From an optimization exercise on the open Yosys and OpenROAD flow, aimed at small area, a short achievable clock period and few clock cycles; shortcuts taken in it are not production practice. The RTL was checked by simulation tests, not by an equivalence proof against the original design.

M1 wires:
Supply wires on this layer in grey.
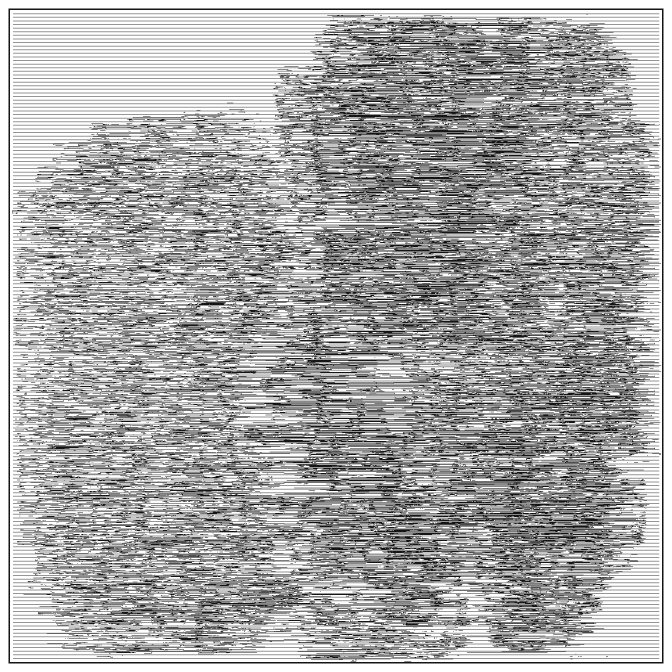
Metal 2:
Cells faint in the background.
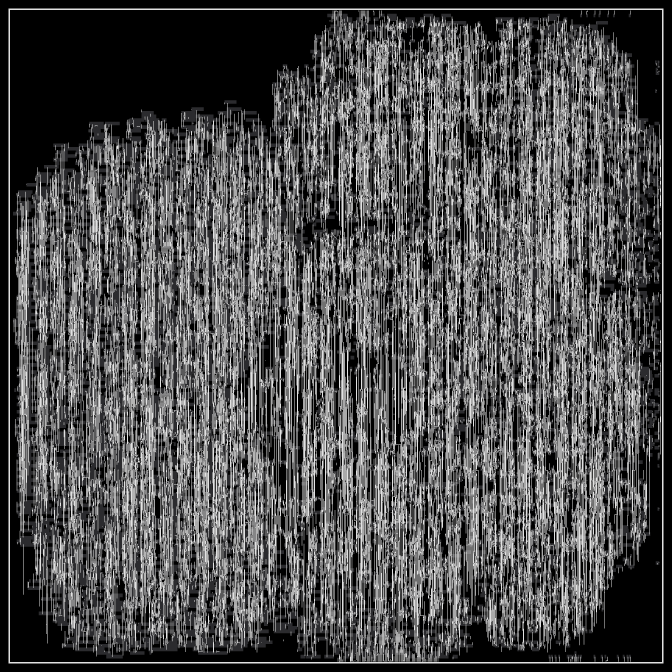
The metal 3 layer:
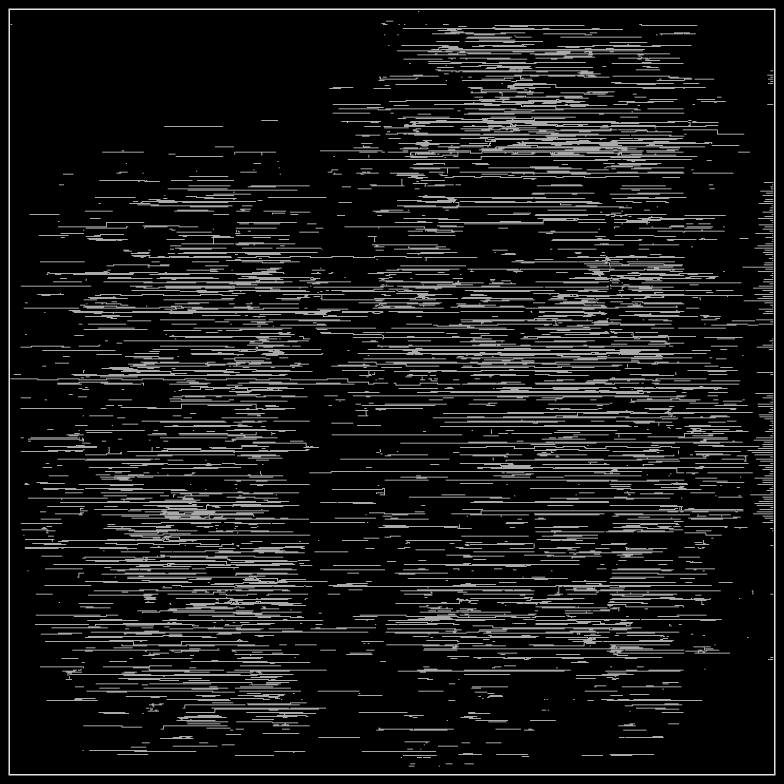
==> design/flow/design.v <==
module CSR(
  input         clock,
  input         reset,
  input         io__stall,  
  input  [2:0]  io__cmd,  
  input  [31:0] io__in,  
  output [31:0] io__out,  
  input  [31:0] io__pc,  
  input  [31:0] io__addr,  
  input  [31:0] io__inst,  
  input         io__illegal,  
  input  [1:0]  io__st_type,  
  input  [2:0]  io__ld_type,  
  input         io__pc_check,  
  output        io__expt,  
  output [31:0] io__evec,  
  output [31:0] io__epc,  
  input         io__host_fromhost_valid,  
  input  [31:0] io__host_fromhost_bits,  
  output [31:0] io__host_tohost,  
  output        io_expt
);
  wire [11:0] csr_addr = io__inst[31:20];  
  wire [4:0] rs1_addr = io__inst[19:15];  
  reg [31:0] time_;  
  reg [31:0] timeh;  
  reg [31:0] cycle;  
  reg [31:0] cycleh;  
  reg [31:0] instret;  
  reg [31:0] instreth;  
  reg [1:0] PRV;  
  reg [1:0] PRV1;  
  reg  IE;  
  reg  IE1;  
  wire [31:0] mstatus = {22'h0,3'h0,1'h0,PRV1,IE1,PRV,IE};  
  reg  MTIP;  
  reg  MTIE;  
  reg  MSIP;  
  reg  MSIE;  
  wire [31:0] mip = {24'h0,MTIP,1'h0,2'h0,MSIP,1'h0,2'h0};  
  wire [31:0] mie = {24'h0,MTIE,1'h0,2'h0,MSIE,1'h0,2'h0};  
  reg [31:0] mtimecmp;  
  reg [31:0] mscratch;  
  reg [31:0] mepc;  
  reg [31:0] mcause;  
  reg [31:0] mbadaddr;  
  reg [31:0] mtohost;  
  reg [31:0] mfromhost;  
  wire [31:0] _GEN_0 = io__host_fromhost_valid ? io__host_fromhost_bits : mfromhost;  
  wire  _io_out_T_1 = 12'hc00 == csr_addr;  
  wire  _io_out_T_3 = 12'hc01 == csr_addr;  
  wire  _io_out_T_5 = 12'hc02 == csr_addr;  
  wire  _io_out_T_7 = 12'hc80 == csr_addr;  
  wire  _io_out_T_9 = 12'hc81 == csr_addr;  
  wire  _io_out_T_11 = 12'hc82 == csr_addr;  
  wire  _io_out_T_13 = 12'h900 == csr_addr;  
  wire  _io_out_T_15 = 12'h901 == csr_addr;  
  wire  _io_out_T_17 = 12'h902 == csr_addr;  
  wire  _io_out_T_19 = 12'h980 == csr_addr;  
  wire  _io_out_T_21 = 12'h981 == csr_addr;  
  wire  _io_out_T_23 = 12'h982 == csr_addr;  
  wire  _io_out_T_25 = 12'hf00 == csr_addr;  
  wire  _io_out_T_27 = 12'hf01 == csr_addr;  
  wire  _io_out_T_29 = 12'hf10 == csr_addr;  
  wire  _io_out_T_31 = 12'h301 == csr_addr;  
  wire  _io_out_T_33 = 12'h302 == csr_addr;  
  wire  _io_out_T_35 = 12'h304 == csr_addr;  
  wire  _io_out_T_37 = 12'h321 == csr_addr;  
  wire  _io_out_T_39 = 12'h701 == csr_addr;  
  wire  _io_out_T_41 = 12'h741 == csr_addr;  
  wire  _io_out_T_43 = 12'h340 == csr_addr;  
  wire  _io_out_T_45 = 12'h341 == csr_addr;  
  wire  _io_out_T_47 = 12'h342 == csr_addr;  
  wire  _io_out_T_49 = 12'h343 == csr_addr;  
  wire  _io_out_T_51 = 12'h344 == csr_addr;  
  wire  _io_out_T_53 = 12'h780 == csr_addr;  
  wire  _io_out_T_55 = 12'h781 == csr_addr;  
  wire  _io_out_T_57 = 12'h300 == csr_addr;  
  wire [31:0] _io_out_T_58 = _io_out_T_57 ? mstatus : 32'h0;  
  wire [31:0] _io_out_T_59 = _io_out_T_55 ? mfromhost : _io_out_T_58;  
  wire [31:0] _io_out_T_60 = _io_out_T_53 ? mtohost : _io_out_T_59;  
  wire [31:0] _io_out_T_61 = _io_out_T_51 ? mip : _io_out_T_60;  
  wire [31:0] _io_out_T_62 = _io_out_T_49 ? mbadaddr : _io_out_T_61;  
  wire [31:0] _io_out_T_63 = _io_out_T_47 ? mcause : _io_out_T_62;  
  wire [31:0] _io_out_T_64 = _io_out_T_45 ? mepc : _io_out_T_63;  
  wire [31:0] _io_out_T_65 = _io_out_T_43 ? mscratch : _io_out_T_64;  
  wire [31:0] _io_out_T_66 = _io_out_T_41 ? timeh : _io_out_T_65;  
  wire [31:0] _io_out_T_67 = _io_out_T_39 ? time_ : _io_out_T_66;  
  wire [31:0] _io_out_T_68 = _io_out_T_37 ? mtimecmp : _io_out_T_67;  
  wire [31:0] _io_out_T_69 = _io_out_T_35 ? mie : _io_out_T_68;  
  wire [31:0] _io_out_T_70 = _io_out_T_33 ? 32'h0 : _io_out_T_69;  
  wire [31:0] _io_out_T_71 = _io_out_T_31 ? 32'h100 : _io_out_T_70;  
  wire [31:0] _io_out_T_72 = _io_out_T_29 ? 32'h0 : _io_out_T_71;  
  wire [31:0] _io_out_T_73 = _io_out_T_27 ? 32'h0 : _io_out_T_72;  
  wire [31:0] _io_out_T_74 = _io_out_T_25 ? 32'h100100 : _io_out_T_73;  
  wire [31:0] _io_out_T_75 = _io_out_T_23 ? instreth : _io_out_T_74;  
  wire [31:0] _io_out_T_76 = _io_out_T_21 ? timeh : _io_out_T_75;  
  wire [31:0] _io_out_T_77 = _io_out_T_19 ? cycleh : _io_out_T_76;  
  wire [31:0] _io_out_T_78 = _io_out_T_17 ? instret : _io_out_T_77;  
  wire [31:0] _io_out_T_79 = _io_out_T_15 ? time_ : _io_out_T_78;  
  wire [31:0] _io_out_T_80 = _io_out_T_13 ? cycle : _io_out_T_79;  
  wire [31:0] _io_out_T_81 = _io_out_T_11 ? instreth : _io_out_T_80;  
  wire [31:0] _io_out_T_82 = _io_out_T_9 ? timeh : _io_out_T_81;  
  wire [31:0] _io_out_T_83 = _io_out_T_7 ? cycleh : _io_out_T_82;  
  wire [31:0] _io_out_T_84 = _io_out_T_5 ? instret : _io_out_T_83;  
  wire [31:0] _io_out_T_85 = _io_out_T_3 ? time_ : _io_out_T_84;  
  wire  privValid = csr_addr[9:8] <= PRV;  
  wire  privInst = io__cmd == 3'h4;  
  wire  _isEcall_T_2 = privInst & ~csr_addr[0];  
  wire  _isEcall_T_4 = ~csr_addr[8];  
  wire  isEcall = privInst & ~csr_addr[0] & ~csr_addr[8];  
  wire  isEbreak = privInst & csr_addr[0] & _isEcall_T_4;  
  wire  isEret = _isEcall_T_2 & csr_addr[8];  
  wire  csrValid = _io_out_T_1 | _io_out_T_3 | _io_out_T_5 | _io_out_T_7 | _io_out_T_9 | _io_out_T_11 | _io_out_T_13 |
    _io_out_T_15 | _io_out_T_17 | _io_out_T_19 | _io_out_T_21 | _io_out_T_23 | _io_out_T_25 | _io_out_T_27 |
    _io_out_T_29 | _io_out_T_31 | _io_out_T_33 | _io_out_T_35 | _io_out_T_37 | _io_out_T_39 | _io_out_T_41 |
    _io_out_T_43 | _io_out_T_45 | _io_out_T_47 | _io_out_T_49 | _io_out_T_51 | _io_out_T_53 | _io_out_T_55 |
    _io_out_T_57;  
  wire  csrRO = &csr_addr[11:10] | csr_addr == 12'h301 | csr_addr == 12'h302;  
  wire  wen = io__cmd == 3'h1 | io__cmd[1] & |rs1_addr;  
  wire [31:0] _wdata_T = io__out | io__in;  
  wire [31:0] _wdata_T_1 = ~io__in;  
  wire [31:0] _wdata_T_2 = io__out & _wdata_T_1;  
  wire [31:0] _wdata_T_4 = 3'h1 == io__cmd ? io__in : 32'h0;  
  wire [31:0] _wdata_T_6 = 3'h2 == io__cmd ? _wdata_T : _wdata_T_4;  
  wire [31:0] wdata = 3'h3 == io__cmd ? _wdata_T_2 : _wdata_T_6;  
  wire  iaddrInvalid = io__pc_check & io__addr[1];  
  wire  _laddrInvalid_T_1 = |io__addr[1:0];  
  wire  _laddrInvalid_T_7 = 3'h2 == io__ld_type ? io__addr[0] : 3'h1 == io__ld_type & _laddrInvalid_T_1;  
  wire  laddrInvalid = 3'h4 == io__ld_type ? io__addr[0] : _laddrInvalid_T_7;  
  wire  saddrInvalid = 2'h2 == io__st_type ? io__addr[0] : 2'h1 == io__st_type & _laddrInvalid_T_1;  
  wire  _io_expt_T_6 = ~privValid;  
  wire  _io_expt_T_8 = |io__cmd[1:0] & (~csrValid | ~privValid);  
  wire  _io_expt_T_9 = io__illegal | iaddrInvalid | laddrInvalid | saddrInvalid | _io_expt_T_8;  
  wire  _io_expt_T_13 = privInst & _io_expt_T_6;  
  wire  _io_expt_T_14 = _io_expt_T_9 | wen & csrRO | _io_expt_T_13;  
  wire [7:0] _io_evec_T = {PRV, 6'h0};  
  wire [31:0] _GEN_260 = {{24'd0}, _io_evec_T};  
  wire [31:0] _time_T_1 = time_ + 32'h1;  
  wire [31:0] _timeh_T_1 = timeh + 32'h1;  
  wire [31:0] _GEN_1 = &time_ ? _timeh_T_1 : timeh;  
  wire [31:0] _cycle_T_1 = cycle + 32'h1;  
  wire [31:0] _cycleh_T_1 = cycleh + 32'h1;  
  wire [31:0] _GEN_2 = &cycle ? _cycleh_T_1 : cycleh;  
  wire  _isInstRet_T_5 = ~io__stall;  
  wire  isInstRet = io__inst != 32'h13 & (~io__expt | isEcall | isEbreak) & ~io__stall;  
  wire [31:0] _instret_T_1 = instret + 32'h1;  
  wire [31:0] _GEN_3 = isInstRet ? _instret_T_1 : instret;  
  wire [31:0] _instreth_T_1 = instreth + 32'h1;  
  wire [31:0] _GEN_4 = isInstRet & &instret ? _instreth_T_1 : instreth;  
  wire [31:0] _mepc_T_1 = {io__pc[31:2], 2'h0};  
  wire [3:0] _GEN_261 = {{2'd0}, PRV};  
  wire [3:0] _mcause_T_1 = 4'h8 + _GEN_261;  
  wire [1:0] _mcause_T_2 = isEbreak ? 2'h3 : 2'h2;  
  wire [3:0] _mcause_T_3 = isEcall ? _mcause_T_1 : {{2'd0}, _mcause_T_2};  
  wire [3:0] _mcause_T_4 = saddrInvalid ? 4'h6 : _mcause_T_3;  
  wire [3:0] _mcause_T_5 = laddrInvalid ? 4'h4 : _mcause_T_4;  
  wire [3:0] _mcause_T_6 = iaddrInvalid ? 4'h0 : _mcause_T_5;  
  wire [31:0] _mepc_T_2 = {{2'd0}, wdata[31:2]};  
  wire [33:0] _GEN_263 = {_mepc_T_2, 2'h0};  
  wire [34:0] _mepc_T_3 = {{1'd0}, _GEN_263};  
  wire [31:0] _mcause_T_7 = wdata & 32'h8000000f;  
  wire [31:0] _GEN_6 = csr_addr == 12'h982 ? wdata : _GEN_4;  
  wire [31:0] _GEN_7 = csr_addr == 12'h981 ? wdata : _GEN_1;  
  wire [31:0] _GEN_8 = csr_addr == 12'h981 ? _GEN_4 : _GEN_6;  
  wire [31:0] _GEN_9 = csr_addr == 12'h980 ? wdata : _GEN_2;  
  wire [31:0] _GEN_10 = csr_addr == 12'h980 ? _GEN_1 : _GEN_7;  
  wire [31:0] _GEN_11 = csr_addr == 12'h980 ? _GEN_4 : _GEN_8;  
  wire [31:0] _GEN_12 = csr_addr == 12'h902 ? wdata : _GEN_3;  
  wire [31:0] _GEN_13 = csr_addr == 12'h902 ? _GEN_2 : _GEN_9;  
  wire [31:0] _GEN_14 = csr_addr == 12'h902 ? _GEN_1 : _GEN_10;  
  wire [31:0] _GEN_15 = csr_addr == 12'h902 ? _GEN_4 : _GEN_11;  
  wire [31:0] _GEN_16 = csr_addr == 12'h901 ? wdata : _time_T_1;  
  wire [31:0] _GEN_17 = csr_addr == 12'h901 ? _GEN_3 : _GEN_12;  
  wire [31:0] _GEN_18 = csr_addr == 12'h901 ? _GEN_2 : _GEN_13;  
  wire [31:0] _GEN_19 = csr_addr == 12'h901 ? _GEN_1 : _GEN_14;  
  wire [31:0] _GEN_20 = csr_addr == 12'h901 ? _GEN_4 : _GEN_15;  
  wire [31:0] _GEN_21 = csr_addr == 12'h900 ? wdata : _cycle_T_1;  
  wire [31:0] _GEN_22 = csr_addr == 12'h900 ? _time_T_1 : _GEN_16;  
  wire [31:0] _GEN_23 = csr_addr == 12'h900 ? _GEN_3 : _GEN_17;  
  wire [31:0] _GEN_24 = csr_addr == 12'h900 ? _GEN_2 : _GEN_18;  
  wire [31:0] _GEN_25 = csr_addr == 12'h900 ? _GEN_1 : _GEN_19;  
  wire [31:0] _GEN_26 = csr_addr == 12'h900 ? _GEN_4 : _GEN_20;  
  wire [31:0] _GEN_27 = csr_addr == 12'h781 ? wdata : _GEN_0;  
  wire [31:0] _GEN_28 = csr_addr == 12'h781 ? _cycle_T_1 : _GEN_21;  
  wire [31:0] _GEN_29 = csr_addr == 12'h781 ? _time_T_1 : _GEN_22;  
  wire [31:0] _GEN_30 = csr_addr == 12'h781 ? _GEN_3 : _GEN_23;  
  wire [31:0] _GEN_31 = csr_addr == 12'h781 ? _GEN_2 : _GEN_24;  
  wire [31:0] _GEN_32 = csr_addr == 12'h781 ? _GEN_1 : _GEN_25;  
  wire [31:0] _GEN_33 = csr_addr == 12'h781 ? _GEN_4 : _GEN_26;  
  wire [31:0] _GEN_34 = csr_addr == 12'h780 ? wdata : mtohost;  
  wire [31:0] _GEN_35 = csr_addr == 12'h780 ? _GEN_0 : _GEN_27;  
  wire [31:0] _GEN_36 = csr_addr == 12'h780 ? _cycle_T_1 : _GEN_28;  
  wire [31:0] _GEN_37 = csr_addr == 12'h780 ? _time_T_1 : _GEN_29;  
  wire [31:0] _GEN_38 = csr_addr == 12'h780 ? _GEN_3 : _GEN_30;  
  wire [31:0] _GEN_39 = csr_addr == 12'h780 ? _GEN_2 : _GEN_31;  
  wire [31:0] _GEN_40 = csr_addr == 12'h780 ? _GEN_1 : _GEN_32;  
  wire [31:0] _GEN_41 = csr_addr == 12'h780 ? _GEN_4 : _GEN_33;  
  wire [31:0] _GEN_42 = csr_addr == 12'h343 ? wdata : mbadaddr;  
  wire [31:0] _GEN_43 = csr_addr == 12'h343 ? mtohost : _GEN_34;  
  wire [31:0] _GEN_44 = csr_addr == 12'h343 ? _GEN_0 : _GEN_35;  
  wire [31:0] _GEN_45 = csr_addr == 12'h343 ? _cycle_T_1 : _GEN_36;  
  wire [31:0] _GEN_46 = csr_addr == 12'h343 ? _time_T_1 : _GEN_37;  
  wire [31:0] _GEN_47 = csr_addr == 12'h343 ? _GEN_3 : _GEN_38;  
  wire [31:0] _GEN_48 = csr_addr == 12'h343 ? _GEN_2 : _GEN_39;  
  wire [31:0] _GEN_49 = csr_addr == 12'h343 ? _GEN_1 : _GEN_40;  
  wire [31:0] _GEN_50 = csr_addr == 12'h343 ? _GEN_4 : _GEN_41;  
  wire [31:0] _GEN_51 = csr_addr == 12'h342 ? _mcause_T_7 : mcause;  
  wire [31:0] _GEN_52 = csr_addr == 12'h342 ? mbadaddr : _GEN_42;  
  wire [31:0] _GEN_53 = csr_addr == 12'h342 ? mtohost : _GEN_43;  
  wire [31:0] _GEN_54 = csr_addr == 12'h342 ? _GEN_0 : _GEN_44;  
  wire [31:0] _GEN_55 = csr_addr == 12'h342 ? _cycle_T_1 : _GEN_45;  
  wire [31:0] _GEN_56 = csr_addr == 12'h342 ? _time_T_1 : _GEN_46;  
  wire [31:0] _GEN_57 = csr_addr == 12'h342 ? _GEN_3 : _GEN_47;  
  wire [31:0] _GEN_58 = csr_addr == 12'h342 ? _GEN_2 : _GEN_48;  
  wire [31:0] _GEN_59 = csr_addr == 12'h342 ? _GEN_1 : _GEN_49;  
  wire [31:0] _GEN_60 = csr_addr == 12'h342 ? _GEN_4 : _GEN_50;  
  wire [34:0] _GEN_61 = csr_addr == 12'h341 ? _mepc_T_3 : {{3'd0}, mepc};  
  wire [31:0] _GEN_62 = csr_addr == 12'h341 ? mcause : _GEN_51;  
  wire [31:0] _GEN_63 = csr_addr == 12'h341 ? mbadaddr : _GEN_52;  
  wire [31:0] _GEN_64 = csr_addr == 12'h341 ? mtohost : _GEN_53;  
  wire [31:0] _GEN_65 = csr_addr == 12'h341 ? _GEN_0 : _GEN_54;  
  wire [31:0] _GEN_66 = csr_addr == 12'h341 ? _cycle_T_1 : _GEN_55;  
  wire [31:0] _GEN_67 = csr_addr == 12'h341 ? _time_T_1 : _GEN_56;  
  wire [31:0] _GEN_68 = csr_addr == 12'h341 ? _GEN_3 : _GEN_57;  
  wire [31:0] _GEN_69 = csr_addr == 12'h341 ? _GEN_2 : _GEN_58;  
  wire [31:0] _GEN_70 = csr_addr == 12'h341 ? _GEN_1 : _GEN_59;  
  wire [31:0] _GEN_71 = csr_addr == 12'h341 ? _GEN_4 : _GEN_60;  
  wire [31:0] _GEN_72 = csr_addr == 12'h340 ? wdata : mscratch;  
  wire [34:0] _GEN_73 = csr_addr == 12'h340 ? {{3'd0}, mepc} : _GEN_61;  
  wire [31:0] _GEN_74 = csr_addr == 12'h340 ? mcause : _GEN_62;  
  wire [31:0] _GEN_75 = csr_addr == 12'h340 ? mbadaddr : _GEN_63;  
  wire [31:0] _GEN_76 = csr_addr == 12'h340 ? mtohost : _GEN_64;  
  wire [31:0] _GEN_77 = csr_addr == 12'h340 ? _GEN_0 : _GEN_65;  
  wire [31:0] _GEN_78 = csr_addr == 12'h340 ? _cycle_T_1 : _GEN_66;  
  wire [31:0] _GEN_79 = csr_addr == 12'h340 ? _time_T_1 : _GEN_67;  
  wire [31:0] _GEN_80 = csr_addr == 12'h340 ? _GEN_3 : _GEN_68;  
  wire [31:0] _GEN_81 = csr_addr == 12'h340 ? _GEN_2 : _GEN_69;  
  wire [31:0] _GEN_82 = csr_addr == 12'h340 ? _GEN_1 : _GEN_70;  
  wire [31:0] _GEN_83 = csr_addr == 12'h340 ? _GEN_4 : _GEN_71;  
  wire [31:0] _GEN_84 = csr_addr == 12'h321 ? wdata : mtimecmp;  
  wire [31:0] _GEN_85 = csr_addr == 12'h321 ? mscratch : _GEN_72;  
  wire [34:0] _GEN_86 = csr_addr == 12'h321 ? {{3'd0}, mepc} : _GEN_73;  
  wire [31:0] _GEN_87 = csr_addr == 12'h321 ? mcause : _GEN_74;  
  wire [31:0] _GEN_88 = csr_addr == 12'h321 ? mbadaddr : _GEN_75;  
  wire [31:0] _GEN_89 = csr_addr == 12'h321 ? mtohost : _GEN_76;  
  wire [31:0] _GEN_90 = csr_addr == 12'h321 ? _GEN_0 : _GEN_77;  
  wire [31:0] _GEN_91 = csr_addr == 12'h321 ? _cycle_T_1 : _GEN_78;  
  wire [31:0] _GEN_92 = csr_addr == 12'h321 ? _time_T_1 : _GEN_79;  
  wire [31:0] _GEN_93 = csr_addr == 12'h321 ? _GEN_3 : _GEN_80;  
  wire [31:0] _GEN_94 = csr_addr == 12'h321 ? _GEN_2 : _GEN_81;  
  wire [31:0] _GEN_95 = csr_addr == 12'h321 ? _GEN_1 : _GEN_82;  
  wire [31:0] _GEN_96 = csr_addr == 12'h321 ? _GEN_4 : _GEN_83;  
  wire [31:0] _GEN_97 = csr_addr == 12'h741 ? wdata : _GEN_95;  
  wire [31:0] _GEN_98 = csr_addr == 12'h741 ? mtimecmp : _GEN_84;  
  wire [31:0] _GEN_99 = csr_addr == 12'h741 ? mscratch : _GEN_85;  
  wire [34:0] _GEN_100 = csr_addr == 12'h741 ? {{3'd0}, mepc} : _GEN_86;  
  wire [31:0] _GEN_101 = csr_addr == 12'h741 ? mcause : _GEN_87;  
  wire [31:0] _GEN_102 = csr_addr == 12'h741 ? mbadaddr : _GEN_88;  
  wire [31:0] _GEN_103 = csr_addr == 12'h741 ? mtohost : _GEN_89;  
  wire [31:0] _GEN_104 = csr_addr == 12'h741 ? _GEN_0 : _GEN_90;  
  wire [31:0] _GEN_105 = csr_addr == 12'h741 ? _cycle_T_1 : _GEN_91;  
  wire [31:0] _GEN_106 = csr_addr == 12'h741 ? _time_T_1 : _GEN_92;  
  wire [31:0] _GEN_107 = csr_addr == 12'h741 ? _GEN_3 : _GEN_93;  
  wire [31:0] _GEN_108 = csr_addr == 12'h741 ? _GEN_2 : _GEN_94;  
  wire [31:0] _GEN_109 = csr_addr == 12'h741 ? _GEN_4 : _GEN_96;  
  wire [31:0] _GEN_110 = csr_addr == 12'h701 ? wdata : _GEN_106;  
  wire [31:0] _GEN_111 = csr_addr == 12'h701 ? _GEN_1 : _GEN_97;  
  wire [31:0] _GEN_112 = csr_addr == 12'h701 ? mtimecmp : _GEN_98;  
  wire [31:0] _GEN_113 = csr_addr == 12'h701 ? mscratch : _GEN_99;  
  wire [34:0] _GEN_114 = csr_addr == 12'h701 ? {{3'd0}, mepc} : _GEN_100;  
  wire [31:0] _GEN_115 = csr_addr == 12'h701 ? mcause : _GEN_101;  
  wire [31:0] _GEN_116 = csr_addr == 12'h701 ? mbadaddr : _GEN_102;  
  wire [31:0] _GEN_117 = csr_addr == 12'h701 ? mtohost : _GEN_103;  
  wire [31:0] _GEN_118 = csr_addr == 12'h701 ? _GEN_0 : _GEN_104;  
  wire [31:0] _GEN_119 = csr_addr == 12'h701 ? _cycle_T_1 : _GEN_105;  
  wire [31:0] _GEN_120 = csr_addr == 12'h701 ? _GEN_3 : _GEN_107;  
  wire [31:0] _GEN_121 = csr_addr == 12'h701 ? _GEN_2 : _GEN_108;  
  wire [31:0] _GEN_122 = csr_addr == 12'h701 ? _GEN_4 : _GEN_109;  
  wire  _GEN_123 = csr_addr == 12'h304 ? wdata[7] : MTIE;  
  wire  _GEN_124 = csr_addr == 12'h304 ? wdata[3] : MSIE;  
  wire [31:0] _GEN_125 = csr_addr == 12'h304 ? _time_T_1 : _GEN_110;  
  wire [31:0] _GEN_126 = csr_addr == 12'h304 ? _GEN_1 : _GEN_111;  
  wire [31:0] _GEN_127 = csr_addr == 12'h304 ? mtimecmp : _GEN_112;  
  wire [31:0] _GEN_128 = csr_addr == 12'h304 ? mscratch : _GEN_113;  
  wire [34:0] _GEN_129 = csr_addr == 12'h304 ? {{3'd0}, mepc} : _GEN_114;  
  wire [31:0] _GEN_130 = csr_addr == 12'h304 ? mcause : _GEN_115;  
  wire [31:0] _GEN_131 = csr_addr == 12'h304 ? mbadaddr : _GEN_116;  
  wire [31:0] _GEN_132 = csr_addr == 12'h304 ? mtohost : _GEN_117;  
  wire [31:0] _GEN_133 = csr_addr == 12'h304 ? _GEN_0 : _GEN_118;  
  wire [31:0] _GEN_134 = csr_addr == 12'h304 ? _cycle_T_1 : _GEN_119;  
  wire [31:0] _GEN_135 = csr_addr == 12'h304 ? _GEN_3 : _GEN_120;  
  wire [31:0] _GEN_136 = csr_addr == 12'h304 ? _GEN_2 : _GEN_121;  
  wire [31:0] _GEN_137 = csr_addr == 12'h304 ? _GEN_4 : _GEN_122;  
  wire  _GEN_138 = csr_addr == 12'h344 ? wdata[7] : MTIP;  
  wire  _GEN_139 = csr_addr == 12'h344 ? wdata[3] : MSIP;  
  wire  _GEN_140 = csr_addr == 12'h344 ? MTIE : _GEN_123;  
  wire  _GEN_141 = csr_addr == 12'h344 ? MSIE : _GEN_124;  
  wire [31:0] _GEN_142 = csr_addr == 12'h344 ? _time_T_1 : _GEN_125;  
  wire [31:0] _GEN_143 = csr_addr == 12'h344 ? _GEN_1 : _GEN_126;  
  wire [31:0] _GEN_144 = csr_addr == 12'h344 ? mtimecmp : _GEN_127;  
  wire [31:0] _GEN_145 = csr_addr == 12'h344 ? mscratch : _GEN_128;  
  wire [34:0] _GEN_146 = csr_addr == 12'h344 ? {{3'd0}, mepc} : _GEN_129;  
  wire [31:0] _GEN_147 = csr_addr == 12'h344 ? mcause : _GEN_130;  
  wire [31:0] _GEN_148 = csr_addr == 12'h344 ? mbadaddr : _GEN_131;  
  wire [31:0] _GEN_149 = csr_addr == 12'h344 ? mtohost : _GEN_132;  
  wire [31:0] _GEN_150 = csr_addr == 12'h344 ? _GEN_0 : _GEN_133;  
  wire [31:0] _GEN_151 = csr_addr == 12'h344 ? _cycle_T_1 : _GEN_134;  
  wire [31:0] _GEN_152 = csr_addr == 12'h344 ? _GEN_3 : _GEN_135;  
  wire [31:0] _GEN_153 = csr_addr == 12'h344 ? _GEN_2 : _GEN_136;  
  wire [31:0] _GEN_154 = csr_addr == 12'h344 ? _GEN_4 : _GEN_137;  
  wire [1:0] _GEN_155 = csr_addr == 12'h300 ? wdata[5:4] : PRV1;  
  wire  _GEN_156 = csr_addr == 12'h300 ? wdata[3] : IE1;  
  wire [1:0] _GEN_157 = csr_addr == 12'h300 ? wdata[2:1] : PRV;  
  wire  _GEN_158 = csr_addr == 12'h300 ? wdata[0] : IE;  
  wire  _GEN_159 = csr_addr == 12'h300 ? MTIP : _GEN_138;  
  wire  _GEN_160 = csr_addr == 12'h300 ? MSIP : _GEN_139;  
  wire  _GEN_161 = csr_addr == 12'h300 ? MTIE : _GEN_140;  
  wire  _GEN_162 = csr_addr == 12'h300 ? MSIE : _GEN_141;  
  wire [31:0] _GEN_163 = csr_addr == 12'h300 ? _time_T_1 : _GEN_142;  
  wire [31:0] _GEN_164 = csr_addr == 12'h300 ? _GEN_1 : _GEN_143;  
  wire [31:0] _GEN_165 = csr_addr == 12'h300 ? mtimecmp : _GEN_144;  
  wire [31:0] _GEN_166 = csr_addr == 12'h300 ? mscratch : _GEN_145;  
  wire [34:0] _GEN_167 = csr_addr == 12'h300 ? {{3'd0}, mepc} : _GEN_146;  
  wire [31:0] _GEN_168 = csr_addr == 12'h300 ? mcause : _GEN_147;  
  wire [31:0] _GEN_169 = csr_addr == 12'h300 ? mbadaddr : _GEN_148;  
  wire [31:0] _GEN_170 = csr_addr == 12'h300 ? mtohost : _GEN_149;  
  wire [31:0] _GEN_171 = csr_addr == 12'h300 ? _GEN_0 : _GEN_150;  
  wire [31:0] _GEN_172 = csr_addr == 12'h300 ? _cycle_T_1 : _GEN_151;  
  wire [31:0] _GEN_173 = csr_addr == 12'h300 ? _GEN_3 : _GEN_152;  
  wire [31:0] _GEN_174 = csr_addr == 12'h300 ? _GEN_2 : _GEN_153;  
  wire [31:0] _GEN_175 = csr_addr == 12'h300 ? _GEN_4 : _GEN_154;  
  wire [1:0] _GEN_176 = wen ? _GEN_155 : PRV1;  
  wire  _GEN_177 = wen ? _GEN_156 : IE1;  
  wire [1:0] _GEN_178 = wen ? _GEN_157 : PRV;  
  wire  _GEN_179 = wen ? _GEN_158 : IE;  
  wire  _GEN_180 = wen ? _GEN_159 : MTIP;  
  wire  _GEN_181 = wen ? _GEN_160 : MSIP;  
  wire  _GEN_182 = wen ? _GEN_161 : MTIE;  
  wire  _GEN_183 = wen ? _GEN_162 : MSIE;  
  wire [31:0] _GEN_184 = wen ? _GEN_163 : _time_T_1;  
  wire [31:0] _GEN_185 = wen ? _GEN_164 : _GEN_1;  
  wire [34:0] _GEN_188 = wen ? _GEN_167 : {{3'd0}, mepc};  
  wire [31:0] _GEN_191 = wen ? _GEN_170 : mtohost;  
  wire [31:0] _GEN_193 = wen ? _GEN_172 : _cycle_T_1;  
  wire [31:0] _GEN_194 = wen ? _GEN_173 : _GEN_3;  
  wire [31:0] _GEN_195 = wen ? _GEN_174 : _GEN_2;  
  wire [31:0] _GEN_196 = wen ? _GEN_175 : _GEN_4;  
  wire  _GEN_200 = isEret | _GEN_177;  
  wire [34:0] _GEN_209 = isEret ? {{3'd0}, mepc} : _GEN_188;  
  wire [34:0] _GEN_218 = io__expt ? {{3'd0}, _mepc_T_1} : _GEN_209;  
  wire [34:0] _GEN_239 = _isInstRet_T_5 ? _GEN_218 : {{3'd0}, mepc};  
  assign io__out = _io_out_T_1 ? cycle : _io_out_T_85;  
  assign io__expt = _io_expt_T_14 | isEcall | isEbreak;  
  assign io__evec = 32'h100 + _GEN_260;  
  assign io__epc = mepc;  
  assign io__host_tohost = mtohost;  
  assign io_expt = io__expt;
  always @(posedge clock) begin
    if (reset) begin  
      time_ <= 32'h0;  
    end else if (_isInstRet_T_5) begin  
      if (io__expt) begin  
        time_ <= _time_T_1;  
      end else if (isEret) begin  
        time_ <= _time_T_1;  
      end else begin
        time_ <= _GEN_184;
      end
    end else begin
      time_ <= _time_T_1;  
    end
    if (reset) begin  
      timeh <= 32'h0;  
    end else if (_isInstRet_T_5) begin  
      if (io__expt) begin  
        timeh <= _GEN_1;
      end else if (isEret) begin  
        timeh <= _GEN_1;
      end else begin
        timeh <= _GEN_185;
      end
    end else begin
      timeh <= _GEN_1;
    end
    if (reset) begin  
      cycle <= 32'h0;  
    end else if (_isInstRet_T_5) begin  
      if (io__expt) begin  
        cycle <= _cycle_T_1;  
      end else if (isEret) begin  
        cycle <= _cycle_T_1;  
      end else begin
        cycle <= _GEN_193;
      end
    end else begin
      cycle <= _cycle_T_1;  
    end
    if (reset) begin  
      cycleh <= 32'h0;  
    end else if (_isInstRet_T_5) begin  
      if (io__expt) begin  
        cycleh <= _GEN_2;
      end else if (isEret) begin  
        cycleh <= _GEN_2;
      end else begin
        cycleh <= _GEN_195;
      end
    end else begin
      cycleh <= _GEN_2;
    end
    if (reset) begin  
      instret <= 32'h0;  
    end else if (_isInstRet_T_5) begin  
      if (io__expt) begin  
        instret <= _GEN_3;
      end else if (isEret) begin  
        instret <= _GEN_3;
      end else begin
        instret <= _GEN_194;
      end
    end else begin
      instret <= _GEN_3;
    end
    if (reset) begin  
      instreth <= 32'h0;  
    end else if (_isInstRet_T_5) begin  
      if (io__expt) begin  
        instreth <= _GEN_4;
      end else if (isEret) begin  
        instreth <= _GEN_4;
      end else begin
        instreth <= _GEN_196;
      end
    end else begin
      instreth <= _GEN_4;
    end
    if (reset) begin  
      PRV <= 2'h3;  
    end else if (_isInstRet_T_5) begin  
      if (io__expt) begin  
        PRV <= 2'h3;  
      end else if (isEret) begin  
        PRV <= PRV1;  
      end else begin
        PRV <= _GEN_178;
      end
    end
    if (reset) begin  
      PRV1 <= 2'h3;  
    end else if (_isInstRet_T_5) begin  
      if (io__expt) begin  
        PRV1 <= PRV;  
      end else if (isEret) begin  
        PRV1 <= 2'h0;  
      end else begin
        PRV1 <= _GEN_176;
      end
    end
    if (reset) begin  
      IE <= 1'h0;  
    end else if (_isInstRet_T_5) begin  
      if (io__expt) begin  
        IE <= 1'h0;  
      end else if (isEret) begin  
        IE <= IE1;  
      end else begin
        IE <= _GEN_179;
      end
    end
    if (reset) begin  
      IE1 <= 1'h0;  
    end else if (_isInstRet_T_5) begin  
      if (io__expt) begin  
        IE1 <= IE;  
      end else begin
        IE1 <= _GEN_200;
      end
    end
    if (reset) begin  
      MTIP <= 1'h0;  
    end else if (_isInstRet_T_5) begin  
      if (!(io__expt)) begin  
        if (!(isEret)) begin  
          MTIP <= _GEN_180;
        end
      end
    end
    if (reset) begin  
      MTIE <= 1'h0;  
    end else if (_isInstRet_T_5) begin  
      if (!(io__expt)) begin  
        if (!(isEret)) begin  
          MTIE <= _GEN_182;
        end
      end
    end
    if (reset) begin  
      MSIP <= 1'h0;  
    end else if (_isInstRet_T_5) begin  
      if (!(io__expt)) begin  
        if (!(isEret)) begin  
          MSIP <= _GEN_181;
        end
      end
    end
    if (reset) begin  
      MSIE <= 1'h0;  
    end else if (_isInstRet_T_5) begin  
      if (!(io__expt)) begin  
        if (!(isEret)) begin  
          MSIE <= _GEN_183;
        end
      end
    end
    if (_isInstRet_T_5) begin  
      if (!(io__expt)) begin  
        if (!(isEret)) begin  
          if (wen) begin  
            mtimecmp <= _GEN_165;
          end
        end
      end
    end
    if (_isInstRet_T_5) begin  
      if (!(io__expt)) begin  
        if (!(isEret)) begin  
          if (wen) begin  
            mscratch <= _GEN_166;
          end
        end
      end
    end
    mepc <= _GEN_239[31:0];
    if (_isInstRet_T_5) begin  
      if (io__expt) begin  
        mcause <= {{28'd0}, _mcause_T_6};  
      end else if (!(isEret)) begin  
        if (wen) begin  
          mcause <= _GEN_168;
        end
      end
    end
    if (_isInstRet_T_5) begin  
      if (io__expt) begin  
        if (iaddrInvalid | laddrInvalid | saddrInvalid) begin  
          mbadaddr <= io__addr;  
        end
      end else if (!(isEret)) begin  
        if (wen) begin  
          mbadaddr <= _GEN_169;
        end
      end
    end
    if (reset) begin  
      mtohost <= 32'h0;  
    end else if (_isInstRet_T_5) begin  
      if (!(io__expt)) begin  
        if (!(isEret)) begin  
          mtohost <= _GEN_191;
        end
      end
    end
    if (_isInstRet_T_5) begin  
      if (io__expt) begin  
        mfromhost <= _GEN_0;
      end else if (isEret) begin  
        mfromhost <= _GEN_0;
      end else if (wen) begin  
        mfromhost <= _GEN_171;
      end else begin
        mfromhost <= _GEN_0;
      end
    end else begin
      mfromhost <= _GEN_0;
    end
  end
endmodule
module RegFile(
  input         clock,
  input  [4:0]  io_raddr1,  
  input  [4:0]  io_raddr2,  
  output [31:0] io_rdata1,  
  output [31:0] io_rdata2,  
  input         io_wen,  
  input  [4:0]  io_waddr,  
  input  [31:0] io_wdata  
);
  reg [31:0] regs [0:31];  
  wire  regs_io_rdata1_MPORT_en;  
  wire [4:0] regs_io_rdata1_MPORT_addr;  
  wire [31:0] regs_io_rdata1_MPORT_data;  
  wire  regs_io_rdata2_MPORT_en;  
  wire [4:0] regs_io_rdata2_MPORT_addr;  
  wire [31:0] regs_io_rdata2_MPORT_data;  
  wire [31:0] regs_MPORT_data;  
  wire [4:0] regs_MPORT_addr;  
  wire  regs_MPORT_mask;  
  wire  regs_MPORT_en;  
  wire  _T = |io_waddr;  
  assign regs_io_rdata1_MPORT_en = 1'h1;
  assign regs_io_rdata1_MPORT_addr = io_raddr1;
  assign regs_io_rdata1_MPORT_data = regs[regs_io_rdata1_MPORT_addr];  
  assign regs_io_rdata2_MPORT_en = 1'h1;
  assign regs_io_rdata2_MPORT_addr = io_raddr2;
  assign regs_io_rdata2_MPORT_data = regs[regs_io_rdata2_MPORT_addr];  
  assign regs_MPORT_data = io_wdata;
  assign regs_MPORT_addr = io_waddr;
  assign regs_MPORT_mask = 1'h1;
  assign regs_MPORT_en = io_wen & _T;
  assign io_rdata1 = |io_raddr1 ? regs_io_rdata1_MPORT_data : 32'h0;  
  assign io_rdata2 = |io_raddr2 ? regs_io_rdata2_MPORT_data : 32'h0;  
  always @(posedge clock) begin
    if (regs_MPORT_en & regs_MPORT_mask) begin
      regs[regs_MPORT_addr] <= regs_MPORT_data;  
    end
  end
endmodule
module AluArea(
  input  [31:0] io_A,  
  input  [31:0] io_B,  
  input  [3:0]  io_alu_op,  
  output [31:0] io_out,  
  output [31:0] io_sum  
);
  wire [31:0] _sum_T_2 = 32'h0 - io_B;  
  wire [31:0] _sum_T_3 = io_alu_op[0] ? _sum_T_2 : io_B;  
  wire [31:0] sum = io_A + _sum_T_3;  
  wire  _cmp_T_7 = io_alu_op[1] ? io_B[31] : io_A[31];  
  wire  cmp = io_A[31] == io_B[31] ? sum[31] : _cmp_T_7;  
  wire [4:0] shamt = io_B[4:0];  
  wire [31:0] _GEN_0 = {{16'd0}, io_A[31:16]};  
  wire [31:0] _shin_T_4 = _GEN_0 & 32'hffff;  
  wire [31:0] _shin_T_6 = {io_A[15:0], 16'h0};  
  wire [31:0] _shin_T_8 = _shin_T_6 & 32'hffff0000;  
  wire [31:0] _shin_T_9 = _shin_T_4 | _shin_T_8;  
  wire [31:0] _GEN_1 = {{8'd0}, _shin_T_9[31:8]};  
  wire [31:0] _shin_T_14 = _GEN_1 & 32'hff00ff;  
  wire [31:0] _shin_T_16 = {_shin_T_9[23:0], 8'h0};  
  wire [31:0] _shin_T_18 = _shin_T_16 & 32'hff00ff00;  
  wire [31:0] _shin_T_19 = _shin_T_14 | _shin_T_18;  
  wire [31:0] _GEN_2 = {{4'd0}, _shin_T_19[31:4]};  
  wire [31:0] _shin_T_24 = _GEN_2 & 32'hf0f0f0f;  
  wire [31:0] _shin_T_26 = {_shin_T_19[27:0], 4'h0};  
  wire [31:0] _shin_T_28 = _shin_T_26 & 32'hf0f0f0f0;  
  wire [31:0] _shin_T_29 = _shin_T_24 | _shin_T_28;  
  wire [31:0] _GEN_3 = {{2'd0}, _shin_T_29[31:2]};  
  wire [31:0] _shin_T_34 = _GEN_3 & 32'h33333333;  
  wire [31:0] _shin_T_36 = {_shin_T_29[29:0], 2'h0};  
  wire [31:0] _shin_T_38 = _shin_T_36 & 32'hcccccccc;  
  wire [31:0] _shin_T_39 = _shin_T_34 | _shin_T_38;  
  wire [31:0] _GEN_4 = {{1'd0}, _shin_T_39[31:1]};  
  wire [31:0] _shin_T_44 = _GEN_4 & 32'h55555555;  
  wire [31:0] _shin_T_46 = {_shin_T_39[30:0], 1'h0};  
  wire [31:0] _shin_T_48 = _shin_T_46 & 32'haaaaaaaa;  
  wire [31:0] _shin_T_49 = _shin_T_44 | _shin_T_48;  
  wire [31:0] shin = io_alu_op[3] ? io_A : _shin_T_49;  
  wire  _shiftr_T_2 = io_alu_op[0] & shin[31];  
  wire [32:0] _shiftr_T_4 = {_shiftr_T_2,shin};  
  wire [32:0] _shiftr_T_5 = $signed(_shiftr_T_4) >>> shamt;  
  wire [31:0] shiftr = _shiftr_T_5[31:0];  
  wire [31:0] _GEN_5 = {{16'd0}, shiftr[31:16]};  
  wire [31:0] _shiftl_T_3 = _GEN_5 & 32'hffff;  
  wire [31:0] _shiftl_T_5 = {shiftr[15:0], 16'h0};  
  wire [31:0] _shiftl_T_7 = _shiftl_T_5 & 32'hffff0000;  
  wire [31:0] _shiftl_T_8 = _shiftl_T_3 | _shiftl_T_7;  
  wire [31:0] _GEN_6 = {{8'd0}, _shiftl_T_8[31:8]};  
  wire [31:0] _shiftl_T_13 = _GEN_6 & 32'hff00ff;  
  wire [31:0] _shiftl_T_15 = {_shiftl_T_8[23:0], 8'h0};  
  wire [31:0] _shiftl_T_17 = _shiftl_T_15 & 32'hff00ff00;  
  wire [31:0] _shiftl_T_18 = _shiftl_T_13 | _shiftl_T_17;  
  wire [31:0] _GEN_7 = {{4'd0}, _shiftl_T_18[31:4]};  
  wire [31:0] _shiftl_T_23 = _GEN_7 & 32'hf0f0f0f;  
  wire [31:0] _shiftl_T_25 = {_shiftl_T_18[27:0], 4'h0};  
  wire [31:0] _shiftl_T_27 = _shiftl_T_25 & 32'hf0f0f0f0;  
  wire [31:0] _shiftl_T_28 = _shiftl_T_23 | _shiftl_T_27;  
  wire [31:0] _GEN_8 = {{2'd0}, _shiftl_T_28[31:2]};  
  wire [31:0] _shiftl_T_33 = _GEN_8 & 32'h33333333;  
  wire [31:0] _shiftl_T_35 = {_shiftl_T_28[29:0], 2'h0};  
  wire [31:0] _shiftl_T_37 = _shiftl_T_35 & 32'hcccccccc;  
  wire [31:0] _shiftl_T_38 = _shiftl_T_33 | _shiftl_T_37;  
  wire [31:0] _GEN_9 = {{1'd0}, _shiftl_T_38[31:1]};  
  wire [31:0] _shiftl_T_43 = _GEN_9 & 32'h55555555;  
  wire [31:0] _shiftl_T_45 = {_shiftl_T_38[30:0], 1'h0};  
  wire [31:0] _shiftl_T_47 = _shiftl_T_45 & 32'haaaaaaaa;  
  wire [31:0] shiftl = _shiftl_T_43 | _shiftl_T_47;  
  wire  _out_T_2 = io_alu_op == 4'h0 | io_alu_op == 4'h1;  
  wire  _out_T_5 = io_alu_op == 4'h5 | io_alu_op == 4'h7;  
  wire  _out_T_8 = io_alu_op == 4'h9 | io_alu_op == 4'h8;  
  wire  _out_T_9 = io_alu_op == 4'h6;  
  wire  _out_T_10 = io_alu_op == 4'h2;  
  wire [31:0] _out_T_11 = io_A & io_B;  
  wire  _out_T_12 = io_alu_op == 4'h3;  
  wire [31:0] _out_T_13 = io_A | io_B;  
  wire [31:0] _out_T_15 = io_A ^ io_B;  
  wire [31:0] _out_T_17 = io_alu_op == 4'ha ? io_A : io_B;  
  wire [31:0] _out_T_18 = io_alu_op == 4'h4 ? _out_T_15 : _out_T_17;  
  wire [31:0] _out_T_19 = _out_T_12 ? _out_T_13 : _out_T_18;  
  wire [31:0] _out_T_20 = _out_T_10 ? _out_T_11 : _out_T_19;  
  wire [31:0] _out_T_21 = _out_T_9 ? shiftl : _out_T_20;  
  wire [31:0] _out_T_22 = _out_T_8 ? shiftr : _out_T_21;  
  wire [31:0] _out_T_23 = _out_T_5 ? {{31'd0}, cmp} : _out_T_22;  
  assign io_out = _out_T_2 ? sum : _out_T_23;  
  assign io_sum = io_A + _sum_T_3;  
endmodule
module ImmGenWire(
  input  [31:0] io_inst,  
  input  [2:0]  io_sel,  
  output [31:0] io_out  
);
  wire [11:0] Iimm = io_inst[31:20];  
  wire [11:0] Simm = {io_inst[31:25],io_inst[11:7]};  
  wire [12:0] Bimm = {io_inst[31],io_inst[7],io_inst[30:25],io_inst[11:8],1'h0};  
  wire [31:0] Uimm = {io_inst[31:12],12'h0};  
  wire [20:0] Jimm = {io_inst[31],io_inst[19:12],io_inst[20],io_inst[30:25],io_inst[24:21],1'h0};  
  wire [5:0] Zimm = {1'b0,$signed(io_inst[19:15])};  
  wire [11:0] _io_out_T_1 = $signed(Iimm) & -12'sh2;  
  wire [11:0] _io_out_T_3 = 3'h1 == io_sel ? $signed(Iimm) : $signed(_io_out_T_1);  
  wire [11:0] _io_out_T_5 = 3'h2 == io_sel ? $signed(Simm) : $signed(_io_out_T_3);  
  wire [12:0] _io_out_T_7 = 3'h5 == io_sel ? $signed(Bimm) : $signed({{1{_io_out_T_5[11]}},_io_out_T_5});  
  wire [31:0] _io_out_T_9 = 3'h3 == io_sel ? $signed(Uimm) : $signed({{19{_io_out_T_7[12]}},_io_out_T_7});  
  wire [31:0] _io_out_T_11 = 3'h4 == io_sel ? $signed({{11{Jimm[20]}},Jimm}) : $signed(_io_out_T_9);  
  assign io_out = 3'h6 == io_sel ? $signed({{26{Zimm[5]}},Zimm}) : $signed(_io_out_T_11);  
endmodule
module BrCondArea(
  input  [31:0] io_rs1,  
  input  [31:0] io_rs2,  
  input  [2:0]  io_br_type,  
  output        io_taken  
);
  wire [31:0] diff = io_rs1 - io_rs2;  
  wire  neq = |diff;  
  wire  eq = ~neq;  
  wire  isSameSign = io_rs1[31] == io_rs2[31];  
  wire  lt = isSameSign ? diff[31] : io_rs1[31];  
  wire  ltu = isSameSign ? diff[31] : io_rs2[31];  
  wire  ge = ~lt;  
  wire  geu = ~ltu;  
  wire  _io_taken_T_3 = io_br_type == 3'h6 & neq;  
  wire  _io_taken_T_4 = io_br_type == 3'h3 & eq | _io_taken_T_3;  
  wire  _io_taken_T_6 = io_br_type == 3'h2 & lt;  
  wire  _io_taken_T_7 = _io_taken_T_4 | _io_taken_T_6;  
  wire  _io_taken_T_9 = io_br_type == 3'h5 & ge;  
  wire  _io_taken_T_10 = _io_taken_T_7 | _io_taken_T_9;  
  wire  _io_taken_T_12 = io_br_type == 3'h1 & ltu;  
  wire  _io_taken_T_13 = _io_taken_T_10 | _io_taken_T_12;  
  wire  _io_taken_T_15 = io_br_type == 3'h4 & geu;  
  assign io_taken = _io_taken_T_13 | _io_taken_T_15;  
endmodule
module Datapath(
  input         clock,
  input         reset,
  input         io__host_fromhost_valid,  
  input  [31:0] io__host_fromhost_bits,  
  output [31:0] io__host_tohost,  
  output        io__icache_req_valid,  
  output [31:0] io__icache_req_bits_addr,  
  input         io__icache_resp_valid,  
  input  [31:0] io__icache_resp_bits_data,  
  output        io__dcache_abort,  
  output        io__dcache_req_valid,  
  output [31:0] io__dcache_req_bits_addr,  
  output [31:0] io__dcache_req_bits_data,  
  output [3:0]  io__dcache_req_bits_mask,  
  input         io__dcache_resp_valid,  
  input  [31:0] io__dcache_resp_bits_data,  
  output [31:0] io__ctrl_inst,  
  input  [1:0]  io__ctrl_pc_sel,  
  input         io__ctrl_inst_kill,  
  input         io__ctrl_A_sel,  
  input         io__ctrl_B_sel,  
  input  [2:0]  io__ctrl_imm_sel,  
  input  [3:0]  io__ctrl_alu_op,  
  input  [2:0]  io__ctrl_br_type,  
  input  [1:0]  io__ctrl_st_type,  
  input  [2:0]  io__ctrl_ld_type,  
  input  [1:0]  io__ctrl_wb_sel,  
  input         io__ctrl_wb_en,  
  input  [2:0]  io__ctrl_csr_cmd,  
  input         io__ctrl_illegal,  
  output [4:0]  _T_18_0,
  output [32:0] _T_9_0,
  output [31:0] REG_4_0,
  output        io_expt,
  output [31:0] ew_reg_inst,
  output [34:0] REG_6_0,
  output [4:0]  flywire_rs2_addr_0,
  output [31:0] ew_reg_pc,
  output        _T_8_0,
  output [63:0] instOrder_0,
  output [31:0] io_dcache_resp_bits_data,
  output [4:0]  load_mask_0,
  output [31:0] REG_3_0,
  output [4:0]  flywire_rs1_addr_0,
  output        instCommit_0,
  output [31:0] REG_5_0,
  output [32:0] regWrite_0,
  output [3:0]  REG_2_0
);
  wire  csr_clock;  
  wire  csr_reset;  
  wire  csr_io__stall;  
  wire [2:0] csr_io__cmd;  
  wire [31:0] csr_io__in;  
  wire [31:0] csr_io__out;  
  wire [31:0] csr_io__pc;  
  wire [31:0] csr_io__addr;  
  wire [31:0] csr_io__inst;  
  wire  csr_io__illegal;  
  wire [1:0] csr_io__st_type;  
  wire [2:0] csr_io__ld_type;  
  wire  csr_io__pc_check;  
  wire  csr_io__expt;  
  wire [31:0] csr_io__evec;  
  wire [31:0] csr_io__epc;  
  wire  csr_io__host_fromhost_valid;  
  wire [31:0] csr_io__host_fromhost_bits;  
  wire [31:0] csr_io__host_tohost;  
  wire  csr_io_expt;  
  wire  regFile_clock;  
  wire [4:0] regFile_io_raddr1;  
  wire [4:0] regFile_io_raddr2;  
  wire [31:0] regFile_io_rdata1;  
  wire [31:0] regFile_io_rdata2;  
  wire  regFile_io_wen;  
  wire [4:0] regFile_io_waddr;  
  wire [31:0] regFile_io_wdata;  
  wire [31:0] alu_io_A;  
  wire [31:0] alu_io_B;  
  wire [3:0] alu_io_alu_op;  
  wire [31:0] alu_io_out;  
  wire [31:0] alu_io_sum;  
  wire [31:0] immGen_io_inst;  
  wire [2:0] immGen_io_sel;  
  wire [31:0] immGen_io_out;  
  wire [31:0] brCond_io_rs1;  
  wire [31:0] brCond_io_rs2;  
  wire [2:0] brCond_io_br_type;  
  wire  brCond_io_taken;  
  reg [31:0] fe_reg_inst;  
  reg [31:0] fe_reg_pc;  
  reg [31:0] ew_reg__inst;  
  reg [31:0] ew_reg__pc;  
  reg [31:0] ew_reg__alu;  
  reg [31:0] ew_reg__csr_in;  
  reg [1:0] st_type;  
  reg [2:0] ld_type;  
  reg [1:0] wb_sel;  
  reg  wb_en;  
  reg [2:0] csr_cmd;  
  reg  illegal;  
  reg  pc_check;  
  reg  started;  
  wire  stall = ~io__icache_resp_valid | ~io__dcache_resp_valid;  
  wire [31:0] _pc_T_1 = 32'h200 - 32'h4;  
  reg [32:0] pc;  
  wire [32:0] _next_pc_T_1 = pc + 33'h4;  
  wire  _next_pc_T_2 = io__ctrl_pc_sel == 2'h3;  
  wire  _next_pc_T_3 = io__ctrl_pc_sel == 2'h1;  
  wire  _next_pc_T_4 = io__ctrl_pc_sel == 2'h1 | brCond_io_taken;  
  wire [31:0] _next_pc_T_5 = {{1'd0}, alu_io_sum[31:1]};  
  wire [32:0] _next_pc_T_6 = {_next_pc_T_5, 1'h0};  
  wire  _next_pc_T_7 = io__ctrl_pc_sel == 2'h2;  
  wire [32:0] _next_pc_T_8 = _next_pc_T_7 ? pc : _next_pc_T_1;  
  wire [32:0] _next_pc_T_9 = _next_pc_T_4 ? _next_pc_T_6 : _next_pc_T_8;  
  wire [32:0] _next_pc_T_10 = _next_pc_T_2 ? {{1'd0}, csr_io__epc} : _next_pc_T_9;  
  wire [32:0] _next_pc_T_11 = csr_io__expt ? {{1'd0}, csr_io__evec} : _next_pc_T_10;  
  wire [32:0] next_pc = stall ? pc : _next_pc_T_11;  
  reg  REG;  
  wire  _T_8 = csr_io__expt | REG;  
  reg [32:0] REG_1;  
  wire [32:0] _T_9 = csr_io__expt ? next_pc : REG_1;  
  wire  _inst_T_2 = started | io__ctrl_inst_kill | brCond_io_taken | csr_io__expt;  
  wire  _io_icache_req_valid_T = ~stall;  
  wire [32:0] _GEN_0 = _io_icache_req_valid_T ? pc : {{1'd0}, fe_reg_pc};  
  wire [4:0] rs1_addr = fe_reg_inst[19:15];  
  wire [4:0] rs2_addr = fe_reg_inst[24:20];  
  wire [4:0] wb_rd_addr = ew_reg__inst[11:7];  
  wire  rs1hazard = wb_en & |rs1_addr & rs1_addr == wb_rd_addr;  
  wire  rs2hazard = wb_en & |rs2_addr & rs2_addr == wb_rd_addr;  
  wire  _rs1_T = wb_sel == 2'h0;  
  wire [31:0] rs1 = wb_sel == 2'h0 & rs1hazard ? ew_reg__alu : regFile_io_rdata1;  
  wire [31:0] rs2 = _rs1_T & rs2hazard ? ew_reg__alu : regFile_io_rdata2;  
  wire [31:0] _daddr_T = stall ? ew_reg__alu : alu_io_sum;  
  wire [31:0] _daddr_T_1 = {{2'd0}, _daddr_T[31:2]};  
  wire [33:0] _GEN_27 = {_daddr_T_1, 2'h0};  
  wire [34:0] daddr = {{1'd0}, _GEN_27};  
  wire [4:0] _GEN_28 = {alu_io_sum[1], 4'h0};  
  wire [7:0] _woffset_T_1 = {{3'd0}, _GEN_28};  
  wire [3:0] _woffset_T_3 = {alu_io_sum[0], 3'h0};  
  wire [7:0] _GEN_29 = {{4'd0}, _woffset_T_3};  
  wire [7:0] woffset = _woffset_T_1 | _GEN_29;  
  wire [286:0] _GEN_13 = {{255'd0}, rs2};  
  wire [286:0] _io_dcache_req_bits_data_T = _GEN_13 << woffset;  
  wire [1:0] _io_dcache_req_bits_mask_T = stall ? st_type : io__ctrl_st_type;  
  wire [4:0] _io_dcache_req_bits_mask_T_2 = 5'h3 << alu_io_sum[1:0];  
  wire [3:0] _io_dcache_req_bits_mask_T_4 = 4'h1 << alu_io_sum[1:0];  
  wire [3:0] _io_dcache_req_bits_mask_T_6 = 2'h1 == _io_dcache_req_bits_mask_T ? 4'hf : 4'h0;  
  wire [4:0] _io_dcache_req_bits_mask_T_8 = 2'h2 == _io_dcache_req_bits_mask_T ? _io_dcache_req_bits_mask_T_2 : {{1
    'd0}, _io_dcache_req_bits_mask_T_6};  
  wire [4:0] _io_dcache_req_bits_mask_T_10 = 2'h3 == _io_dcache_req_bits_mask_T ? {{1'd0}, _io_dcache_req_bits_mask_T_4}
     : _io_dcache_req_bits_mask_T_8;  
  wire  _T_16 = ~csr_io__expt;  
  wire [4:0] _GEN_30 = {ew_reg__alu[1], 4'h0};  
  wire [7:0] _loffset_T_1 = {{3'd0}, _GEN_30};  
  wire [3:0] _loffset_T_3 = {ew_reg__alu[0], 3'h0};  
  wire [7:0] _GEN_31 = {{4'd0}, _loffset_T_3};  
  wire [7:0] loffset = _loffset_T_1 | _GEN_31;  
  wire [31:0] lshift = io__dcache_resp_bits_data >> loffset;  
  wire [32:0] _load_T = {1'b0,$signed(io__dcache_resp_bits_data)};  
  wire [15:0] _load_T_2 = lshift[15:0];  
  wire [7:0] _load_T_4 = lshift[7:0];  
  wire [16:0] _load_T_6 = {1'b0,$signed(lshift[15:0])};  
  wire [8:0] _load_T_8 = {1'b0,$signed(lshift[7:0])};  
  wire  _load_T_9 = 3'h2 == ld_type;  
  wire [32:0] _load_T_10 = 3'h2 == ld_type ? $signed({{17{_load_T_2[15]}},_load_T_2}) : $signed(_load_T);  
  wire  _load_T_11 = 3'h3 == ld_type;  
  wire [32:0] _load_T_12 = 3'h3 == ld_type ? $signed({{25{_load_T_4[7]}},_load_T_4}) : $signed(_load_T_10);  
  wire  _load_T_13 = 3'h4 == ld_type;  
  wire [32:0] _load_T_14 = 3'h4 == ld_type ? $signed({{16{_load_T_6[16]}},_load_T_6}) : $signed(_load_T_12);  
  wire  _load_T_15 = 3'h5 == ld_type;  
  wire [32:0] load = 3'h5 == ld_type ? $signed({{24{_load_T_8[8]}},_load_T_8}) : $signed(_load_T_14);  
  reg [31:0] lw_addr;  
  wire [4:0] _load_mask_T_1 = 5'h3 << lw_addr[1:0];  
  wire [3:0] _load_mask_T_3 = 4'h1 << lw_addr[1:0];  
  wire [3:0] _load_mask_T_9 = 3'h0 == ld_type ? 4'h0 : 4'hf;  
  wire [4:0] _load_mask_T_11 = _load_T_9 ? _load_mask_T_1 : {{1'd0}, _load_mask_T_9};  
  wire [4:0] _load_mask_T_13 = _load_T_11 ? {{1'd0}, _load_mask_T_3} : _load_mask_T_11;  
  wire [4:0] _load_mask_T_15 = _load_T_13 ? _load_mask_T_1 : _load_mask_T_13;  
  wire [4:0] load_mask = _load_T_15 ? {{1'd0}, _load_mask_T_3} : _load_mask_T_15;  
  reg [3:0] REG_2;  
  reg [31:0] REG_3;  
  wire [32:0] _regWrite_T = {1'b0,$signed(ew_reg__alu)};  
  wire [31:0] _regWrite_T_2 = ew_reg__pc + 32'h4;  
  wire [32:0] _regWrite_T_3 = {1'b0,$signed(_regWrite_T_2)};  
  wire [32:0] _regWrite_T_4 = {1'b0,$signed(csr_io__out)};  
  wire [32:0] _regWrite_T_6 = 2'h1 == wb_sel ? $signed(load) : $signed(_regWrite_T);  
  wire [32:0] _regWrite_T_8 = 2'h2 == wb_sel ? $signed(_regWrite_T_3) : $signed(_regWrite_T_6);  
  wire [32:0] regWrite = 2'h3 == wb_sel ? $signed(_regWrite_T_4) : $signed(_regWrite_T_8);  
  reg  instCommit_predit_REG;  
  reg  instCommit_predit_REG_1;  
  wire  instCommit_predit = instCommit_predit_REG_1 | stall | reset;  
  reg [63:0] instOrder;  
  wire [63:0] _instOrder_T_1 = instOrder + 64'h1;  
  wire  instCommit = ~instCommit_predit;  
  reg  flywire_rs1_addr_REG;  
  wire  _flywire_rs1_addr_T_2 = io__ctrl_br_type != 3'h0;  
  reg  flywire_rs1_addr_REG_1;  
  reg  flywire_rs2_addr_REG;  
  reg  flywire_rs2_addr_REG_1;  
  reg  flywire_rs2_addr_REG_2;  
  reg [31:0] REG_4;  
  reg [31:0] REG_5;  
  wire [4:0] _T_18 = regFile_io_wen ? wb_rd_addr : 5'h0;  
  reg [34:0] REG_6;  
  wire [4:0] flywire_rs1_addr = flywire_rs1_addr_REG | flywire_rs1_addr_REG_1 ? ew_reg__inst[19:15] : 5'h0;  
  wire [4:0] flywire_rs2_addr = flywire_rs2_addr_REG | flywire_rs2_addr_REG_1 | flywire_rs2_addr_REG_2 ? ew_reg__inst[24
    :20] : 5'h0;  
  wire [32:0] _GEN_32 = reset ? 33'h0 : _GEN_0;  
  CSR csr (  
    .clock(csr_clock),
    .reset(csr_reset),
    .io__stall(csr_io__stall),
    .io__cmd(csr_io__cmd),
    .io__in(csr_io__in),
    .io__out(csr_io__out),
    .io__pc(csr_io__pc),
    .io__addr(csr_io__addr),
    .io__inst(csr_io__inst),
    .io__illegal(csr_io__illegal),
    .io__st_type(csr_io__st_type),
    .io__ld_type(csr_io__ld_type),
    .io__pc_check(csr_io__pc_check),
    .io__expt(csr_io__expt),
    .io__evec(csr_io__evec),
    .io__epc(csr_io__epc),
    .io__host_fromhost_valid(csr_io__host_fromhost_valid),
    .io__host_fromhost_bits(csr_io__host_fromhost_bits),
    .io__host_tohost(csr_io__host_tohost),
    .io_expt(csr_io_expt)
  );
  RegFile regFile (  
    .clock(regFile_clock),
    .io_raddr1(regFile_io_raddr1),
    .io_raddr2(regFile_io_raddr2),
    .io_rdata1(regFile_io_rdata1),
    .io_rdata2(regFile_io_rdata2),
    .io_wen(regFile_io_wen),
    .io_waddr(regFile_io_waddr),
    .io_wdata(regFile_io_wdata)
  );
  AluArea alu (  
    .io_A(alu_io_A),
    .io_B(alu_io_B),
    .io_alu_op(alu_io_alu_op),
    .io_out(alu_io_out),
    .io_sum(alu_io_sum)
  );
  ImmGenWire immGen (  
    .io_inst(immGen_io_inst),
    .io_sel(immGen_io_sel),
    .io_out(immGen_io_out)
  );
  BrCondArea brCond (  
    .io_rs1(brCond_io_rs1),
    .io_rs2(brCond_io_rs2),
    .io_br_type(brCond_io_br_type),
    .io_taken(brCond_io_taken)
  );
  assign io__host_tohost = csr_io__host_tohost;  
  assign io__icache_req_valid = ~stall;  
  assign io__icache_req_bits_addr = next_pc[31:0];  
  assign io__dcache_abort = csr_io__expt;  
  assign io__dcache_req_valid = _io_icache_req_valid_T & (|io__ctrl_st_type | |io__ctrl_ld_type);  
  assign io__dcache_req_bits_addr = daddr[31:0];  
  assign io__dcache_req_bits_data = _io_dcache_req_bits_data_T[31:0];  
  assign io__dcache_req_bits_mask = _io_dcache_req_bits_mask_T_10[3:0];  
  assign io__ctrl_inst = fe_reg_inst;  
  assign _T_18_0 = _T_18;
  assign _T_9_0 = _T_9;
  assign REG_4_0 = REG_4;
  assign io_expt = csr_io_expt;
  assign ew_reg_inst = ew_reg__inst;
  assign REG_6_0 = REG_6;
  assign flywire_rs2_addr_0 = flywire_rs2_addr;
  assign ew_reg_pc = ew_reg__pc;
  assign _T_8_0 = _T_8;
  assign instOrder_0 = instOrder;
  assign io_dcache_resp_bits_data = io__dcache_resp_bits_data;
  assign load_mask_0 = load_mask;
  assign REG_3_0 = REG_3;
  assign flywire_rs1_addr_0 = flywire_rs1_addr;
  assign instCommit_0 = instCommit;
  assign REG_5_0 = REG_5;
  assign regWrite_0 = regWrite;
  assign REG_2_0 = REG_2;
  assign csr_clock = clock;
  assign csr_reset = reset;
  assign csr_io__stall = ~io__icache_resp_valid | ~io__dcache_resp_valid;  
  assign csr_io__cmd = csr_cmd;  
  assign csr_io__in = ew_reg__csr_in;  
  assign csr_io__pc = ew_reg__pc;  
  assign csr_io__addr = ew_reg__alu;  
  assign csr_io__inst = ew_reg__inst;  
  assign csr_io__illegal = illegal;  
  assign csr_io__st_type = st_type;  
  assign csr_io__ld_type = ld_type;  
  assign csr_io__pc_check = pc_check;  
  assign csr_io__host_fromhost_valid = io__host_fromhost_valid;  
  assign csr_io__host_fromhost_bits = io__host_fromhost_bits;  
  assign regFile_clock = clock;
  assign regFile_io_raddr1 = fe_reg_inst[19:15];  
  assign regFile_io_raddr2 = fe_reg_inst[24:20];  
  assign regFile_io_wen = wb_en & _io_icache_req_valid_T & _T_16;  
  assign regFile_io_waddr = ew_reg__inst[11:7];  
  assign regFile_io_wdata = regWrite[31:0];  
  assign alu_io_A = io__ctrl_A_sel ? rs1 : fe_reg_pc;  
  assign alu_io_B = io__ctrl_B_sel ? rs2 : immGen_io_out;  
  assign alu_io_alu_op = io__ctrl_alu_op;  
  assign immGen_io_inst = fe_reg_inst;  
  assign immGen_io_sel = io__ctrl_imm_sel;  
  assign brCond_io_rs1 = wb_sel == 2'h0 & rs1hazard ? ew_reg__alu : regFile_io_rdata1;  
  assign brCond_io_rs2 = _rs1_T & rs2hazard ? ew_reg__alu : regFile_io_rdata2;  
  assign brCond_io_br_type = io__ctrl_br_type;  
  always @(posedge clock) begin
    if (reset) begin  
      fe_reg_inst <= 32'h13;  
    end else if (_io_icache_req_valid_T) begin  
      if (started | io__ctrl_inst_kill | brCond_io_taken | csr_io__expt) begin  
        fe_reg_inst <= 32'h13;
      end else begin
        fe_reg_inst <= io__icache_resp_bits_data;
      end
    end
    fe_reg_pc <= _GEN_32[31:0];  
    if (reset) begin  
      ew_reg__inst <= 32'h13;  
    end else if (!(reset | _io_icache_req_valid_T & csr_io__expt)) begin  
      if (_io_icache_req_valid_T & ~csr_io__expt) begin  
        ew_reg__inst <= fe_reg_inst;  
      end
    end
    if (reset) begin  
      ew_reg__pc <= 32'h0;  
    end else if (!(reset | _io_icache_req_valid_T & csr_io__expt)) begin  
      if (_io_icache_req_valid_T & ~csr_io__expt) begin  
        ew_reg__pc <= fe_reg_pc;  
      end
    end
    if (reset) begin  
      ew_reg__alu <= 32'h0;  
    end else if (!(reset | _io_icache_req_valid_T & csr_io__expt)) begin  
      if (_io_icache_req_valid_T & ~csr_io__expt) begin  
        ew_reg__alu <= alu_io_out;  
      end
    end
    if (reset) begin  
      ew_reg__csr_in <= 32'h0;  
    end else if (!(reset | _io_icache_req_valid_T & csr_io__expt)) begin  
      if (_io_icache_req_valid_T & ~csr_io__expt) begin  
        if (io__ctrl_imm_sel == 3'h6) begin  
          ew_reg__csr_in <= immGen_io_out;
        end else begin
          ew_reg__csr_in <= rs1;
        end
      end
    end
    if (reset | _io_icache_req_valid_T & csr_io__expt) begin  
      st_type <= 2'h0;  
    end else if (_io_icache_req_valid_T & ~csr_io__expt) begin  
      st_type <= io__ctrl_st_type;  
    end
    if (reset | _io_icache_req_valid_T & csr_io__expt) begin  
      ld_type <= 3'h0;  
    end else if (_io_icache_req_valid_T & ~csr_io__expt) begin  
      ld_type <= io__ctrl_ld_type;  
    end
    if (!(reset | _io_icache_req_valid_T & csr_io__expt)) begin  
      if (_io_icache_req_valid_T & ~csr_io__expt) begin  
        wb_sel <= io__ctrl_wb_sel;  
      end
    end
    if (reset | _io_icache_req_valid_T & csr_io__expt) begin  
      wb_en <= 1'h0;  
    end else if (_io_icache_req_valid_T & ~csr_io__expt) begin  
      wb_en <= io__ctrl_wb_en;  
    end
    if (reset | _io_icache_req_valid_T & csr_io__expt) begin  
      csr_cmd <= 3'h0;  
    end else if (_io_icache_req_valid_T & ~csr_io__expt) begin  
      csr_cmd <= io__ctrl_csr_cmd;  
    end
    if (reset | _io_icache_req_valid_T & csr_io__expt) begin  
      illegal <= 1'h0;  
    end else if (_io_icache_req_valid_T & ~csr_io__expt) begin  
      illegal <= io__ctrl_illegal;  
    end
    if (reset | _io_icache_req_valid_T & csr_io__expt) begin  
      pc_check <= 1'h0;  
    end else if (_io_icache_req_valid_T & ~csr_io__expt) begin  
      pc_check <= _next_pc_T_4;  
    end
    started <= reset;  
    if (reset) begin  
      pc <= {{1'd0}, _pc_T_1};  
    end else if (!(stall)) begin  
      if (csr_io__expt) begin  
        pc <= {{1'd0}, csr_io__evec};
      end else if (_next_pc_T_2) begin  
        pc <= {{1'd0}, csr_io__epc};
      end else begin
        pc <= _next_pc_T_9;
      end
    end
    if (reset) begin  
      REG <= 1'h0;  
    end else begin
      REG <= stall | _next_pc_T_2 | _next_pc_T_3 | brCond_io_taken | _next_pc_T_7;  
    end
    if (reset) begin  
      REG_1 <= 33'h0;  
    end else if (stall) begin  
      REG_1 <= pc;
    end else if (csr_io__expt) begin  
      REG_1 <= {{1'd0}, csr_io__evec};
    end else if (_next_pc_T_2) begin  
      REG_1 <= {{1'd0}, csr_io__epc};
    end else begin
      REG_1 <= _next_pc_T_9;
    end
    if (reset) begin  
      lw_addr <= 32'h0;  
    end else begin
      lw_addr <= alu_io_sum;  
    end
    if (reset) begin  
      REG_2 <= 4'h0;  
    end else begin
      REG_2 <= io__dcache_req_bits_mask;  
    end
    if (reset) begin  
      REG_3 <= 32'h0;  
    end else begin
      REG_3 <= io__dcache_req_bits_data;  
    end
    instCommit_predit_REG <= reset | _inst_T_2;  
    instCommit_predit_REG_1 <= reset | (instCommit_predit_REG | csr_io__expt);  
    if (reset) begin  
      instOrder <= 64'h0;  
    end else if (instCommit) begin  
      instOrder <= _instOrder_T_1;  
    end
    if (reset) begin  
      flywire_rs1_addr_REG <= 1'h0;  
    end else begin
      flywire_rs1_addr_REG <= io__ctrl_A_sel;  
    end
    if (reset) begin  
      flywire_rs1_addr_REG_1 <= 1'h0;  
    end else begin
      flywire_rs1_addr_REG_1 <= io__ctrl_br_type != 3'h0;  
    end
    if (reset) begin  
      flywire_rs2_addr_REG <= 1'h0;  
    end else begin
      flywire_rs2_addr_REG <= io__ctrl_B_sel;  
    end
    if (reset) begin  
      flywire_rs2_addr_REG_1 <= 1'h0;  
    end else begin
      flywire_rs2_addr_REG_1 <= io__ctrl_st_type != 2'h0;  
    end
    if (reset) begin  
      flywire_rs2_addr_REG_2 <= 1'h0;  
    end else begin
      flywire_rs2_addr_REG_2 <= _flywire_rs1_addr_T_2;  
    end
    if (reset) begin  
      REG_4 <= 32'h0;  
    end else if (wb_sel == 2'h0 & rs1hazard) begin  
      REG_4 <= ew_reg__alu;
    end else begin
      REG_4 <= regFile_io_rdata1;
    end
    if (reset) begin  
      REG_5 <= 32'h0;  
    end else if (_rs1_T & rs2hazard) begin  
      REG_5 <= ew_reg__alu;
    end else begin
      REG_5 <= regFile_io_rdata2;
    end
    if (reset) begin  
      REG_6 <= 35'h0;  
    end else begin
      REG_6 <= daddr;  
    end
  end
endmodule
module Control(
  input  [31:0] io_inst,  
  output [1:0]  io_pc_sel,  
  output        io_inst_kill,  
  output        io_A_sel,  
  output        io_B_sel,  
  output [2:0]  io_imm_sel,  
  output [3:0]  io_alu_op,  
  output [2:0]  io_br_type,  
  output [1:0]  io_st_type,  
  output [2:0]  io_ld_type,  
  output [1:0]  io_wb_sel,  
  output        io_wb_en,  
  output [2:0]  io_csr_cmd,  
  output        io_illegal  
);
  wire [31:0] _ctrlSignals_T = io_inst & 32'h7f;  
  wire  _ctrlSignals_T_1 = 32'h37 == _ctrlSignals_T;  
  wire  _ctrlSignals_T_3 = 32'h17 == _ctrlSignals_T;  
  wire  _ctrlSignals_T_5 = 32'h6f == _ctrlSignals_T;  
  wire [31:0] _ctrlSignals_T_6 = io_inst & 32'h707f;  
  wire  _ctrlSignals_T_7 = 32'h67 == _ctrlSignals_T_6;  
  wire  _ctrlSignals_T_9 = 32'h63 == _ctrlSignals_T_6;  
  wire  _ctrlSignals_T_11 = 32'h1063 == _ctrlSignals_T_6;  
  wire  _ctrlSignals_T_13 = 32'h4063 == _ctrlSignals_T_6;  
  wire  _ctrlSignals_T_15 = 32'h5063 == _ctrlSignals_T_6;  
  wire  _ctrlSignals_T_17 = 32'h6063 == _ctrlSignals_T_6;  
  wire  _ctrlSignals_T_19 = 32'h7063 == _ctrlSignals_T_6;  
  wire  _ctrlSignals_T_21 = 32'h3 == _ctrlSignals_T_6;  
  wire  _ctrlSignals_T_23 = 32'h1003 == _ctrlSignals_T_6;  
  wire  _ctrlSignals_T_25 = 32'h2003 == _ctrlSignals_T_6;  
  wire  _ctrlSignals_T_27 = 32'h4003 == _ctrlSignals_T_6;  
  wire  _ctrlSignals_T_29 = 32'h5003 == _ctrlSignals_T_6;  
  wire  _ctrlSignals_T_31 = 32'h23 == _ctrlSignals_T_6;  
  wire  _ctrlSignals_T_33 = 32'h1023 == _ctrlSignals_T_6;  
  wire  _ctrlSignals_T_35 = 32'h2023 == _ctrlSignals_T_6;  
  wire  _ctrlSignals_T_37 = 32'h13 == _ctrlSignals_T_6;  
  wire  _ctrlSignals_T_39 = 32'h2013 == _ctrlSignals_T_6;  
  wire  _ctrlSignals_T_41 = 32'h3013 == _ctrlSignals_T_6;  
  wire  _ctrlSignals_T_43 = 32'h4013 == _ctrlSignals_T_6;  
  wire  _ctrlSignals_T_45 = 32'h6013 == _ctrlSignals_T_6;  
  wire  _ctrlSignals_T_47 = 32'h7013 == _ctrlSignals_T_6;  
  wire [31:0] _ctrlSignals_T_48 = io_inst & 32'hfe00707f;  
  wire  _ctrlSignals_T_49 = 32'h1013 == _ctrlSignals_T_48;  
  wire  _ctrlSignals_T_51 = 32'h5013 == _ctrlSignals_T_48;  
  wire  _ctrlSignals_T_53 = 32'h40005013 == _ctrlSignals_T_48;  
  wire  _ctrlSignals_T_55 = 32'h33 == _ctrlSignals_T_48;  
  wire  _ctrlSignals_T_57 = 32'h40000033 == _ctrlSignals_T_48;  
  wire  _ctrlSignals_T_59 = 32'h1033 == _ctrlSignals_T_48;  
  wire  _ctrlSignals_T_61 = 32'h2033 == _ctrlSignals_T_48;  
  wire  _ctrlSignals_T_63 = 32'h3033 == _ctrlSignals_T_48;  
  wire  _ctrlSignals_T_65 = 32'h4033 == _ctrlSignals_T_48;  
  wire  _ctrlSignals_T_67 = 32'h5033 == _ctrlSignals_T_48;  
  wire  _ctrlSignals_T_69 = 32'h40005033 == _ctrlSignals_T_48;  
  wire  _ctrlSignals_T_71 = 32'h6033 == _ctrlSignals_T_48;  
  wire  _ctrlSignals_T_73 = 32'h7033 == _ctrlSignals_T_48;  
  wire [31:0] _ctrlSignals_T_74 = io_inst & 32'hf00fffff;  
  wire  _ctrlSignals_T_75 = 32'hf == _ctrlSignals_T_74;  
  wire  _ctrlSignals_T_77 = 32'h100f == io_inst;  
  wire  _ctrlSignals_T_79 = 32'h1073 == _ctrlSignals_T_6;  
  wire  _ctrlSignals_T_81 = 32'h2073 == _ctrlSignals_T_6;  
  wire  _ctrlSignals_T_83 = 32'h3073 == _ctrlSignals_T_6;  
  wire  _ctrlSignals_T_85 = 32'h5073 == _ctrlSignals_T_6;  
  wire  _ctrlSignals_T_87 = 32'h6073 == _ctrlSignals_T_6;  
  wire  _ctrlSignals_T_89 = 32'h7073 == _ctrlSignals_T_6;  
  wire  _ctrlSignals_T_91 = 32'h73 == io_inst;  
  wire  _ctrlSignals_T_93 = 32'h100073 == io_inst;  
  wire  _ctrlSignals_T_95 = 32'h10000073 == io_inst;  
  wire  _ctrlSignals_T_97 = 32'h10200073 == io_inst;  
  wire [1:0] _ctrlSignals_T_99 = _ctrlSignals_T_95 ? 2'h3 : 2'h0;  
  wire [1:0] _ctrlSignals_T_100 = _ctrlSignals_T_93 ? 2'h0 : _ctrlSignals_T_99;  
  wire [1:0] _ctrlSignals_T_101 = _ctrlSignals_T_91 ? 2'h0 : _ctrlSignals_T_100;  
  wire [1:0] _ctrlSignals_T_102 = _ctrlSignals_T_89 ? 2'h2 : _ctrlSignals_T_101;  
  wire [1:0] _ctrlSignals_T_103 = _ctrlSignals_T_87 ? 2'h2 : _ctrlSignals_T_102;  
  wire [1:0] _ctrlSignals_T_104 = _ctrlSignals_T_85 ? 2'h2 : _ctrlSignals_T_103;  
  wire [1:0] _ctrlSignals_T_105 = _ctrlSignals_T_83 ? 2'h2 : _ctrlSignals_T_104;  
  wire [1:0] _ctrlSignals_T_106 = _ctrlSignals_T_81 ? 2'h2 : _ctrlSignals_T_105;  
  wire [1:0] _ctrlSignals_T_107 = _ctrlSignals_T_79 ? 2'h2 : _ctrlSignals_T_106;  
  wire [1:0] _ctrlSignals_T_108 = _ctrlSignals_T_77 ? 2'h2 : _ctrlSignals_T_107;  
  wire [1:0] _ctrlSignals_T_109 = _ctrlSignals_T_75 ? 2'h0 : _ctrlSignals_T_108;  
  wire [1:0] _ctrlSignals_T_110 = _ctrlSignals_T_73 ? 2'h0 : _ctrlSignals_T_109;  
  wire [1:0] _ctrlSignals_T_111 = _ctrlSignals_T_71 ? 2'h0 : _ctrlSignals_T_110;  
  wire [1:0] _ctrlSignals_T_112 = _ctrlSignals_T_69 ? 2'h0 : _ctrlSignals_T_111;  
  wire [1:0] _ctrlSignals_T_113 = _ctrlSignals_T_67 ? 2'h0 : _ctrlSignals_T_112;  
  wire [1:0] _ctrlSignals_T_114 = _ctrlSignals_T_65 ? 2'h0 : _ctrlSignals_T_113;  
  wire [1:0] _ctrlSignals_T_115 = _ctrlSignals_T_63 ? 2'h0 : _ctrlSignals_T_114;  
  wire [1:0] _ctrlSignals_T_116 = _ctrlSignals_T_61 ? 2'h0 : _ctrlSignals_T_115;  
  wire [1:0] _ctrlSignals_T_117 = _ctrlSignals_T_59 ? 2'h0 : _ctrlSignals_T_116;  
  wire [1:0] _ctrlSignals_T_118 = _ctrlSignals_T_57 ? 2'h0 : _ctrlSignals_T_117;  
  wire [1:0] _ctrlSignals_T_119 = _ctrlSignals_T_55 ? 2'h0 : _ctrlSignals_T_118;  
  wire [1:0] _ctrlSignals_T_120 = _ctrlSignals_T_53 ? 2'h0 : _ctrlSignals_T_119;  
  wire [1:0] _ctrlSignals_T_121 = _ctrlSignals_T_51 ? 2'h0 : _ctrlSignals_T_120;  
  wire [1:0] _ctrlSignals_T_122 = _ctrlSignals_T_49 ? 2'h0 : _ctrlSignals_T_121;  
  wire [1:0] _ctrlSignals_T_123 = _ctrlSignals_T_47 ? 2'h0 : _ctrlSignals_T_122;  
  wire [1:0] _ctrlSignals_T_124 = _ctrlSignals_T_45 ? 2'h0 : _ctrlSignals_T_123;  
  wire [1:0] _ctrlSignals_T_125 = _ctrlSignals_T_43 ? 2'h0 : _ctrlSignals_T_124;  
  wire [1:0] _ctrlSignals_T_126 = _ctrlSignals_T_41 ? 2'h0 : _ctrlSignals_T_125;  
  wire [1:0] _ctrlSignals_T_127 = _ctrlSignals_T_39 ? 2'h0 : _ctrlSignals_T_126;  
  wire [1:0] _ctrlSignals_T_128 = _ctrlSignals_T_37 ? 2'h0 : _ctrlSignals_T_127;  
  wire [1:0] _ctrlSignals_T_129 = _ctrlSignals_T_35 ? 2'h0 : _ctrlSignals_T_128;  
  wire [1:0] _ctrlSignals_T_130 = _ctrlSignals_T_33 ? 2'h0 : _ctrlSignals_T_129;  
  wire [1:0] _ctrlSignals_T_131 = _ctrlSignals_T_31 ? 2'h0 : _ctrlSignals_T_130;  
  wire [1:0] _ctrlSignals_T_132 = _ctrlSignals_T_29 ? 2'h2 : _ctrlSignals_T_131;  
  wire [1:0] _ctrlSignals_T_133 = _ctrlSignals_T_27 ? 2'h2 : _ctrlSignals_T_132;  
  wire [1:0] _ctrlSignals_T_134 = _ctrlSignals_T_25 ? 2'h2 : _ctrlSignals_T_133;  
  wire [1:0] _ctrlSignals_T_135 = _ctrlSignals_T_23 ? 2'h2 : _ctrlSignals_T_134;  
  wire [1:0] _ctrlSignals_T_136 = _ctrlSignals_T_21 ? 2'h2 : _ctrlSignals_T_135;  
  wire [1:0] _ctrlSignals_T_137 = _ctrlSignals_T_19 ? 2'h0 : _ctrlSignals_T_136;  
  wire [1:0] _ctrlSignals_T_138 = _ctrlSignals_T_17 ? 2'h0 : _ctrlSignals_T_137;  
  wire [1:0] _ctrlSignals_T_139 = _ctrlSignals_T_15 ? 2'h0 : _ctrlSignals_T_138;  
  wire [1:0] _ctrlSignals_T_140 = _ctrlSignals_T_13 ? 2'h0 : _ctrlSignals_T_139;  
  wire [1:0] _ctrlSignals_T_141 = _ctrlSignals_T_11 ? 2'h0 : _ctrlSignals_T_140;  
  wire [1:0] _ctrlSignals_T_142 = _ctrlSignals_T_9 ? 2'h0 : _ctrlSignals_T_141;  
  wire [1:0] _ctrlSignals_T_143 = _ctrlSignals_T_7 ? 2'h1 : _ctrlSignals_T_142;  
  wire [1:0] _ctrlSignals_T_144 = _ctrlSignals_T_5 ? 2'h1 : _ctrlSignals_T_143;  
  wire [1:0] _ctrlSignals_T_145 = _ctrlSignals_T_3 ? 2'h0 : _ctrlSignals_T_144;  
  wire  _ctrlSignals_T_156 = _ctrlSignals_T_77 ? 1'h0 : _ctrlSignals_T_79 | (_ctrlSignals_T_81 | _ctrlSignals_T_83);  
  wire  _ctrlSignals_T_157 = _ctrlSignals_T_75 ? 1'h0 : _ctrlSignals_T_156;  
  wire  _ctrlSignals_T_185 = _ctrlSignals_T_19 ? 1'h0 : _ctrlSignals_T_21 | (_ctrlSignals_T_23 | (_ctrlSignals_T_25 | (
    _ctrlSignals_T_27 | (_ctrlSignals_T_29 | (_ctrlSignals_T_31 | (_ctrlSignals_T_33 | (_ctrlSignals_T_35 | (
    _ctrlSignals_T_37 | (_ctrlSignals_T_39 | (_ctrlSignals_T_41 | (_ctrlSignals_T_43 | (_ctrlSignals_T_45 | (
    _ctrlSignals_T_47 | (_ctrlSignals_T_49 | (_ctrlSignals_T_51 | (_ctrlSignals_T_53 | (_ctrlSignals_T_55 | (
    _ctrlSignals_T_57 | (_ctrlSignals_T_59 | (_ctrlSignals_T_61 | (_ctrlSignals_T_63 | (_ctrlSignals_T_65 | (
    _ctrlSignals_T_67 | (_ctrlSignals_T_69 | (_ctrlSignals_T_71 | (_ctrlSignals_T_73 | _ctrlSignals_T_157)))))))))))))))
    )))))))))));  
  wire  _ctrlSignals_T_186 = _ctrlSignals_T_17 ? 1'h0 : _ctrlSignals_T_185;  
  wire  _ctrlSignals_T_187 = _ctrlSignals_T_15 ? 1'h0 : _ctrlSignals_T_186;  
  wire  _ctrlSignals_T_188 = _ctrlSignals_T_13 ? 1'h0 : _ctrlSignals_T_187;  
  wire  _ctrlSignals_T_189 = _ctrlSignals_T_11 ? 1'h0 : _ctrlSignals_T_188;  
  wire  _ctrlSignals_T_190 = _ctrlSignals_T_9 ? 1'h0 : _ctrlSignals_T_189;  
  wire  _ctrlSignals_T_192 = _ctrlSignals_T_5 ? 1'h0 : _ctrlSignals_T_7 | _ctrlSignals_T_190;  
  wire  _ctrlSignals_T_193 = _ctrlSignals_T_3 ? 1'h0 : _ctrlSignals_T_192;  
  wire  _ctrlSignals_T_216 = _ctrlSignals_T_53 ? 1'h0 : _ctrlSignals_T_55 | (_ctrlSignals_T_57 | (_ctrlSignals_T_59 | (
    _ctrlSignals_T_61 | (_ctrlSignals_T_63 | (_ctrlSignals_T_65 | (_ctrlSignals_T_67 | (_ctrlSignals_T_69 | (
    _ctrlSignals_T_71 | _ctrlSignals_T_73))))))));  
  wire  _ctrlSignals_T_217 = _ctrlSignals_T_51 ? 1'h0 : _ctrlSignals_T_216;  
  wire  _ctrlSignals_T_218 = _ctrlSignals_T_49 ? 1'h0 : _ctrlSignals_T_217;  
  wire  _ctrlSignals_T_219 = _ctrlSignals_T_47 ? 1'h0 : _ctrlSignals_T_218;  
  wire  _ctrlSignals_T_220 = _ctrlSignals_T_45 ? 1'h0 : _ctrlSignals_T_219;  
  wire  _ctrlSignals_T_221 = _ctrlSignals_T_43 ? 1'h0 : _ctrlSignals_T_220;  
  wire  _ctrlSignals_T_222 = _ctrlSignals_T_41 ? 1'h0 : _ctrlSignals_T_221;  
  wire  _ctrlSignals_T_223 = _ctrlSignals_T_39 ? 1'h0 : _ctrlSignals_T_222;  
  wire  _ctrlSignals_T_224 = _ctrlSignals_T_37 ? 1'h0 : _ctrlSignals_T_223;  
  wire  _ctrlSignals_T_225 = _ctrlSignals_T_35 ? 1'h0 : _ctrlSignals_T_224;  
  wire  _ctrlSignals_T_226 = _ctrlSignals_T_33 ? 1'h0 : _ctrlSignals_T_225;  
  wire  _ctrlSignals_T_227 = _ctrlSignals_T_31 ? 1'h0 : _ctrlSignals_T_226;  
  wire  _ctrlSignals_T_228 = _ctrlSignals_T_29 ? 1'h0 : _ctrlSignals_T_227;  
  wire  _ctrlSignals_T_229 = _ctrlSignals_T_27 ? 1'h0 : _ctrlSignals_T_228;  
  wire  _ctrlSignals_T_230 = _ctrlSignals_T_25 ? 1'h0 : _ctrlSignals_T_229;  
  wire  _ctrlSignals_T_231 = _ctrlSignals_T_23 ? 1'h0 : _ctrlSignals_T_230;  
  wire  _ctrlSignals_T_232 = _ctrlSignals_T_21 ? 1'h0 : _ctrlSignals_T_231;  
  wire  _ctrlSignals_T_233 = _ctrlSignals_T_19 ? 1'h0 : _ctrlSignals_T_232;  
  wire  _ctrlSignals_T_234 = _ctrlSignals_T_17 ? 1'h0 : _ctrlSignals_T_233;  
  wire  _ctrlSignals_T_235 = _ctrlSignals_T_15 ? 1'h0 : _ctrlSignals_T_234;  
  wire  _ctrlSignals_T_236 = _ctrlSignals_T_13 ? 1'h0 : _ctrlSignals_T_235;  
  wire  _ctrlSignals_T_237 = _ctrlSignals_T_11 ? 1'h0 : _ctrlSignals_T_236;  
  wire  _ctrlSignals_T_238 = _ctrlSignals_T_9 ? 1'h0 : _ctrlSignals_T_237;  
  wire  _ctrlSignals_T_239 = _ctrlSignals_T_7 ? 1'h0 : _ctrlSignals_T_238;  
  wire  _ctrlSignals_T_240 = _ctrlSignals_T_5 ? 1'h0 : _ctrlSignals_T_239;  
  wire  _ctrlSignals_T_241 = _ctrlSignals_T_3 ? 1'h0 : _ctrlSignals_T_240;  
  wire [2:0] _ctrlSignals_T_246 = _ctrlSignals_T_89 ? 3'h6 : 3'h0;  
  wire [2:0] _ctrlSignals_T_247 = _ctrlSignals_T_87 ? 3'h6 : _ctrlSignals_T_246;  
  wire [2:0] _ctrlSignals_T_248 = _ctrlSignals_T_85 ? 3'h6 : _ctrlSignals_T_247;  
  wire [2:0] _ctrlSignals_T_249 = _ctrlSignals_T_83 ? 3'h0 : _ctrlSignals_T_248;  
  wire [2:0] _ctrlSignals_T_250 = _ctrlSignals_T_81 ? 3'h0 : _ctrlSignals_T_249;  
  wire [2:0] _ctrlSignals_T_251 = _ctrlSignals_T_79 ? 3'h0 : _ctrlSignals_T_250;  
  wire [2:0] _ctrlSignals_T_252 = _ctrlSignals_T_77 ? 3'h0 : _ctrlSignals_T_251;  
  wire [2:0] _ctrlSignals_T_253 = _ctrlSignals_T_75 ? 3'h0 : _ctrlSignals_T_252;  
  wire [2:0] _ctrlSignals_T_254 = _ctrlSignals_T_73 ? 3'h0 : _ctrlSignals_T_253;  
  wire [2:0] _ctrlSignals_T_255 = _ctrlSignals_T_71 ? 3'h0 : _ctrlSignals_T_254;  
  wire [2:0] _ctrlSignals_T_256 = _ctrlSignals_T_69 ? 3'h0 : _ctrlSignals_T_255;  
  wire [2:0] _ctrlSignals_T_257 = _ctrlSignals_T_67 ? 3'h0 : _ctrlSignals_T_256;  
  wire [2:0] _ctrlSignals_T_258 = _ctrlSignals_T_65 ? 3'h0 : _ctrlSignals_T_257;  
  wire [2:0] _ctrlSignals_T_259 = _ctrlSignals_T_63 ? 3'h0 : _ctrlSignals_T_258;  
  wire [2:0] _ctrlSignals_T_260 = _ctrlSignals_T_61 ? 3'h0 : _ctrlSignals_T_259;  
  wire [2:0] _ctrlSignals_T_261 = _ctrlSignals_T_59 ? 3'h0 : _ctrlSignals_T_260;  
  wire [2:0] _ctrlSignals_T_262 = _ctrlSignals_T_57 ? 3'h0 : _ctrlSignals_T_261;  
  wire [2:0] _ctrlSignals_T_263 = _ctrlSignals_T_55 ? 3'h0 : _ctrlSignals_T_262;  
  wire [2:0] _ctrlSignals_T_264 = _ctrlSignals_T_53 ? 3'h1 : _ctrlSignals_T_263;  
  wire [2:0] _ctrlSignals_T_265 = _ctrlSignals_T_51 ? 3'h1 : _ctrlSignals_T_264;  
  wire [2:0] _ctrlSignals_T_266 = _ctrlSignals_T_49 ? 3'h1 : _ctrlSignals_T_265;  
  wire [2:0] _ctrlSignals_T_267 = _ctrlSignals_T_47 ? 3'h1 : _ctrlSignals_T_266;  
  wire [2:0] _ctrlSignals_T_268 = _ctrlSignals_T_45 ? 3'h1 : _ctrlSignals_T_267;  
  wire [2:0] _ctrlSignals_T_269 = _ctrlSignals_T_43 ? 3'h1 : _ctrlSignals_T_268;  
  wire [2:0] _ctrlSignals_T_270 = _ctrlSignals_T_41 ? 3'h1 : _ctrlSignals_T_269;  
  wire [2:0] _ctrlSignals_T_271 = _ctrlSignals_T_39 ? 3'h1 : _ctrlSignals_T_270;  
  wire [2:0] _ctrlSignals_T_272 = _ctrlSignals_T_37 ? 3'h1 : _ctrlSignals_T_271;  
  wire [2:0] _ctrlSignals_T_273 = _ctrlSignals_T_35 ? 3'h2 : _ctrlSignals_T_272;  
  wire [2:0] _ctrlSignals_T_274 = _ctrlSignals_T_33 ? 3'h2 : _ctrlSignals_T_273;  
  wire [2:0] _ctrlSignals_T_275 = _ctrlSignals_T_31 ? 3'h2 : _ctrlSignals_T_274;  
  wire [2:0] _ctrlSignals_T_276 = _ctrlSignals_T_29 ? 3'h1 : _ctrlSignals_T_275;  
  wire [2:0] _ctrlSignals_T_277 = _ctrlSignals_T_27 ? 3'h1 : _ctrlSignals_T_276;  
  wire [2:0] _ctrlSignals_T_278 = _ctrlSignals_T_25 ? 3'h1 : _ctrlSignals_T_277;  
  wire [2:0] _ctrlSignals_T_279 = _ctrlSignals_T_23 ? 3'h1 : _ctrlSignals_T_278;  
  wire [2:0] _ctrlSignals_T_280 = _ctrlSignals_T_21 ? 3'h1 : _ctrlSignals_T_279;  
  wire [2:0] _ctrlSignals_T_281 = _ctrlSignals_T_19 ? 3'h5 : _ctrlSignals_T_280;  
  wire [2:0] _ctrlSignals_T_282 = _ctrlSignals_T_17 ? 3'h5 : _ctrlSignals_T_281;  
  wire [2:0] _ctrlSignals_T_283 = _ctrlSignals_T_15 ? 3'h5 : _ctrlSignals_T_282;  
  wire [2:0] _ctrlSignals_T_284 = _ctrlSignals_T_13 ? 3'h5 : _ctrlSignals_T_283;  
  wire [2:0] _ctrlSignals_T_285 = _ctrlSignals_T_11 ? 3'h5 : _ctrlSignals_T_284;  
  wire [2:0] _ctrlSignals_T_286 = _ctrlSignals_T_9 ? 3'h5 : _ctrlSignals_T_285;  
  wire [2:0] _ctrlSignals_T_287 = _ctrlSignals_T_7 ? 3'h1 : _ctrlSignals_T_286;  
  wire [2:0] _ctrlSignals_T_288 = _ctrlSignals_T_5 ? 3'h4 : _ctrlSignals_T_287;  
  wire [2:0] _ctrlSignals_T_289 = _ctrlSignals_T_3 ? 3'h3 : _ctrlSignals_T_288;  
  wire [3:0] _ctrlSignals_T_297 = _ctrlSignals_T_83 ? 4'ha : 4'hf;  
  wire [3:0] _ctrlSignals_T_298 = _ctrlSignals_T_81 ? 4'ha : _ctrlSignals_T_297;  
  wire [3:0] _ctrlSignals_T_299 = _ctrlSignals_T_79 ? 4'ha : _ctrlSignals_T_298;  
  wire [3:0] _ctrlSignals_T_300 = _ctrlSignals_T_77 ? 4'hf : _ctrlSignals_T_299;  
  wire [3:0] _ctrlSignals_T_301 = _ctrlSignals_T_75 ? 4'hf : _ctrlSignals_T_300;  
  wire [3:0] _ctrlSignals_T_302 = _ctrlSignals_T_73 ? 4'h2 : _ctrlSignals_T_301;  
  wire [3:0] _ctrlSignals_T_303 = _ctrlSignals_T_71 ? 4'h3 : _ctrlSignals_T_302;  
  wire [3:0] _ctrlSignals_T_304 = _ctrlSignals_T_69 ? 4'h9 : _ctrlSignals_T_303;  
  wire [3:0] _ctrlSignals_T_305 = _ctrlSignals_T_67 ? 4'h8 : _ctrlSignals_T_304;  
  wire [3:0] _ctrlSignals_T_306 = _ctrlSignals_T_65 ? 4'h4 : _ctrlSignals_T_305;  
  wire [3:0] _ctrlSignals_T_307 = _ctrlSignals_T_63 ? 4'h7 : _ctrlSignals_T_306;  
  wire [3:0] _ctrlSignals_T_308 = _ctrlSignals_T_61 ? 4'h5 : _ctrlSignals_T_307;  
  wire [3:0] _ctrlSignals_T_309 = _ctrlSignals_T_59 ? 4'h6 : _ctrlSignals_T_308;  
  wire [3:0] _ctrlSignals_T_310 = _ctrlSignals_T_57 ? 4'h1 : _ctrlSignals_T_309;  
  wire [3:0] _ctrlSignals_T_311 = _ctrlSignals_T_55 ? 4'h0 : _ctrlSignals_T_310;  
  wire [3:0] _ctrlSignals_T_312 = _ctrlSignals_T_53 ? 4'h9 : _ctrlSignals_T_311;  
  wire [3:0] _ctrlSignals_T_313 = _ctrlSignals_T_51 ? 4'h8 : _ctrlSignals_T_312;  
  wire [3:0] _ctrlSignals_T_314 = _ctrlSignals_T_49 ? 4'h6 : _ctrlSignals_T_313;  
  wire [3:0] _ctrlSignals_T_315 = _ctrlSignals_T_47 ? 4'h2 : _ctrlSignals_T_314;  
  wire [3:0] _ctrlSignals_T_316 = _ctrlSignals_T_45 ? 4'h3 : _ctrlSignals_T_315;  
  wire [3:0] _ctrlSignals_T_317 = _ctrlSignals_T_43 ? 4'h4 : _ctrlSignals_T_316;  
  wire [3:0] _ctrlSignals_T_318 = _ctrlSignals_T_41 ? 4'h7 : _ctrlSignals_T_317;  
  wire [3:0] _ctrlSignals_T_319 = _ctrlSignals_T_39 ? 4'h5 : _ctrlSignals_T_318;  
  wire [3:0] _ctrlSignals_T_320 = _ctrlSignals_T_37 ? 4'h0 : _ctrlSignals_T_319;  
  wire [3:0] _ctrlSignals_T_321 = _ctrlSignals_T_35 ? 4'h0 : _ctrlSignals_T_320;  
  wire [3:0] _ctrlSignals_T_322 = _ctrlSignals_T_33 ? 4'h0 : _ctrlSignals_T_321;  
  wire [3:0] _ctrlSignals_T_323 = _ctrlSignals_T_31 ? 4'h0 : _ctrlSignals_T_322;  
  wire [3:0] _ctrlSignals_T_324 = _ctrlSignals_T_29 ? 4'h0 : _ctrlSignals_T_323;  
  wire [3:0] _ctrlSignals_T_325 = _ctrlSignals_T_27 ? 4'h0 : _ctrlSignals_T_324;  
  wire [3:0] _ctrlSignals_T_326 = _ctrlSignals_T_25 ? 4'h0 : _ctrlSignals_T_325;  
  wire [3:0] _ctrlSignals_T_327 = _ctrlSignals_T_23 ? 4'h0 : _ctrlSignals_T_326;  
  wire [3:0] _ctrlSignals_T_328 = _ctrlSignals_T_21 ? 4'h0 : _ctrlSignals_T_327;  
  wire [3:0] _ctrlSignals_T_329 = _ctrlSignals_T_19 ? 4'h0 : _ctrlSignals_T_328;  
  wire [3:0] _ctrlSignals_T_330 = _ctrlSignals_T_17 ? 4'h0 : _ctrlSignals_T_329;  
  wire [3:0] _ctrlSignals_T_331 = _ctrlSignals_T_15 ? 4'h0 : _ctrlSignals_T_330;  
  wire [3:0] _ctrlSignals_T_332 = _ctrlSignals_T_13 ? 4'h0 : _ctrlSignals_T_331;  
  wire [3:0] _ctrlSignals_T_333 = _ctrlSignals_T_11 ? 4'h0 : _ctrlSignals_T_332;  
  wire [3:0] _ctrlSignals_T_334 = _ctrlSignals_T_9 ? 4'h0 : _ctrlSignals_T_333;  
  wire [3:0] _ctrlSignals_T_335 = _ctrlSignals_T_7 ? 4'h0 : _ctrlSignals_T_334;  
  wire [3:0] _ctrlSignals_T_336 = _ctrlSignals_T_5 ? 4'h0 : _ctrlSignals_T_335;  
  wire [3:0] _ctrlSignals_T_337 = _ctrlSignals_T_3 ? 4'h0 : _ctrlSignals_T_336;  
  wire [2:0] _ctrlSignals_T_377 = _ctrlSignals_T_19 ? 3'h4 : 3'h0;  
  wire [2:0] _ctrlSignals_T_378 = _ctrlSignals_T_17 ? 3'h1 : _ctrlSignals_T_377;  
  wire [2:0] _ctrlSignals_T_379 = _ctrlSignals_T_15 ? 3'h5 : _ctrlSignals_T_378;  
  wire [2:0] _ctrlSignals_T_380 = _ctrlSignals_T_13 ? 3'h2 : _ctrlSignals_T_379;  
  wire [2:0] _ctrlSignals_T_381 = _ctrlSignals_T_11 ? 3'h6 : _ctrlSignals_T_380;  
  wire [2:0] _ctrlSignals_T_382 = _ctrlSignals_T_9 ? 3'h3 : _ctrlSignals_T_381;  
  wire [2:0] _ctrlSignals_T_383 = _ctrlSignals_T_7 ? 3'h0 : _ctrlSignals_T_382;  
  wire [2:0] _ctrlSignals_T_384 = _ctrlSignals_T_5 ? 3'h0 : _ctrlSignals_T_383;  
  wire [2:0] _ctrlSignals_T_385 = _ctrlSignals_T_3 ? 3'h0 : _ctrlSignals_T_384;  
  wire  _ctrlSignals_T_388 = _ctrlSignals_T_93 ? 1'h0 : _ctrlSignals_T_95;  
  wire  _ctrlSignals_T_389 = _ctrlSignals_T_91 ? 1'h0 : _ctrlSignals_T_388;  
  wire  _ctrlSignals_T_397 = _ctrlSignals_T_75 ? 1'h0 : _ctrlSignals_T_77 | (_ctrlSignals_T_79 | (_ctrlSignals_T_81 | (
    _ctrlSignals_T_83 | (_ctrlSignals_T_85 | (_ctrlSignals_T_87 | (_ctrlSignals_T_89 | _ctrlSignals_T_389))))));  
  wire  _ctrlSignals_T_398 = _ctrlSignals_T_73 ? 1'h0 : _ctrlSignals_T_397;  
  wire  _ctrlSignals_T_399 = _ctrlSignals_T_71 ? 1'h0 : _ctrlSignals_T_398;  
  wire  _ctrlSignals_T_400 = _ctrlSignals_T_69 ? 1'h0 : _ctrlSignals_T_399;  
  wire  _ctrlSignals_T_401 = _ctrlSignals_T_67 ? 1'h0 : _ctrlSignals_T_400;  
  wire  _ctrlSignals_T_402 = _ctrlSignals_T_65 ? 1'h0 : _ctrlSignals_T_401;  
  wire  _ctrlSignals_T_403 = _ctrlSignals_T_63 ? 1'h0 : _ctrlSignals_T_402;  
  wire  _ctrlSignals_T_404 = _ctrlSignals_T_61 ? 1'h0 : _ctrlSignals_T_403;  
  wire  _ctrlSignals_T_405 = _ctrlSignals_T_59 ? 1'h0 : _ctrlSignals_T_404;  
  wire  _ctrlSignals_T_406 = _ctrlSignals_T_57 ? 1'h0 : _ctrlSignals_T_405;  
  wire  _ctrlSignals_T_407 = _ctrlSignals_T_55 ? 1'h0 : _ctrlSignals_T_406;  
  wire  _ctrlSignals_T_408 = _ctrlSignals_T_53 ? 1'h0 : _ctrlSignals_T_407;  
  wire  _ctrlSignals_T_409 = _ctrlSignals_T_51 ? 1'h0 : _ctrlSignals_T_408;  
  wire  _ctrlSignals_T_410 = _ctrlSignals_T_49 ? 1'h0 : _ctrlSignals_T_409;  
  wire  _ctrlSignals_T_411 = _ctrlSignals_T_47 ? 1'h0 : _ctrlSignals_T_410;  
  wire  _ctrlSignals_T_412 = _ctrlSignals_T_45 ? 1'h0 : _ctrlSignals_T_411;  
  wire  _ctrlSignals_T_413 = _ctrlSignals_T_43 ? 1'h0 : _ctrlSignals_T_412;  
  wire  _ctrlSignals_T_414 = _ctrlSignals_T_41 ? 1'h0 : _ctrlSignals_T_413;  
  wire  _ctrlSignals_T_415 = _ctrlSignals_T_39 ? 1'h0 : _ctrlSignals_T_414;  
  wire  _ctrlSignals_T_416 = _ctrlSignals_T_37 ? 1'h0 : _ctrlSignals_T_415;  
  wire  _ctrlSignals_T_417 = _ctrlSignals_T_35 ? 1'h0 : _ctrlSignals_T_416;  
  wire  _ctrlSignals_T_418 = _ctrlSignals_T_33 ? 1'h0 : _ctrlSignals_T_417;  
  wire  _ctrlSignals_T_419 = _ctrlSignals_T_31 ? 1'h0 : _ctrlSignals_T_418;  
  wire  _ctrlSignals_T_425 = _ctrlSignals_T_19 ? 1'h0 : _ctrlSignals_T_21 | (_ctrlSignals_T_23 | (_ctrlSignals_T_25 | (
    _ctrlSignals_T_27 | (_ctrlSignals_T_29 | _ctrlSignals_T_419))));  
  wire  _ctrlSignals_T_426 = _ctrlSignals_T_17 ? 1'h0 : _ctrlSignals_T_425;  
  wire  _ctrlSignals_T_427 = _ctrlSignals_T_15 ? 1'h0 : _ctrlSignals_T_426;  
  wire  _ctrlSignals_T_428 = _ctrlSignals_T_13 ? 1'h0 : _ctrlSignals_T_427;  
  wire  _ctrlSignals_T_429 = _ctrlSignals_T_11 ? 1'h0 : _ctrlSignals_T_428;  
  wire  _ctrlSignals_T_430 = _ctrlSignals_T_9 ? 1'h0 : _ctrlSignals_T_429;  
  wire  _ctrlSignals_T_433 = _ctrlSignals_T_3 ? 1'h0 : _ctrlSignals_T_5 | (_ctrlSignals_T_7 | _ctrlSignals_T_430);  
  wire [1:0] _ctrlSignals_T_465 = _ctrlSignals_T_35 ? 2'h1 : 2'h0;  
  wire [1:0] _ctrlSignals_T_466 = _ctrlSignals_T_33 ? 2'h2 : _ctrlSignals_T_465;  
  wire [1:0] _ctrlSignals_T_467 = _ctrlSignals_T_31 ? 2'h3 : _ctrlSignals_T_466;  
  wire [1:0] _ctrlSignals_T_468 = _ctrlSignals_T_29 ? 2'h0 : _ctrlSignals_T_467;  
  wire [1:0] _ctrlSignals_T_469 = _ctrlSignals_T_27 ? 2'h0 : _ctrlSignals_T_468;  
  wire [1:0] _ctrlSignals_T_470 = _ctrlSignals_T_25 ? 2'h0 : _ctrlSignals_T_469;  
  wire [1:0] _ctrlSignals_T_471 = _ctrlSignals_T_23 ? 2'h0 : _ctrlSignals_T_470;  
  wire [1:0] _ctrlSignals_T_472 = _ctrlSignals_T_21 ? 2'h0 : _ctrlSignals_T_471;  
  wire [1:0] _ctrlSignals_T_473 = _ctrlSignals_T_19 ? 2'h0 : _ctrlSignals_T_472;  
  wire [1:0] _ctrlSignals_T_474 = _ctrlSignals_T_17 ? 2'h0 : _ctrlSignals_T_473;  
  wire [1:0] _ctrlSignals_T_475 = _ctrlSignals_T_15 ? 2'h0 : _ctrlSignals_T_474;  
  wire [1:0] _ctrlSignals_T_476 = _ctrlSignals_T_13 ? 2'h0 : _ctrlSignals_T_475;  
  wire [1:0] _ctrlSignals_T_477 = _ctrlSignals_T_11 ? 2'h0 : _ctrlSignals_T_476;  
  wire [1:0] _ctrlSignals_T_478 = _ctrlSignals_T_9 ? 2'h0 : _ctrlSignals_T_477;  
  wire [1:0] _ctrlSignals_T_479 = _ctrlSignals_T_7 ? 2'h0 : _ctrlSignals_T_478;  
  wire [1:0] _ctrlSignals_T_480 = _ctrlSignals_T_5 ? 2'h0 : _ctrlSignals_T_479;  
  wire [1:0] _ctrlSignals_T_481 = _ctrlSignals_T_3 ? 2'h0 : _ctrlSignals_T_480;  
  wire [2:0] _ctrlSignals_T_516 = _ctrlSignals_T_29 ? 3'h4 : 3'h0;  
  wire [2:0] _ctrlSignals_T_517 = _ctrlSignals_T_27 ? 3'h5 : _ctrlSignals_T_516;  
  wire [2:0] _ctrlSignals_T_518 = _ctrlSignals_T_25 ? 3'h1 : _ctrlSignals_T_517;  
  wire [2:0] _ctrlSignals_T_519 = _ctrlSignals_T_23 ? 3'h2 : _ctrlSignals_T_518;  
  wire [2:0] _ctrlSignals_T_520 = _ctrlSignals_T_21 ? 3'h3 : _ctrlSignals_T_519;  
  wire [2:0] _ctrlSignals_T_521 = _ctrlSignals_T_19 ? 3'h0 : _ctrlSignals_T_520;  
  wire [2:0] _ctrlSignals_T_522 = _ctrlSignals_T_17 ? 3'h0 : _ctrlSignals_T_521;  
  wire [2:0] _ctrlSignals_T_523 = _ctrlSignals_T_15 ? 3'h0 : _ctrlSignals_T_522;  
  wire [2:0] _ctrlSignals_T_524 = _ctrlSignals_T_13 ? 3'h0 : _ctrlSignals_T_523;  
  wire [2:0] _ctrlSignals_T_525 = _ctrlSignals_T_11 ? 3'h0 : _ctrlSignals_T_524;  
  wire [2:0] _ctrlSignals_T_526 = _ctrlSignals_T_9 ? 3'h0 : _ctrlSignals_T_525;  
  wire [2:0] _ctrlSignals_T_527 = _ctrlSignals_T_7 ? 3'h0 : _ctrlSignals_T_526;  
  wire [2:0] _ctrlSignals_T_528 = _ctrlSignals_T_5 ? 3'h0 : _ctrlSignals_T_527;  
  wire [2:0] _ctrlSignals_T_529 = _ctrlSignals_T_3 ? 3'h0 : _ctrlSignals_T_528;  
  wire [1:0] _ctrlSignals_T_532 = _ctrlSignals_T_93 ? 2'h3 : _ctrlSignals_T_99;  
  wire [1:0] _ctrlSignals_T_533 = _ctrlSignals_T_91 ? 2'h3 : _ctrlSignals_T_532;  
  wire [1:0] _ctrlSignals_T_534 = _ctrlSignals_T_89 ? 2'h3 : _ctrlSignals_T_533;  
  wire [1:0] _ctrlSignals_T_535 = _ctrlSignals_T_87 ? 2'h3 : _ctrlSignals_T_534;  
  wire [1:0] _ctrlSignals_T_536 = _ctrlSignals_T_85 ? 2'h3 : _ctrlSignals_T_535;  
  wire [1:0] _ctrlSignals_T_537 = _ctrlSignals_T_83 ? 2'h3 : _ctrlSignals_T_536;  
  wire [1:0] _ctrlSignals_T_538 = _ctrlSignals_T_81 ? 2'h3 : _ctrlSignals_T_537;  
  wire [1:0] _ctrlSignals_T_539 = _ctrlSignals_T_79 ? 2'h3 : _ctrlSignals_T_538;  
  wire [1:0] _ctrlSignals_T_540 = _ctrlSignals_T_77 ? 2'h0 : _ctrlSignals_T_539;  
  wire [1:0] _ctrlSignals_T_541 = _ctrlSignals_T_75 ? 2'h0 : _ctrlSignals_T_540;  
  wire [1:0] _ctrlSignals_T_542 = _ctrlSignals_T_73 ? 2'h0 : _ctrlSignals_T_541;  
  wire [1:0] _ctrlSignals_T_543 = _ctrlSignals_T_71 ? 2'h0 : _ctrlSignals_T_542;  
  wire [1:0] _ctrlSignals_T_544 = _ctrlSignals_T_69 ? 2'h0 : _ctrlSignals_T_543;  
  wire [1:0] _ctrlSignals_T_545 = _ctrlSignals_T_67 ? 2'h0 : _ctrlSignals_T_544;  
  wire [1:0] _ctrlSignals_T_546 = _ctrlSignals_T_65 ? 2'h0 : _ctrlSignals_T_545;  
  wire [1:0] _ctrlSignals_T_547 = _ctrlSignals_T_63 ? 2'h0 : _ctrlSignals_T_546;  
  wire [1:0] _ctrlSignals_T_548 = _ctrlSignals_T_61 ? 2'h0 : _ctrlSignals_T_547;  
  wire [1:0] _ctrlSignals_T_549 = _ctrlSignals_T_59 ? 2'h0 : _ctrlSignals_T_548;  
  wire [1:0] _ctrlSignals_T_550 = _ctrlSignals_T_57 ? 2'h0 : _ctrlSignals_T_549;  
  wire [1:0] _ctrlSignals_T_551 = _ctrlSignals_T_55 ? 2'h0 : _ctrlSignals_T_550;  
  wire [1:0] _ctrlSignals_T_552 = _ctrlSignals_T_53 ? 2'h0 : _ctrlSignals_T_551;  
  wire [1:0] _ctrlSignals_T_553 = _ctrlSignals_T_51 ? 2'h0 : _ctrlSignals_T_552;  
  wire [1:0] _ctrlSignals_T_554 = _ctrlSignals_T_49 ? 2'h0 : _ctrlSignals_T_553;  
  wire [1:0] _ctrlSignals_T_555 = _ctrlSignals_T_47 ? 2'h0 : _ctrlSignals_T_554;  
  wire [1:0] _ctrlSignals_T_556 = _ctrlSignals_T_45 ? 2'h0 : _ctrlSignals_T_555;  
  wire [1:0] _ctrlSignals_T_557 = _ctrlSignals_T_43 ? 2'h0 : _ctrlSignals_T_556;  
  wire [1:0] _ctrlSignals_T_558 = _ctrlSignals_T_41 ? 2'h0 : _ctrlSignals_T_557;  
  wire [1:0] _ctrlSignals_T_559 = _ctrlSignals_T_39 ? 2'h0 : _ctrlSignals_T_558;  
  wire [1:0] _ctrlSignals_T_560 = _ctrlSignals_T_37 ? 2'h0 : _ctrlSignals_T_559;  
  wire [1:0] _ctrlSignals_T_561 = _ctrlSignals_T_35 ? 2'h0 : _ctrlSignals_T_560;  
  wire [1:0] _ctrlSignals_T_562 = _ctrlSignals_T_33 ? 2'h0 : _ctrlSignals_T_561;  
  wire [1:0] _ctrlSignals_T_563 = _ctrlSignals_T_31 ? 2'h0 : _ctrlSignals_T_562;  
  wire [1:0] _ctrlSignals_T_564 = _ctrlSignals_T_29 ? 2'h1 : _ctrlSignals_T_563;  
  wire [1:0] _ctrlSignals_T_565 = _ctrlSignals_T_27 ? 2'h1 : _ctrlSignals_T_564;  
  wire [1:0] _ctrlSignals_T_566 = _ctrlSignals_T_25 ? 2'h1 : _ctrlSignals_T_565;  
  wire [1:0] _ctrlSignals_T_567 = _ctrlSignals_T_23 ? 2'h1 : _ctrlSignals_T_566;  
  wire [1:0] _ctrlSignals_T_568 = _ctrlSignals_T_21 ? 2'h1 : _ctrlSignals_T_567;  
  wire [1:0] _ctrlSignals_T_569 = _ctrlSignals_T_19 ? 2'h0 : _ctrlSignals_T_568;  
  wire [1:0] _ctrlSignals_T_570 = _ctrlSignals_T_17 ? 2'h0 : _ctrlSignals_T_569;  
  wire [1:0] _ctrlSignals_T_571 = _ctrlSignals_T_15 ? 2'h0 : _ctrlSignals_T_570;  
  wire [1:0] _ctrlSignals_T_572 = _ctrlSignals_T_13 ? 2'h0 : _ctrlSignals_T_571;  
  wire [1:0] _ctrlSignals_T_573 = _ctrlSignals_T_11 ? 2'h0 : _ctrlSignals_T_572;  
  wire [1:0] _ctrlSignals_T_574 = _ctrlSignals_T_9 ? 2'h0 : _ctrlSignals_T_573;  
  wire [1:0] _ctrlSignals_T_575 = _ctrlSignals_T_7 ? 2'h2 : _ctrlSignals_T_574;  
  wire [1:0] _ctrlSignals_T_576 = _ctrlSignals_T_5 ? 2'h2 : _ctrlSignals_T_575;  
  wire [1:0] _ctrlSignals_T_577 = _ctrlSignals_T_3 ? 2'h0 : _ctrlSignals_T_576;  
  wire  _ctrlSignals_T_588 = _ctrlSignals_T_77 ? 1'h0 : _ctrlSignals_T_79 | (_ctrlSignals_T_81 | (_ctrlSignals_T_83 | (
    _ctrlSignals_T_85 | (_ctrlSignals_T_87 | _ctrlSignals_T_89))));  
  wire  _ctrlSignals_T_589 = _ctrlSignals_T_75 ? 1'h0 : _ctrlSignals_T_588;  
  wire  _ctrlSignals_T_609 = _ctrlSignals_T_35 ? 1'h0 : _ctrlSignals_T_37 | (_ctrlSignals_T_39 | (_ctrlSignals_T_41 | (
    _ctrlSignals_T_43 | (_ctrlSignals_T_45 | (_ctrlSignals_T_47 | (_ctrlSignals_T_49 | (_ctrlSignals_T_51 | (
    _ctrlSignals_T_53 | (_ctrlSignals_T_55 | (_ctrlSignals_T_57 | (_ctrlSignals_T_59 | (_ctrlSignals_T_61 | (
    _ctrlSignals_T_63 | (_ctrlSignals_T_65 | (_ctrlSignals_T_67 | (_ctrlSignals_T_69 | (_ctrlSignals_T_71 | (
    _ctrlSignals_T_73 | _ctrlSignals_T_589))))))))))))))))));  
  wire  _ctrlSignals_T_610 = _ctrlSignals_T_33 ? 1'h0 : _ctrlSignals_T_609;  
  wire  _ctrlSignals_T_611 = _ctrlSignals_T_31 ? 1'h0 : _ctrlSignals_T_610;  
  wire  _ctrlSignals_T_617 = _ctrlSignals_T_19 ? 1'h0 : _ctrlSignals_T_21 | (_ctrlSignals_T_23 | (_ctrlSignals_T_25 | (
    _ctrlSignals_T_27 | (_ctrlSignals_T_29 | _ctrlSignals_T_611))));  
  wire  _ctrlSignals_T_618 = _ctrlSignals_T_17 ? 1'h0 : _ctrlSignals_T_617;  
  wire  _ctrlSignals_T_619 = _ctrlSignals_T_15 ? 1'h0 : _ctrlSignals_T_618;  
  wire  _ctrlSignals_T_620 = _ctrlSignals_T_13 ? 1'h0 : _ctrlSignals_T_619;  
  wire  _ctrlSignals_T_621 = _ctrlSignals_T_11 ? 1'h0 : _ctrlSignals_T_620;  
  wire  _ctrlSignals_T_622 = _ctrlSignals_T_9 ? 1'h0 : _ctrlSignals_T_621;  
  wire [2:0] _ctrlSignals_T_627 = _ctrlSignals_T_95 ? 3'h4 : 3'h0;  
  wire [2:0] _ctrlSignals_T_628 = _ctrlSignals_T_93 ? 3'h4 : _ctrlSignals_T_627;  
  wire [2:0] _ctrlSignals_T_629 = _ctrlSignals_T_91 ? 3'h4 : _ctrlSignals_T_628;  
  wire [2:0] _ctrlSignals_T_630 = _ctrlSignals_T_89 ? 3'h3 : _ctrlSignals_T_629;  
  wire [2:0] _ctrlSignals_T_631 = _ctrlSignals_T_87 ? 3'h2 : _ctrlSignals_T_630;  
  wire [2:0] _ctrlSignals_T_632 = _ctrlSignals_T_85 ? 3'h1 : _ctrlSignals_T_631;  
  wire [2:0] _ctrlSignals_T_633 = _ctrlSignals_T_83 ? 3'h3 : _ctrlSignals_T_632;  
  wire [2:0] _ctrlSignals_T_634 = _ctrlSignals_T_81 ? 3'h2 : _ctrlSignals_T_633;  
  wire [2:0] _ctrlSignals_T_635 = _ctrlSignals_T_79 ? 3'h1 : _ctrlSignals_T_634;  
  wire [2:0] _ctrlSignals_T_636 = _ctrlSignals_T_77 ? 3'h0 : _ctrlSignals_T_635;  
  wire [2:0] _ctrlSignals_T_637 = _ctrlSignals_T_75 ? 3'h0 : _ctrlSignals_T_636;  
  wire [2:0] _ctrlSignals_T_638 = _ctrlSignals_T_73 ? 3'h0 : _ctrlSignals_T_637;  
  wire [2:0] _ctrlSignals_T_639 = _ctrlSignals_T_71 ? 3'h0 : _ctrlSignals_T_638;  
  wire [2:0] _ctrlSignals_T_640 = _ctrlSignals_T_69 ? 3'h0 : _ctrlSignals_T_639;  
  wire [2:0] _ctrlSignals_T_641 = _ctrlSignals_T_67 ? 3'h0 : _ctrlSignals_T_640;  
  wire [2:0] _ctrlSignals_T_642 = _ctrlSignals_T_65 ? 3'h0 : _ctrlSignals_T_641;  
  wire [2:0] _ctrlSignals_T_643 = _ctrlSignals_T_63 ? 3'h0 : _ctrlSignals_T_642;  
  wire [2:0] _ctrlSignals_T_644 = _ctrlSignals_T_61 ? 3'h0 : _ctrlSignals_T_643;  
  wire [2:0] _ctrlSignals_T_645 = _ctrlSignals_T_59 ? 3'h0 : _ctrlSignals_T_644;  
  wire [2:0] _ctrlSignals_T_646 = _ctrlSignals_T_57 ? 3'h0 : _ctrlSignals_T_645;  
  wire [2:0] _ctrlSignals_T_647 = _ctrlSignals_T_55 ? 3'h0 : _ctrlSignals_T_646;  
  wire [2:0] _ctrlSignals_T_648 = _ctrlSignals_T_53 ? 3'h0 : _ctrlSignals_T_647;  
  wire [2:0] _ctrlSignals_T_649 = _ctrlSignals_T_51 ? 3'h0 : _ctrlSignals_T_648;  
  wire [2:0] _ctrlSignals_T_650 = _ctrlSignals_T_49 ? 3'h0 : _ctrlSignals_T_649;  
  wire [2:0] _ctrlSignals_T_651 = _ctrlSignals_T_47 ? 3'h0 : _ctrlSignals_T_650;  
  wire [2:0] _ctrlSignals_T_652 = _ctrlSignals_T_45 ? 3'h0 : _ctrlSignals_T_651;  
  wire [2:0] _ctrlSignals_T_653 = _ctrlSignals_T_43 ? 3'h0 : _ctrlSignals_T_652;  
  wire [2:0] _ctrlSignals_T_654 = _ctrlSignals_T_41 ? 3'h0 : _ctrlSignals_T_653;  
  wire [2:0] _ctrlSignals_T_655 = _ctrlSignals_T_39 ? 3'h0 : _ctrlSignals_T_654;  
  wire [2:0] _ctrlSignals_T_656 = _ctrlSignals_T_37 ? 3'h0 : _ctrlSignals_T_655;  
  wire [2:0] _ctrlSignals_T_657 = _ctrlSignals_T_35 ? 3'h0 : _ctrlSignals_T_656;  
  wire [2:0] _ctrlSignals_T_658 = _ctrlSignals_T_33 ? 3'h0 : _ctrlSignals_T_657;  
  wire [2:0] _ctrlSignals_T_659 = _ctrlSignals_T_31 ? 3'h0 : _ctrlSignals_T_658;  
  wire [2:0] _ctrlSignals_T_660 = _ctrlSignals_T_29 ? 3'h0 : _ctrlSignals_T_659;  
  wire [2:0] _ctrlSignals_T_661 = _ctrlSignals_T_27 ? 3'h0 : _ctrlSignals_T_660;  
  wire [2:0] _ctrlSignals_T_662 = _ctrlSignals_T_25 ? 3'h0 : _ctrlSignals_T_661;  
  wire [2:0] _ctrlSignals_T_663 = _ctrlSignals_T_23 ? 3'h0 : _ctrlSignals_T_662;  
  wire [2:0] _ctrlSignals_T_664 = _ctrlSignals_T_21 ? 3'h0 : _ctrlSignals_T_663;  
  wire [2:0] _ctrlSignals_T_665 = _ctrlSignals_T_19 ? 3'h0 : _ctrlSignals_T_664;  
  wire [2:0] _ctrlSignals_T_666 = _ctrlSignals_T_17 ? 3'h0 : _ctrlSignals_T_665;  
  wire [2:0] _ctrlSignals_T_667 = _ctrlSignals_T_15 ? 3'h0 : _ctrlSignals_T_666;  
  wire [2:0] _ctrlSignals_T_668 = _ctrlSignals_T_13 ? 3'h0 : _ctrlSignals_T_667;  
  wire [2:0] _ctrlSignals_T_669 = _ctrlSignals_T_11 ? 3'h0 : _ctrlSignals_T_668;  
  wire [2:0] _ctrlSignals_T_670 = _ctrlSignals_T_9 ? 3'h0 : _ctrlSignals_T_669;  
  wire [2:0] _ctrlSignals_T_671 = _ctrlSignals_T_7 ? 3'h0 : _ctrlSignals_T_670;  
  wire [2:0] _ctrlSignals_T_672 = _ctrlSignals_T_5 ? 3'h0 : _ctrlSignals_T_671;  
  wire [2:0] _ctrlSignals_T_673 = _ctrlSignals_T_3 ? 3'h0 : _ctrlSignals_T_672;  
  wire  _ctrlSignals_T_674 = _ctrlSignals_T_97 ? 1'h0 : 1'h1;  
  wire  _ctrlSignals_T_675 = _ctrlSignals_T_95 ? 1'h0 : _ctrlSignals_T_674;  
  wire  _ctrlSignals_T_676 = _ctrlSignals_T_93 ? 1'h0 : _ctrlSignals_T_675;  
  wire  _ctrlSignals_T_677 = _ctrlSignals_T_91 ? 1'h0 : _ctrlSignals_T_676;  
  wire  _ctrlSignals_T_678 = _ctrlSignals_T_89 ? 1'h0 : _ctrlSignals_T_677;  
  wire  _ctrlSignals_T_679 = _ctrlSignals_T_87 ? 1'h0 : _ctrlSignals_T_678;  
  wire  _ctrlSignals_T_680 = _ctrlSignals_T_85 ? 1'h0 : _ctrlSignals_T_679;  
  wire  _ctrlSignals_T_681 = _ctrlSignals_T_83 ? 1'h0 : _ctrlSignals_T_680;  
  wire  _ctrlSignals_T_682 = _ctrlSignals_T_81 ? 1'h0 : _ctrlSignals_T_681;  
  wire  _ctrlSignals_T_683 = _ctrlSignals_T_79 ? 1'h0 : _ctrlSignals_T_682;  
  wire  _ctrlSignals_T_684 = _ctrlSignals_T_77 ? 1'h0 : _ctrlSignals_T_683;  
  wire  _ctrlSignals_T_685 = _ctrlSignals_T_75 ? 1'h0 : _ctrlSignals_T_684;  
  wire  _ctrlSignals_T_686 = _ctrlSignals_T_73 ? 1'h0 : _ctrlSignals_T_685;  
  wire  _ctrlSignals_T_687 = _ctrlSignals_T_71 ? 1'h0 : _ctrlSignals_T_686;  
  wire  _ctrlSignals_T_688 = _ctrlSignals_T_69 ? 1'h0 : _ctrlSignals_T_687;  
  wire  _ctrlSignals_T_689 = _ctrlSignals_T_67 ? 1'h0 : _ctrlSignals_T_688;  
  wire  _ctrlSignals_T_690 = _ctrlSignals_T_65 ? 1'h0 : _ctrlSignals_T_689;  
  wire  _ctrlSignals_T_691 = _ctrlSignals_T_63 ? 1'h0 : _ctrlSignals_T_690;  
  wire  _ctrlSignals_T_692 = _ctrlSignals_T_61 ? 1'h0 : _ctrlSignals_T_691;  
  wire  _ctrlSignals_T_693 = _ctrlSignals_T_59 ? 1'h0 : _ctrlSignals_T_692;  
  wire  _ctrlSignals_T_694 = _ctrlSignals_T_57 ? 1'h0 : _ctrlSignals_T_693;  
  wire  _ctrlSignals_T_695 = _ctrlSignals_T_55 ? 1'h0 : _ctrlSignals_T_694;  
  wire  _ctrlSignals_T_696 = _ctrlSignals_T_53 ? 1'h0 : _ctrlSignals_T_695;  
  wire  _ctrlSignals_T_697 = _ctrlSignals_T_51 ? 1'h0 : _ctrlSignals_T_696;  
  wire  _ctrlSignals_T_698 = _ctrlSignals_T_49 ? 1'h0 : _ctrlSignals_T_697;  
  wire  _ctrlSignals_T_699 = _ctrlSignals_T_47 ? 1'h0 : _ctrlSignals_T_698;  
  wire  _ctrlSignals_T_700 = _ctrlSignals_T_45 ? 1'h0 : _ctrlSignals_T_699;  
  wire  _ctrlSignals_T_701 = _ctrlSignals_T_43 ? 1'h0 : _ctrlSignals_T_700;  
  wire  _ctrlSignals_T_702 = _ctrlSignals_T_41 ? 1'h0 : _ctrlSignals_T_701;  
  wire  _ctrlSignals_T_703 = _ctrlSignals_T_39 ? 1'h0 : _ctrlSignals_T_702;  
  wire  _ctrlSignals_T_704 = _ctrlSignals_T_37 ? 1'h0 : _ctrlSignals_T_703;  
  wire  _ctrlSignals_T_705 = _ctrlSignals_T_35 ? 1'h0 : _ctrlSignals_T_704;  
  wire  _ctrlSignals_T_706 = _ctrlSignals_T_33 ? 1'h0 : _ctrlSignals_T_705;  
  wire  _ctrlSignals_T_707 = _ctrlSignals_T_31 ? 1'h0 : _ctrlSignals_T_706;  
  wire  _ctrlSignals_T_708 = _ctrlSignals_T_29 ? 1'h0 : _ctrlSignals_T_707;  
  wire  _ctrlSignals_T_709 = _ctrlSignals_T_27 ? 1'h0 : _ctrlSignals_T_708;  
  wire  _ctrlSignals_T_710 = _ctrlSignals_T_25 ? 1'h0 : _ctrlSignals_T_709;  
  wire  _ctrlSignals_T_711 = _ctrlSignals_T_23 ? 1'h0 : _ctrlSignals_T_710;  
  wire  _ctrlSignals_T_712 = _ctrlSignals_T_21 ? 1'h0 : _ctrlSignals_T_711;  
  wire  _ctrlSignals_T_713 = _ctrlSignals_T_19 ? 1'h0 : _ctrlSignals_T_712;  
  wire  _ctrlSignals_T_714 = _ctrlSignals_T_17 ? 1'h0 : _ctrlSignals_T_713;  
  wire  _ctrlSignals_T_715 = _ctrlSignals_T_15 ? 1'h0 : _ctrlSignals_T_714;  
  wire  _ctrlSignals_T_716 = _ctrlSignals_T_13 ? 1'h0 : _ctrlSignals_T_715;  
  wire  _ctrlSignals_T_717 = _ctrlSignals_T_11 ? 1'h0 : _ctrlSignals_T_716;  
  wire  _ctrlSignals_T_718 = _ctrlSignals_T_9 ? 1'h0 : _ctrlSignals_T_717;  
  wire  _ctrlSignals_T_719 = _ctrlSignals_T_7 ? 1'h0 : _ctrlSignals_T_718;  
  wire  _ctrlSignals_T_720 = _ctrlSignals_T_5 ? 1'h0 : _ctrlSignals_T_719;  
  wire  _ctrlSignals_T_721 = _ctrlSignals_T_3 ? 1'h0 : _ctrlSignals_T_720;  
  assign io_pc_sel = _ctrlSignals_T_1 ? 2'h0 : _ctrlSignals_T_145;  
  assign io_inst_kill = _ctrlSignals_T_1 ? 1'h0 : _ctrlSignals_T_433;  
  assign io_A_sel = _ctrlSignals_T_1 ? 1'h0 : _ctrlSignals_T_193;  
  assign io_B_sel = _ctrlSignals_T_1 ? 1'h0 : _ctrlSignals_T_241;  
  assign io_imm_sel = _ctrlSignals_T_1 ? 3'h3 : _ctrlSignals_T_289;  
  assign io_alu_op = _ctrlSignals_T_1 ? 4'hb : _ctrlSignals_T_337;  
  assign io_br_type = _ctrlSignals_T_1 ? 3'h0 : _ctrlSignals_T_385;  
  assign io_st_type = _ctrlSignals_T_1 ? 2'h0 : _ctrlSignals_T_481;  
  assign io_ld_type = _ctrlSignals_T_1 ? 3'h0 : _ctrlSignals_T_529;  
  assign io_wb_sel = _ctrlSignals_T_1 ? 2'h0 : _ctrlSignals_T_577;  
  assign io_wb_en = _ctrlSignals_T_1 | (_ctrlSignals_T_3 | (_ctrlSignals_T_5 | (_ctrlSignals_T_7 | _ctrlSignals_T_622)))
    ;  
  assign io_csr_cmd = _ctrlSignals_T_1 ? 3'h0 : _ctrlSignals_T_673;  
  assign io_illegal = _ctrlSignals_T_1 ? 1'h0 : _ctrlSignals_T_721;  
endmodule
module Core(
  input         clock,
  input         reset,
  input         io_host_fromhost_valid,  
  input  [31:0] io_host_fromhost_bits,  
  output [31:0] io_host_tohost,  
  output        io_icache_abort,  
  output        io_icache_req_valid,  
  output [31:0] io_icache_req_bits_addr,  
  output [31:0] io_icache_req_bits_data,  
  output [3:0]  io_icache_req_bits_mask,  
  input         io_icache_resp_valid,  
  input  [31:0] io_icache_resp_bits_data,  
  output        io_dcache_abort,  
  output        io_dcache_req_valid,  
  output [31:0] io_dcache_req_bits_addr,  
  output [31:0] io_dcache_req_bits_data,  
  output [3:0]  io_dcache_req_bits_mask,  
  input         io_dcache_resp_valid,  
  input  [31:0] io_dcache_resp_bits_data  
);
  wire  dpath_clock;  
  wire  dpath_reset;  
  wire  dpath_io__host_fromhost_valid;  
  wire [31:0] dpath_io__host_fromhost_bits;  
  wire [31:0] dpath_io__host_tohost;  
  wire  dpath_io__icache_req_valid;  
  wire [31:0] dpath_io__icache_req_bits_addr;  
  wire  dpath_io__icache_resp_valid;  
  wire [31:0] dpath_io__icache_resp_bits_data;  
  wire  dpath_io__dcache_abort;  
  wire  dpath_io__dcache_req_valid;  
  wire [31:0] dpath_io__dcache_req_bits_addr;  
  wire [31:0] dpath_io__dcache_req_bits_data;  
  wire [3:0] dpath_io__dcache_req_bits_mask;  
  wire  dpath_io__dcache_resp_valid;  
  wire [31:0] dpath_io__dcache_resp_bits_data;  
  wire [31:0] dpath_io__ctrl_inst;  
  wire [1:0] dpath_io__ctrl_pc_sel;  
  wire  dpath_io__ctrl_inst_kill;  
  wire  dpath_io__ctrl_A_sel;  
  wire  dpath_io__ctrl_B_sel;  
  wire [2:0] dpath_io__ctrl_imm_sel;  
  wire [3:0] dpath_io__ctrl_alu_op;  
  wire [2:0] dpath_io__ctrl_br_type;  
  wire [1:0] dpath_io__ctrl_st_type;  
  wire [2:0] dpath_io__ctrl_ld_type;  
  wire [1:0] dpath_io__ctrl_wb_sel;  
  wire  dpath_io__ctrl_wb_en;  
  wire [2:0] dpath_io__ctrl_csr_cmd;  
  wire  dpath_io__ctrl_illegal;  
  wire [4:0] dpath__T_18_0;  
  wire [32:0] dpath__T_9_0;  
  wire [31:0] dpath_REG_4_0;  
  wire  dpath_io_expt;  
  wire [31:0] dpath_ew_reg_inst;  
  wire [34:0] dpath_REG_6_0;  
  wire [4:0] dpath_flywire_rs2_addr_0;  
  wire [31:0] dpath_ew_reg_pc;  
  wire  dpath__T_8_0;  
  wire [63:0] dpath_instOrder_0;  
  wire [31:0] dpath_io_dcache_resp_bits_data;  
  wire [4:0] dpath_load_mask_0;  
  wire [31:0] dpath_REG_3_0;  
  wire [4:0] dpath_flywire_rs1_addr_0;  
  wire  dpath_instCommit_0;  
  wire [31:0] dpath_REG_5_0;  
  wire [32:0] dpath_regWrite_0;  
  wire [3:0] dpath_REG_2_0;  
  wire [31:0] ctrl_io_inst;  
  wire [1:0] ctrl_io_pc_sel;  
  wire  ctrl_io_inst_kill;  
  wire  ctrl_io_A_sel;  
  wire  ctrl_io_B_sel;  
  wire [2:0] ctrl_io_imm_sel;  
  wire [3:0] ctrl_io_alu_op;  
  wire [2:0] ctrl_io_br_type;  
  wire [1:0] ctrl_io_st_type;  
  wire [2:0] ctrl_io_ld_type;  
  wire [1:0] ctrl_io_wb_sel;  
  wire  ctrl_io_wb_en;  
  wire [2:0] ctrl_io_csr_cmd;  
  wire  ctrl_io_illegal;  
  Datapath dpath (  
    .clock(dpath_clock),
    .reset(dpath_reset),
    .io__host_fromhost_valid(dpath_io__host_fromhost_valid),
    .io__host_fromhost_bits(dpath_io__host_fromhost_bits),
    .io__host_tohost(dpath_io__host_tohost),
    .io__icache_req_valid(dpath_io__icache_req_valid),
    .io__icache_req_bits_addr(dpath_io__icache_req_bits_addr),
    .io__icache_resp_valid(dpath_io__icache_resp_valid),
    .io__icache_resp_bits_data(dpath_io__icache_resp_bits_data),
    .io__dcache_abort(dpath_io__dcache_abort),
    .io__dcache_req_valid(dpath_io__dcache_req_valid),
    .io__dcache_req_bits_addr(dpath_io__dcache_req_bits_addr),
    .io__dcache_req_bits_data(dpath_io__dcache_req_bits_data),
    .io__dcache_req_bits_mask(dpath_io__dcache_req_bits_mask),
    .io__dcache_resp_valid(dpath_io__dcache_resp_valid),
    .io__dcache_resp_bits_data(dpath_io__dcache_resp_bits_data),
    .io__ctrl_inst(dpath_io__ctrl_inst),
    .io__ctrl_pc_sel(dpath_io__ctrl_pc_sel),
    .io__ctrl_inst_kill(dpath_io__ctrl_inst_kill),
    .io__ctrl_A_sel(dpath_io__ctrl_A_sel),
    .io__ctrl_B_sel(dpath_io__ctrl_B_sel),
    .io__ctrl_imm_sel(dpath_io__ctrl_imm_sel),
    .io__ctrl_alu_op(dpath_io__ctrl_alu_op),
    .io__ctrl_br_type(dpath_io__ctrl_br_type),
    .io__ctrl_st_type(dpath_io__ctrl_st_type),
    .io__ctrl_ld_type(dpath_io__ctrl_ld_type),
    .io__ctrl_wb_sel(dpath_io__ctrl_wb_sel),
    .io__ctrl_wb_en(dpath_io__ctrl_wb_en),
    .io__ctrl_csr_cmd(dpath_io__ctrl_csr_cmd),
    .io__ctrl_illegal(dpath_io__ctrl_illegal),
    ._T_18_0(dpath__T_18_0),
    ._T_9_0(dpath__T_9_0),
    .REG_4_0(dpath_REG_4_0),
    .io_expt(dpath_io_expt),
    .ew_reg_inst(dpath_ew_reg_inst),
    .REG_6_0(dpath_REG_6_0),
    .flywire_rs2_addr_0(dpath_flywire_rs2_addr_0),
    .ew_reg_pc(dpath_ew_reg_pc),
    ._T_8_0(dpath__T_8_0),
    .instOrder_0(dpath_instOrder_0),
    .io_dcache_resp_bits_data(dpath_io_dcache_resp_bits_data),
    .load_mask_0(dpath_load_mask_0),
    .REG_3_0(dpath_REG_3_0),
    .flywire_rs1_addr_0(dpath_flywire_rs1_addr_0),
    .instCommit_0(dpath_instCommit_0),
    .REG_5_0(dpath_REG_5_0),
    .regWrite_0(dpath_regWrite_0),
    .REG_2_0(dpath_REG_2_0)
  );
  Control ctrl (  
    .io_inst(ctrl_io_inst),
    .io_pc_sel(ctrl_io_pc_sel),
    .io_inst_kill(ctrl_io_inst_kill),
    .io_A_sel(ctrl_io_A_sel),
    .io_B_sel(ctrl_io_B_sel),
    .io_imm_sel(ctrl_io_imm_sel),
    .io_alu_op(ctrl_io_alu_op),
    .io_br_type(ctrl_io_br_type),
    .io_st_type(ctrl_io_st_type),
    .io_ld_type(ctrl_io_ld_type),
    .io_wb_sel(ctrl_io_wb_sel),
    .io_wb_en(ctrl_io_wb_en),
    .io_csr_cmd(ctrl_io_csr_cmd),
    .io_illegal(ctrl_io_illegal)
  );
  assign io_host_tohost = dpath_io__host_tohost;  
  assign io_icache_abort = 1'h0;  
  assign io_icache_req_valid = dpath_io__icache_req_valid;  
  assign io_icache_req_bits_addr = dpath_io__icache_req_bits_addr;  
  assign io_icache_req_bits_data = 32'h0;  
  assign io_icache_req_bits_mask = 4'h0;  
  assign io_dcache_abort = dpath_io__dcache_abort;  
  assign io_dcache_req_valid = dpath_io__dcache_req_valid;  
  assign io_dcache_req_bits_addr = dpath_io__dcache_req_bits_addr;  
  assign io_dcache_req_bits_data = dpath_io__dcache_req_bits_data;  
  assign io_dcache_req_bits_mask = dpath_io__dcache_req_bits_mask;  
  assign dpath_clock = clock;
  assign dpath_reset = reset;
  assign dpath_io__host_fromhost_valid = io_host_fromhost_valid;  
  assign dpath_io__host_fromhost_bits = io_host_fromhost_bits;  
  assign dpath_io__icache_resp_valid = io_icache_resp_valid;  
  assign dpath_io__icache_resp_bits_data = io_icache_resp_bits_data;  
  assign dpath_io__dcache_resp_valid = io_dcache_resp_valid;  
  assign dpath_io__dcache_resp_bits_data = io_dcache_resp_bits_data;  
  assign dpath_io__ctrl_pc_sel = ctrl_io_pc_sel;  
  assign dpath_io__ctrl_inst_kill = ctrl_io_inst_kill;  
  assign dpath_io__ctrl_A_sel = ctrl_io_A_sel;  
  assign dpath_io__ctrl_B_sel = ctrl_io_B_sel;  
  assign dpath_io__ctrl_imm_sel = ctrl_io_imm_sel;  
  assign dpath_io__ctrl_alu_op = ctrl_io_alu_op;  
  assign dpath_io__ctrl_br_type = ctrl_io_br_type;  
  assign dpath_io__ctrl_st_type = ctrl_io_st_type;  
  assign dpath_io__ctrl_ld_type = ctrl_io_ld_type;  
  assign dpath_io__ctrl_wb_sel = ctrl_io_wb_sel;  
  assign dpath_io__ctrl_wb_en = ctrl_io_wb_en;  
  assign dpath_io__ctrl_csr_cmd = ctrl_io_csr_cmd;  
  assign dpath_io__ctrl_illegal = ctrl_io_illegal;  
  assign ctrl_io_inst = dpath_io__ctrl_inst;  
endmodule
==> design/flow/run.sh <==
#!/bin/bash
# synth_recipe.tcl (not shown) runs the flow's synth.tcl, then flattens the netlist and writes it again
# the make line also repeats each setting of config.mk as NAME=value (left out here)
make -C /OpenROAD-flow-scripts/flow DESIGN_CONFIG=/design/flow/config.mk WORK_HOME=/design/flow/orfs CLKGATE_MAP_FILE= SYNTH_SCRIPT=/design/flow/synth_recipe.tcl finish
==> design/flow/config.mk <==
export PLATFORM = sky130hd
export DESIGN_NAME = Core
export DESIGN_NICKNAME = Core
export VERILOG_FILES = /design/flow/design.v
export SDC_FILE = /design/flow/constraint.sdc
export NUM_CORES = 4
export LEC_CHECK = 0
export CAP_MARGIN = 20
export CORE_MARGIN = 2
export CORE_UTILIZATION = 40
export SLEW_MARGIN = 20
==> design/flow/constraint.sdc <==
create_clock -name core_clock -period 14.0 [get_ports {clock}]
set_input_delay 2.8000 -clock core_clock [delete_from_list [all_inputs] [get_ports {clock}]]
set_output_delay 2.8000 -clock core_clock [all_outputs]
set_load 0.01 [all_outputs]
==> results.json <==
{
  "cp.arrival_ns": 10.69,
  "final_cell_mix": "edfxtp_1, nand2_1, nor2_1",
  "comb-power_mw": 2.27,
  "hold_viol_final": 0,
  "critPathBufInv": 5,
  "max-cap-violations": 0,
  "drc": 0,
  "post-route-util": 0.458,
  "grt_max_degree": 107,
  "slew_headroom": 0.171,
  "p_clk_frac": 0.400,
  "first_pass_iters": 7,
  "cp-end-kind": "output pin",
  "die_area_um2": 242000,
  "die_y_um": 492,
  "report.final.slew_viol_count": 0,
  "synth_top_family_by_area": "compound AO/OA/AOI/OAI gates",
  "power.internal_mw": 8.96,
  "critical-path-top-delay-family": "compound AO/OA/AOI/OAI gates",
  "synth_top_area_frac": 0.364,
  "ys.flop_type": "edfxtp_1",
  "path_max_fanout": 30,
  "antenna_found_initial": 35,
  "gp_congestion": 1.06,
  "post-dp-hpwl_um": 335000,
  "synthXorXnorAreaFrac": 0.0291,
  "num_rows": 179,
  "synthCells": 8679,
  "io_pins": 273,
  "synthAdderAreaFrac": 0.0190,
  "critPathLaunchType": "register",
  "overflow": 0,
  "place_area_um2": 102000,
  "clk_latency_ns": 0.90,
  "p_clk_mw": 5.12,
  "drive_above_1_share": 0.161,
  "p_comb_frac": 0.178,
  "worst_slew_pin_slew_ns": 1.24,
  "worstPathRequired_ns": 11.20,
  "cts_tree": "yes",
  "cts.path.max_buffers": 3,
  "min_path_type": "reg2reg",
  "cts_num_sinks": 1669,
  "area_growth_pct": 14.0,
  "yosysWarnings": 3,
  "top_register": "dpath.regFile.regs",
  "final_common_cell": "edfxtp_1",
  "synth_edf_count": 1157,
  "synthMuxAreaShare": 0.157,
  "yosysUniqueCellTypes": 121,
  "viasPerCell": 6.79,
  "status": "timing/DRC/antenna clean",
  "clockRootBuffer": "clkbuf_16",
  "fin_crit_sh": 0.963,
  "grt_pass1_wl_um": 637000,
  "synth_simple_gate_area_frac": 0.125,
  "power_density_nw_per_um2": 118,
  "peakVddDrop_v": 0.000109,
  "cp_slowest_stage_delay_ns": 0.80,
  "die_w_um": 492,
  "numCtsBuffers": 185,
  "power.group.top": "sequential cells",
  "synthTopCellsByArea": "edfxtp_1, mux4_2, dfxtp_1, mux2i_1, nand2_1",
  "io_buffers": 233,
  "drtIter0Drc": 13606,
  "clk_transition_reported_paths_ns": 0.06,
  "reg2reg_slack_ns": 4.28,
  "swShare": 0.300,
  "syn_area_um2": 95400
}
Testbench counts, summed over its fixed seeds: cycles 157,789.
Notes on 'M1 wires' above:
nets with wire on the layer	8,574
main direction	horizontal
longest straight run	116 um
share of all routed wire	39%
wire length on this layer	182 mm

Notes on 'metal 2' above:
share of all routed wire	42%
main direction	vertical
longest straight run	165 um
nets with wire on the layer	7,656
wire length on this layer	199 mm

Notes on 'the metal 3 layer' above:
longest straight run	200 um
share of all routed wire	12%
Routed WL: 471,000 um
via count: 82,812
grt met3 use: 0.0962

[worst paths after layout]
check                   startpoint                          to  depth (start not counted)
max                       register  io_icache_req_bits_addr[9]                         33
max reg2reg               register                    register                         31
min reg2reg  dpath.ew_reg__inst[6]       dpath.ew_reg__inst[6]                          2
min          dpath.ew_reg__inst[6]       dpath.ew_reg__inst[6]                          2
[cell families (layout without fill, tap and decap cells)]
group	count (synthesis)	after routing
buf+inv	878	1141
mux	880	880
xor+xnor	316	316
other cells	1	89
simple gates	2560	2560
compound gates	2232	2232
fa+ha+maj	143	143
flops	1669	1669
[layer usage]
metal	wire (um)	vias to the layer above	global-route usage
li1	-	33650	-
met1	182000	41700	0.507
met2	199000	6250	0.548
met3	57600	1178	0.0962
met4	32000	34	0.213
met5	360	-	0.00450
[worst min-delay path, delay by kind of cell (launching register included)]
kind               cells  cell delay [ns]
DFF                    1             0.31
and+or+nand+nor        1             0.05
AOI/OAI and AO/OA      1             0.05
[per-stage QoR]
step / setup WS (ns) / instances
floorplan: 3.77 / 8749
global placement: 0.982 / 11831
detailed placement: 1.29 / 11831
CTS: 0.327 / 12173
global route: 0.0741 / 12181
finish: 0.514 / 12197
[timing repair]
item                                   CTS  global route
resized for setup                        0             6
hold buffers                             0             0
buffers inserted                         0             6
setup endpoints to repair                0            28
endpoints found under the hold margin    0             0
[synth_stat cells (26+ instances only)]
cell type  instances
a211oi_1         334
clkbuf_1         418
nand2b_1          46
buf_6             26
o221ai_1          35
a22o_1            52
ha_1             140
dfxtp_1          512
a21o_1            54
and2_1            38
a31oi_1           52
nand4_1           76
xnor2_1          179
a221o_1           40
a22oi_1          154
and3_1           100
o21ai_1           30
o21ai_0          333
mux2i_1          338
a211o_1           26
inv_1            154
and4_1            27
o22ai_1          149
nor2_1           789
o211ai_1          55
nor4_1            40
edfxtp_1        1157
mux4_2           472
nor2b_1           98
nand2_1          830
buf_2            124
a21oi_1          566
mux2_2            49
a222oi_1          44
xor2_1           136
buf_4             91
nor3_1           128
nand3_1          225
o21a_1            28
buf_1             47
or3_1             34
a221oi_1          83
[layout make-up]
cell class	instances	area, um2	share of cell area
diodes	18	45.0	0.000414
inverters	165	619	0.00569
flip-flops and latches	1669	45000	0.414
repair buffers	634	5620	0.0516
clock buffers	242	5080	0.0467
well taps	3167	3960	0.0364
clock inverters	100	1250	0.0115
multi-input cells	6202	47200	0.434

## afterwards: timing with drivers on the ports
No port has a modelled driver above. Below, the same layout with a new extraction and two added sets of constraints. Step 1 assumes that a clkbuf_16 drives the clock port and a buf_2 every other input. Step 2 times the ports against the registers' clock, not the clock port: input delays grow and output delays shrink by t, the midpoint of the rising clock arrivals with the driver on. Three values: no drivers, after step 1, after step 2; two values: the first two.
t, ns: 0.943
slack for setup (ns): 0.514 / 0.421 / 1.364
clock arrival spread, ns: 0.095 / 0.096
slew at the worst register clock pin (ns): 0.07 / 0.07
worst slew at a driven data input, ns: 0.17
After both steps this run still meets setup and hold. The setup slack of this run moves by -0.093 ns with the drivers and by +0.850 ns with both steps.
